Context: an optimization exercise on an open-source flow, tuned for small area and a short achievable clock period. The choices shown serve that exercise and are no tape-out recipe. Where RTL was checked, it was by simulation tests only, not by an equivalence proof against the original. Not every run is shown, and edits may drop behaviour that the tests do not exercise. For run 2, only the layout was checked, not whether the RTL still works. Power figures rest on the tool's default switching activity, not on a simulated workload.

## config.mk

```make
export PLATFORM = sky130hd
export DESIGN_NAME = ka10
export DESIGN_NICKNAME = ka10
export VERILOG_FILES = /design/flow/design.v
export SDC_FILE = /design/flow/constraint.sdc
export NUM_CORES = 4
export LEC_CHECK = 0
export CAP_MARGIN = 20
export CORE_MARGIN = 2
export CORE_UTILIZATION = 40
export PLACE_DENSITY = 0.6
export SLEW_MARGIN = 20
```

## constraint.sdc

```tcl
create_clock -name core_clock -period 28.0 [get_ports {clk}]
set_input_delay 5.6000 -clock core_clock [delete_from_list [all_inputs] [get_ports {clk}]]
set_output_delay 5.6000 -clock core_clock [all_outputs]
set_load 0.01 [all_outputs]
```

## design.v

```verilog
module clk60hz(
	input wire clk,
	input wire reset,
	output wire outclk
);
	reg [19:0] cnt;
	assign outclk = cnt == 833333;
	always @(posedge clk or posedge reset)
		if(reset)
			cnt <= 0;
		else if(outclk)
			cnt <= 0;
		else
			cnt <= cnt + 20'b1;
endmodule
module clk63_3hz(
	input wire clk,
	input wire reset,
	output wire outclk
);
	reg [19:0] cnt;
	assign outclk = cnt == 789900;
	always @(posedge clk or posedge reset)
		if(reset)
			cnt <= 0;
		else if(outclk)
			cnt <= 0;
		else
			cnt <= cnt + 20'b1;
endmodule
module clk50khz(
	input wire clk,
	input wire reset,
	output wire outclk
);
	reg [9:0] cnt;
	assign outclk = cnt == 1000;
	always @(posedge clk or posedge reset)
		if(reset)
			cnt <= 0;
		else if(outclk)
			cnt <= 0;
		else
			cnt <= cnt + 10'b1;
endmodule
module adr(input a, input b, input cin, input cins, input ckill, output s, output cout);
	wire c = cin | cins;
	assign s = a ^ b ^ c;
	assign cout = (a & b | (a^b)&c) & ~ckill;
endmodule
module pg(input clk, input reset, input in, output p);
	reg [1:0] x;
	always @(posedge clk or posedge reset)
		if(reset)
			x <= 0;
		else
			x <= { x[0], in };
	assign p = x[0] & !x[1];
endmodule
module pa(input wire clk, input wire reset, input wire in, output wire p);
	reg [1:0] x;
	reg [1:0] init;
	always @(posedge clk or posedge reset)
		if(reset) begin
			x <= 0;
			init <= 0;
		end else begin
			x <= { x[0], in };
			init <= { init[0], 1'b1 };
		end
	assign p = (&init) & x[0] & !x[1];
endmodule
module dcd(input clk, input reset, input p, input l, output q);
	reg [1:0] x;
	reg [1:0] init;
	always @(posedge clk or posedge reset)
		if(reset) begin
			x <= 0;
			init <= 0;
		end else begin
			x <= { x[0], p };
			init <= { init[0], 1'b1 };
		end
	assign q = l & (&init) & x[0] & !x[1];
endmodule
module pa_dcd(input clk, input reset, input p, input l, output q);
	dcd dcd(clk, reset, p, l, q);
endmodule
module pa_dcd2(input clk, input reset,
		input p1, input l1,
		input p2, input l2,
		output q);
	wire q1, q2;
	dcd dcd1(clk, reset, p1, l1, q1);
	dcd dcd2(clk, reset, p2, l2, q2);
	assign q = q1 | q2;
endmodule
module pa_dcd4(input clk, input reset,
		input p1, input l1,
		input p2, input l2,
		input p3, input l3,
		input p4, input l4,
		output q);
	wire q1, q2, q3, q4;
	dcd dcd1(clk, reset, p1, l1, q1);
	dcd dcd2(clk, reset, p2, l2, q2);
	dcd dcd3(clk, reset, p3, l3, q3);
	dcd dcd4(clk, reset, p4, l4, q4);
	assign q = q1 | q2 | q3 | q4;
endmodule
module bd(input clk, input reset, input in, output p);
	reg [2:0] r;
	always @(posedge clk or posedge reset) begin
		if(reset)
			r <= 0;
		else begin
			if(r)
				r <= r + 3'b1;
			if(in)
				r <= 1;
		end
	end
	assign p = r == 2;
endmodule
module ka10_cla(input [0:35] g, input [0:35] p, input cin, output [0:35] c);
	wire [35:0] G0, P0;
	genvar k;
	generate
		for(k = 0; k < 36; k = k + 1) begin : rev
			assign G0[k] = g[35-k];
			assign P0[k] = p[35-k];
		end
	endgenerate
	wire [35:0] Ga = { G0[35:1], G0[0] | P0[0] & cin };
	wire [35:0] Pa = P0;
	wire [35:0] G1, P1, G2, P2, G3, P3, G4, P4, G5, P5, G6;
	generate
		for(k = 0; k < 36; k = k + 1) begin : l1
			if(k >= 1) begin
				assign G1[k] = Ga[k] | Pa[k] & Ga[k-1];
				assign P1[k] = Pa[k] & Pa[k-1];
			end else begin
				assign G1[k] = Ga[k]; assign P1[k] = Pa[k];
			end
			if(k >= 2) begin
				assign G2[k] = G1[k] | P1[k] & G1[k-2];
				assign P2[k] = P1[k] & P1[k-2];
			end else begin
				assign G2[k] = G1[k]; assign P2[k] = P1[k];
			end
			if(k >= 4) begin
				assign G3[k] = G2[k] | P2[k] & G2[k-4];
				assign P3[k] = P2[k] & P2[k-4];
			end else begin
				assign G3[k] = G2[k]; assign P3[k] = P2[k];
			end
			if(k >= 8) begin
				assign G4[k] = G3[k] | P3[k] & G3[k-8];
				assign P4[k] = P3[k] & P3[k-8];
			end else begin
				assign G4[k] = G3[k]; assign P4[k] = P3[k];
			end
			if(k >= 16) begin
				assign G5[k] = G4[k] | P4[k] & G4[k-16];
				assign P5[k] = P4[k] & P4[k-16];
			end else begin
				assign G5[k] = G4[k]; assign P5[k] = P4[k];
			end
			if(k >= 32) begin
				assign G6[k] = G5[k] | P5[k] & G5[k-32];
			end else begin
				assign G6[k] = G5[k];
			end
			assign c[35-k] = G6[k];
		end
	endgenerate
endmodule
module dly30ns(input clk, input reset, input in, output p);
	reg [1-1:0] r;
	always @(posedge clk or posedge reset) begin
		if(reset)
			r <= 0;
		else begin
			if(r)
				r <= r + 1'b1;
			if(in)
				r <= 1;
		end
	end
	assign p = r == 1;
endmodule
module dly45ns(input clk, input reset, input in, output p);
	reg [2-1:0] r;
	always @(posedge clk or posedge reset) begin
		if(reset)
			r <= 0;
		else begin
			if(r)
				r <= r + 2'b1;
			if(in)
				r <= 1;
		end
	end
	assign p = r == 2;
endmodule
module dly50ns(input clk, input reset, input in, output p);
	reg [2-1:0] r;
	always @(posedge clk or posedge reset) begin
		if(reset)
			r <= 0;
		else begin
			if(r)
				r <= r + 2'b1;
			if(in)
				r <= 1;
		end
	end
	assign p = r == 2;
endmodule
module dly65ns(input clk, input reset, input in, output p);
	reg [2-1:0] r;
	always @(posedge clk or posedge reset) begin
		if(reset)
			r <= 0;
		else begin
			if(r)
				r <= r + 2'b1;
			if(in)
				r <= 1;
		end
	end
	assign p = r == 3;
endmodule
module dly70ns(input clk, input reset, input in, output p);
	reg [2-1:0] r;
	always @(posedge clk or posedge reset) begin
		if(reset)
			r <= 0;
		else begin
			if(r)
				r <= r + 2'b1;
			if(in)
				r <= 1;
		end
	end
	assign p = r == 3;
endmodule
module dly75ns(input clk, input reset, input in, output p);
	reg [2-1:0] r;
	always @(posedge clk or posedge reset) begin
		if(reset)
			r <= 0;
		else begin
			if(r)
				r <= r + 2'b1;
			if(in)
				r <= 1;
		end
	end
	assign p = r == 3;
endmodule
module dly90ns(input clk, input reset, input in, output p);
	reg [3-1:0] r;
	always @(posedge clk or posedge reset) begin
		if(reset)
			r <= 0;
		else begin
			if(r)
				r <= r + 3'b1;
			if(in)
				r <= 1;
		end
	end
	assign p = r == 4;
endmodule
module dly100ns(input clk, input reset, input in, output p);
	reg [3-1:0] r;
	always @(posedge clk or posedge reset) begin
		if(reset)
			r <= 0;
		else begin
			if(r)
				r <= r + 3'b1;
			if(in)
				r <= 1;
		end
	end
	assign p = r == 5;
endmodule
module dly115ns(input clk, input reset, input in, output p);
	reg [3-1:0] r;
	always @(posedge clk or posedge reset) begin
		if(reset)
			r <= 0;
		else begin
			if(r)
				r <= r + 3'b1;
			if(in)
				r <= 1;
		end
	end
	assign p = r == 5;
endmodule
module dly140ns(input clk, input reset, input in, output p);
	reg [3-1:0] r;
	always @(posedge clk or posedge reset) begin
		if(reset)
			r <= 0;
		else begin
			if(r)
				r <= r + 3'b1;
			if(in)
				r <= 1;
		end
	end
	assign p = r == 7;
endmodule
module dly150ns(input clk, input reset, input in, output p);
	reg [3-1:0] r;
	always @(posedge clk or posedge reset) begin
		if(reset)
			r <= 0;
		else begin
			if(r)
				r <= r + 3'b1;
			if(in)
				r <= 1;
		end
	end
	assign p = r == 7;
endmodule
module dly165ns(input clk, input reset, input in, output p);
	reg [4-1:0] r;
	always @(posedge clk or posedge reset) begin
		if(reset)
			r <= 0;
		else begin
			if(r)
				r <= r + 4'b1;
			if(in)
				r <= 1;
		end
	end
	assign p = r == 8;
endmodule
module dly170ns(input clk, input reset, input in, output p);
	reg [4-1:0] r;
	always @(posedge clk or posedge reset) begin
		if(reset)
			r <= 0;
		else begin
			if(r)
				r <= r + 4'b1;
			if(in)
				r <= 1;
		end
	end
	assign p = r == 8;
endmodule
module dly190ns(input clk, input reset, input in, output p);
	reg [4-1:0] r;
	always @(posedge clk or posedge reset) begin
		if(reset)
			r <= 0;
		else begin
			if(r)
				r <= r + 4'b1;
			if(in)
				r <= 1;
		end
	end
	assign p = r == 9;
endmodule
module dly200ns(input clk, input reset, input in, output p);
	reg [4-1:0] r;
	always @(posedge clk or posedge reset) begin
		if(reset)
			r <= 0;
		else begin
			if(r)
				r <= r + 4'b1;
			if(in)
				r <= 1;
		end
	end
	assign p = r == 10;
endmodule
module dly215ns(input clk, input reset, input in, output p);
	reg [4-1:0] r;
	always @(posedge clk or posedge reset) begin
		if(reset)
			r <= 0;
		else begin
			if(r)
				r <= r + 4'b1;
			if(in)
				r <= 1;
		end
	end
	assign p = r == 10;
endmodule
module dly240ns(input clk, input reset, input in, output p);
	reg [4-1:0] r;
	always @(posedge clk or posedge reset) begin
		if(reset)
			r <= 0;
		else begin
			if(r)
				r <= r + 4'b1;
			if(in)
				r <= 1;
		end
	end
	assign p = r == 12;
endmodule
module dly250ns(input clk, input reset, input in, output p);
	reg [4-1:0] r;
	always @(posedge clk or posedge reset) begin
		if(reset)
			r <= 0;
		else begin
			if(r)
				r <= r + 4'b1;
			if(in)
				r <= 1;
		end
	end
	assign p = r == 12;
endmodule
module dly265ns(input clk, input reset, input in, output p);
	reg [4-1:0] r;
	always @(posedge clk or posedge reset) begin
		if(reset)
			r <= 0;
		else begin
			if(r)
				r <= r + 4'b1;
			if(in)
				r <= 1;
		end
	end
	assign p = r == 13;
endmodule
module dly280ns(input clk, input reset, input in, output p);
	reg [4-1:0] r;
	always @(posedge clk or posedge reset) begin
		if(reset)
			r <= 0;
		else begin
			if(r)
				r <= r + 4'b1;
			if(in)
				r <= 1;
		end
	end
	assign p = r == 14;
endmodule
module dly300ns(input clk, input reset, input in, output p);
	reg [4-1:0] r;
	always @(posedge clk or posedge reset) begin
		if(reset)
			r <= 0;
		else begin
			if(r)
				r <= r + 4'b1;
			if(in)
				r <= 1;
		end
	end
	assign p = r == 15;
endmodule
module dly335ns(input clk, input reset, input in, output p);
	reg [5-1:0] r;
	always @(posedge clk or posedge reset) begin
		if(reset)
			r <= 0;
		else begin
			if(r)
				r <= r + 5'b1;
			if(in)
				r <= 1;
		end
	end
	assign p = r == 16;
endmodule
module dly400ns(input clk, input reset, input in, output p);
	reg [5-1:0] r;
	always @(posedge clk or posedge reset) begin
		if(reset)
			r <= 0;
		else begin
			if(r)
				r <= r + 5'b1;
			if(in)
				r <= 1;
		end
	end
	assign p = r == 20;
endmodule
module dly450ns(input clk, input reset, input in, output p);
	reg [5-1:0] r;
	always @(posedge clk or posedge reset) begin
		if(reset)
			r <= 0;
		else begin
			if(r)
				r <= r + 5'b1;
			if(in)
				r <= 1;
		end
	end
	assign p = r == 22;
endmodule
module ldly500ns(input clk, input reset, input in, output p, output reg l);
	reg [5-1:0] r;
	always @(posedge clk or posedge reset) begin
		if(reset) begin
			r <= 0;
			l <= 0;
		end else begin
			if(r)
				r <= r + 5'b1;
			if(in) begin
				r <= 1;
				l <= 1;
			end
			if(p) begin
				r <= 0;
				l <= 0;
			end
		end
	end
	assign p = r == 25;
endmodule
module dly550ns(input clk, input reset, input in, output p);
	reg [5-1:0] r;
	always @(posedge clk or posedge reset) begin
		if(reset)
			r <= 0;
		else begin
			if(r)
				r <= r + 5'b1;
			if(in)
				r <= 1;
		end
	end
	assign p = r == 27;
endmodule
module dly750ns(input clk, input reset, input in, output p);
	reg [6-1:0] r;
	always @(posedge clk or posedge reset) begin
		if(reset)
			r <= 0;
		else begin
			if(r)
				r <= r + 6'b1;
			if(in)
				r <= 1;
		end
	end
	assign p = r == 37;
endmodule
module dly800ns(input clk, input reset, input in, output p);
	reg [6-1:0] r;
	always @(posedge clk or posedge reset) begin
		if(reset)
			r <= 0;
		else begin
			if(r)
				r <= r + 6'b1;
			if(in)
				r <= 1;
		end
	end
	assign p = r == 40;
endmodule
module gdly0_2us(input clk, input reset, input p, input l, output q, output ql);
	reg [4-1:0] r;
	wire t;
	dcd dcd(.clk(clk), .reset(reset), .p(p), .l(l), .q(t));
	always @(posedge clk or posedge reset) begin
		if(reset) begin
			r <= 0;
		end else begin
			if(ql)
				r <= r + 1;
			if(t)
				r <= -10;
		end
	end
	assign ql = r != 0 | t;
	assign q = (r != -4'b1) & (r != 0) | t;
endmodule
module dly1us(input clk, input reset, input in, output p);
	reg [6-1:0] r;
	always @(posedge clk or posedge reset) begin
		if(reset)
			r <= 0;
		else begin
			if(r)
				r <= r + 6'b1;
			if(in)
				r <= 1;
		end
	end
	assign p = r == 50;
endmodule
module ldly1us(input clk, input reset, input in, output p, output reg l);
	reg [6-1:0] r;
	always @(posedge clk or posedge reset) begin
		if(reset) begin
			r <= 0;
			l <= 0;
		end else begin
			if(r)
				r <= r + 6'b1;
			if(in) begin
				r <= 1;
				l <= 1;
			end
			if(p) begin
				r <= 0;
				l <= 0;
			end
		end
	end
	assign p = r == 50;
endmodule
module gdly1us(input clk, input reset, input p, input l, output q, output ql);
	reg [6-1:0] r;
	wire t;
	dcd dcd(.clk(clk), .reset(reset), .p(p), .l(l), .q(t));
	always @(posedge clk or posedge reset) begin
		if(reset) begin
			r <= 0;
		end else begin
			if(ql)
				r <= r + 1;
			if(t)
				r <= -50;
		end
	end
	assign ql = r != 0 | t;
	assign q = (r != -6'b1) & (r != 0) | t;
endmodule
module ldly1_5us(input clk, input reset, input in, output p, output reg l);
	reg [7-1:0] r;
	always @(posedge clk or posedge reset) begin
		if(reset) begin
			r <= 0;
			l <= 0;
		end else begin
			if(r)
				r <= r + 7'b1;
			if(in) begin
				r <= 1;
				l <= 1;
			end
			if(p) begin
				r <= 0;
				l <= 0;
			end
		end
	end
	assign p = r == 75;
endmodule
module gdly1_5us(input clk, input reset, input p, input l, output q, output ql);
	reg [7-1:0] r;
	wire t;
	dcd dcd(.clk(clk), .reset(reset), .p(p), .l(l), .q(t));
	always @(posedge clk or posedge reset) begin
		if(reset) begin
			r <= 0;
		end else begin
			if(ql)
				r <= r + 1;
			if(t)
				r <= -75;
		end
	end
	assign ql = r != 0 | t;
	assign q = (r != -7'b1) & (r != 0) | t;
endmodule
module ldly2us(input clk, input reset, input in, output p, output reg l);
	reg [7-1:0] r;
	always @(posedge clk or posedge reset) begin
		if(reset) begin
			r <= 0;
			l <= 0;
		end else begin
			if(r)
				r <= r + 7'b1;
			if(in) begin
				r <= 1;
				l <= 1;
			end
			if(p) begin
				r <= 0;
				l <= 0;
			end
		end
	end
	assign p = r == 100;
endmodule
module gdly2us(input clk, input reset, input p, input l, output q, output ql);
	reg [7-1:0] r;
	wire t;
	dcd dcd(.clk(clk), .reset(reset), .p(p), .l(l), .q(t));
	always @(posedge clk or posedge reset) begin
		if(reset) begin
			r <= 0;
		end else begin
			if(ql)
				r <= r + 1;
			if(t)
				r <= -100;
		end
	end
	assign ql = r != 0 | t;
	assign q = (r != -7'b1) & (r != 0) | t;
endmodule
module gdly2_5us(input clk, input reset, input p, input l, output q, output ql);
	reg [7-1:0] r;
	wire t;
	dcd dcd(.clk(clk), .reset(reset), .p(p), .l(l), .q(t));
	always @(posedge clk or posedge reset) begin
		if(reset) begin
			r <= 0;
		end else begin
			if(ql)
				r <= r + 1;
			if(t)
				r <= -125;
		end
	end
	assign ql = r != 0 | t;
	assign q = (r != -7'b1) & (r != 0) | t;
endmodule
module dly2_8us(input clk, input reset, input in, output p);
	reg [8-1:0] r;
	always @(posedge clk or posedge reset) begin
		if(reset)
			r <= 0;
		else begin
			if(r)
				r <= r + 8'b1;
			if(in)
				r <= 1;
		end
	end
	assign p = r == 140;
endmodule
module dly35us(input clk, input reset, input in, output p);
	reg [11-1:0] r;
	always @(posedge clk or posedge reset) begin
		if(reset)
			r <= 0;
		else begin
			if(r)
				r <= r + 11'b1;
			if(in)
				r <= 1;
		end
	end
	assign p = r == 1750;
endmodule
module dly100us(input clk, input reset, input in, output p);
	reg [13-1:0] r;
	always @(posedge clk or posedge reset) begin
		if(reset)
			r <= 0;
		else begin
			if(r)
				r <= r + 13'b1;
			if(in)
				r <= 1;
		end
	end
	assign p = r == 5000;
endmodule
module ldly100us(input clk, input reset, input in, output p, output reg l);
	reg [13-1:0] r;
	always @(posedge clk or posedge reset) begin
		if(reset) begin
			r <= 0;
			l <= 0;
		end else begin
			if(r)
				r <= r + 13'b1;
			if(in) begin
				r <= 1;
				l <= 1;
			end
			if(p) begin
				r <= 0;
				l <= 0;
			end
		end
	end
	assign p = r == 5000;
endmodule
module gdly100us(input clk, input reset, input p, input l, output q, output ql);
	reg [13-1:0] r;
	wire t;
	dcd dcd(.clk(clk), .reset(reset), .p(p), .l(l), .q(t));
	always @(posedge clk or posedge reset) begin
		if(reset) begin
			r <= 0;
		end else begin
			if(ql)
				r <= r + 1;
			if(t)
				r <= -5000;
		end
	end
	assign ql = r != 0 | t;
	assign q = (r != -13'b1) & (r != 0) | t;
endmodule
module dly2_1ms(input clk, input reset, input in, output p);
	reg [17-1:0] r;
	always @(posedge clk or posedge reset) begin
		if(reset)
			r <= 0;
		else begin
			if(r)
				r <= r + 17'b1;
			if(in)
				r <= 1;
		end
	end
	assign p = r == 105000;
endmodule
module dly2_5ms(input clk, input reset, input in, output p);
	reg [17-1:0] r;
	always @(posedge clk or posedge reset) begin
		if(reset)
			r <= 0;
		else begin
			if(r)
				r <= r + 17'b1;
			if(in)
				r <= 1;
		end
	end
	assign p = r == 125000;
endmodule
module dly5ms(input clk, input reset, input in, output p);
	reg [18-1:0] r;
	always @(posedge clk or posedge reset) begin
		if(reset)
			r <= 0;
		else begin
			if(r)
				r <= r + 18'b1;
			if(in)
				r <= 1;
		end
	end
	assign p = r == 250000;
endmodule
module ldly5ms(input clk, input reset, input in, output p, output reg l);
	reg [18-1:0] r;
	always @(posedge clk or posedge reset) begin
		if(reset) begin
			r <= 0;
			l <= 0;
		end else begin
			if(r)
				r <= r + 18'b1;
			if(in) begin
				r <= 1;
				l <= 1;
			end
			if(p) begin
				r <= 0;
				l <= 0;
			end
		end
	end
	assign p = r == 250000;
endmodule
module ldly1s(input clk, input reset, input in, output p, output reg l);
	reg [26-1:0] r;
	always @(posedge clk or posedge reset) begin
		if(reset) begin
			r <= 0;
			l <= 0;
		end else begin
			if(r)
				r <= r + 26'b1;
			if(in) begin
				r <= 1;
				l <= 1;
			end
			if(p) begin
				r <= 0;
				l <= 0;
			end
		end
	end
	assign p = r == 50000000;
endmodule
module ldly5s(input clk, input reset, input in, output p, output reg l);
	reg [28-1:0] r;
	always @(posedge clk or posedge reset) begin
		if(reset) begin
			r <= 0;
			l <= 0;
		end else begin
			if(r)
				r <= r + 28'b1;
			if(in) begin
				r <= 1;
				l <= 1;
			end
			if(p) begin
				r <= 0;
				l <= 0;
			end
		end
	end
	assign p = r == 250000000;
endmodule
module ka10(
	input wire clk,
	input wire reset,
	input wire key_stop_sw,
	input wire key_exa_sw,
	input wire key_ex_nxt_sw,
	input wire key_dep_sw,
	input wire key_dep_nxt_sw,
	input wire key_reset_sw,
	input wire key_exe_sw,
	input wire key_sta_sw,
	input wire key_rdi_sw,
	input wire key_cont_sw,
	input wire key_sing_inst,
	input wire key_sing_cycle,
	input wire key_adr_inst,
	input wire key_adr_rd,
	input wire key_adr_wr,
	input wire key_adr_stop,
	input wire key_adr_brk,
	input wire key_par_stop,
	input wire key_nxm_stop,
	input wire key_repeat_sw,
	input wire [0:35] ds,
	input wire [18:35] as,
	output wire membus_rd_rq,
	output wire membus_wr_rq,
	output wire membus_rq_cyc,
	output wire membus_wr_rs,	 
	output wire [21:35] membus_ma,
	output wire [18:21] membus_sel,
	output wire membus_fmc_select,
	output wire [0:35] membus_mb_out,
	input  wire membus_addr_ack,	 
	input  wire membus_rd_rs,	 
	input  wire [0:35] membus_mb_in,
	output wire iobus_iob_poweron,	 
	output wire iobus_iob_reset,	 
	output wire iobus_datao_clear,	 
	output wire iobus_datao_set,	 
	output wire iobus_cono_clear,	 
	output wire iobus_cono_set,	 
	output wire iobus_iob_fm_datai,
	output wire iobus_iob_fm_status,
	output wire iobus_rdi_pulse,	 
	output wire [3:9]  iobus_ios,
	output wire [0:35] iobus_iob_out,
	input  wire [1:7]  iobus_pi_req,
	input  wire [0:35] iobus_iob_in,
	input  wire iobus_iob_dr_split,
	input  wire iobus_rdi_data,	 
	output wire ind_run,
	output wire ind_pi_on,
	output wire pwr_on_ind,
	output wire ind_prog_stop,
	output wire ind_user,
	output wire ind_mem_stop,
	output wire [1:7] ind_pih,
	output wire [1:7] ind_pir,
	output wire [1:7] ind_pio,
	output wire [1:7] ind_iob_req,
	output wire [18:35] ind_pc_reg,
	output wire [0:17] ind_ir_reg,
	output wire [18:35] ind_ma_reg,
	output wire [0:35] ind_mi_reg,
	output wire ind_mi_prog,
	output wire [6:0] ind_ar,
	output wire [0:35] ind_ar_reg,
	output wire [0:35] ind_br_reg,
	output wire [0:35] ind_mq_reg,
	output wire [10:0] ind_ad,
	output wire [0:35] ind_ad_reg,
	output wire ind_sc,
	output wire [0:8] ind_sc_reg,
	output wire [0:8] ind_fe_reg,
	output wire [7:0] ind_scad,
	output wire [0:8] ind_scad_reg,
	output wire [2:0] ind_ir,
	output wire [11:0] ind_key,
	output wire [11:0] ind_opr,
	output wire [5:0] ind_fetch,
	output wire [4:0] ind_store,
	output wire [32:35] ind_fma,
	output wire [15:0] ind_pr_reg,
	output wire [15:0] ind_rl_reg,
	output wire [15:0] ind_rla_reg,
	output wire [9:0] ind_mem,
	output wire [4:0] ind_ex,
	output wire [1:0] ind_pi,
	output wire [1:0] ind_byte,
	output wire [13:0] ind_cpa,
	output wire [15:0] ind_misc,
	output wire [2:0] ind_nr,
	output wire [1:0] ind_as,
	input wire sw_power,
	input wire sc_stop_sw,
	input wire fm_enable_sw,
	input wire key_repeat_bypass_sw,
	input wire mi_prog_dis_sw,
	input wire [3:9] rdi_sel,
	input wire [17:0] s_address,
	input wire s_write,
	input wire s_read,
	input wire [35:0] s_writedata,
	output wire [35:0] s_readdata,
	output wire s_waitrequest
);
	assign ind_run = run;
	assign ind_pi_on = pi_act;
	assign ind_prog_stop = key_prog_stop;
	assign ind_user = ex_user;
	assign ind_mem_stop = mc_stop;
	assign ind_pih = pih;
	assign ind_pir = pir;
	assign ind_pio = pio;
	assign ind_iob_req = iobus_pi_req;
	assign ind_pc_reg = pc;
	assign ind_ir_reg = ir;
	assign ind_ma_reg = ma;
	assign ind_mi_reg = mi;
	assign ind_mi_prog = mi_prog;
	assign ind_ar = {
		ar_ov_flag,
		ar_cry0_flag, ar_cry1_flag, ar_fov,
		ar_fxu, ar_dck, ar_ov_cond };
	assign ind_ar_reg = ar;
	assign ind_br_reg = br;
	assign ind_mq_reg = mq;
	assign ind_ad = {
		ad_ar_p_en, ad_ar_m_en,
		ad_br_p_en, ad_br_m_en, ad_cry_36,
		ad_cry_ins, ad_p1_lh, ad_m1_lh,
		ad_md_p, ad_md_m, ad_cond };
	assign ind_ad_reg = ad;
	assign ind_sc = sc_stop;
	assign ind_sc_reg = sc;
	assign ind_fe_reg = fe;
	assign ind_scad = {
		scad_data0, scad_data1,
		scad_sc_comp, scad_inc_en, scad_br_en,
		scad_ar6_11_en, scad_200_en, scad_33_en };
	assign ind_scad_reg = scad;
	assign ind_ir = { ir_uuo, ir_lt_en, ir_rt_en };
	assign ind_key = {
		key_f1, key_sync_rq, key_sync,
		key_reset, key_examine, key_ex_nxt,
		key_deposit, key_dep_nxt, key_rdi,
		key_start, key_execute, key_cont };
	assign ind_opr = {
		if0, af2, ff1,
		ff2, ff4, e_uuof,
		e_xctf, e_long, ef0_long,
		sf1, sf6, sf8 };
	assign ind_fetch = {
		fce, fce_pse, fac_inh,
		fac2, fcc_aclt, fcc_acrt };
	assign ind_store = {
		sce, st_inh,
		sac2, sac_inh, sac_eq_0 };	 
	assign ind_fma = fma;
	assign ind_pr_reg = { prb, pr };
	assign ind_rl_reg = { rlb, rl };
	assign ind_rla_reg = { rlc, rla };
	assign ind_mem = {
		mc_rq,
		mc_rd, mc_wr, mc_req_cyc,
		mc_split_cyc_sync, mc_fm_en, mai_fma_sel,
		fma_ac, fma_ac2, fma_xr };
	assign ind_ex = {
		ex_ill_op, ex_pi_sync,
		ex_mode_sync, ex_iot_user, ex_rel };
	assign ind_pi = { pi_ov, pi_cyc };
	assign ind_byte = { lb_byte_load, db_byte_dep };
	assign ind_cpa = {
		cpa_pwr_fail, cpa_adr_break,
		cpa_par_err, cpa_par_enb, cpa_pdl_ov,
		cpa_mem_prot_flag, cpa_non_ex_mem, cpa_clk_en,
		cpa_clk_flag, cpa_fov_en, cpa_ar_ov_en,
		cpa_pia };
	assign ind_misc = {
		bltf1, mpf1, mpf2,
		msf1, byf4, byf5,
		byf6, dsf1, dsf7,
		faf1, fdf1, fdf3,
		key_rim, iot_f1, iot_go };
	assign ind_nr = { nr_sh_rt_cond, nr_normal, nr_round };
	assign ind_as = { as_eq_rla, as_eq_fma };
	wire ma_trap_offset = 0;
	wire ir_fp_trap_sw = 0;
	wire pn_par_even = 0;
	assign membus_rd_rq = mc_rd;
	assign membus_wr_rq = mc_wr;
	assign membus_rq_cyc = mc_req_cyc;
	assign membus_wr_rs = mc_wr_rs;
	assign membus_sel = mai[18:21];
	assign membus_ma = mai[21:35];
	assign membus_fmc_select = 0;
	assign membus_mb_out =
		mc_membus_fm_ar1 ? ar :
		0;
	assign iobus_iob_poweron = sw_power;	 
	assign iobus_iob_reset = iot_reset;	 
	wire iob_dr_split = iobus_iob_dr_split;
	assign iobus_ios = ir[3:9];
	assign iobus_datao_clear = iot_datao_clr;	 
	assign iobus_datao_set = iot_datao_set;	 
	assign iobus_cono_clear = iot_cono_clr;	 
	assign iobus_cono_set = iot_cono_set;	 
	assign iobus_iob_fm_datai = iob_datai;
	assign iobus_iob_fm_status = iob_status;
	assign iobus_rdi_pulse = iot_rdi_pulse;	 
	assign iobus_iob_out = iob_fm_ar ? ar :
		cpa_status ? cpa_iob :
		pi_status ? pi_iob :
		0;
	wire [1:7] iob_pi = iobus_pi_req | {7{ cpa_req_enable}}&cpa_req;
	wire [0:35] iob = iobus_iob_in | iobus_iob_out;
	wire iob_status = iot_data_xfer & (iot_consx | iot_coni);
	wire iob_datai = iot_datai & iot_data_xfer;
	wire iob_fm_ar = iot_out_going & iot_data_xfer;
	wire bio_cpa_sel = ir[3:9] == 0;
	wire bio_pi_sel = ir[3:9] == 1;
	wire bio_ptp_sel = ir[3:9] == 'o20;
	wire bio_ptr_sel = ir[3:9] == 'o21;
	wire bio_tty_sel = ir[3:9] == 'o24;
	assign pwr_on_ind = sw_power;
	wire mr_pwr_clr;
	wire mr_start;
	wire mr_clr;
	pg mr_pg1(.clk(clk), .reset(reset), .in(sw_power), .p(mr_pwr_clr));
	pa mr_pa1(.clk(clk), .reset(reset),
		.in(mr_pwr_clr |
		    kt0a & key_rdi & ~run |
		    kst2),
		.p(mr_start));
	pa mr_pa2(.clk(clk), .reset(reset),
		.in(mr_start |
		    kt1 & ~key_cont |
		    it0),
		.p(mr_clr));
	reg key_examine, key_ex_nxt;
	reg key_deposit, key_dep_nxt;
	reg key_reset;
	reg key_execute;
	reg key_start;
	reg key_rdi;
	reg key_cont;
	reg key_rept_sync;
	reg key_pi_inh;
	reg key_sync;
	reg key_sync_rq;
	reg run;
	reg key_rim;
	reg key_f1;
	reg key_rdi_part2;
	wire key_manual = key_rdi_sw | key_sta_sw |
		key_cont_sw | key_reset_sw |
		key_exe_sw | key_exa_sw |
		key_dep_sw | key_ex_nxt_sw |
		key_dep_nxt_sw;
	wire key_next = key_dep_nxt | key_ex_nxt;
	wire key_mem_ref = key_dep_nxt | key_ex_nxt | key_examine | key_deposit;
	wire key_ex_OR_ex_nxt = key_examine | key_ex_nxt;
	wire key_dep_OR_dep_nxt = key_deposit | key_dep_nxt;
	wire key_dep_OR_dep_nxt_OR_exe = key_deposit | key_dep_nxt | key_execute;
	wire key_as_strobe_en = key_examine | key_deposit | key_start;
	wire kt1_en = ~run &
		(key_start | key_rdi | key_examine | key_deposit | key_execute);
	wire key_sync_ops = key_examine | key_deposit | key_execute;
	wire key_mid_inst_stop = mc_stop | sc_stop;
	wire key_prog_stop = ir_jrst & ir[10];
	wire key_fcn_strobe;
	wire key_fcn_clr;
	wire key_rept_dly;
	wire key_clr = mr_clr;
	wire key_run_clr = kst1 |
		et0 & (key_prog_stop | key_sing_inst);
	wire key_it0_en = run & ~pi_ov & (e_xctf | ~key_sync);
	wire key_at_inh;
	wire kt0;
	wire kt0a;
	wire kt1;
	wire kt2;
	wire kt3;
	wire kt3a;
	wire kt4;
	wire knt1;
	wire knt2;
	wire knt3;
	wire kct0;
	wire kst1;
	wire kst2;
	wire key_rdi_dly;
	wire key_rdi_done = st1 & key_rim & pi_ov;
	wire key_done;
	wire key_rept_in, key_at_inh_in;
	pa_dcd4 key_pa1(.clk(clk), .reset(reset),
		.p1(mr_pwr_clr), .l1(1'b1),
		.p2(kt0), .l2(run & (key_ex_nxt | key_dep_nxt | key_start | key_rdi)),
		.p3(key_done), .l3(~key_rept_sync),
		.p4(~key_rept_dly), .l4(~key_rept_sync),
		.q(key_fcn_clr));
	pa_dcd key_pa2(.clk(clk), .reset(reset),
		.p(~key_manual_D),
		.l(~key_rept_sync),
		.q(key_fcn_strobe));
	pa_dcd2 key_pa3(.clk(clk), .reset(reset),
		.p1(~key_fcn_strobe_D), .l1(1'b1),
		.p2(~key_rept_dly), .l2(key_rept_sync),
		.q(kt0));
	pa key_pa4(.clk(clk), .reset(reset), .in(kt0), .p(kt0a));
	pa key_pa5(.clk(clk), .reset(reset),
		.in(kt0a_D & kt1_en |
		    knt3_D |
		    st9 & key_sync & ~e_xctf),
		.p(kt1));
	pa key_pa6(.clk(clk), .reset(reset), .in(kt1_D), .p(kt2));
	pa key_pa7(.clk(clk), .reset(reset), .in(kt2_D), .p(kt3));
	pa key_pa8(.clk(clk), .reset(reset), .in(kt3_D), .p(kt3a));
	pa key_pa9(.clk(clk), .reset(reset),
		.in(kt3_D & key_start |
		    mc_rst1 & key_f1 |
		    kct0_D),
		.p(kt4));
	pa key_pa10(.clk(clk), .reset(reset),
		.in(kt0a & (key_cont & key_mid_inst_stop |
		            run & key_cont & ~key_mid_inst_stop) |
		    kt3a & key_execute |
		    kt4 |
		    kst2 |
		    key_run_clr & key_cont |
		    key_rdi_done),
		.p(key_done));
	pa key_pa11(.clk(clk), .reset(reset),
		.in(kt0a & key_next & ~run),
		.p(knt1));
	pa key_pa12(.clk(clk), .reset(reset),
		.in(knt1_D),
		.p(knt2));
	pa key_pa13(.clk(clk), .reset(reset),
		.in(knt2_D),
		.p(knt3));
	pa_dcd2 key_pa14(.clk(clk), .reset(reset),
		.p1(key_done), .l1(key_rept_sync),
		.p2(kt0), .l2(key_repeat_bypass_sw),
		.q(key_rept_in));
	pa key_pa15(.clk(clk), .reset(reset),
		.in(kt0a & ~run & key_cont & ~key_mid_inst_stop),
		.p(kct0));
	pa_dcd2 key_pa16(.clk(clk), .reset(reset),
		.p1(key_stop_sw), .l1(1'b1),
		.p2(kt0), .l2(key_reset & run),
		.q(kst1));
	pa_dcd key_pa17(.clk(clk), .reset(reset),
		.p(~key_at_inh), .l(key_reset),
		.q(kst2));
	wire key_manual_D;
	wire key_fcn_strobe_D;
	wire kt0a_D, kt1_D, kt2_D, kt3_D;
	wire knt1_D, knt2_D, knt3_D;
	wire kct0_D;
	wire kst1_D;
	gdly0_2us key_dly1(.clk(clk), .reset(reset),
		.p(key_manual), .l(1'b1),
		.q(key_manual_D));
	gdly1us key_dly2(.clk(clk), .reset(reset),
		.p(key_fcn_strobe), .l(1'b1),
		.q(key_fcn_strobe_D));
	dly165ns key_dly3(.clk(clk), .reset(reset), .in(kt0a), .p(kt0a_D));
	dly90ns key_dly4(.clk(clk), .reset(reset), .in(kt1), .p(kt1_D));
	dly90ns key_dly5(.clk(clk), .reset(reset), .in(kt2), .p(kt2_D));
	dly265ns key_dly6(.clk(clk), .reset(reset), .in(kt3), .p(kt3_D));
	dly90ns key_dly7(.clk(clk), .reset(reset), .in(knt1), .p(knt1_D));
	dly90ns key_dly8(.clk(clk), .reset(reset), .in(knt2), .p(knt2_D));
	dly90ns key_dly9(.clk(clk), .reset(reset), .in(knt3), .p(knt3_D));
	dly165ns key_dly10(.clk(clk), .reset(reset), .in(kct0), .p(kct0_D));
	gdly1us key_dly11(.clk(clk), .reset(reset),
		.p(key_rept_in), .l(1'b1),
		.q(key_rept_dly));
	gdly100us key_dly12(.clk(clk), .reset(reset),
		.p(kst1), .l(1'b1),
		.q(kst1_D));
	gdly100us key_dly13(.clk(clk), .reset(reset),
		.p(key_at_inh_in), .l(1'b1),
		.q(key_at_inh));
	gdly1_5us key_dly14(.clk(clk), .reset(reset),
		.p(kt0), .l(key_rdi & ~run),
		.q(key_rdi_dly));
	wire key_rept_sync_clr;
	wire key_rept_sync_set = 0;	 
	pa_dcd2 key_dcd1(.clk(clk), .reset(reset),
		.p1(key_done), .l1(~key_repeat_sw),
		.p2(key_reset_sw), .l2(1'b1),
		.q(key_rept_sync_clr));
	pa_dcd2 key_dcd2(.clk(clk), .reset(reset),
		.p1(kt0), .l1(key_reset & ~run),
		.p2(~kst1_D), .l2(1'b1),
		.q(key_at_inh_in));
	always @(posedge clk or posedge reset) begin
		if(reset) begin
			key_rept_sync <= 0;
			key_examine <= 0;
			key_ex_nxt <= 0;
			key_deposit <= 0;
			key_dep_nxt <= 0;
			key_reset <= 0;
			key_execute <= 0;
			key_start <= 0;
			key_rdi <= 0;
			key_cont <= 0;
			key_sync <= 0;
			key_sync_rq <= 0;
			run <= 0;
			key_rim <= 0;
			key_f1 <= 0;
			key_pi_inh <= 0;
			key_rdi_part2 <= 0;
		end else begin
			if(mr_pwr_clr)
				key_rept_sync <= 0;
			if(key_fcn_clr) begin
				key_examine <= 0;
				key_ex_nxt <= 0;
				key_deposit <= 0;
				key_dep_nxt <= 0;
				key_reset <= 0;
				key_execute <= 0;
				key_start <= 0;
				key_rdi <= 0;
				key_cont <= 0;
			end
			if(mr_start) begin
				key_sync <= 0;
				key_sync_rq <= 0;
				run <= 0;
				key_rim <= 0;
			end
			if(key_clr) begin
				key_f1 <= 0;
				key_pi_inh <= 0;
			end
			if(ex_clr)
				key_rdi_part2 <= 0;
			if(key_run_clr)
				run <= 0;
			if(key_fcn_strobe) begin
				key_examine <= key_exa_sw;
				key_ex_nxt <= key_ex_nxt_sw;
				key_deposit <= key_dep_sw;
				key_dep_nxt <= key_dep_nxt_sw;
				key_reset <= key_reset_sw;
				key_execute <= key_exe_sw;
				key_start <= key_sta_sw;
				key_rdi <= key_rdi_sw;
				key_cont <= key_cont_sw;
			end
			if((key_fcn_strobe | kt0) & key_repeat_sw)
				key_rept_sync <= 1;
			if(key_rept_sync_clr)
				key_rept_sync <= 0;
			if(key_rept_sync_set)
				key_rept_sync <= 1;
			if(key_rdi_done) begin
				key_rim <= 0;
				if(~key_sing_inst)
					run <= 1;
			end
			if(kt0a & key_cont & ~key_mid_inst_stop)
				run <= 1;
			if(kt0a & run & key_sync_ops)
				key_sync_rq <= 1;
			if(kt2 & key_execute)
				key_pi_inh <= 1;
			if(kt3) begin
				if(key_start)
					run <= 1;
				if(key_mem_ref)
					key_f1 <= 1;
				key_sync <= 0;
				key_sync_rq <= 0;
			end
			if(kt3a & key_rdi)
				key_rim <= 1;
			if(kt4)
				key_f1 <= 0;
			if(ft9 & key_sync_rq)
				key_sync <= 1;
		end
	end
	reg if0;
	wire it0;
	wire it1;
	pa i_pa1(.clk(clk), .reset(reset),
		.in(kt4 & run |
		    pi_t0_D |
		    st9 & key_it0_en),
		.p(it0));
	pa i_pa2(.clk(clk), .reset(reset),
		.in(kt3a & (key_execute | key_rim) |
		    mc_rst1 & if0 |
		    mc_illeg_adr_del & if0 |
		    byt7a_D),
		.p(it1));
	always @(posedge clk or posedge reset) begin
		if(reset) begin
			if0 <= 0;
		end else begin
			if(mr_start | it1 | key_at_inh)
				if0 <= 0;
			if(it0 | at4)
				if0 <= 1;
		end
	end
	reg af2;
	wire at1;
	wire at2;
	wire at3;
	wire at4;
	wire at6;
	pa a_pa1(.clk(clk), .reset(reset),
		.in(it1 & ~pi_rq & ir[14:17] != 0),
		.p(at1));
	pa a_pa2(.clk(clk), .reset(reset),
		.in(at1_D & mc_fm_en |
		    mc_rst1 & af2),
		.p(at2));
	pa a_pa3(.clk(clk), .reset(reset),
		.in(at2_D |
		    it1 & ~pi_rq & ir[14:17] == 0 |
		    iot_t1),
		.p(at3));
	pa a_pa4(.clk(clk), .reset(reset),
		.in(at3_D & ir[13]),
		.p(at4));
	pa a_pa6(.clk(clk), .reset(reset),
		.in(at3_D & ~ir[13]),
		.p(at6));
	wire at1_D, at2_D, at3_D, at6_D;
	dly90ns a_dly1(.clk(clk), .reset(reset),
		.in(at1), .p(at1_D));
	dly90ns a_dly2(.clk(clk), .reset(reset),
		.in(at2), .p(at2_D));
	dly90ns a_dly3(.clk(clk), .reset(reset),
		.in(at3), .p(at3_D));
	dly90ns a_dly4(.clk(clk), .reset(reset),
		.in(at6), .p(at6_D));
	always @(posedge clk or posedge reset) begin
		if(reset) begin
			af2 <= 0;
		end else begin
			if(mr_clr | at3)
				af2 <= 0;
			if(at1)
				af2 <= 1;
		end
	end
	reg ff1;
	reg ff2;
	reg ff4;
	wire ft0;
	wire ft1;
	wire ft1a;
	wire ft2;
	wire ft3;
	wire ft4;
	wire ft4a;
	wire ft5;
	wire ft6;
	wire ft7;
	wire ft8;
	wire ft9;
	wire fce = ir_as_dir | ir_fwt_dir | hwt_dir |
		ir_skipx | ir_camx | ir_test_fce |
		ir_push | ir_fp_NOT_imm | ir_md_fce |
		byte_ptr_not_inc | lb_byte_load | iot_datao |
		ir_boole_dir & ~ir_boole_0 & ~ir_boole_5 & ~ir_boole_12 & ~ir_boole_17 |
		ir_ufa | db_byte_dep;
	wire fce_pse = ir_as_mem | ir_as_both | ir_fwt_self | hwt_self |
		ir_dfn | ir_exch | ir_xosx |
		byte_ptr_inc | iot_blk |
		ir_boole & ir[7] & ~ir_boole_0 & ~ir_boole_5 & ~ir_boole_12 & ~ir_boole_17 |
		hwt_3_let & hwt_mem;
	wire fac_inh = ir_fwt_dir | ir_fwt_imm | ir_fwt_self | hwt_self |
		ir_boole_0 | ir_boole_3 | ir_boole_14 | ir_boole_17 |
		ir_skips | byte_ptr_inc | byte_ptr_not_inc | lb_byte_load |
		ir_xct | ir_uuo | ir_iot | ir_254_7 | ir_jsr | ir_jsp |
		ir_hwt & ~hwt_3_let & ~hwt_mem;
	wire fac2 = ir_ashc | ir_rotc | ir_lshc | ir_div | ir_fdvl;
	wire fcc_aclt = ir_jra | ir_blt;
	wire fcc_acrt = ir_pop | ir_popj;
	pa f_pa1(.clk(clk), .reset(reset),
		.in(at6 & fce),
		.p(ft0));
	pa f_pa2(.clk(clk), .reset(reset),
		.in(at6_D & fce_pse),
		.p(ft1));
	pa f_pa3(.clk(clk), .reset(reset),
		.in(at6 & ~ir_fp_imm & ~fce_pse & ~fce |
		    mc_rst1 & ff1 |
		    ft8_D),
		.p(ft1a));
	pa f_pa4(.clk(clk), .reset(reset),
		.in(ft1a & ~fac_inh),
		.p(ft2));
	pa f_pa5(.clk(clk), .reset(reset),
		.in(ft2_D & mc_fm_en |
		    mc_rst1 & ff2),
		.p(ft3));
	pa f_pa6(.clk(clk), .reset(reset),
		.in(ft3_D & fac2),
		.p(ft4));
	pa f_pa7(.clk(clk), .reset(reset),
		.in(ft4_D & mc_fm_en),
		.p(ft5));
	pa f_pa8(.clk(clk), .reset(reset),
		.in(ft5_D |
		    mc_rst1 & ff4),
		.p(ft4a));
	pa f_pa9(.clk(clk), .reset(reset),
		.in(ft3_D & fcc_aclt |
		    blt_t3_D & ~pi_rq),
		.p(ft6));
	pa f_pa10(.clk(clk), .reset(reset),
		.in(ft3_D & fcc_acrt |
		    ft6_D),
		.p(ft7));
	pa f_pa11(.clk(clk), .reset(reset),
		.in(at6 & ir_fp_imm),
		.p(ft8));
	pa f_pa12(.clk(clk), .reset(reset),
		.in(ft1a & fac_inh |
		    ft3 & ~fac2 & ~fcc_aclt & ~fcc_acrt |
		    ft4a),
		.p(ft9));
	wire ft2_D, ft3_D, ft4_D, ft5_D, ft6_D, ft8_D;
	wire ft9_D1, ft9_D2;
	dly100ns f_dly1(.clk(clk), .reset(reset), .in(ft2), .p(ft2_D));
	dly90ns f_dly2(.clk(clk), .reset(reset), .in(ft3), .p(ft3_D));
	dly90ns f_dly3(.clk(clk), .reset(reset), .in(ft4), .p(ft4_D));
	dly90ns f_dly4(.clk(clk), .reset(reset), .in(ft5), .p(ft5_D));
	dly115ns f_dly5(.clk(clk), .reset(reset), .in(ft6), .p(ft6_D));
	dly65ns f_dly6(.clk(clk), .reset(reset), .in(ft8), .p(ft8_D));
	dly90ns f_dly7(.clk(clk), .reset(reset), .in(ft9), .p(ft9_D1));
	dly265ns f_dly8(.clk(clk), .reset(reset), .in(ft9), .p(ft9_D2));
	always @(posedge clk or posedge reset) begin
		if(reset) begin
			ff1 <= 0;
			ff2 <= 0;
			ff4 <= 0;
		end else begin
			if(mr_clr) begin
				ff1 <= 0;
				ff2 <= 0;
				ff4 <= 0;
			end
			if(ft0 | ft1)
				ff1 <= 1;
			if(ft1a)
				ff1 <= 0;
			if(ft2)
				ff2 <= 1;
			if(ft3)
				ff2 <= 0;
			if(ft4 | ft7)
				ff4 <= 1;
			if(ft4a)
				ff4 <= 0;
		end
	end
	reg e_uuof;
	reg e_xctf;
	wire e_long = ir_boole_2 | ir_boole_10 | ir_boole_13 | ir_boole_16 |
		hwt_e_long | ir_test |
		ir_26x_e_long | key_prog_stop | ir_dfn | ir_idiv | ir_fsc | ir_blt |
		ir_div_OR_fdvl | ir_jffo;
	wire ef0_long = ir_as | ir_21x | ir_3xx |
		ir_aobjp | ir_aobjn | ir_260_3 |
		ir_idiv | ir_fsb | iot_blk |
		ir_dfn | ir_fdv_NOT_l | ir_jffo;
	wire e_long_OR_st_inh = e_long | st_inh;
	wire et0;
	wire et0_del, et0_dela;
	wire et1;
	wire et2;
	wire et2b_del;
	pa e_pa1(.clk(clk), .reset(reset),
		.in(ft9_D1 & ~ef0_long |
		    ft9_D2 & ef0_long),
		.p(et0));
	pa e_pa2(.clk(clk), .reset(reset),
		.in(et0_del & e_long),
		.p(et1));
	pa e_pa3(.clk(clk), .reset(reset),
		.in(et1_D),
		.p(et2));
	wire et1_D;
	dly140ns e_dly1(.clk(clk), .reset(reset), .in(et0), .p(et0_del));
	dly165ns e_dly2(.clk(clk), .reset(reset), .in(et0), .p(et0_dela));
	dly215ns e_dly3(.clk(clk), .reset(reset), .in(et1), .p(et1_D));
	dly90ns e_dly4(.clk(clk), .reset(reset), .in(et2), .p(et2b_del));
	always @(posedge clk or posedge reset) begin
		if(reset) begin
			e_uuof <= 0;
			e_xctf <= 0;
		end else begin
			if(mr_start | it1) begin
				e_uuof <= 0;
				e_xctf <= 0;
			end
			if(et0 & ir_uuo)
				e_uuof <= 1;
			if(et0 & (ir_uuo | ir_xct) | key_rdi_done)
				e_xctf <= 1;
		end
	end
	reg sf1;
	reg sf6;
	reg sf8;
	wire sce = ir_jsr | ir_uuo | ir_fwt_mem |
		ir_fp_mem | ir_fp_both | ir_md_sce |
		iot_datai | iot_coni | hwt_sce |
		ir_boole & ir[7] & ~fce_pse |
		db_byte_dep;
	wire sar_ne_br = ir_push | ir_pushj | ir_pop |
		ir_jsa | ir_exch | ir_dfn;
	wire sac2 = ir_ashc | ir_fp_long | ir_md_sac2 |
		ir_lshc | ir_rotc;
	wire sac_eq_0 = ir[9:12] == 0;
	wire sac_inh = ir_md_sac_inh | db_byte_dep |
		ir_fp_mem | ir_boole_mem | ir_fwt_mem | hwt_mem |
		ir_cax | ir_jumpx | ir_txnx | ir_jsr | ir_254_7 | ir_uuo |
		ir_iot | ir_as_mem | ir_ibp |
		(ir_fwt_self | hwt_self | ir_skips) & sac_eq_0;
	wire st_inh =
		sr_op | ir_md | ir_fp | ir_blt | ir_iot | ir_fsc |
		ir_ufa | byte_ptr_inc | byte_ptr_not_inc |
		lb_byte_load | db_byte_dep | ir_jffo;
	wire sar_ne_br_OR_sac2 = sar_ne_br | sac2;
	wire sac_inh_OR_fm_en = sac_inh | mc_fm_en;
	wire sce_OR_fce_pse = sce | fce_pse;
	wire st0;
	wire st1;
	wire st1a;
	wire st2;
	wire st5;
	wire st6;
	wire st6a;
	wire st7;
	wire st8;
	wire st9;
	pa s_pa1(.clk(clk), .reset(reset),
		.in(iot_t4 & ~iot_consx |
		    iot_t5 |
		    blt_t3 & pi_rq |
		    et2 & ir_jffo & ~jffo_cycle |
		    jffo_t1_del & ~jffo_cycle |
		    sct4 & sr_op |
		    lbt1 | dbt5 |
		    mpt2 & ir[6] | mpt4 |
		    div_t5 |
		    nrt99 |
		    fdt8_del & ir_fdv_NOT_l |
		    fdt14),
		.p(st0));
	pa s_pa2(.clk(clk), .reset(reset),
		.in(et2b_del & ~st_inh |
		    et0_del & ~e_long_OR_st_inh |
		    st0_D),
		.p(st1));
	pa s_pa3(.clk(clk), .reset(reset),
		.in(st1 & ex_pi_sync & sac_inh_OR_fm_en &
		          ~sce_OR_fce_pse & ~sar_ne_br_OR_sac2 |
		    blt_t2 |
		    mc_rst1 & byf4 & ir_ibp),
		.p(st1a));
	pa s_pa4(.clk(clk), .reset(reset),
		.in(mc_rst1 & sf1 |
		    st1 & sac_inh_OR_fm_en & sar_ne_br_OR_sac2),
		.p(st2));
	pa s_pa5(.clk(clk), .reset(reset),
		.in(st1 & sac_inh_OR_fm_en & fce_pse & ~sar_ne_br_OR_sac2 |
		    st2 & fce_pse),
		.p(st5));
	pa s_pa6(.clk(clk), .reset(reset),
		.in(st1 & sac_inh_OR_fm_en & sce & ~sar_ne_br_OR_sac2 |
		    st2 & ~fce_pse & sar_ne_br |
		    st2 & sce & ~sar_ne_br),	 
		.p(st6));
	pa s_pa7(.clk(clk), .reset(reset),
		.in(mc_rst1 & sf6),
		.p(st6a));
	pa s_pa8(.clk(clk), .reset(reset),
		.in(st6a & sac2 |
		    st2 & ~sce_OR_fce_pse & ~sar_ne_br & sac2),
		.p(st7));
	pa s_pa9(.clk(clk), .reset(reset), .in(st7_D), .p(st8));
	pa s_pa10(.clk(clk), .reset(reset),
		.in(st1 & ~ex_pi_sync & sac_inh_OR_fm_en &
		          ~sce_OR_fce_pse & ~sar_ne_br_OR_sac2 |
		    st1a |
		    st2 & ~sce_OR_fce_pse & ~sar_ne_br_OR_sac2 |
		    st6a & ~sac2 |
		    st8 & mc_fm_en |
		    mc_rst1 & sf8 |
		    mc_illeg_adr_del & ~if0 |
		    dst7),
		.p(st9));
	wire st0_D, st1_D, st7_D;
	dly90ns s_dly1(.clk(clk), .reset(reset), .in(st0), .p(st0_D));
	dly90ns s_dly2(.clk(clk), .reset(reset), .in(st1), .p(st1_D));
	dly115ns s_dly3(.clk(clk), .reset(reset), .in(st7), .p(st7_D));
	always @(posedge clk or posedge reset) begin
		if(reset) begin
			sf1 <= 0;
			sf6 <= 0;
			sf8 <= 0;
		end else begin
			if(mr_clr) begin
				sf1 <= 0;
				sf6 <= 0;
				sf8 <= 0;
			end
			if(st1 & ~sac_inh_OR_fm_en)
				sf1 <= 1;
			if(st2)
				sf1 <= 0;
			if(st5 | st6)
				sf6 <= 1;
			if(st6a)
				sf6 <= 0;
			if(st8 & ~mc_fm_en)
				sf8 <= 1;
			if(st9)
				sf8 <= 0;
		end
	end
	reg pi_act;
	reg pi_ov;
	reg pi_cyc;
	reg [1:7] pih;
	reg [1:7] pir;
	reg [1:7] pio;
	wire [1:7] pi_req = pir & ~pih & pi_ok;
	wire [1:7] pi_ok = { pi_act, ~pir[1:6] & ~pih[1:6] & pi_ok[1:6] };
	wire [32:34] pi_enc;
	wire pi_rq = (pi_req != 0) & ~pi_cyc & ~key_pi_inh;
	wire pi_data_io = iot_datao | iot_datai;
	wire pi_sel = bio_pi_sel;
	wire pi_status = pi_sel & iob_status;
	wire pi_hold = pi_cyc & (~ir_iot | ~pi_ov & pi_data_io);
	wire pi_restore = ir_jrst & ir[9] |
		 pi_cyc & ~pi_ov & pi_data_io;
	wire pi_ov_en = pi_cyc | key_rim;
	wire pi_reset =
		mr_start |
		iot_cono_clr & pi_sel & iob[23];
	wire pi_cono_set = iot_cono_set & pi_sel;
	wire pio_set = pi_cono_set & iob[25];
	wire pio_clr = pi_cono_set & iob[26];
	wire pir_fm_iob1 = pi_cono_set & iob[24];
	wire pir_stb = mc_rq_pulse & ~pi_cyc;
	wire pih_fm_pi_chrq = ft9 & pi_hold;
	wire pi_ok_clrs_pih = et0 & pi_restore;
	wire pi_t0;
	assign pi_enc[32] = pi_req[4] | pi_req[5] | pi_req[6] | pi_req[7];
	assign pi_enc[33] = pi_req[2] | pi_req[3] | pi_req[6] | pi_req[7];
	assign pi_enc[34] = pi_req[1] | pi_req[3] | pi_req[5] | pi_req[7];
	wire [18:35] pi_iob = {
		cpa_pwr_fail, cpa_par_err, cpa_par_enb,
		pih, pi_act, pio };
	pa pi_pa0(.clk(clk), .reset(reset),
		.in(it1 & pi_rq |
		    st9 & pi_ov),
		.p(pi_t0));
	wire pi_t0_D;
	dly90ns pi_dly0(.clk(clk), .reset(reset), .in(pi_t0), .p(pi_t0_D));
	always @(posedge clk or posedge reset) begin
		if(reset) begin
			pi_ov <= 0;
			pi_cyc <= 0;
			pih <= 0;
			pir <= 0;
			pio <= 0;
			pi_act <= 0;
		end else begin
			if(mr_start) begin
				pi_ov <= 0;
				pi_cyc <= 0;
			end
			if(st1 & pi_hold)
				pi_cyc <= 0;
			if(pi_t0)
				pi_cyc <= 1;
			if(st1 & pi_hold | key_rdi_done)
				pi_ov <= 0;
			if(et0 & iot_blk & pi_ov_en & ad_cry[0])
				pi_ov <= 1;
			if(pi_reset) begin
				pih <= 0;
				pir <= 0;
				pio <= 0;
				pi_act <= 0;
			end else if(pir_stb)
				pir <= pir | iob_pi & pio;
			else if(pir_fm_iob1)
				pir <= pir | iob[29:35];
			else
	if(pih)
				pir <= pir & ~pih;
			if(pih_fm_pi_chrq)
				pih <= pih | pi_req;
			if(pi_ok_clrs_pih)
				pih <= pih & ~pi_ok;
			if(pi_cono_set) begin
				if(iob[27] &  pi_act) pi_act <= 0;
				if(iob[28] & ~pi_act) pi_act <= 1;
			end
			if(pio_clr & ~pio_set)
				pio <= pio & ~iob[29:35];
			if(~pio_clr & pio_set)
				pio <= pio | iob[29:35];
			if(pio_clr & pio_set)
				pio <= pio ^ iob[29:35];
		end
	end
	reg ex_user;
	reg ex_ill_op;
	reg ex_pi_sync;
	reg ex_mode_sync;
	reg ex_iot_user;
	wire ex_clr = mr_start | iot_datao_clr & bio_cpa_sel;
	wire ex_set = iot_datao_set & bio_cpa_sel;
	wire ex_allow_iots = ex_iot_user | ~ex_user;
	wire ex_trap_cond = ex_pi_sync | ex_ill_op;
	wire ex_rel = ex_user & ~ex_trap_cond &
		~ma18_31_eq_0 & ~mai_fma_sel &
		~key_f1;
	wire ex_non_rel_uuo = ir_uuo &
		(~ex_user | ir[2] | ir[3] | ir[4:8] == 0);
	always @(posedge clk or posedge reset) begin
		if(reset) begin
			ex_user <= 0;
			ex_ill_op <= 0;
			ex_iot_user <= 0;
			ex_pi_sync <= 0;
			ex_mode_sync <= 0;
		end else begin
			if(mr_start) begin
				ex_user <= 0;
				ex_ill_op <= 0;
				ex_iot_user <= 0;
			end
			if(mr_clr) begin
				if(~pi_cyc)	 
					ex_pi_sync <= 0;
				ex_mode_sync <= 0;
			end else if(pi_cyc)
				ex_pi_sync <= 1;
			if(et0_del & ex_trap_cond & ar_fm_pcJ_et0)
				ex_user <= 0;
			if(mr_clr & ex_mode_sync)
				ex_user <= 1;
			if(et0 & ex_non_rel_uuo)
				ex_ill_op <= 1;
			if(et0_del & ar_fm_pcJ_et0 |
			   et0 & iot_blk)
				ex_ill_op <= 0;
			if(arf_flags_fm_brJ) begin
				if(~br[6])
					ex_iot_user <= 0;
				else if(br[6] & ~ex_user)
					ex_iot_user <= 1;
			end
			if(arf_flags_fm_brJ & br[5] |
			   et0 & ir_jrst & ir[12])
				ex_mode_sync <= 1;
		end
	end
	reg [18:25] pr;
	reg [18:25] prb;
	reg [18:25] rl;
	reg [18:25] rlb;
	reg pr_wr_prot;
	wire [18:25] rla = rl + ma[18:25];
	wire [18:25] rlc = rlb + ma[18:25];
	wire pr1_ill_adr = ma[18:25] > pr;
	wire pr2_ill_adr = ma[18:25] > prb;
	wire pra_ill_adr =
		ex_rel &
		pr1_ill_adr &
		(pr2_ill_adr | ~ma[18] | pr_wr_prot) &
		(pr2_ill_adr | ~ma[18] | mc_wr);
	always @(posedge clk or posedge reset) begin
		if(reset) begin
			pr <= 0;
			prb <= 0;
			pr_wr_prot <= 0;
			rl <= 0;
			rlb <= 0;
		end else begin
			if(ex_clr) begin
				pr <= 0;
				prb <= 0;
				pr_wr_prot <= 0;
				rl <= 0;
				rlb <= 0;
			end
			if(ex_set) begin
				pr <= iob[0:7];
				prb <= iob[9:16];
				pr_wr_prot <= iob[17];
				rl <= iob[18:25];
				rlb <= iob[27:34];
			end
		end
	end
	reg cpa_pwr_fail;
	reg cpa_adr_break;
	reg cpa_par_err;
	reg cpa_par_enb;
	reg cpa_pdl_ov;
	reg cpa_mem_prot_flag;
	reg cpa_non_ex_mem;
	reg cpa_clk_en;
	reg cpa_clk_flag;
	reg cpa_fov_en;
	reg cpa_ar_ov_en;
	reg [33:35] cpa_pia;
	wire cpa_req_enable =	 
		cpa_pwr_fail |
		cpa_adr_break |
		cpa_par_enb & cpa_par_err |
		cpa_pdl_ov |
		cpa_mem_prot_flag |
		cpa_non_ex_mem |
		cpa_clk_en & cpa_clk_flag |
		cpa_fov_en & ar_fov |
		cpa_ar_ov_en & ar_ov_flag;
	wire [1:7] cpa_req = { cpa_req_enable, 7'b0 } >> cpa_pia;
	wire cpa_status = bio_cpa_sel & iob_status;
	wire cpa_pdl_ov_set =
		et0 & (ir_push | ir_pushj) & ad_cry[0] |
		et0 & ir_pops & ~ad_cry[0];
	wire cpa_cono_set = iot_cono_set & bio_cpa_sel;
	wire [18:35] cpa_iob = {
		1'b0, cpa_pdl_ov, ex_iot_user,
		cpa_adr_break, cpa_mem_prot_flag, cpa_non_ex_mem,
		1'b0, cpa_clk_en, cpa_clk_flag,
		1'b0, cpa_fov_en, ar_fov,
		ma_trap_offset, cpa_ar_ov_en, ar_ov_flag,
		cpa_pia };
	wire cpa_adr_break_set;
	dcd cpa_dcd(.clk(clk), .reset(reset),
		.p(mc_adr_break_set), .l(1'b1),
		.q(cpa_adr_break_set));
	wire cpa_pwr_clk;
	clk60hz cpa_clk(.clk(clk), .reset(reset), .outclk(cpa_pwr_clk));
	always @(posedge clk or posedge reset) begin
		if(reset) begin
			cpa_pwr_fail <= 0;
			cpa_adr_break <= 0;
			cpa_par_err <= 0;
			cpa_par_enb <= 0;
			cpa_pdl_ov <= 0;
			cpa_mem_prot_flag <= 0;
			cpa_non_ex_mem <= 0;
			cpa_clk_en <= 0;
			cpa_clk_flag <= 0;
			cpa_fov_en <= 0;
			cpa_ar_ov_en <= 0;
			cpa_pia <= 0;
		end else begin
			if(mr_start) begin
				cpa_pwr_fail <= 0;
				cpa_adr_break <= 0;
				cpa_par_err <= 0;
				cpa_par_enb <= 0;
				cpa_pdl_ov <= 0;
				cpa_mem_prot_flag <= 0;
				cpa_non_ex_mem <= 0;
				cpa_clk_en <= 0;
				cpa_clk_flag <= 0;
				cpa_fov_en <= 0;
				cpa_ar_ov_en <= 0;
				cpa_pia <= 0;
			end
			if(cpa_pdl_ov_set)
				cpa_pdl_ov <= 1;
			if(mc_non_ex_mem)
				cpa_non_ex_mem <= 1;
			if(mc_illeg_adr)
				cpa_mem_prot_flag <= 1;
			if(cpa_adr_break_set)
				cpa_adr_break <= 1;
			if(cpa_cono_set) begin
				if(iob[18]) cpa_pdl_ov <= 0;
				if(iob[21]) cpa_adr_break <= 0;
				if(iob[22]) cpa_mem_prot_flag <= 0;
				if(iob[23]) cpa_non_ex_mem <= 0;
				if(iob[24] &  cpa_clk_en) cpa_clk_en <= 0;
				if(iob[25] & ~cpa_clk_en) cpa_clk_en <= 1;
				if(iob[26]) cpa_clk_flag <= 0;
				if(iob[27] &  cpa_fov_en) cpa_fov_en <= 0;
				if(iob[28] & ~cpa_fov_en) cpa_fov_en <= 1;
				if(iob[30] &  cpa_ar_ov_en) cpa_ar_ov_en <= 0;
				if(iob[31] & ~cpa_ar_ov_en) cpa_ar_ov_en <= 1;
				cpa_pia <= iob[33:35];
			end
			if(pi_cono_set) begin
				if(iob[18]) cpa_pwr_fail <= 0;
				if(iob[19]) cpa_par_err <= 0;
				if(iob[20] &  cpa_par_enb) cpa_par_enb <= 0;
				if(iob[21] & ~cpa_par_enb) cpa_par_enb <= 1;
			end
			if(~key_sing_inst & cpa_pwr_clk)
				cpa_clk_flag <= 1;
		end
	end
	reg [0:35] mq;
	wire mq_clr = mr_clr | ft6 | nrt7;
	wire mq_fm_adJ =
		et0 & mq_fm_adJ_et0 |
		et1 & (ir_idiv | jffo_f1) |
		et2 & ir_blt |
		ft4 | ft7 | ft4a |
		dbt2 |
		mst0 |
		div_t0 & ar[0] |
		div_t1 |
		dst5 |
		nlt1 | nlt4 |
		fdt13;
	wire mq_sh_lt =
		et2 & ir_idiv |
		jffo_t1 |
		sct3 & (sr_go_left | db_byte_dep | dsf1 | byf4) |
		div_t4 |
		dst3 |
		nrt2 & ~ir_fdvx;
	wire mq_sh_rt =
		sct3 & (sr_go_right | msf1 | faf1) |
		mpt2 |
		nrt10 & ~ir_fdvx |
		fdt3;
	wire mq_fm_adJ_et0 = ir_pops | ir_pushj;
	always @(posedge clk or posedge reset) begin
		if(reset) begin
			mq <= 0;
		end else begin
			if(mq_clr)
				mq <= 0;
			if(mq_fm_adJ)
				mq <= ad;
			if(et0 & jffo_swap) begin
				mq[31] <= 1;
				mq[34] <= 1;
			end
			if(mq_sh_lt)
				mq <= { mq0_sh_lt_inp, mq[2:7],
					mq7_sh_lt_inp, mq[9:35],
					mq35_sh_lt_inp };
			if(mq_sh_rt)
				mq <= { mq0_sh_rt_inp,
					mq1_sh_rt_inp, mq[1:6],
					mq8_sh_rt_inp, mq[8:34] };
			if(fmt3)
				mq[35] <= 0;
		end
	end
	wire armq_fp_sh_en = ir_fp | ir_ufa | ir_fsc;
	wire armq_byte_mask = byte_ptr_inc | byte_ptr_not_inc;
	wire armq_preserve_sign = (ir_ash | ir_ashc | armq_fp_sh_en) & ~dsf1;
	wire armq_mul_OR_ashx_OR_fp = armq_preserve_sign | msf1;
	wire armq_ar35_fm_mq0_en = ir_lshc | ir_rotc | ir_xdiv;
	wire armq_fdv_norm = ir_fdvx & ~dsf1;
	wire armq_lrc_OR_mul = ir_lshc | ir_rotc | msf1;
	wire armq_ashc_OR_mul_last = ir_ashc | ir_xmul & ~msf1;
	wire ar0_sh_lt_inp = armq_preserve_sign & ad[0] | ~armq_preserve_sign & ad[1];
	wire ar35_sh_lt_inp =
		ir_rot & ad[0] |
		armq_ar35_fm_mq0_en & mq[0] |
		ir_ashc & mq[1] |
		armq_fp_sh_en & ~armq_fdv_norm & mq[8];
	wire ar0_sh_rt_inp =
		armq_mul_OR_ashx_OR_fp & ad[0] |
		ir_rot & ad[35] |
		ir_rotc & mq[35];
	wire mq0_sh_lt_inp = mq[1] & ~ir_ashc | ad[0] & ir_ashc;
	wire mq7_sh_lt_inp = mq[8] & ~armq_fp_sh_en;
	wire mq35_sh_lt_inp = armq_byte_mask | ad[0] & ir_rotc | ~ad[0] & dsf1;
	wire mq0_sh_rt_inp =
		armq_lrc_OR_mul & ~armq_fp_sh_en & ad[35] |
		armq_ashc_OR_mul_last & ~armq_fp_sh_en & ad[0];
	wire mq1_sh_rt_inp = ir_ashc & ad[35] | ~ir_ashc & mq[0];
	wire mq8_sh_rt_inp = armq_fp_sh_en & ad[35] | ~armq_fp_sh_en & mq[7];
	reg [0:35] ar;
	wire ar_clr =	 
		et0 & (iot_datai | iot_coni | iot_consx) |
		mc_rd_rq_pulse |
		mc_rdwr_rq_pulse |
		kt1 | at1 |
		ft2 | ft4 |
		mst1 |
		nlt1 & scad[0] |
		fat4 |
		fdt9 |
		fdt12 & ~ar0_eq_scad0;
	wire arlt_clr =
		ar_clr |
		et0 & hwt_arlt_clr_et0 |
		et1 & ir_idiv |
		at3 |
		blt_t1;
	wire arrt_clr =
		ar_clr |
		et1 & ir_idiv |
		et0 & hwt_arrt_clr_et0;
	wire ar_sh_lt =
		sct3 & (db_byte_dep | sr_go_left | dsf1) |
		nrt2 |
		et2 & ir_idiv;	 
	wire ar_sh_rt =
		sct3 & (lb_byte_load | sr_go_right | msf1 | faf1) |
		nrt10 | nlt2 |
		fdt3 |
		fdt6 & ir[6];
	wire ar_fm_ds1 =
		kt2 & key_dep_OR_dep_nxt_OR_exe |
		iot_t3 & bio_cpa_sel & iob_datai;
	wire ar_fm_pcJ =
		et0 & ar_fm_pcJ_et0 |
		et1 & ir_jsa |
		knt1 |
		knt3;
	wire arrt_fm_pcJ = ar_fm_pcJ;
	wire arlt_fm_ir1 = et0 & ir_uuo;
	wire arlt_fm_flagsJ = et0 & ar_fm_flags_et0;
	wire ar_fm_fm1 =
		at2 & mc_fm_en |
		ft3 & mc_fm_en |
		ft5 |
		fmat1 & mc_rd |
		fdt10;
	wire ar_fm_iob1 = iot_t3;
	wire ar_swap = ft6 | ft8;
	wire arlt_fm_arrtJ =
		ar_swap |
		et0 & arlt_fm_arrt_et0 |
		et1 & arlt_fm_arrt_et1 |
		et2 & ar_swap_et2;
	wire arrt_fm_arltJ =
		ar_swap |
		et0 & arrt_fm_arlt_et0 |
		et1 & arrt_fm_arlt_et1 |
		et2 & ar_swap_et2;
	wire ar_fm_adJ =
		st2 & sar_ne_br |
		byt2 |
		dbt3 |
		mpt2 |
		div_t3 |
		dst3 |
		dst4 & ~mq[35] |
		div_t5 & dsf7_XOR_br0 |
		nrt7 |
		fmt3 |
		fat3a | fat8 |
		fdt8 & (dsf7 ^ br[0]) |
		fdt14;
	wire arlt_fm_adJ =
		ar_fm_adJ |
		et0 & arlt_fm_adJ_et0 |
		et1 & arlt_fm_adJ_et1;
	wire arrt_fm_adJ =
		ar_fm_adJ |
		et0 & arrt_fm_adJ_et0 |
		et1 & arrt_fm_adJ_et1 |
		at3 & af2 |
		jffo_t1;
	wire ar_fm_ad0 =
		et0 & ar_fm_ad0_et0 |
		et1 & ar_fm_ad0_et1 |
		et2 & ar_fm_adJ_et2;
	wire ar_fm_ad1 =
		et0 & ar_fm_ad1_et0 |
		et1 & ar_fm_ad1_et1 |
		et2 & ar_fm_adJ_et2 |
		dbt5;
	wire arlt_fm_ad0 = arlt_fm_adJ | ar_fm_ad0;
	wire arlt_fm_ad1 = arlt_fm_adJ | ar_fm_ad1;
	wire arrt_fm_ad0 = arrt_fm_adJ | ar_fm_ad0;
	wire arrt_fm_ad1 = arrt_fm_adJ | ar_fm_ad1;
	wire ar_fm_mqJ =
		st7 |
		blt_t3 |
		ft4a |
		dbt2 |
		mpt4 |
		div_t0 & ar[0] |
		div_t1 |
		dst5 |
		nlt1 & ~scad[0] |
		nlt4 |
		fdt11;
	wire ar_fm_mq0 =
		ar_fm_mqJ |
		et0 & ir_pops |
		et1 & ar_fm_mqJ_et1 |
		et2 & ar_fm_mqJ_et2 |
		lbt1 |
		dbt4;
	wire ar_fm_mq1 =
		ar_fm_mqJ |
		et0 & ir_pops |
		et1 & ar_fm_mqJ_et1 |
		et2 & ar_fm_mqJ_et2;
	wire arlt_fm_mq0 = ar_fm_mq0;
	wire arlt_fm_mq1 = ar_fm_mq1;
	wire arrt_fm_mq0 = ar_fm_mq0 | blt_t1;
	wire arrt_fm_mq1 = ar_fm_mq1 | blt_t1;
	wire ar0_5_fm_scad3_8J = byt4;
	wire ar1_8_fm_scad1_8J =
		et1 & ir_dfn |
		nrt5 |
		nlt3 & ad[9:35] != 0 |
		fdt12 & ar0_eq_scad0 & ~ad_eq_0;
	wire ar1_8_fm_ar0J =
		et1 & ir_fsc |
		fpt3 |
		fat5;
	wire ari_dfn_clr = ir_dfn & ~scad[0];
	wire ari_dfn_set = ir_dfn & scad[0];
	wire ar_fm_adJ_et0 =
		ir_as | ir_exch | ir_3xx | ir_aobjp | ir_aobjn | ir_push |
		iot_blk | ir_jra | ir_movnx |
		ar[0] & (ir_movmx | ir_idiv | ir_fdv_NOT_l) |
		ir_dfn | ir_boole_0 | ir_boole_6 |
		ir_boole_11 | ir_boole_12 | ir_boole_14;
	wire ar_fm_ad0_et0 =
		ar_fm_adJ_et0 |
		ir_boole_1 | ir_boole_4 | ir_boole_13 | ir_boole_16;
	wire ar_fm_ad1_et0 =
		ar_fm_adJ_et0 |
		ir_boole_2 | ir_boole_7 | ir_boole_10 | ir_boole_15 | ir_boole_17;
	wire arlt_fm_arrt_et0 =
		ir_movsx | ir_test_swap |
		hwt_lt_fm_rt_et0 | iot_cono |
		ir_blt | jffo_swap;
	wire arrt_fm_arlt_et0 =
		ir_movsx | ir_test_swap |
		hwt_rt_fm_lt_et0 |
		ir_blt | jffo_swap;
	wire arlt_fm_adJ_et0 = hwt_arlt_fm_adJ_et0 | ir_fsb;
	wire arrt_fm_adJ_et0 = hwt_arrt_fm_adJ_et0 | ir_fsb;
	wire ar_fm_pcJ_et0 = ir_pushj | ir_jsa | ir_jsp | ir_jsr | ir_jrst;
	wire ar_fm_flags_et0 = ir_jsr | ir_jsp | ir_pushj;
	wire arlt_fm_arrt_et1 = hwt_lt_fm_rt_et1 | ir_jsa;
	wire arrt_fm_arlt_et1 = hwt_rt_fm_lt_et1;
	wire arlt_fm_adJ_et1 = hwt_e_long & ir[3];
	wire arrt_fm_adJ_et1 = hwt_e_long & ~ir[3];
	wire ar_fm_ad0_et1 = ir_pop | ir_txzx | ir_txcx;
	wire ar_fm_ad1_et1 = ir_pop | ir_txcx | ir_txox;
	wire ar_fm_mqJ_et1 = ir_popj | ir_jra | ir_pushj | jffo_f1;
	wire ar_fm_adJ_et2 = ir_boole | ir_dfn;
	wire ar_swap_et2 = ir_test_swap | ir_jsa;
	wire ar_fm_mqJ_et2 = ir_pop | ir_blt;
	wire ar0_eq_br0 = ar[0] == br[0];
	wire ar0_eq_scad0 = ar[0] == scad[0];
	always @(posedge clk or posedge reset) begin: arctl
		integer i;
		if(reset) begin
			ar <= 0;
		end else begin
			if(arlt_fm_ir1)
				ar[0:12] <= ar[0:12] | ir[0:12];
			if(ar_fm_iob1)
				ar <= ar | iob;
			if(ar_fm_ds1)
				ar <= ar | ds;
			if(arlt_clr)
				ar[0:17] <= 0;
			if(arrt_clr)
				ar[18:35] <= 0;
			if(arlt_fm_arrtJ)
				ar[0:17] <= ar[18:35];
			if(arrt_fm_arltJ)
				ar[18:35] <= ar[0:17];
			if(ar_sh_lt)
				ar <= { ar0_sh_lt_inp, ad[2:35], ar35_sh_lt_inp };
			if(ar_sh_rt)
				ar <= { ar0_sh_rt_inp, ad[0:34] };
			if(arlt_fm_flagsJ) begin
				ar[0:6] <= { ar_ov_flag, ar_cry0_flag, ar_cry1_flag, ar_fov,
					byf6, ex_user, ex_iot_user };
				ar[11:12] <= { ar_fxu, ar_dck };
			end
			if(arrt_fm_pcJ)
				ar[18:35] <= pc;
			for(i = 0; i < 18; i = i+1) begin
				if(arlt_fm_ad0 & ~ad[i])
					ar[i] <= 0;
				if(arlt_fm_ad1 & ad[i])
					ar[i] <= 1;
				if(arrt_fm_ad0 & ~ad[i+18])
					ar[i+18] <= 0;
				if(arrt_fm_ad1 & ad[i+18])
					ar[i+18] <= 1;
				if(arlt_fm_mq0 & ~mq[i])
					ar[i] <= 0;
				if(arlt_fm_mq1 & mq[i])
					ar[i] <= 1;
				if(arrt_fm_mq0 & ~mq[i+18])
					ar[i+18] <= 0;
				if(arrt_fm_mq1 & mq[i+18])
					ar[i+18] <= 1;
			end
			if(ar0_5_fm_scad3_8J)
				ar[0:5] <= scad[3:8];
			if(ar1_8_fm_scad1_8J) begin
				ar[1:8] <= scad[1:8];
				if(ari_dfn_clr)
					ar[0] <= 0;
				if(ari_dfn_set)
					ar[0] <= 1;
			end
			if(ar1_8_fm_ar0J)
				ar[1:8] <= {8{ar[0]}};
			if(mc_rd)
				ar <= ar | membus_mb_in;
			if(ar_fm_fm1)
				ar <= ar | fm;
		end
	end
	reg ar_ov_flag;
	reg ar_cry0_flag;
	reg ar_cry1_flag;
	reg ar_fov;
	reg ar_fxu;
	reg ar_dck;
	reg ar_fxu_hold;	 
	wire ar_ov_cond = ad_cry[0] ^ ad_cry[1];
	wire ar0_XOR_ar1 = ar[0] ^ ar[1];
	wire arf_flags_fm_brJ = et0 & ir_jrst & ir[11];
	wire ar_jfcl_clr = et0 & ir_jfcl;
	wire arf_cry_stb =
		et0 & (ir_as | ir_3xx & ir[3] | ar_fm_adJ_et0 & ir_21x);
	wire ar_ov_set =
		mpt2 & ad[0] & mpf2 |
		mpt4 & ~ad_eq_0 |
		sct3 & ar0_XOR_ar1 & sr_go_left & ir_24x & ir[7:8] == 0 |
		dst7 |
		nrt4 & ~sc[0];
	always @(posedge clk or posedge reset) begin
		if(reset) begin
			ar_ov_flag <= 0;
			ar_cry0_flag <= 0;
			ar_cry1_flag <= 0;
			ar_fov <= 0;
			ar_dck <= 0;
			ar_fxu_hold <= 0;
			ar_fxu <= 0;
		end else begin
			if(mr_start) begin
				ar_ov_flag = 0;
				ar_cry0_flag = 0;
				ar_cry1_flag = 0;
				ar_fov = 0;
				ar_fxu = 0;
				ar_dck = 0;
			end
			if(arf_cry_stb & ar_ov_cond | ar_ov_set)
				ar_ov_flag <= 1;
			if(arf_cry_stb & ad_cry[0])
				ar_cry0_flag <= 1;
			if(arf_cry_stb & ad_cry[1])
				ar_cry1_flag <= 1;
			if(ar_jfcl_clr & ir[9])
				ar_ov_flag <= 0;
			if(ar_jfcl_clr & ir[10])
				ar_cry0_flag <= 0;
			if(ar_jfcl_clr & ir[11])
				ar_cry1_flag <= 0;
			if(ar_jfcl_clr & ir[12])
				ar_fov <= 0;
			if(ar_ov_set & (ir_fp | ir_13x))
				ar_fov <= 1;
			if(dst7)
				ar_dck <= 1;
			if(mr_clr)
				ar_fxu_hold <= 0;
			if(nrt1 & ~nrf1 & sc_sc0_XOR_sc1 |
			   fdt4 & sc_sc0_XOR_sc1)
				ar_fxu_hold <= 1;
			if(nrt4 & ~sc[0] & ~ar_fxu_hold)
				ar_fxu <= 1;
			if(arf_flags_fm_brJ) begin
				ar_ov_flag <= br[0];
				ar_cry0_flag <= br[1];
				ar_cry1_flag <= br[2];
				ar_fov <= br[3];
				ar_fxu <= br[11];
				ar_dck <= br[12];
			end
			if(cpa_cono_set) begin
				if(iob[29]) ar_fov <= 0;
				if(iob[32]) ar_ov_flag <= 0;
			end
		end
	end
	reg [0:35] br;
	wire br_fm_ar0 =
		br_fm_arJ |
		et1 & ir_test |
		iot_t4 & iot_consx |
		dbt3;
	wire br_fm_ar1 = br_fm_arJ;
	wire br_fm_arJ =
		et0 & br_fm_arJ_et0 |
		et1 & br_fm_arJ_et1 |
		et2 & ir_dfn |
		at1 | at3 |
		ft1a & ~ir_jrst |
		dbt2 |
		mst0 |
		fat3a |
		fdt9;
	wire br1_8_clr = (fpt3 | fat7) & ~br[0];
	wire br1_8_set = (fpt3 | fat7) & br[0];
	wire br_fm_arJ_et0 = ir_jsa | ir_exch | ir_fsb |
		hwt_e_long | ir_dfn | ir_fsc;
	wire br_fm_arJ_et1 = ir_pushj | ir_pop;
	always @(posedge clk or posedge reset) begin: brctl
		integer i;
		if(reset) begin
			br <= 0;
		end else begin
			for(i = 0; i < 36; i = i+1) begin
				if(br_fm_ar0 & ~ar[i])
					br[i] <= 0;
				if(br_fm_ar1 & ar[i])
					br[i] <= 1;
			end
			if(br1_8_clr)
				br[1:8] <= 0;
			if(br1_8_set)
				br[1:8] <= 8'o377;
		end
	end
	reg ad_ar_p_en;
	reg ad_ar_m_en;
	reg ad_br_p_en;
	reg ad_br_m_en;
	reg ad_cry_ins;
	reg ad_p1_lh;
	reg ad_m1_lh;
	reg ad_cry_36;
	wire ad_cry_allow =
		ad_ar_p_en & ad_br_p_en |
		ad_ar_p_en & ad_br_m_en |
		ad_ar_m_en & ad_br_p_en |
		ad_ar_m_en & ad_br_m_en |
		ad_cry_36;
	wire ad_cond = ad[0] ^ (ad_cry[0] ^ ad_cry[1]);
	wire ad_md_p =
		msf1 & mq[35] & ~mq[34] |
		dsf1 & (ad[0] ^ br[0]);
	wire ad_md_m =
		msf1 & ~mq[35] & mq[34] |
		dsf1 & (ad[0] == br[0]);
	wire ad_ar_p_en_clr =
		ft9 & ~ad_ar_p_en_ft9 |
		et0 & ad_br_p_only_en_et0 |
		et1 & ir_test |
		et2 & ~st_inh |
		st0 |
		dbt1 |
		dst4 & dsf7 |
		dst5 & ir[1] |
		fdt7 | fdt13;
	wire ad_ar_p_en_set =
		mr_clr |
		et0 & ir_idiv |
		sct0 |
		div_t1 |
		dst1 |
		dst5 & ~ir[1] |
		nrt0 |
		fat4 |
		fdt1 | fdt8;
	wire ad_ar_m_en_clr =
		et0 & ad_br_p_only_en_et0 |
		et0 & ir_idiv |
		et2 & ~st_inh |
		st0 |
		sct0 |
		dbt3 |
		div_t1 |
		dst5 & ~ir[1] |
		fpt3 |
		fdt8;
	wire ad_ar_m_en_set =
		ft9 & ad_ar_m_en_ft9 |
		et1 & ir_boole |
		dbt2 |
		dst4 & dsf7 |
		dst5 & ir[1] |
		fdt7;
	wire ad_br_p_en_clr =
		at3 |
		et1 & ir_boole |
		sct3 & ~ad_md_p |
		dbt2 |
		mst1 |
		mpt3 |
		dst3 & ~ad_md_p |
		dst4 |
		nrt0 |
		fat5 |
		fdt2;
	wire ad_br_p_en_set =
		mr_clr | at4 |
		ft9 & ad_br_p_en_ft9 |
		et0 & ad_br_p_only_en_et0 |
		et1 & ir_test |
		et2 & ~st_inh |
		st0 |
		iot_t3 |
		sct3 & ad_md_p |
		byt7a |
		dbt1 | dbt3 |
		dst1 & br[0] |
		dst3 & ad_md_p |
		fmt1 |
		fat1 | fat6 |
		fdt1 & br[0] |
		fdt13;
	wire ad_br_m_en_clr =
		mr_clr |
		et0 & ad_br_p_only_en_et0 |
		et1 & (ir_boole | ir_test) |
		et2 & ~st_inh |
		st0 |
		blt_t3 |
		sct3 & ~ad_md_m |
		mst1 & ~mq[35] |
		mpt3 |
		dst3 & ~ad_md_m |
		dst4 |
		nrt0 |
		fat1 |
		fdt2;
	wire ad_br_m_en_set =
		ft9 & ad_br_m_en_ft9 |
		blt_t1 |
		sct3 & ad_md_m |
		mst1 & mq[35] |
		dst1 & ~br[0] |
		dst3 & ad_md_m |
		fdt1 & ~br[0];
	wire ad_clr = mr_clr | dst1;
	wire ad_cry_ins_clr = et1 | st0;
	wire ad_cry_ins_set =
		ft9 & ad_cry_ins_ft9 |
		mpt3 & ar[0];
	wire ad_cry36_clr =
		et0 & (ir_idiv | ad_br_p_only_en_et0) |
		et0 & ir_dfn & ad[9:35] != 0 |
		et2 & ~st_inh |
		st0 |
		blt_t1 |
		sct3 & ~ad_md_m |
		byt7a |
		mst1 & ~mq[35] |
		mpt3 |
		div_t1 & ~div_low_zero_cond |
		dst3 & ~ad_md_m |
		dst4 & ~dsf7 |
		nrt0 |
		fpt3 |
		fat1 |
		fdt2 | fdt8;
	wire ad_cry36_set =
		ft9 & ad_cry36_ft9 |
		et1 & jffo_f1 |
		sct3 & ad_md_m |
		mst1 & mq[35] |
		div_t0 & ar[0] |
		dst1 & ~br[0] |
		dst3 & ad_md_m |
		dst4 & dsf7 |
		dst5 |
		nrt6 |
		fdt1 & ~br[0] |
		fdt7;
	wire [0:35] ad_cry_kill = {
		5'b0, ~ad_cry_allow,
		8'b0, ~ad_cry_allow,
		8'b0, ~ad_cry_allow,
		8'b0, ~ad_cry_allow,
		3'b0 };
	wire [0:35] ad_ar_inp = {36{ad_ar_p_en}} & ar | {36{ad_ar_m_en}} & ~ar;
	wire [0:35] ad_br_inp =
		({36{ad_br_p_en}} & br | {36{ad_br_m_en}} & ~br) &
		 ~{ 17'b0, ad_m1_lh, 18'b0 } |
		{ 17'b0, ad_p1_lh, 18'b0 };
	wire [0:35] ad;
	wire [0:36] ad_cry;
	wire [0:35] ad_g = ad_ar_inp & ad_br_inp & ~ad_cry_kill;
	wire [0:35] ad_x = ad_ar_inp ^ ad_br_inp;
	wire [0:35] ad_p = ad_x & ~ad_cry_kill;
	wire [0:35] ad_pg = (ad_ar_inp | ad_br_inp) & ~ad_cry_kill;
	wire [0:36] ad_c;	 
	ka10_cla ad_cla(.g(ad_g), .p(ad_p), .cin(ad_cry_36), .c(ad_c[0:35]));
	assign ad_c[36] = ad_cry_36;
	assign ad_cry[36] = ad_cry_36;
	assign ad_cry[0:35] = ad_cry_ins ? ad_pg : ad_c[0:35];
	assign ad = ad_x ^ (ad_c[1:36] | {36{ad_cry_ins}});
	wire ad_eq_0 = ad == 0;
	wire ad_inc_both_ft9 = ir_aobjp | ir_aobjn |
		ir_push | ir_pushj |
		iot_blk | ir_blt;
	wire ad_ar_negate_ft9 = ir_21x | ir_idiv | ir_fdv_NOT_l;
	wire ad_minus_br_ft9 = ir_sub | ir_fsb | ir_cax | ir_dfn;
	wire ad_br_pm_ft9 = ir_soxx | ir_pops | hwt_br_pm_en_ft9;
	wire ad_ar_p_en_ft9 = ad_inc_both_ft9 |
		ir_as | ir_3xx | ir_pops | ir_txcx |
		byte_ptr_inc | ir_jffo;
	wire ad_ar_m_en_ft9 = ad_ar_negate_ft9 |
		ir_boole_6 | ir_boole_11 | ir_boole_12 | ir_boole_17 |
		ir_div_OR_fdvl;
	wire ad_br_p_en_ft9 = ad_br_pm_ft9 |
		ir_add | ir_exch | ir_jsa | ir_jra | ir_txox | ir_hwt |
		ir_xmul | ir_boole_1 | ir_boole_6 | ir_boole_7 | ir_boole_10 | ir_boole_16;
	wire ad_br_m_en_ft9 = ad_br_pm_ft9 | ad_minus_br_ft9 |
		ir_txcx | ir_txzx | ir_boole_2 | ir_boole_4 |
		ir_boole_11 | ir_boole_13 | ir_boole_14 | ir_boole_15;
	wire ad_cry_ins_ft9 = ir_boole_6 | ir_boole_11 | ir_txcx;
	wire ad_cry36_ft9 = ad_inc_both_ft9 | ad_minus_br_ft9 |
		ad_ar_negate_ft9 | ir_aoxx | byte_ptr_inc;
	wire ad_br_p_only_en_et0 = hwt_e_long | ir_pops |
		~e_long_OR_st_inh;
	always @(posedge clk or posedge reset) begin
		if(reset) begin
			ad_cry_ins <= 0;
			ad_p1_lh <= 0;
			ad_m1_lh <= 0;
			ad_cry_36 <= 0;
			ad_ar_p_en <= 0;
			ad_ar_m_en <= 0;
			ad_br_p_en <= 0;
			ad_br_m_en <= 0;
		end else begin
			if(ad_clr) begin
				ad_cry_ins <= 0;
				ad_p1_lh <= 0;
				ad_m1_lh <= 0;
				if(~ad_cry36_set)	 
					ad_cry_36 <= 0;
			end
			if(ad_cry_ins_clr)
				ad_cry_ins <= 0;
			if(ad_cry_ins_set)
				ad_cry_ins <= 1;
			if(ad_cry36_clr)
				ad_cry_36 <= 0;
			if(ad_cry36_set)
				ad_cry_36 <= 1;
			if(et0 & ~ir_blt | et2)
				ad_p1_lh <= 0;
			if(ft9 & ad_inc_both_ft9)
				ad_p1_lh <= 1;
			if(et0)
				ad_m1_lh <= 0;
			if(ft9 & ir_pops)
				ad_m1_lh <= 1;
			if(ad_ar_p_en_clr) ad_ar_p_en <= 0;
			if(ad_ar_m_en_clr | ad_clr) ad_ar_m_en <= 0;
			if(ad_ar_p_en_set) ad_ar_p_en <= 1;
			if(ad_ar_m_en_set) ad_ar_m_en <= 1;
			if(ad_br_p_en_clr) ad_br_p_en <= 0;
			if(ad_br_m_en_clr) ad_br_m_en <= 0;
			if(ad_br_p_en_set) ad_br_p_en <= 1;
			if(ad_br_m_en_set) ad_br_m_en <= 1;
		end
	end
	reg [18:35] pc;
	wire pc_inc_inh =
		ir_xct | ir_uuo | iot_blk |
		ir_blt | pi_cyc | key_pi_inh |
		ir_134_7 & ~byf5;
	wire pc_cond_p =
		ir[6:8] == 4 |			 
		~ir[6] & ir[7] & ad_eq_0 |	 
		ir[6] & ~ir[8] & ~ad_eq_0;	 
	wire pc_cond_r =
		~ir[6] & ir[8] & ad[0] |	 
		ir[6] & ~ir[7] & ~ad[0] |	 
		ir[6] & ~ad_eq_0 & ~ad[0];	 
	wire pc_cond_q =
		~ir[6] & ir[8] & ad_cond |	 
		ir[6] & ~ir[7] & ~ad_cond |	 
		ir[6] & ~ad_eq_0 & ~ad_cond;	 
	wire pc_fm_ma =
		et0 & (pc_set_et0 | ir_jumps & (pc_cond_r | pc_cond_p)) |
		et2 & (ir_popj | ir_jra) |
		knt1 |
		knt3 |
		kt3 & key_start;
	wire pc_inc =
		et0 & ir_skips & (pc_cond_p | pc_cond_r) |
		et0 & ir_cax & (pc_cond_p | pc_cond_q) |
		et0 & iot_blk & ~pi_cyc & ~ad_cry[0] |
		et2 & pc_inc_et2 |
		ft9 & ~pc_inc_inh |
		knt2 |
		iot_t5 & (iot_conso & ~ad_eq_0 |
		          iot_consz & ad_eq_0) |
		blt_t2;
	wire pc_set_et0 =
		ir_aobjp & ~ad[0] |
		ir_aobjn & ad[0] |
		ir_jffo & ~ad_eq_0 |
		ar_fm_pcJ_et0 |
		ir_jfcl &
			(ir[9] & ar_ov_flag |
			 ir[10] & ar_cry0_flag |
			 ir[11] & ar_cry1_flag |
			 ir[12] & ar_fov);
	wire pc_inc_et2 =
		ir_test & (ir[6:7] == 1 & ad_eq_0 |
		           ir[6:7] == 2 |
		           ir[6:7] == 3 & ~ad_eq_0) |
		ir_jsr | ir_jsa;
	always @(posedge clk or posedge reset) begin
		if(reset) begin
			pc <= 0;
		end else begin
			if(pc_fm_ma)
				pc <= ma;
			if(pc_inc)
				pc <= pc + 1;
		end
	end
	reg [0:17] ir;
	reg ir_lt_en;
	reg ir_rt_en;
	wire ir_rdi_setup = kt3 & key_rdi;
	wire ir_lt_clr = mr_clr;
	wire ir_rt_clr = mr_clr | at4 | at6 & ir_134_7;
	wire ir_uuo = ir[0:1] == 0 &
			(ir_fp_trap_sw |
			 ir[2] == 0 |
			 ir[3] == 0 & (ir[4] == 0 | ir[5] == 0)) |
		ir_jrsta & ~ex_allow_iots & (ir[9] | ir[10]) |
		ir_iota & ~ex_allow_iots & ~ex_pi_sync;
	wire ir_0xx = ir[0:2] == 0;
	wire ir_1xx = ir[0:2] == 1;
	wire ir_2xx = ir[0:2] == 2;
	wire ir_3xx = ir[0:2] == 3;
	wire ir_boole = ir[0:2] == 4;
	wire ir_hwt = ir[0:2] == 5;
	wire ir_test = ir[0:2] == 6;
	wire ir_iota = ir[0:2] == 7;
	wire ir_iot = ir_iota & ~ir_uuo;
	wire ir_20x = ir_2xx & ir[3:5] == 0;
	wire ir_21x = ir_2xx & ir[3:5] == 1;
	wire ir_xmul = ir_2xx & ir[3:5] == 2;
	wire ir_xdiv = ir_2xx & ir[3:5] == 3;
	wire ir_24x = ir_2xx & ir[3:5] == 4;
	wire ir_25x = ir_2xx & ir[3:5] == 5;
	wire ir_26x = ir_2xx & ir[3:5] == 6;
	wire ir_as = ir_2xx & ir[3:5] == 7;
	wire ir_13x = ir[0:5] == 6'o13 & ~ir_uuo;
	wire ir_134_7 = ir_13x & ir[6];
	wire ir_ufa = ir_13x & ir[6:8] == 0;
	wire ir_dfn = ir_13x & ir[6:8] == 1;
	wire ir_fsc = ir_13x & ir[6:8] == 2;
	wire ir_ibp = ir_13x & ir[6:8] == 3;
	wire ir_ildb = ir_13x & ir[6:8] == 4;
	wire ir_ldb = ir_13x & ir[6:8] == 5;
	wire ir_idpb = ir_13x & ir[6:8] == 6;
	wire ir_dpb = ir_13x & ir[6:8] == 7;
	wire ir_fp = ir_1xx & ir[3] & ~ir_uuo;
	wire ir_fad = ir_fp & ir[4:5] == 0;
	wire ir_fsb = ir_fp & ir[4:5] == 1;
	wire ir_fmp = ir_fp & ir[4:5] == 2;
	wire ir_fdvx = ir_fp & ir[4:5] == 3;
	wire ir_fp_dir = ir_fp & ir[7:8] == 0;
	wire ir_fp_l_i = ir_fp & ir[7:8] == 1;
	wire ir_fp_mem = ir_fp & ir[7:8] == 2;
	wire ir_fp_both = ir_fp & ir[7:8] == 3;
	wire ir_fp_long = ir_fp_l_i & ~ir[6];
	wire ir_fp_imm = ir_fp_l_i & ir[6];
	wire ir_fp_NOT_imm = ir_fp & (~ir[6] | ir[7] | ~ir[8]);
	wire ir_fdvl = ir_fdvx & ir_fp_long;
	wire ir_fdv_NOT_l = ir_fdvx & ~ir_fp_long;
	wire ir_fwt = ir_20x | ir_21x;
	wire ir_movex = ir_fwt & ir[5:6] == 0;
	wire ir_movsx = ir_fwt & ir[5:6] == 1;
	wire ir_movnx = ir_fwt & ir[5:6] == 2;
	wire ir_movmx = ir_fwt & ir[5:6] == 3;
	wire ir_fwt_dir = ir_fwt & ir[7:8] == 0;
	wire ir_fwt_imm = ir_fwt & ir[7:8] == 1;
	wire ir_fwt_mem = ir_fwt & ir[7:8] == 2;
	wire ir_fwt_self = ir_fwt & ir[7:8] == 3;
	wire ir_idiv = ir_xdiv & ~ir[6];
	wire ir_div = ir_xdiv & ir[6];
	wire ir_md = ir_2xx & ~ir[3] & ir[4];
	wire ir_md_sce = ir_md & ir[7];
	wire ir_md_fce = ir_md & (ir[7] | ~ir[8]);
	wire ir_md_sac_inh = ir_md & ir[7] & ~ir[8];
	wire ir_md_sac2 = ~ir_md_sac_inh & (ir_xdiv | ir_xmul & ir[6]);
	wire ir_ash = ir_24x & ir[6:8] == 0;
	wire ir_rot = ir_24x & ir[6:8] == 1;
	wire ir_lsh = ir_24x & ir[6:8] == 2;
	wire ir_jffo = ir_24x & ir[6:8] == 3;
	wire ir_ashc = ir_24x & ir[6:8] == 4;
	wire ir_rotc = ir_24x & ir[6:8] == 5;
	wire ir_lshc = ir_24x & ir[6:8] == 6;
	wire ir_247 = ir_24x & ir[6:8] == 7;
	wire ir_254_7 = ir_25x & ir[6];
	wire ir_exch = ir_25x & ir[6:8] == 0;
	wire ir_blt = ir_25x & ir[6:8] == 1;
	wire ir_aobjp = ir_25x & ir[6:8] == 2;
	wire ir_aobjn = ir_25x & ir[6:8] == 3;
	wire ir_jrsta = ir_25x & ir[6:8] == 4;
	wire ir_jfcl = ir_25x & ir[6:8] == 5;
	wire ir_xct = ir_25x & ir[6:8] == 6;
	wire ir_257 = ir_25x & ir[6:8] == 7;
	wire ir_jrst = ir_jrsta & ~ir_uuo;
	wire ir_26x_e_long = ir_26x & ~ir_jsp;
	wire ir_260_3 = ir_26x & ~ir[6];
	wire ir_pushj = ir_26x & ir[6:8] == 0;
	wire ir_push = ir_26x & ir[6:8] == 1;
	wire ir_pop = ir_26x & ir[6:8] == 2;
	wire ir_popj = ir_26x & ir[6:8] == 3;
	wire ir_jsr = ir_26x & ir[6:8] == 4;
	wire ir_jsp = ir_26x & ir[6:8] == 5;
	wire ir_jsa = ir_26x & ir[6:8] == 6;
	wire ir_jra = ir_26x & ir[6:8] == 7;
	wire ir_pops = ir_pop | ir_popj;
	wire ir_add = ir_as & ~ir[6];
	wire ir_sub = ir_as & ir[6];
	wire ir_as_dir = ir_as & ir[7:8] == 0;
	wire ir_as_imm = ir_as & ir[7:8] == 1;
	wire ir_as_mem = ir_as & ir[7:8] == 2;
	wire ir_as_both = ir_as & ir[7:8] == 3;
	wire ir_caix = ir_3xx & ir[3:5] == 0;
	wire ir_camx = ir_3xx & ir[3:5] == 1;
	wire ir_jumpx = ir_3xx & ir[3:5] == 2;
	wire ir_skipx = ir_3xx & ir[3:5] == 3;
	wire ir_aojx = ir_3xx & ir[3:5] == 4;
	wire ir_aosx = ir_3xx & ir[3:5] == 5;
	wire ir_sojx = ir_3xx & ir[3:5] == 6;
	wire ir_sosx = ir_3xx & ir[3:5] == 7;
	wire ir_cax = ir_caix | ir_camx;
	wire ir_jumps = ir_jumpx | ir_aojx | ir_sojx;
	wire ir_aoxx = ir_aojx | ir_aosx;
	wire ir_soxx = ir_sojx | ir_sosx;
	wire ir_xosx = ir_3xx & ir[3] & ir[5];
	wire ir_skips = ir_3xx & ir[5] & ~ir_camx;
	wire ir_boole_0 = ir_boole & ir[3:6] == 0;
	wire ir_boole_1 = ir_boole & ir[3:6] == 1;
	wire ir_boole_2 = ir_boole & ir[3:6] == 2;
	wire ir_boole_3 = ir_boole & ir[3:6] == 3;
	wire ir_boole_4 = ir_boole & ir[3:6] == 4;
	wire ir_boole_5 = ir_boole & ir[3:6] == 5;
	wire ir_boole_6 = ir_boole & ir[3:6] == 6;
	wire ir_boole_7 = ir_boole & ir[3:6] == 7;
	wire ir_boole_10 = ir_boole & ir[3:6] == 8;
	wire ir_boole_11 = ir_boole & ir[3:6] == 9;
	wire ir_boole_12 = ir_boole & ir[3:6] == 10;
	wire ir_boole_13 = ir_boole & ir[3:6] == 11;
	wire ir_boole_14 = ir_boole & ir[3:6] == 12;
	wire ir_boole_15 = ir_boole & ir[3:6] == 13;
	wire ir_boole_16 = ir_boole & ir[3:6] == 14;
	wire ir_boole_17 = ir_boole & ir[3:6] == 15;
	wire ir_boole_dir = ir_boole & ir[7:8] == 0;
	wire ir_boole_mem = ir_boole & ir[7:8] == 2;
	wire ir_txnx = ir_test & ir[3:4] == 0;
	wire ir_txzx = ir_test & ir[3:4] == 1;
	wire ir_txcx = ir_test & ir[3:4] == 2;
	wire ir_txox = ir_test & ir[3:4] == 3;
	wire ir_test_fce = ir_test & ir[5];
	wire ir_test_swap = ir_test & ir[8];
	wire ir_div_OR_fdvl = ir_div | ir_fdvl;
	always @(posedge clk or posedge reset) begin
		if(reset) begin
			ir <= 0;
			ir_lt_en <= 0;
			ir_rt_en <= 0;
		end else begin
			if(ir_lt_en)
				ir[0:12] <= ir[0:12] | membus_mb_in[0:12];
			if(ir_rt_en)
				ir[13:17] <= ir[13:17] | membus_mb_in[13:17];
			if(ir_lt_clr)
				ir[0:12] <= 0;
			if(ir_rt_clr)
				ir[13:17] <= 0;
			if(it1) begin
				ir_lt_en <= 0;
				ir_rt_en <= 0;
			end
			if(ft1a)
				ir_rt_en <= 0;
			if(at4 | at6 & ir_134_7)
				ir_rt_en <= 1;
			if(kt2 & key_execute | it0) begin
				ir_lt_en <= 1;
				ir_rt_en <= 1;
			end
			if(st1 & key_rim)
				ir[12] <= 0;
			if(et0 & iot_blk)
				ir[12] <= 1;
			if(ir_rdi_setup) begin
				ir[0:2] <= 3'o7;
				ir[3:9] <= rdi_sel;
				ir[12] <= ~key_rdi_part2;
			end
		end
	end
	wire hwt_3_let = ir_hwt & ir[4:5] == 0;
	wire hwt_z = ir_hwt & ir[4:5] == 1;
	wire hwt_o = ir_hwt & ir[4:5] == 2;
	wire hwt_e = ir_hwt & ir[4:5] == 3;
	wire hwt_dir = ir_hwt & ir[7:8] == 0;
	wire hwt_imm = ir_hwt & ir[7:8] == 1;
	wire hwt_mem = ir_hwt & ir[7:8] == 2;
	wire hwt_self = ir_hwt & ir[7:8] == 3;
	wire hwt_e_long = hwt_3_let & ir[6] & ~ir[7];
	wire hwt_sce = hwt_mem & ~hwt_3_let;
	wire hwt_e_test =
		(ir[3]^ir[6]) & ar[18] |
		~(ir[3]^ir[6]) & ar[0];
	wire hwt_br_pm_en_ft9 = ir_hwt & ir[4];
	wire hwt_lt_fm_rt_et0 = ir_hwt & ir[6] & ~hwt_e_long & ~ir[3];
	wire hwt_rt_fm_lt_et0 = ir_hwt & ir[6] & ~hwt_e_long & ir[3];
	wire hwt_lt_fm_rt_et1 = ir_hwt & ir[6] & hwt_e_long & ~ir[3];
	wire hwt_rt_fm_lt_et1 = ir_hwt & ir[6] & hwt_e_long & ir[3];
	wire hwt_arrt_clr_et0 = hwt_e & ~hwt_e_test & ~ir[3] |
		hwt_z & ~ir[3];
	wire hwt_arlt_clr_et0 = hwt_e & ~hwt_e_test & ir[3] |
		hwt_z & ir[3];
	wire hwt_arrt_fm_adJ_et0 = hwt_e & hwt_e_test & ~ir[3] |
		hwt_e_long |
		hwt_3_let & hwt_mem & ~ir[3] |
		hwt_3_let & ~ir[7] & ir[3] |
		hwt_o & ~ir[3];
	wire hwt_arlt_fm_adJ_et0 = hwt_e & hwt_e_test & ir[3] |
		hwt_e_long |
		hwt_3_let & hwt_mem & ir[3] |
		hwt_3_let & ~ir[7] & ~ir[3] |
		hwt_o & ir[3];
	reg jffo_f1;
	wire jffo_swap = ir_jffo & ad[0:17] == 0;
	wire jffo_t1;
	wire jffo_t1_del;
	wire jffo_cycle = jffo_f1 & ~mq[0];
	pa jffo_pa1(.clk(clk), .reset(reset),
		.in((et2b_del | jffo_t1_del) & jffo_cycle),
		.p(jffo_t1));
	dly170ns jffo_dly1(.clk(clk), .reset(reset), .in(jffo_t1), .p(jffo_t1_del));
	always @(posedge clk or posedge reset) begin
		if(reset) begin
			jffo_f1 <= 0;
		end else begin
			if(mr_clr)
				jffo_f1 <= 0;
			if(et0 & ir_jffo & ~ad_eq_0)
				jffo_f1 <= 1;
		end
	end
	reg bltf1;
	wire blt_t1;
	wire blt_t2;
	wire blt_t3;
	pa blt_pa1(.clk(clk), .reset(reset),
		.in(mc_rst1 & bltf1),
		.p(blt_t1));
	pa blt_pa2(.clk(clk), .reset(reset),
		.in(blt_t1_D & ~ad[17]),
		.p(blt_t2));
	pa blt_pa3(.clk(clk), .reset(reset),
		.in(blt_t1_D & ad[17]),
		.p(blt_t3));
	wire blt_t1_D, blt_t3_D;
	dly265ns blt_dly1(.clk(clk), .reset(reset), .in(blt_t1), .p(blt_t1_D));
	dly90ns blt_dly3(.clk(clk), .reset(reset), .in(blt_t3), .p(blt_t3_D));
	always @(posedge clk or posedge reset) begin
		if(reset) begin
			bltf1 <= 0;
		end else begin
			if(mr_clr | blt_t1)
				bltf1 <= 0;
			if(et2 & ir_blt)
				bltf1 <= 1;
		end
	end
	reg byf4;
	reg byf5;
	reg byf6;
	wire byte_ptr_inc = (ir_ildb | ir_idpb | ir_ibp) & ~byf5 & ~byf6;
	wire byte_ptr_not_inc = (ir_ldb | ir_dpb | byf6) & ir_134_7 & ~byf5;
	wire lb_byte_load = (ir_ildb | ir_ldb) & byf5;
	wire db_byte_dep = (ir_idpb | ir_dpb) & byf5;
	wire byt1;
	wire byt2;
	wire byt3;
	wire byt4;
	wire byt6;
	wire byt7;
	wire byt7a;
	wire lbt1;
	wire dbt1;
	wire dbt2;
	wire dbt3;
	wire dbt4;
	wire dbt5;
	pa by_pa1(.clk(clk), .reset(reset),
		.in(et0 & byte_ptr_inc),
		.p(byt1));
	pa by_pa2(.clk(clk), .reset(reset),
		.in(byt1_D & scad[0]),
		.p(byt2));
	pa by_pa3(.clk(clk), .reset(reset), .in(byt2_D), .p(byt3));
	pa by_pa4(.clk(clk), .reset(reset),
		.in(byt1_D & ~scad[0] |
		    byt3_D),
		.p(byt4));
	pa by_pa5(.clk(clk), .reset(reset),
		.in(et0 & byte_ptr_not_inc),
		.p(byt6));
	pa by_pa6(.clk(clk), .reset(reset),
		.in(byt6_D | mc_rst1 & byf4 & ~ir_ibp),
		.p(byt7));
	pa by_pa7(.clk(clk), .reset(reset),
		.in(sct4 & byf4),
		.p(byt7a));
	pa by_pa8(.clk(clk), .reset(reset), .in(sct4 & lb_byte_load), .p(lbt1));
	pa by_pa9(.clk(clk), .reset(reset), .in(sct4 & db_byte_dep), .p(dbt1));
	pa by_pa10(.clk(clk), .reset(reset), .in(dbt1_D), .p(dbt2));
	pa by_pa11(.clk(clk), .reset(reset), .in(dbt2_D), .p(dbt3));
	pa by_pa12(.clk(clk), .reset(reset), .in(dbt3_D), .p(dbt4));
	pa by_pa13(.clk(clk), .reset(reset), .in(dbt4_D), .p(dbt5));
	wire byt1_D, byt2_D, byt3_D, byt6_D, byt7a_D;
	wire dbt1_D, dbt2_D, dbt3_D, dbt4_D;
	dly215ns by_dly1(.clk(clk), .reset(reset), .in(byt1), .p(byt1_D));
	dly90ns by_dly2(.clk(clk), .reset(reset), .in(byt2), .p(byt2_D));
	dly115ns by_dly3(.clk(clk), .reset(reset), .in(byt3), .p(byt3_D));
	dly190ns by_dly4(.clk(clk), .reset(reset), .in(byt6), .p(byt6_D));
	dly65ns by_dly5(.clk(clk), .reset(reset), .in(byt7a), .p(byt7a_D));
	dly115ns by_dly6(.clk(clk), .reset(reset), .in(dbt1), .p(dbt1_D));
	dly115ns by_dly7(.clk(clk), .reset(reset), .in(dbt2), .p(dbt2_D));
	dly90ns by_dly8(.clk(clk), .reset(reset), .in(dbt3), .p(dbt3_D));
	dly90ns by_dly9(.clk(clk), .reset(reset), .in(dbt4), .p(dbt4_D));
	always @(posedge clk or posedge reset) begin
		if(reset) begin
			byf4 <= 0;
			byf5 <= 0;
			byf6 <= 0;
		end else begin
			if(mr_clr | st1a | byt7a)
				byf4 <= 0;
			if(byt4 | byt6)
				byf4 <= 1;
			if(mr_clr)
				byf5 <= 0;
			if(byt7a)
				byf5 <= 1;
			if(mr_start |
			   arlt_fm_flagsJ |
			   arf_flags_fm_brJ & ~br[4] |
			   lbt1 | dbt1)
				byf6 <= 0;
			if(arf_flags_fm_brJ & br[4] | byt7a)
				byf6 <= 1;
		end
	end
	reg iot_f1;
	reg iot_go;
	wire iot_blki = ir_iot & ir[10:12] == 0;
	wire iot_datai = ir_iot & ir[10:12] == 1;
	wire iot_blko = ir_iot & ir[10:12] == 2;
	wire iot_datao = ir_iot & ir[10:12] == 3;
	wire iot_cono = ir_iot & ir[10:12] == 4;
	wire iot_coni = ir_iot & ir[10:12] == 5;
	wire iot_consz = ir_iot & ir[10:12] == 6;
	wire iot_conso = ir_iot & ir[10:12] == 7;
	wire iot_consx = iot_conso | iot_consz;
	wire iot_blk = iot_blki | iot_blko;
	wire iot_out_going = iot_cono | iot_datao;
	wire iot_t0;
	wire iot_t1;
	wire iot_t2;
	wire iot_t3;
	wire iot_t4;
	wire iot_t5;
	wire iot_rdi_pulse;
	wire iot_initial_setup_dly;
	wire iot_restart_dly;
	wire iot_data_dly;
	wire iot_reset_dly;
	wire iot_data_xfer = iot_restart_dly | iot_data_dly;
	wire iob_bus_reset = iot_reset_dly & ~iot_data_dly;
	wire iot_datao_clr;
	wire iot_datao_set;
	wire iot_cono_clr;
	wire iot_cono_set;
	wire iot_reset;
	dcd iot_dcd1(.clk(clk), .reset(reset),
		.p(iot_go & ~iot_reset_dly), .l(1'b1),
		.q(iot_t0));
	dcd iot_dcd2(.clk(clk), .reset(reset),
		.p(~iot_initial_setup_dly), .l(1'b1),
		.q(iot_t2));
	dcd iot_dcd3(.clk(clk), .reset(reset),
		.p(~iot_restart_dly), .l(1'b1),
		.q(iot_t3));
	dcd iot_dcd4(.clk(clk), .reset(reset),
		.p(~iot_data_dly), .l(1'b1),
		.q(iot_t4));
	dcd iot_dcd5(.clk(clk), .reset(reset),
		.p(~key_rdi_dly), .l(1'b1),
		.q(iot_rdi_pulse));
	pa iot_pa1(.clk(clk), .reset(reset),
		.in(iot_t4_D & iot_consx),
		.p(iot_t5));
	pa iot_pa2(.clk(clk), .reset(reset),
		.in(mc_rst1 & iot_f1),
		.p(iot_t1));
	pa iot_pa3(.clk(clk), .reset(reset),
		.in(iot_t2 & iot_datao),
		.p(iot_datao_clr));
	pa iot_pa4(.clk(clk), .reset(reset),
		.in(iot_t2 & iot_cono),
		.p(iot_cono_clr));
	pa iot_pa5(.clk(clk), .reset(reset),
		.in(iot_t3 & iot_datao),
		.p(iot_datao_set));
	pa iot_pa6(.clk(clk), .reset(reset),
		.in(iot_t3 & iot_cono),
		.p(iot_cono_set));
	pa iot_pa7(.clk(clk), .reset(reset),
		.in(mr_start |
		    cpa_cono_set & iob[19]),
		.p(iot_reset));
	wire iot_t4_D;
	gdly1us iot_dly1(.clk(clk), .reset(reset),
		.p(iot_t0), .l(1'b1),
		.q(iot_initial_setup_dly));
	gdly2us iot_dly2(.clk(clk), .reset(reset),
		.p(iot_t0), .l(1'b1),
		.q(iot_restart_dly));
	gdly1_5us iot_dly3(.clk(clk), .reset(reset),
		.p(iot_t2), .l(1'b1),
		.q(iot_data_dly));
	gdly2_5us iot_dly4(.clk(clk), .reset(reset),
		.p(iot_t3), .l(1'b1),
		.q(iot_reset_dly));
	dly190ns iot_dly5(.clk(clk), .reset(reset),
		.in(iot_t4),
		.p(iot_t4_D));
	always @(posedge clk or posedge reset) begin
		if(reset) begin
			iot_f1 <= 0;
			iot_go <= 0;
		end else begin
			if(mr_clr | iot_t1)
				iot_f1 <= 0;
			if(et0 & iot_blk)
				iot_f1 <= 1;
			if(mr_start | iot_t2)
				iot_go <= 0;
			if(et0 & ir_iot & ~iot_blk)
				iot_go <= 1;
		end
	end
	reg [0:8] sc;
	wire [0:8] scad = scad_inp_a + scad_inp_b + scad_inc_en;
	wire [0:8] scad_inp_a = scad_sc_comp ? ~sc : sc;
	wire [0:8] scad_inp_b = {9{scad_data1}} & sc_data | {9{scad_data0}} & ~sc_data;
	wire [0:8] sc_data =
		{9{scad_br_en}} & br[0:8] |
		{6{scad_ar6_11_en}} & ar[6:11] |
		{5{scad_33_en}} & (5'o33 & ~fdf3) |
		(scad_200_en << 7);
	always @(posedge clk or posedge reset) begin
		if(reset) begin
			sc <= 0;
		end else begin
			if(sc_clr)
				sc <= 0;
			if(sc_fm_scadJ)
				sc <= scad;
			if(sc_fm_ar0_5_1)
				sc[3:8] <= sc[3:8] | ar[0:5];
			if(sc_fm_ar0_8_1)
				sc <= sc | ar[0:8];
			if(sc_fm_br1)
				sc <= sc | { br[18], br[28:35] };
			if(sc_inc)
				sc <= sc + 1;
			if(sc_md_setup)
				sc <= sc | 9'o735;
			if(sc_fp_setup) begin
				sc[0:7] <= sc[0:7] | 9'o744>>1;
				if(~ir[5])
					sc[8] <= 1;
			end
			if(sc_fm_fe1)
				sc <= sc | fe;
			if(byt3)
				sc <= sc | 'o44;
			if(fdt5 & ~ir[6])
				sc[8] <= 1;
		end
	end
	reg scad_data0;
	reg scad_data1;
	reg scad_sc_comp;
	reg scad_inc_en;
	reg scad_br_en;
	reg scad_ar6_11_en;
	reg scad_200_en;
	reg scad_33_en;
	wire sc_sc0_XOR_sc1 = sc[0] ^ sc[1];
	wire sc0_eq_ar0 = sc[0] == ar[0];
	wire sc_clr =
		mr_clr |
		byt2 | byt4 |
		fpt3 & ~ir[5] |
		fat4 |
		fdt4 | fdt9;
	wire sc_inc = sct1;
	wire sc_fm_scadJ =
		srt1 |
		byt7 |
		et0 & (byf5 | ir_dfn) |
		et2 & ir_fsc |
		nrt2 | nrt3 | nrt4 | nrt6 | nrt10 | nlt1 |
		fpt1 | fpt2 |
		fpt3 & ir[5] |
		fat2 | fat3 | fat7 |
		fat8 & br[0];
	wire sc_fm_fe1 = fmt3 | fdt6;
	wire sc_fm_ar0_5_1 = byt1 | byt7a;
	wire sc_fm_br1 = et0 & (ir_fsc | sr_op);
	wire sc_fm_ar0_8_1 = fpt0 | fat1 | fdt11;
	wire sc_negate_setup =
		et0 & sr_go_left |
		byt7a |
		fat2 & ~scad[0] & ar0_eq_br0;
	wire scad_sc_inc_setup =
		sct0 |
		nrt0 | nrt2 |
		fpt3 |
		fat2 & scad[0] & ~ar0_eq_br0;
	wire scad_sc_comp_setup =
		nrt1 | nrt3 |
		fpt0 & ar[0] |
		fat2 & ~scad[0] & ~ar0_eq_br0 |
		fat7;
	wire scad_sc_p_br_setup =
		ft9 & ir_dfn |
		et0 & ir_fsc & ~ar[0] |
		fat1 & ~ar0_eq_br0 |
		fat6;
	wire scad_sc_m_br_setup =
		et0 & ir_fsc & ar[0] |
		fat1 & ar0_eq_br0;
	wire sc_md_setup = et0 & ir_md;
	wire sc_fp_setup = fmt1 | fdt5;
	wire scad_all_dis =
		mr_clr |
		et0 & ir_dfn |
		nrt4 & ~ar[0] |
		nlt2 |
		fat2 & scad[0] & ar0_eq_br0;
	wire scad_misc_clr =
		scad_all_dis |
		scad_sc_inc_setup |
		scad_sc_p_br_setup |
		scad_sc_m_br_setup;
	wire sc_p_en =
		scad_sc_p_br_setup |
		fpt2 & ir[5] |
		fdt11 & ar[0];
	wire sc_m_en =
		byt1 | byt6 |
		nlt0 |
		scad_sc_m_br_setup |
		fpt2 & ~ir[5] |
		fdt11 & ~ar[0];
	always @(posedge clk or posedge reset) begin
		if(reset) begin
			scad_data0 <= 0;
			scad_data1 <= 0;
			scad_sc_comp <= 0;
			scad_inc_en <= 0;
			scad_br_en <= 0;
			scad_ar6_11_en <= 0;
			scad_200_en <= 0;
			scad_33_en <= 0;
		end else begin
			if(scad_all_dis) begin
				scad_data0 <= 0;
				scad_data1 <= 0;
				scad_sc_comp <= 0;
				scad_inc_en <= 0;
				scad_br_en <= 0;
				scad_ar6_11_en <= 0;
			end
			if(scad_misc_clr) begin
				scad_200_en <= 0;
				scad_33_en <= 0;
			end
			if(scad_sc_comp_setup) begin
				scad_data0 <= 0;
				scad_data1 <= 0;
				scad_sc_comp <= 1;
				scad_inc_en <= 0;
			end
			if(sc_negate_setup) begin
				scad_data0 <= 0;
				scad_data1 <= 0;
				scad_sc_comp <= 1;
				scad_inc_en <= 1;
			end
			if(scad_sc_inc_setup) begin
				scad_data0 <= 0;
				scad_data1 <= 0;
				scad_sc_comp <= 0;
				scad_inc_en <= 1;
				scad_br_en <= 0;
			end
			if(sc_p_en) begin
				scad_data0 <= 0;
				scad_data1 <= 1;
				scad_sc_comp <= 0;
				scad_inc_en <= 0;
			end
			if(sc_m_en) begin
				scad_data0 <= 1;
				scad_data1 <= 0;
				scad_sc_comp <= 0;
				if(~ir_fsc)
					scad_inc_en <= 1;
			end
			if(fpt1) begin
				if(fp_exp_add)
					scad_data0 <= 1;
				else
					scad_data1 <= 1;
				scad_sc_comp <= 0;
				if(ir[5])
					scad_inc_en <= 1;
			end
			if(fpt2)
				scad_br_en <= 0;
			if(scad_sc_p_br_setup | scad_sc_m_br_setup | fpt1)
				scad_br_en <= 1;
			if(byt1 | byt6)
				scad_ar6_11_en <= 1;
			if(byt7a)
				scad_ar6_11_en <= 0;
			if(nlt0 | fdt11)
				scad_33_en <= 1;
			if(fpt2)
				scad_200_en <= 1;
		end
	end
	reg sc_stop;
	wire sr_op = ~ir_jffo & ~ir_247 & ir_24x;
	wire sr_go_left = sr_op & ~br[18];
	wire sr_go_right = sr_op & br[18];
	wire sc_sbr_et0 = db_byte_dep | lb_byte_load | sr_go_right;
	wire srt1;
	wire sct0;
	wire sct1;
	wire sct2;
	wire sct3;
	wire sct4;
	wire sct4_del;
	pa sr_pa1(.clk(clk), .reset(reset), .in(et0_D & sr_go_left), .p(srt1));
	pa sc_pa2(.clk(clk), .reset(reset),
		.in(et0_D & sc_sbr_et0 |
		    srt1 |
		    byt7 |
		    mst1 |
		    dst2 |
		    fat5),
		.p(sct0));
	pa sc_pa3(.clk(clk), .reset(reset),
		.in((sct0_D | sct3_D) & ~sc_stop & sc[0] |
		    kt0a & sc_stop),
		.p(sct1));
	pa sc_pa4(.clk(clk), .reset(reset),
		.in(sct1 & (ad_br_p_en | ad_br_m_en)),
		.p(sct2));
	pa sc_pa5(.clk(clk), .reset(reset),
		.in(sct1 & ~ad_br_p_en & ~ad_br_m_en |
		    sct2_D),
		.p(sct3));
	pa sc_pa6(.clk(clk), .reset(reset),
		.in((sct0_D | sct3_D) & ~sc[0]),
		.p(sct4));
	wire et0_D;
	wire sct0_D, sct2_D, sct3_D;
	dly140ns sr_dly1(.clk(clk), .reset(reset), .in(et0), .p(et0_D));
	dly165ns sc_dly1(.clk(clk), .reset(reset), .in(sct0), .p(sct0_D));
	dly280ns sc_dly2(.clk(clk), .reset(reset), .in(sct2), .p(sct2_D));
	dly150ns sc_dly3(.clk(clk), .reset(reset), .in(sct3), .p(sct3_D));
	dly165ns sc_dly4(.clk(clk), .reset(reset), .in(sct4), .p(sct4_del));
	always @(posedge clk or posedge reset) begin
		if(reset) begin
			sc_stop <= 0;
		end else begin
			if(mr_clr | sct4)
				sc_stop <= 0;
			if(sct0 & sc_stop_sw)
				sc_stop <= 1;
		end
	end
	reg mpf1;
	reg mpf2;
	reg msf1;
	wire mpt2;
	wire mpt3;
	wire mpt4;
	wire mst0;
	wire mst1;
	pa ms_pa1(.clk(clk), .reset(reset),
		.in(et0 & ir_xmul |
		    fmt1_D),
		.p(mst0));
	pa ms_pa2(.clk(clk), .reset(reset), .in(mst0_D), .p(mst1));
	pa ms_pa3(.clk(clk), .reset(reset),
		.in(sct4_del & mpf1),
		.p(mpt2));
	pa ms_pa4(.clk(clk), .reset(reset), .in(mpt2_D & ~ir[6]), .p(mpt3));
	pa ms_pa5(.clk(clk), .reset(reset), .in(mpt3_D), .p(mpt4));
	wire mst0_D, mpt2_D, mpt3_D;
	dly115ns ms_dly1(.clk(clk), .reset(reset), .in(mst0), .p(mst0_D));
	dly115ns ms_dly2(.clk(clk), .reset(reset), .in(mpt2), .p(mpt2_D));
	dly165ns ms_dly3(.clk(clk), .reset(reset), .in(mpt3), .p(mpt3_D));
	always @(posedge clk or posedge reset) begin
		if(reset) begin
			mpf1 <= 0;
			mpf2 <= 0;
			msf1 <= 0;
		end else begin
			if(mr_clr) begin
				mpf1 <= 0;
				mpf2 <= 0;
				msf1 <= 0;
			end
			if(mpt2)
				mpf1 <= 0;
			if(et0 & ir_xmul)
				mpf1 <= 1;
			if(mst0 & ar[0] & br[0])
				mpf2 <= 1;
			if(sct4)
				msf1 <= 0;
			if(mst1)
				msf1 <= 1;
		end
	end
	reg dsf1;
	reg dsf7;
	wire div_t0;
	wire div_t1;
	wire div_t3;
	wire div_t4;
	wire div_t4_del;
	wire div_t5;
	wire dst1;
	wire dst2;
	wire dst3;
	wire dst4;
	wire dst5;
	wire dst5_del;
	wire dst7;
	wire div_low_zero_cond = ir[1] & ad_cry[1] | ~ir[0] & ad[8:35] == 0;
	wire dsf7_XOR_br0 = dsf7 ^ br[0];
	pa div_pa1(.clk(clk), .reset(reset),
		.in(et0 & ir_div_OR_fdvl),
		.p(div_t0));
	pa div_pa2(.clk(clk), .reset(reset),
		.in(et2 & ir_idiv |
		    div_t4_del & ~ir_fdvl |
		    fdt5),
		.p(dst1));
	pa div_pa3(.clk(clk), .reset(reset),
		.in(et2 & ir_div_OR_fdvl & dsf7),
		.p(div_t1));
	pa div_pa4(.clk(clk), .reset(reset),
		.in(div_t1_D),
		.p(div_t3));
	pa div_pa5(.clk(clk), .reset(reset),
		.in(div_t3 | et2 & ir_div_OR_fdvl & ~dsf7),
		.p(div_t4));
	pa div_pa6(.clk(clk), .reset(reset),
		.in(dst1_D & ad[0]),
		.p(dst2));
	pa div_pa7(.clk(clk), .reset(reset),
		.in(dst1_D & ~ad[0]),
		.p(dst7));
	pa div_pa8(.clk(clk), .reset(reset),
		.in(sct4_del & dsf1),
		.p(dst3));
	pa div_pa9(.clk(clk), .reset(reset),
		.in(dst3_D),
		.p(dst4));
	pa div_pa10(.clk(clk), .reset(reset),
		.in(dst4_D),
		.p(dst5));
	pa div_pa11(.clk(clk), .reset(reset),
		.in(dst5_del & ir[1]),
		.p(div_t5));
	wire div_t1_D, dst1_D, dst3_D, dst4_D;
	dly240ns div_dly1(.clk(clk), .reset(reset), .in(div_t1), .p(div_t1_D));
	dly115ns div_dly2(.clk(clk), .reset(reset), .in(div_t4), .p(div_t4_del));
	dly280ns div_dly3(.clk(clk), .reset(reset), .in(dst1), .p(dst1_D));
	dly240ns div_dly4(.clk(clk), .reset(reset), .in(dst3), .p(dst3_D));
	dly240ns div_dly5(.clk(clk), .reset(reset), .in(dst4), .p(dst4_D));
	dly240ns div_dly6(.clk(clk), .reset(reset), .in(dst5), .p(dst5_del));
	always @(posedge clk or posedge reset) begin
		if(reset) begin
			dsf1 <= 0;
			dsf7 <= 0;
		end else begin
			if(mr_clr) begin
				dsf1 <= 0;
				dsf7 <= 0;
			end
			if(dst4)
				dsf1 <= 0;
			if(dst1)
				dsf1 <= 1;
			if(div_t0 & ar[0] |
			   et0 & ar[0] & (ir_idiv | ir_fdv_NOT_l))
				dsf7 <= 1;
		end
	end
	reg nrf1;
	wire nr_all_zero = ad_eq_0 & (mq[8:35] == 0 | ir_fdvx);
	wire nr_normal = (ar[0] ^ ar[9]) | ad[9] & ad[10:35] == 0 | ir_ufa;
	wire nr_sh_rt_cond = (ar[0] ^ ar[8]) | ad[9:35] == 0;
	wire nr_round = ~nrf1 & ir[6] & mq[8] & (mq[9:35] != 0 & ~ar[0]);
	wire nrt0;
	wire nrt0_del;
	wire nrt10;
	wire nrt1;
	wire nrt2;
	wire nrt3;
	wire nrt4;
	wire nrt5;
	wire nrt6;
	wire nrt7;
	wire nrt99;
	wire nlt0;
	wire nlt1;
	wire nlt2;
	wire nlt3;
	wire nlt4;
	pa pa_nrt1(.clk(clk), .reset(reset),
		.in(et2 & ir_fsc |
		    nrt7 |
		    fmt3 |
		    fat8 |
		    fdt6),
		.p(nrt0));
	pa pa_nrt2(.clk(clk), .reset(reset),
		.in(nrt0_del & nr_sh_rt_cond),
		.p(nrt10));
	pa pa_nrt3(.clk(clk), .reset(reset),
		.in(nrt0_del & ~nr_all_zero),
		.p(nrt1));
	pa pa_nrt4(.clk(clk), .reset(reset),
		.in((nrt1_D | nrt2_D) & ~nr_normal),
		.p(nrt2));
	pa pa_nrt5(.clk(clk), .reset(reset),
		.in((nrt1_D | nrt2_D) & nr_normal),
		.p(nrt3));
	pa pa_nrt6(.clk(clk), .reset(reset),
		.in(nrt3_D & ~nr_round),
		.p(nrt4));
	pa pa_nrt7(.clk(clk), .reset(reset), .in(nrt4_D), .p(nrt5));
	pa pa_nrt8(.clk(clk), .reset(reset),
		.in(nrt3_D & nr_round),
		.p(nrt6));
	pa pa_nrt9(.clk(clk), .reset(reset), .in(nrt6_D), .p(nrt7));
	pa pa_nrt10(.clk(clk), .reset(reset),
		.in(nrt5 & ~ir_fdvx & ir_fp_long),
		.p(nlt0));
	pa pa_nrt11(.clk(clk), .reset(reset), .in(nlt0_D), .p(nlt1));
	pa pa_nrt12(.clk(clk), .reset(reset), .in(nlt1_D), .p(nlt2));
	pa pa_nrt13(.clk(clk), .reset(reset), .in(nlt2_D), .p(nlt3));
	pa pa_nrt14(.clk(clk), .reset(reset), .in(nlt3_D), .p(nlt4));
	pa pa_nrt15(.clk(clk), .reset(reset),
		.in(nlt4 |
		    nrt0_del & nr_all_zero |
		    nrt5 & ~ir_fdvx & ~ir_fp_long),
		.p(nrt99));
	wire nrt1_D, nrt2_D, nrt3_D, nrt4_D, nrt6_D;
	wire nlt0_D, nlt1_D, nlt2_D, nlt3_D;
	dly215ns pa_dly1(.clk(clk), .reset(reset), .in(nrt0), .p(nrt0_del));
	dly215ns pa_dly2(.clk(clk), .reset(reset), .in(nrt1), .p(nrt1_D));
	dly215ns pa_dly3(.clk(clk), .reset(reset), .in(nrt2), .p(nrt2_D));
	dly165ns pa_dly4(.clk(clk), .reset(reset), .in(nrt3), .p(nrt3_D));
	dly140ns pa_dly5(.clk(clk), .reset(reset), .in(nrt4), .p(nrt4_D));
	dly240ns pa_dly6(.clk(clk), .reset(reset), .in(nrt6), .p(nrt6_D));
	dly190ns pa_dly7(.clk(clk), .reset(reset), .in(nlt0), .p(nlt0_D));
	dly115ns pa_dly8(.clk(clk), .reset(reset), .in(nlt1), .p(nlt1_D));
	dly190ns pa_dly9(.clk(clk), .reset(reset), .in(nlt2), .p(nlt2_D));
	dly65ns pa_dly10(.clk(clk), .reset(reset), .in(nlt3), .p(nlt3_D));
	always @(posedge clk or posedge reset) begin
		if(reset) begin
			nrf1 <= 0;
		end else begin
			if(mr_clr)
				nrf1 <= 0;
			if(nrt6 | fdt6)
				nrf1 <= 1;
		end
	end
	reg [0:8] fe;
	wire fe_clr = mr_clr | fdt2;
	wire fe_fm_scad1 = fpt3 | fdt3;
	always @(posedge clk or posedge reset) begin
		if(reset) begin
			fe <= 0;
		end else begin
			if(fe_clr)
				fe <= 0;
			if(fe_fm_scad1)
				fe <= fe | scad;
		end
	end
	wire fp_exp_add = ir[5] ^ br[0];
	wire fpt0;
	wire fpt1;
	wire fpt2;
	wire fpt3;
	wire fpt3_del;
	wire fmt1;
	wire fmt3;
	pa fp_pa1(.clk(clk), .reset(reset),
		.in(et0_del & ir_fdv_NOT_l |
		    et0 & ir_fmp |
		    div_t4_del & ir_fdvl),
		.p(fpt0));
	pa fp_pa2(.clk(clk), .reset(reset), .in(fpt0_D), .p(fpt1));
	pa fp_pa3(.clk(clk), .reset(reset), .in(fpt1_D), .p(fpt2));
	pa fp_pa4(.clk(clk), .reset(reset), .in(fpt2_D), .p(fpt3));
	pa fm_pa1(.clk(clk), .reset(reset), .in(fpt3_del & ~ir[5]), .p(fmt1));
	pa fm_pa2(.clk(clk), .reset(reset), .in(sct4_del & ir_fmp), .p(fmt3));
	wire fpt0_D, fpt1_D, fpt2_D;
	wire fmt1_D;
	dly140ns fp_dly1(.clk(clk), .reset(reset), .in(fpt0), .p(fpt0_D));
	dly140ns fp_dly2(.clk(clk), .reset(reset), .in(fpt1), .p(fpt1_D));
	dly140ns fp_dly3(.clk(clk), .reset(reset), .in(fpt2), .p(fpt2_D));
	dly65ns fp_dly4(.clk(clk), .reset(reset), .in(fpt3), .p(fpt3_del));
	dly90ns fm_dly1(.clk(clk), .reset(reset), .in(fmt1), .p(fmt1_D));
	reg faf1;
	wire fat1;
	wire fat2;
	wire fat3;
	wire fat3a;
	wire fat4;
	wire fat5;
	wire fat6;
	wire fat7;
	wire fat8;
	pa fa_pa1(.clk(clk), .reset(reset),
		.in(et0_del & (ir_fad | ir_fsb | ir_ufa)),
		.p(fat1));
	pa fa_pa2(.clk(clk), .reset(reset), .in(fat1_D), .p(fat2));
	pa fa_pa3(.clk(clk), .reset(reset), .in(fat2_D), .p(fat3));
	pa fa_pa4(.clk(clk), .reset(reset), .in(fat3 & sc0_eq_ar0), .p(fat3a));
	pa fa_pa5(.clk(clk), .reset(reset),
		.in(fat3_D & sc[0] & (~sc[1] | ~sc[2])),	 
		.p(fat4));
	pa fa_pa6(.clk(clk), .reset(reset),
		.in(fat3_D & (~sc[0] | sc[1] & sc[2])),		 
		.p(fat5));
	pa fa_pa7(.clk(clk), .reset(reset),
		.in(sct4 & faf1 | fat4),
		.p(fat6));
	pa fa_pa8(.clk(clk), .reset(reset), .in(fat6_D), .p(fat7));
	pa fa_pa9(.clk(clk), .reset(reset), .in(fat7_D), .p(fat8));
	wire fat1_D, fat2_D, fat3_D, fat6_D, fat7_D;
	dly190ns fa_dly1(.clk(clk), .reset(reset), .in(fat1), .p(fat1_D));
	dly165ns fa_dly2(.clk(clk), .reset(reset), .in(fat2), .p(fat2_D));
	dly140ns fa_dly3(.clk(clk), .reset(reset), .in(fat3), .p(fat3_D));
	dly165ns fa_dly4(.clk(clk), .reset(reset), .in(fat6), .p(fat6_D));
	dly140ns fa_dly5(.clk(clk), .reset(reset), .in(fat7), .p(fat7_D));
	always @(posedge clk or posedge reset) begin
		if(reset) begin
			faf1 <= 0;
		end else begin
			if(mr_clr | fat6)
				faf1 <= 0;
			if(fat5)
				faf1 <= 1;
		end
	end
	reg fdf1;
	reg fdf3;
	wire fdt1;
	wire fdt2;
	wire fdt3;
	wire fdt4;
	wire fdt5;
	wire fdt6;
	wire fdt7;
	wire fdt8;
	wire fdt8_del;
	wire fdt9;
	wire fdt10;
	wire fdt11;
	wire fdt12;
	wire fdt13;
	wire fdt14;
	pa fd_pa1(.clk(clk), .reset(reset),
		.in(fpt3_del & ir[5]),
		.p(fdt1));
	pa fd_pa2(.clk(clk), .reset(reset),
		.in(fdt1_D & ~ar[0]),
		.p(fdt2));
	pa fd_pa3(.clk(clk), .reset(reset), .in(fdt2_D), .p(fdt3));
	pa fd_pa4(.clk(clk), .reset(reset),
		.in(fdt1_D & ar[0] |
		    fdt3),
		.p(fdt4));
	pa fd_pa5(.clk(clk), .reset(reset), .in(fdt4_D), .p(fdt5));
	pa fd_pa6(.clk(clk), .reset(reset), .in(dst5_del & ~ir[1]), .p(fdt6));
	pa fd_pa7(.clk(clk), .reset(reset), .in(nrt5 & ir_fdvx), .p(fdt7));
	pa fd_pa8(.clk(clk), .reset(reset), .in(fdt7_D), .p(fdt8));
	pa fd_pa9(.clk(clk), .reset(reset), .in(fdt8_del & ir_fdvl), .p(fdt9));
	pa fd_pa10(.clk(clk), .reset(reset), .in(fdt9_D & mc_fm_en), .p(fdt10));
	pa fd_pa11(.clk(clk), .reset(reset),
		.in(fdt10_D |
		    mc_rst1 & fdf1),
		.p(fdt11));
	pa fd_pa12(.clk(clk), .reset(reset), .in(fdt11_D), .p(fdt12));
	pa fd_pa13(.clk(clk), .reset(reset), .in(fdt12_D), .p(fdt13));
	pa fd_pa14(.clk(clk), .reset(reset), .in(fdt13_D), .p(fdt14));
	wire fdt1_D, fdt2_D, fdt4_D, fdt7_D, fdt9_D;
	wire fdt10_D, fdt11_D, fdt12_D, fdt13_D;
	dly280ns fd_dly1(.clk(clk), .reset(reset), .in(fdt1), .p(fdt1_D));
	dly115ns fd_dly2(.clk(clk), .reset(reset), .in(fdt2), .p(fdt2_D));
	dly90ns fd_dly3(.clk(clk), .reset(reset), .in(fdt4), .p(fdt4_D));
	dly190ns fd_dly4(.clk(clk), .reset(reset), .in(fdt7), .p(fdt7_D));
	dly90ns fd_dly5(.clk(clk), .reset(reset), .in(fdt8), .p(fdt8_del));
	dly115ns fd_dly6(.clk(clk), .reset(reset), .in(fdt9), .p(fdt9_D));
	dly65ns fd_dly7(.clk(clk), .reset(reset), .in(fdt10), .p(fdt10_D));
	dly215ns fd_dly8(.clk(clk), .reset(reset), .in(fdt11), .p(fdt11_D));
	dly140ns fd_dly9(.clk(clk), .reset(reset), .in(fdt12), .p(fdt12_D));
	dly90ns fd_dly10(.clk(clk), .reset(reset), .in(fdt13), .p(fdt13_D));
	always @(posedge clk or posedge reset) begin
		if(reset) begin
			fdf1 <= 0;
			fdf3 <= 0;
		end else begin
			if(mr_clr | fdt11)
				fdf1 <= 0;
			if(fdt9)
				fdf1 <= 1;
			if(mr_clr)
				fdf3 <= 0;
			if(fdt3)
				fdf3 <= 1;
		end
	end
	reg [0:35] mi;
	reg mi_prog;
	wire mi_prog_en = bio_pi_sel & ~mi_prog_dis_sw;
	wire mi_load;
	wire mit0;
	wire mit1;
	pa mi_pa1(.clk(clk), .reset(reset),
		.in(mc_rst1 & key_f1 |
		    iot_datao_set & mi_prog_en |
		    mit1 & ~mi_prog),
		.p(mi_load));
	pa mi_pa2(.clk(clk), .reset(reset),
		.in(mc_rst0 & as_cond & mc_rd |
		    ar_fm_fm1 & as_eq_fma),
		.p(mit0));
	pa mi_pa3(.clk(clk), .reset(reset),
		.in(mit0_D |
		    st1 & as_eq_fma & ~sac_inh |
		    st8 & as_eq_fma |
		    mc_rst0 & as_cond & ~mc_rd),
		.p(mit1));
	wire mit0_D;
	pa mi_dly1(.clk(clk), .reset(reset), .in(mit0), .p(mit0_D));
	always @(posedge clk or posedge reset) begin
		if(reset) begin
			mi <= 0;
			mi_prog <= 0;
		end else begin
			if(mr_pwr_clr)
				mi <= 0;
			if(mi_load)
				mi <= ar;
			if(mr_start | key_f1 | mi_prog_dis_sw)
				mi_prog <= 0;
			if(iot_datao_set & mi_prog_en)
				mi_prog <= 1;
		end
	end
	wire as_eq_fma = as == { 14'b0, fma };
	wire as_eq_rla = as[18:25] == mai[18:25] & as[26:35] == ma[26:35];
	wire as_cond = as_eq_rla & ~mai_fma_sel | as_eq_fma & mai_fma_sel;
	reg [18:35] ma;
	wire ma18_31_eq_0 = ma[18:31] == 0;
	wire ma_fm_arJ =
		ft7 |
		et1 & (ir_blt | ir_jra | ir_push | ir_popj | ir_jrst) |
		et2 & br_fm_arJ_et1 |
		knt2 |
		kt1 & key_next |
		at4 |
		at6 & ~ir_uuo;
	wire ma_fm_asJ = kt2 & key_as_strobe_en;
	wire ma_fm_pcJ = it0 & ~pi_cyc & ~e_xctf;
	wire ma_fm_pich1 = it0 & pi_cyc;
	wire ma_clr = it1 | pi_t0 & pi_ov;
	always @(posedge clk or posedge reset) begin
		if(reset) begin
			ma <= 0;
		end else begin
			if(ma_clr)
				ma <= 0;
			if(ma_fm_arJ)
				ma <= ar[18:35];
			if(ma_fm_asJ)
				ma <= as;
			if(ma_fm_pcJ)
				ma <= pc;
			if(ma_fm_pich1) begin
				ma[30] <= 1;
				ma[32:34] <= ma[32:34] | pi_enc;
			end
			if(ma_fm_pich1 & ma_trap_offset |
			   et0 & ma_trap_offset & ex_non_rel_uuo)
				ma[29] <= 1;
			if(it0 & (pi_ov | e_uuof))
				ma[35] <= 1;
			if(et0) begin
				if(ir_uuo)
					ma[30] <= 1;
				if(ir_uuo & ir_1xx)
					ma[31] <= 1;
			end
		end
	end
	reg mai_fma_sel;
	wire [18:35] mai;
	assign mai[32:35] = mai_fma_sel ? fma : ma[32:35];
	assign mai[26:31] = mai_fma_sel ? 0 : ma[26:31];
	assign mai[18:25] =
		{8{ex_rel & ~pr1_ill_adr}} & rla |
		{8{ex_rel & pr1_ill_adr}} & rlc |
		{8{~ex_rel & ~mai_fma_sel}} & ma[18:25];
	wire mai_cmc_adr_ack = membus_addr_ack;
	wire mai_cmc_rd_rs = membus_rd_rs;
	always @(posedge clk or posedge reset) begin
		if(reset) begin
			mai_fma_sel <= 0;
		end else begin
			if(mr_start | mc_rst0)
				mai_fma_sel <= 0;
			if(mc_fm_rd_rq | mc_fm_wr_rq)
				mai_fma_sel <= 1;
		end
	end
	reg mc_rd;
	reg mc_wr;
	reg mc_rq;
	reg mc_stop;
	reg mc_split_cyc_sync;
	reg mc_par_stop;
	reg mc_ignore_parity;
	wire mc_req_cyc = (mc_rd | mc_wr) & mc_rq &
		(~ma18_31_eq_0 | ~mc_fm_en);
	wire mc_sw_cond =
		key_adr_inst & if0 |
		key_adr_rd & ~if0 & mc_rd |
		key_adr_wr & ~mc_rd & mc_wr;
	wire mc_stop_en =
		key_sing_cycle |
		as_cond & key_adr_stop & mc_sw_cond;
	wire mc_adr_break_set = mc_rq & mc_sw_cond & as_cond & key_adr_brk;
	wire mc_split_cyc_en =
		key_adr_stop | key_sing_cycle |
		~mc_fm_en | iob_dr_split;
	wire mc_fm_en = fm_enable_sw;
	wire mc_fm_rd_rq;
	wire mc_fm_wr_rq;
	wire mc_rdwr_rs;
	wire mc_rd_rq_pulse;
	wire mc_wr_rq_pulse;
	wire mc_rdwr_rq_pulse;
	wire mc_rq_pulse;
	wire mc_rq_set;
	wire mc_illeg_adr;
	wire mc_illeg_adr_del;
	wire mc_adr_ack;
	wire mc_rd_rs;
	wire mc_wr_rs;
	wire mc_membus_fm_ar1;
	wire mc_bus_wr_rs;
	wire mc_rst0;
	wire mc_rst1;
	wire mc_non_ex_mem;
	wire mc_nxm_rst;
	wire mc_nxm_rd;
	wire mc_stop_set;
	pa mc_pa1(.clk(clk), .reset(reset),
		.in(mc_fm_rd_rq |
		    kt3 & key_ex_OR_ex_nxt |
		    it0 |
		    at4 |
		    ft0 |
		    ft1 & (mc_split_cyc_sync | ma18_31_eq_0) |
		    ft7),
		.p(mc_rd_rq_pulse));
	pa mc_pa2(.clk(clk), .reset(reset),
		.in(mc_fm_wr_rq |
		    mc_rdwr_rs & mc_split_cyc_sync |
		    kt3 & key_dep_OR_dep_nxt |
		    et2 & ir_blt |
		    st6),
		.p(mc_wr_rq_pulse));
	pa mc_pa3(.clk(clk), .reset(reset),
		.in(ft1 & ~mc_split_cyc_sync & ~ma18_31_eq_0),
		.p(mc_rdwr_rq_pulse));
	pa mc_pa4(.clk(clk), .reset(reset),
		.in(et0 & iot_blk |
		    st5 |
		    byt4),
		.p(mc_rdwr_rs));
	pa mc_pa5(.clk(clk), .reset(reset),
		.in((at1 | ft2 | ft4 | fdt9) & ~mc_fm_en),
		.p(mc_fm_rd_rq));
	pa mc_pa6(.clk(clk), .reset(reset),
		.in(st1 & ~sac_inh_OR_fm_en |
		    st8 & ~mc_fm_en),
		.p(mc_fm_wr_rq));
	pa mc_pa7(.clk(clk), .reset(reset),
		.in(mc_rd_rq_pulse | mc_wr_rq_pulse | mc_rdwr_rq_pulse),
		.p(mc_rq_pulse));
	pa mc_pa8(.clk(clk), .reset(reset),
		.in(mc_rq_pulse_D2 & ex_user & pra_ill_adr),
		.p(mc_illeg_adr));
	pa mc_pa9(.clk(clk), .reset(reset),
		.in(mc_rq_pulse_D2 & ex_user & ~pra_ill_adr & ~ma18_31_eq_0 |
		    mc_rq_pulse_D1 & (~ex_user | ma18_31_eq_0)),
		.p(mc_rq_set));
	pa mc_pa10(.clk(clk), .reset(reset),
		.in(fmat2 | mai_cmc_adr_ack | mc_nxm_rst),
		.p(mc_adr_ack));
	pa mc_pa11(.clk(clk), .reset(reset),
		.in(mai_cmc_rd_rs),
		.p(mc_rd_rs));
	pa mc_pa12(.clk(clk), .reset(reset),
		.in(kt3 & key_execute |
		    mc_rdwr_rs_D & ~mc_split_cyc_sync |
		    mc_adr_ack & (fma_ma_en | mc_wr & ~mc_rd)),
		.p(mc_wr_rs));
	pa mc_pa13(.clk(clk), .reset(reset),
		.in(mc_wr_rs),
		.p(mc_membus_fm_ar1));
	pa mc_pa14(.clk(clk), .reset(reset),
		.in(mc_wr_rs_D),
		.p(mc_bus_wr_rs));
	pa mc_pa15(.clk(clk), .reset(reset),
		.in(mc_rd_rs_D & (~pn_par_even | mc_ignore_parity) & ~mc_stop & mc_par_stop |
		    mai_cmc_rd_rs & ~mc_stop & ~mc_par_stop |
		    mc_wr_rs & ~mc_stop |
		    mc_nxm_rd & ~mc_stop |
		    kt0a & mc_stop & key_cont
		),
		.p(mc_rst0));
	pa mc_pa16(.clk(clk), .reset(reset),
		.in(mc_rst0_D),
		.p(mc_rst1));
	pa_dcd mc_pa17(.clk(clk), .reset(reset),
		.p(~mc_rq_pulse_D3), .l(mc_rq & ~mc_stop),
		.q(mc_non_ex_mem));
	pa mc_pa18(.clk(clk), .reset(reset),
		.in(mc_non_ex_mem & ~key_nxm_stop),
		.p(mc_nxm_rst));
	pa mc_pa19(.clk(clk), .reset(reset),
		.in(mc_nxm_rst & mc_rd),
		.p(mc_nxm_rd));
	wire mc_rq_pulse_D1, mc_rq_pulse_D2, mc_rq_pulse_D3;
	wire mc_wr_rs_D, mc_rd_rs_D, mc_rdwr_rs_D;
	wire mc_rst0_D;
	dly45ns mc_dly1(.clk(clk), .reset(reset), .in(mc_rq_pulse), .p(mc_rq_pulse_D1));
	dly140ns mc_dly2(.clk(clk), .reset(reset), .in(mc_rq_pulse), .p(mc_rq_pulse_D2));
	dly215ns mc_dly3(.clk(clk), .reset(reset), .in(mc_rq_pulse), .p(mc_stop_set));
	dly190ns mc_dly4(.clk(clk), .reset(reset), .in(mc_wr_rs), .p(mc_wr_rs_D));
	dly140ns mc_dly5(.clk(clk), .reset(reset), .in(mc_rd_rs), .p(mc_rd_rs_D));
	dly65ns mc_dly6(.clk(clk), .reset(reset), .in(mc_rdwr_rs), .p(mc_rdwr_rs_D));
	dly65ns mc_dly7(.clk(clk), .reset(reset), .in(mc_rst0), .p(mc_rst0_D));
	dly265ns mc_dly8(.clk(clk), .reset(reset), .in(mc_illeg_adr), .p(mc_illeg_adr_del));
	gdly100us mc_dly9(.clk(clk), .reset(reset),
		.p(mc_rq_pulse), .l(1'b1),
		.q(mc_rq_pulse_D3));
	always @(posedge clk or posedge reset) begin
		if(reset) begin
			mc_rd <= 0;
			mc_wr <= 0;
			mc_rq <= 0;
			mc_stop <= 0;
			mc_ignore_parity <= 0;
			mc_split_cyc_sync <= 0;
			mc_par_stop <= 0;
		end else begin
			if(mr_start) begin
				mc_rd <= 0;
				mc_wr <= 0;
				mc_rq <= 0;
				mc_stop <= 0;
				mc_ignore_parity <= 0;
			end
			if(mr_clr) begin
				mc_split_cyc_sync <= 0;
				mc_par_stop <= 0;
			end
			if(mc_stop_set) begin
				if(key_par_stop)
					mc_par_stop <= 1;
				if(mc_stop_en |
				   mc_non_ex_mem & key_nxm_stop)
					mc_stop <= 1;
			end
			if(mc_wr_rq_pulse | mc_rst1)
				mc_rd <= 0;
			if(mc_rd_rq_pulse | mc_rdwr_rq_pulse)
				mc_rd <= 1;
			if(mc_rd_rq_pulse)
				mc_wr <= 0;
			if(mc_wr_rq_pulse | mc_rdwr_rq_pulse)
				mc_wr <= 1;
			if(mc_rq_pulse) begin
				mc_stop <= 0;
				mc_par_stop <= 0;
				mc_ignore_parity <= 0;
			end
			if(mc_rq_set)
				mc_rq <= 1;
			if(mc_adr_ack)
				mc_rq <= 0;
			if(kt0a & ~key_cont | mc_rst1)
				mc_stop <= 0;
			if(it1 & mc_split_cyc_en |
			   ft1 & ma18_31_eq_0)
				mc_split_cyc_sync <= 1;
		end
	end
	reg [0:35] fmem[0:15];
	reg fma_xr;
	reg fma_ac;
	reg fma_ac2;
	wire fma_ma_en = mc_rq & ma18_31_eq_0 & mc_fm_en;
	wire fma_xr_en = fma_xr & ~fma_ma_en;
	wire fma_ac_en = fma_ac & ~fma_ma_en;
	wire fma_ac2_en = fma_ac2 & ~fma_ma_en;
	wire [32:35] fma =
		{4{fma_ma_en}} & ma[32:35] |
		{4{fma_xr_en}} & ir[14:17] |
		{4{fma_ac_en}} & ir[9:12] |
		{4{fma_ac2_en}} & (ir[9:12]+1);
	wire [0:35] fm = fmem[fma];
	wire fmat1;
	wire fmat2;
	wire fma_fm_arJ =
		fmat1 & mc_wr |
		st1 & mc_fm_en & ~sac_inh |
		st8 & mc_fm_en;
	pa fma_pa1(.clk(clk), .reset(reset),
		.in(mc_rq_set_D & fma_ma_en),
		.p(fmat1));
	pa fma_pa2(.clk(clk), .reset(reset),
		.in(fmat1_D),
		.p(fmat2));
	wire mc_rq_set_D, fmat1_D;
	dly115ns fma_dly1(.clk(clk), .reset(reset), .in(mc_rq_set), .p(mc_rq_set_D));
	dly65ns fma_dly2(.clk(clk), .reset(reset), .in(fmat1), .p(fmat1_D));
	always @(posedge clk or posedge reset) begin
		if(reset) begin
			fma_xr <= 0;
			fma_ac <= 0;
			fma_ac2 <= 0;
		end else begin
			if(mr_clr | at4 | byt7a) begin
				fma_xr <= 1;
				fma_ac <= 0;
				fma_ac2 <= 0;
			end
			if(at3) begin
				fma_xr <= 0;
				fma_ac <= 1;
			end
			if(ft3 & fac2) begin
				fma_ac <= 0;
				fma_ac2 <= 1;
			end
			if(ft4a) begin
				fma_ac <= 1;
				fma_ac2 <= 0;
			end
			if(et0 & (ir_ufa | ir_jffo) |
			   st2) begin
				fma_ac <= 0;
				fma_ac2 <= 1;
			end
		end
	end
	always @(posedge clk) begin
		if(fma_fm_arJ)
			fmem[fma] <= ar;
		if(s_write)
			fmem[s_address[3:0]] <= s_writedata;
	end
	assign s_readdata = fmem[s_address[3:0]];
	assign s_waitrequest = 0;
endmodule
```

## run.sh

```bash
#!/bin/bash
# synth_recipe.tcl (not shown) runs the flow's synth.tcl, then flattens the netlist and writes it again
# the make line also repeats each setting of config.mk as NAME=value (left out here)
make -C /OpenROAD-flow-scripts/flow DESIGN_CONFIG=/design/flow/config.mk WORK_HOME=/design/flow/orfs CLKGATE_MAP_FILE= SYNTH_SCRIPT=/design/flow/synth_recipe.tcl finish
```

### Finished layout with every layer on, run 1

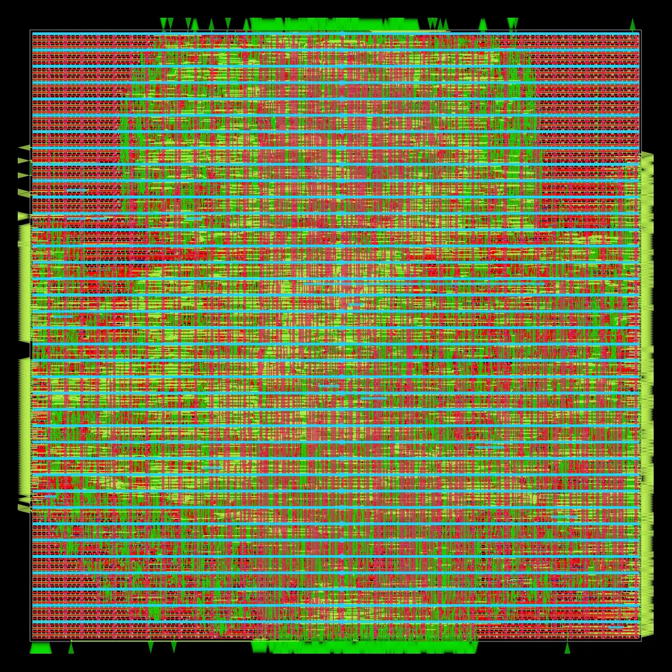
final standard cell utilization of the core: 0.476
die boundary height: 509 um
DIE WIDTH: 509 um
final standard cell count with taps included and fillers excluded: 14255

### Signal wires by layer, run 1

Only two layers are drawn.
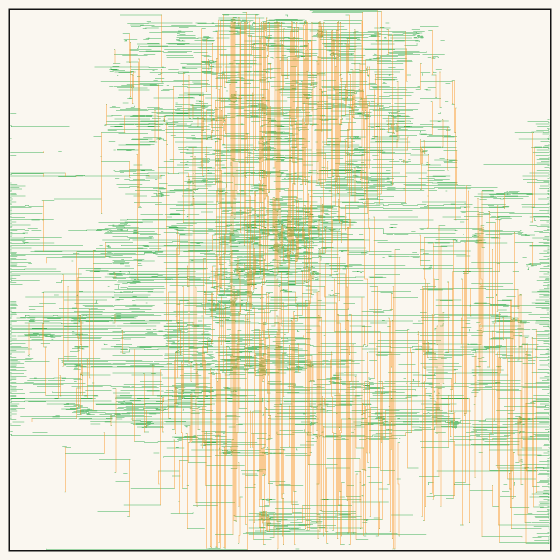
| layer | colour | wire length |
|---|---|---|
| metal 4 | orange | 47.2 mm |
| metal 3 | green | 61.1 mm |
total vias in the final route: 92612
aggregate global-route resource usage: 0.382
Routed Wire Length: 510000 um
Wirelength per Cell: 35.8 um

==> out/metrics.yaml, run 1 <==
layout_worst_path_cycle_share: 0.550
cts_setup_buffers: 0
ctsRootBufferMaster: "clkbuf_16"
avgSynthCellArea_sq_um: 10.0
tritoncts: "done"
netsw_mw: 4.42
synth-warning-count: 25
clock_period_minus_final_worst_setup_slack_ps: 15390
synth_largest_area_cell: "dfrtp_1"
layout.nets: 11280
start_kind: "primary input"
grt_first_pass_wirelength_um: 697000
path_max_fanout: 35
timing.max_slew.rel_slack: 0.127
grt_setup_unrepaired: "no"
final_max_slew_viol_count: 0
crit_path_end_kind: "output port"
power_frac_clock: 0.256
place.detailed.hpwl_um: 364000
timing.setup.tns_ps: 0
drt_pass1_iterations: 9
layout-drive-gt1-share: 0.151
synthesis.instances: 10167
gp_routability_congestion: 1.05
report.final.hold_viol_count: 0
p_seq_frac: 0.325
run_status: "timing/DRC/antenna clean"
synthTopCellsByArea: "dfrtp_1 (28%), edfxtp_1 (17%), mux2_2 (6.8%)"
grt.overflow.total: 0
layout-area-overhead-vs-synth_pct: 18.4
async_reset_ff_frac: 0.667
p_per_area_nw_per_um2: 86.7
post_synth_design_cell_area_sq_um: 102000
vdd_drop_max_v: 0.0000902
### Sequential cells grouped by signal name, run 1

Other sequential cells in the stronger grey, the rest of the logic in the fainter grey.
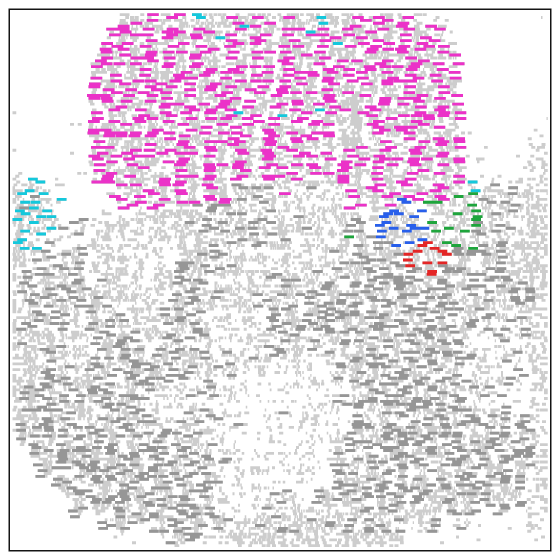
| signal | colour | placed flops |
|---|---|---|
| mc_dly9.r | red | 13 |
| fmem | magenta | 576 |
| mi | cyan | 36 |
| pc | green | 18 |
| cpa_clk.cnt | blue | 20 |

## run 1: power by group through the flow
stage	combinational, mW	clock [mW]	sequential [mW]
floorplan	2.27	0	3.24
global placement	4.13	0	3.40
detailed placement	4.20	0	3.41
CTS	4.22	2.69	3.37
global route	4.53	2.79	3.41
finish	4.40	2.68	3.40
## run 1: cell usage in the layout, fill, tap and decap left out, types with 170 or more instances in the layout
cell / count
and3_1: 182
ha_1: 351
dfrtp_1: 1114
edfxtp_1: 576
xnor2_1: 177
nand2b_1: 170
o21ai_0: 429
nor2_1: 729
mux4_2: 180
clkdlybuf4s50_1: 819
buf_4: 320
nand3_1: 382
clkbuf_16: 196
mux2_2: 618
a21oi_1: 465
nand2_1: 1275
inv_1: 359
## run 1: synthesized netlist by cell type (23+ instances only)
cell,count
nand2_1,1277
dfrtp_1,1153
nor2_1,741
mux2_2,618
clkbuf_1,582
edfxtp_1,576
a21oi_1,466
o21ai_0,438
nand3_1,382
inv_1,364
ha_1,351
and3_1,183
mux4_2,180
xnor2_1,180
nand2b_1,171
mux2i_1,150
nor3_1,147
nor3b_1,146
nand3b_1,145
a311oi_1,140
buf_4,137
and2_1,127
xor2_1,115
a22oi_1,89
a211oi_1,86
buf_1,80
o22ai_1,69
a31oi_1,68
o211ai_1,65
nand4_1,64
nor2b_1,64
nor4_1,58
o31ai_1,50
o22a_1,42
a221oi_1,39
a21o_1,38
or3_1,38
a221o_1,33
a22o_1,33
o221ai_1,27
o311ai_0,25
or4_1,23
## run 1: worst max-delay path, cell delays in order
cell	delay (ps)
clkdlybuf4s50_1	450
buf_4	270
nand3_1	650
mux2i_4	440
buf_4	310
inv_8	270
xnor2_1	150
nand4_1	170
nor4_2	730
clkdlybuf4s50_1	690
## run 1: cell type report
class,count,area (sq um)
diodes,29,72.6
clock buffers,262,5400
clock inverters,96,1120
fillers,23222,133000
inverters,372,1410
multi-input cells,7246,51500
flip-flops and latches,1729,46200
well taps,3366,4210
repair buffers,1155,10900
## run 1: stage by stage
| step | total power [mW] | area [sq um] | setup slack (ps) | hold slack [ps] | cells |
|---|---|---|---|---|---|
| after floorplan | 5.51 | 102000 | 6480 | 346 | 10169 |
| after global placement | 7.52 | 114000 | 12640 | 352 | 13863 |
| after detailed placement | 7.62 | 114000 | 12630 | 353 | 13865 |
| after CTS | 10.3 | 121000 | 12620 | 355 | 14223 |
| after global routing | 10.7 | 121000 | 12490 | 369 | 14230 |
| final | 10.5 | 121000 | 12610 | 354 | 14255 |
## run 1: routing by layer
metal  global-route usage  share of wire  up-vias
met5              0.00537        0.00074        -
met4                0.291          0.093       28
met1                0.492           0.38    46520
met3                0.106           0.12     1478
met2                0.543           0.41     6685
li1                     -              -    37901
## run 1: logic make-up after synthesis
logic type,share of synthesized area
xor gates and xnor gates,0.0258
AOI/OAI and AO/OA,0.132
adders and majority gates,0.0439
buffers and inverters,0.0493
and+or+nand+nor,0.173
DFF,0.452
muxes,0.123
other,0.0000736
## run 1: state kept, by name, indices dropped and copies added (netlist names), 8 cells and up
register / cells
ar: 36
br: 36
cpa_clk.cnt: 20
fe: 9
fmem: 576
ir: 18
key_dly12.r: 13
key_dly13.r: 13
ma: 18
mc_dly9.r: 13
mi: 36
mq: 36
pc: 18
pr: 8
prb: 8
rl: 8
rlb: 8
sc: 9
## run 1: how the worst max path moves through the flow
stage | depth (start not counted) | slack [ps] | endpoint | from
after floorplan | 1 | 6480 | a_dly1.r[0] | reset
after global placement | 10 | 12640 | ind_as[0] | fm_enable_sw
after detailed placement | 10 | 12630 | ind_as[0] | fm_enable_sw
after CTS | 10 | 12620 | ind_as[0] | fm_enable_sw
after global routing | 10 | 12490 | ind_as[0] | fm_enable_sw
final | 10 | 12610 | ind_as[0] | fm_enable_sw
### Metal 2, run 1

Bar = 200 um. Cells faint in the background.
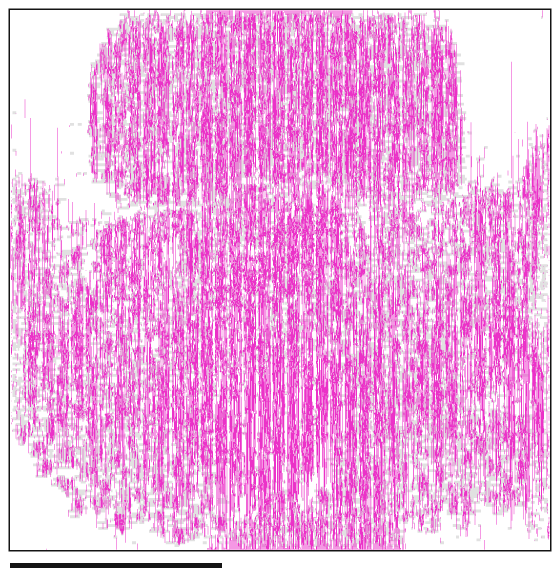

## Run 2: what changed since run 1
--- a/design.v
+++ b/design.v
@@ -122,59 +122,6 @@
 	end
 	assign p = r == 2;
 endmodule
-module ka10_cla(input [0:35] g, input [0:35] p, input cin, output [0:35] c);
-	wire [35:0] G0, P0;
-	genvar k;
-	generate
-		for(k = 0; k < 36; k = k + 1) begin : rev
-			assign G0[k] = g[35-k];
-			assign P0[k] = p[35-k];
-		end
-	endgenerate
-	wire [35:0] Ga = { G0[35:1], G0[0] | P0[0] & cin };
-	wire [35:0] Pa = P0;
-	wire [35:0] G1, P1, G2, P2, G3, P3, G4, P4, G5, P5, G6;
-	generate
-		for(k = 0; k < 36; k = k + 1) begin : l1
-			if(k >= 1) begin
-				assign G1[k] = Ga[k] | Pa[k] & Ga[k-1];
-				assign P1[k] = Pa[k] & Pa[k-1];
-			end else begin
-				assign G1[k] = Ga[k]; assign P1[k] = Pa[k];
-			end
-			if(k >= 2) begin
-				assign G2[k] = G1[k] | P1[k] & G1[k-2];
-				assign P2[k] = P1[k] & P1[k-2];
-			end else begin
-				assign G2[k] = G1[k]; assign P2[k] = P1[k];
-			end
-			if(k >= 4) begin
-				assign G3[k] = G2[k] | P2[k] & G2[k-4];
-				assign P3[k] = P2[k] & P2[k-4];
-			end else begin
-				assign G3[k] = G2[k]; assign P3[k] = P2[k];
-			end
-			if(k >= 8) begin
-				assign G4[k] = G3[k] | P3[k] & G3[k-8];
-				assign P4[k] = P3[k] & P3[k-8];
-			end else begin
-				assign G4[k] = G3[k]; assign P4[k] = P3[k];
-			end
-			if(k >= 16) begin
-				assign G5[k] = G4[k] | P4[k] & G4[k-16];
-				assign P5[k] = P4[k] & P4[k-16];
-			end else begin
-				assign G5[k] = G4[k]; assign P5[k] = P4[k];
-			end
-			if(k >= 32) begin
-				assign G6[k] = G5[k] | P5[k] & G5[k-32];
-			end else begin
-				assign G6[k] = G5[k];
-			end
-			assign c[35-k] = G6[k];
-		end
-	endgenerate
-endmodule
 module dly30ns(input clk, input reset, input in, output p);
 	reg [1-1:0] r;
 	always @(posedge clk or posedge reset) begin
@@ -2628,16 +2575,15 @@
 		{ 17'b0, ad_p1_lh, 18'b0 };
 	wire [0:35] ad;
 	wire [0:36] ad_cry;
-	wire [0:35] ad_g = ad_ar_inp & ad_br_inp & ~ad_cry_kill;
-	wire [0:35] ad_x = ad_ar_inp ^ ad_br_inp;
-	wire [0:35] ad_p = ad_x & ~ad_cry_kill;
-	wire [0:35] ad_pg = (ad_ar_inp | ad_br_inp) & ~ad_cry_kill;
-	wire [0:36] ad_c;	 
-	ka10_cla ad_cla(.g(ad_g), .p(ad_p), .cin(ad_cry_36), .c(ad_c[0:35]));
-	assign ad_c[36] = ad_cry_36;
 	assign ad_cry[36] = ad_cry_36;
-	assign ad_cry[0:35] = ad_cry_ins ? ad_pg : ad_c[0:35];
-	assign ad = ad_x ^ (ad_c[1:36] | {36{ad_cry_ins}});
+	genvar i;
+	generate
+		for(i = 0; i < 36; i = i + 1) begin : adgen
+			adr ad_adr(ad_ar_inp[i], ad_br_inp[i],
+				ad_cry[i+1], ad_cry_ins, ad_cry_kill[i],
+				ad[i], ad_cry[i]);
+		end
+	endgenerate
 	wire ad_eq_0 = ad == 0;
 	wire ad_inc_both_ft9 = ir_aobjp | ir_aobjn |
 		ir_push | ir_pushj |
### Metal 2, run 2

Bar = 200 um. Cells faint in the background.
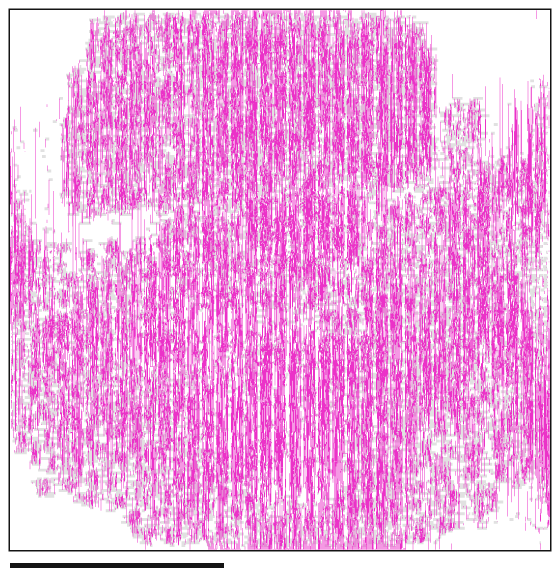
longest straight run: 146 um
main direction: vertical
share of all routed wire: 41%
nets with wire on the layer: 9444
wire length on this layer: 216 mm

### Sequential cells grouped by signal name, run 2

Other sequential cells in the stronger grey, the rest of the logic in the fainter grey.
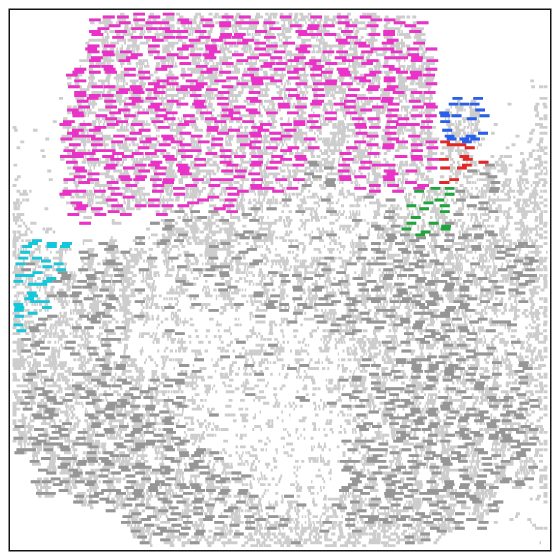
| signal | colour | placed flops |
|---|---|---|
| fmem | magenta | 576 |
| pc | green | 18 |
| mc_dly9.r | red | 13 |
| cpa_clk.cnt | blue | 20 |
| mi | cyan | 36 |
not coloured: 1066

==> run 2 against run 1 <==
Net effect: synthesized cell count fell by 1.3%; largest power group unchanged; clock power rose by 3%; hold slack better by 2.2 ps; global-route usage is 1.6 points higher; largest cell class unchanged; non-clock buffer count increased by 19; die area is 1.3% lower; setup slack got worse by 12000 ps; critical endpoint is now ind_ad[0]; combinational power up 8.4%; sequential share of layout area grew 0.29 points; sequential power decreased by 2%.
==> out/metrics.yaml, run 2 <==
report.final.hold_viol_count: 0  # unchanged
synthesis.instances: 10035  # -1.3%
largest_register_ffs: 576  # unchanged
synth_simple_gate_area_share: 0.176  # +0.00205
synthTopCellsByCount: "nand2_1 (1245), dfrtp_1 (1153), nor2_1 (753), mux2_2 (592), edfxtp_1 (576)"
ctsRootBufferMaster: "clkbuf_16"
final_core_utilization: 0.478  # +0.00249
synth-adder-area-share: 0.0470  # +0.00301
clock_period_minus_final_worst_setup_slack_ps: 27560  # +12160 ps
layout_worst_path_cycle_share: 0.984  # +0.434
gp_routability_congestion: 1.05  # -0.10%
synth_compound_area_frac: 0.123  # -0.00913
layout.nets: 11137  # -1.3%
synth-warning-count: 25  # unchanged
area.sequential_sq_um: 46200  # about the same
drt_pass1_iterations: 8  # -1
place.detailed.hpwl_um: 377000  # +3.5%
most_common_library_cell_in_the_layout_ignoring_fill_and_taps: "nand2_1"
vdd_drop_max_v: 0.000148  # +64%
start_kind: "flip-flop"
dr_total_vias: 91372  # -1.3%
hold-worst-slack_ps: 356  # +2.21 ps
run_status: "timing/DRC/antenna clean"
wirelength_um: 525000  # +3.0%
gr-usage-all-layers: 0.398  # +0.0162
fp.dieW_um: 506  # -0.64%
synth_top_family_by_area: "simple AND/OR/NAND/NOR gates"
post_synth_design_cell_area_sq_um: 101000  # -1.3%
die_h_um: 506  # -0.64%
timing.max_slew.rel_slack: 0.113  # -0.0137
n_fill_cell: 22898  # -1.4%
numPlacedInstances: 13697  # -1.2%
layout-drive-gt1-share: 0.157  # +0.00676
grt.overflow.total: 0  # unchanged
synthTopCellsByArea: "dfrtp_1 (29%), edfxtp_1 (17%), mux2_2 (6.6%)"
critical_path.startpoint: "ar[35]"
synth.mux.area_fraction: 0.119  # -0.00347
yosys.area_share.xor_xnor: 0.0240  # -0.00180
final_standard_cell_count_with_taps_included_and_fillers_excluded: 14115  # -0.98%
critical_path_top_delay_cell: "fa_2"
final_max_slew_viol_count: 0  # unchanged
layout-area-overhead-vs-synth_pct: 19.1
tritoncts: "done"
multiInputGateArea_sq_um: 50200  # -2.6%
### Signal wires by layer, run 2

Only two layers are drawn.
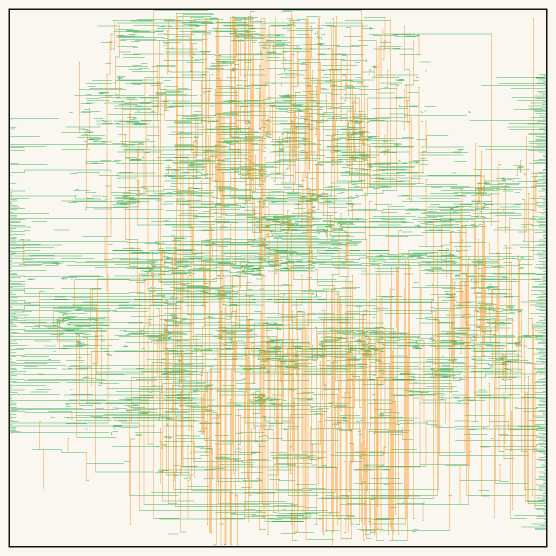
| layer | colour | wire length |
|---|---|---|
| metal 3 | green | 64.2 mm |
| metal 4 | orange | 49.3 mm |

[run 2: cell count changes after synthesis, sizes merged, moves of 32 or more]
cell / change
a311oi: -100
nand3: +69
buf: +68
o21ai: +64
a31oi: +43
nor3b: -41
and3: -38
ha: -38
a211oi: -36
fa: +36
clkbuf: -34
nand2: -32
[run 2: worst max-delay path: cells and delay by family (launching register included)]
family	cells	cell delay (ps)
buf+inv	3	420
compound gates	4	320
mux	1	350
fa+ha+maj	36	12980
xor+xnor	2	410
simple gates	31	6210
flops	1	390
[run 2: power breakdown]
group | internal (mW) | switching, mW | total, mW
Sequential | 2.95 | 0.388 | 3.33
Clock | 1.60 | 1.17 | 2.77
Combinational | 1.65 | 3.12 | 4.77
[run 2: through the flow]
stage                     instance area [sq um]  setup TNS [ps]  setup slack [ps]
final                                    120000               0               443
after global routing                     120000               0              5.93
after CTS                                120000               0              44.9
after detailed placement                 113000           -5110             -1170
after global placement                   112000           -4640             -1060
after floorplan                          101000               0              2.93
[run 2: worst max path at each step]
stage / endpoint / slack [ps] / depth (start not counted)
finish: ind_ad[0] / 440 / 77
global route: ind_ad[0] / 6 / 77
CTS: ind_ad[2] / 40 / 75
detailed placement: ind_ad[2] / -1170 / 75
global placement: ind_ad[0] / -1060 / 76
floorplan: ind_ad[1] / 3 / 78
[run 2: cells by family after synthesis]
| family | count (synthesis) |
|---|---|
| AOI/OAI and AO/OA | 1906 |
| xor gates and xnor gates | 276 |
| adders and majority gates | 354 |
| buffers and inverters | 1219 |
| DFF | 1729 |
| muxes | 899 |
| other | 2 |
| and+or+nand+nor | 3650 |
[run 2: what timing repair did]
item / 4_1_cts / 5_1_grt
cloned: 0 / 0
hold buffers: 0 / 0
setup buffers: 1 / 2
setup endpoints to repair: 8 / 6
pin swaps: 24 / 22
gates resized for setup: 69 / 17
[run 2: metal layers]
| metal | GRT usage | vias to the layer above | wire length [um] |
|---|---|---|---|
| li1 | - | 37035 | - |
| met3 | 0.128 | 1517 | 64200 |
| met1 | 0.500 | 46252 | 195000 |
| met4 | 0.310 | 26 | 49300 |
| met5 | 0 | - | 153 |
| met2 | 0.566 | 6542 | 216000 |
[run 2: final cells by class]
cell class	count	area share
well taps	3348	0.0349
repair buffers	1174	0.0918
inverters	363	0.0115
clock buffers	281	0.0476
diodes	43	0.000898
multi-input cells	7089	0.418
flip-flops and latches	1729	0.385
clock inverters	88	0.00950

-- re-timing with driven ports --
The flow's constraints put no driver on any port. The routed layouts listed below were extracted and timed again, unchanged, in two steps. Step 1, drivers: a clkbuf_16 drives clk and a buf_2 each remaining input, both assumed. Step 2 adds t to the input delays and takes it off the output delays; t is the mean of the earliest and latest rising clock arrival at the registers after step 1. Input paths then give back, and output paths get back, about the clock's delay inside the block. a / b / c = ideal / step 1 / step 2; a / b = the first two.
run	t (ns)	slack for setup (ns)	slew at the worst register clock pin (ns)	worst slew at a driven data input, ns
run 1	0.978	12.606 / 12.583 / 12.583	0.07 / 0.07	0.16
run 2	0.995	0.443 / 0.329 / 1.325	0.07 / 0.07	0.18
After both steps every run listed still meets setup and hold. For run 1, which loses most, drivers alone change the setup slack by -0.023 ns; drivers and shift together by -0.023 ns.
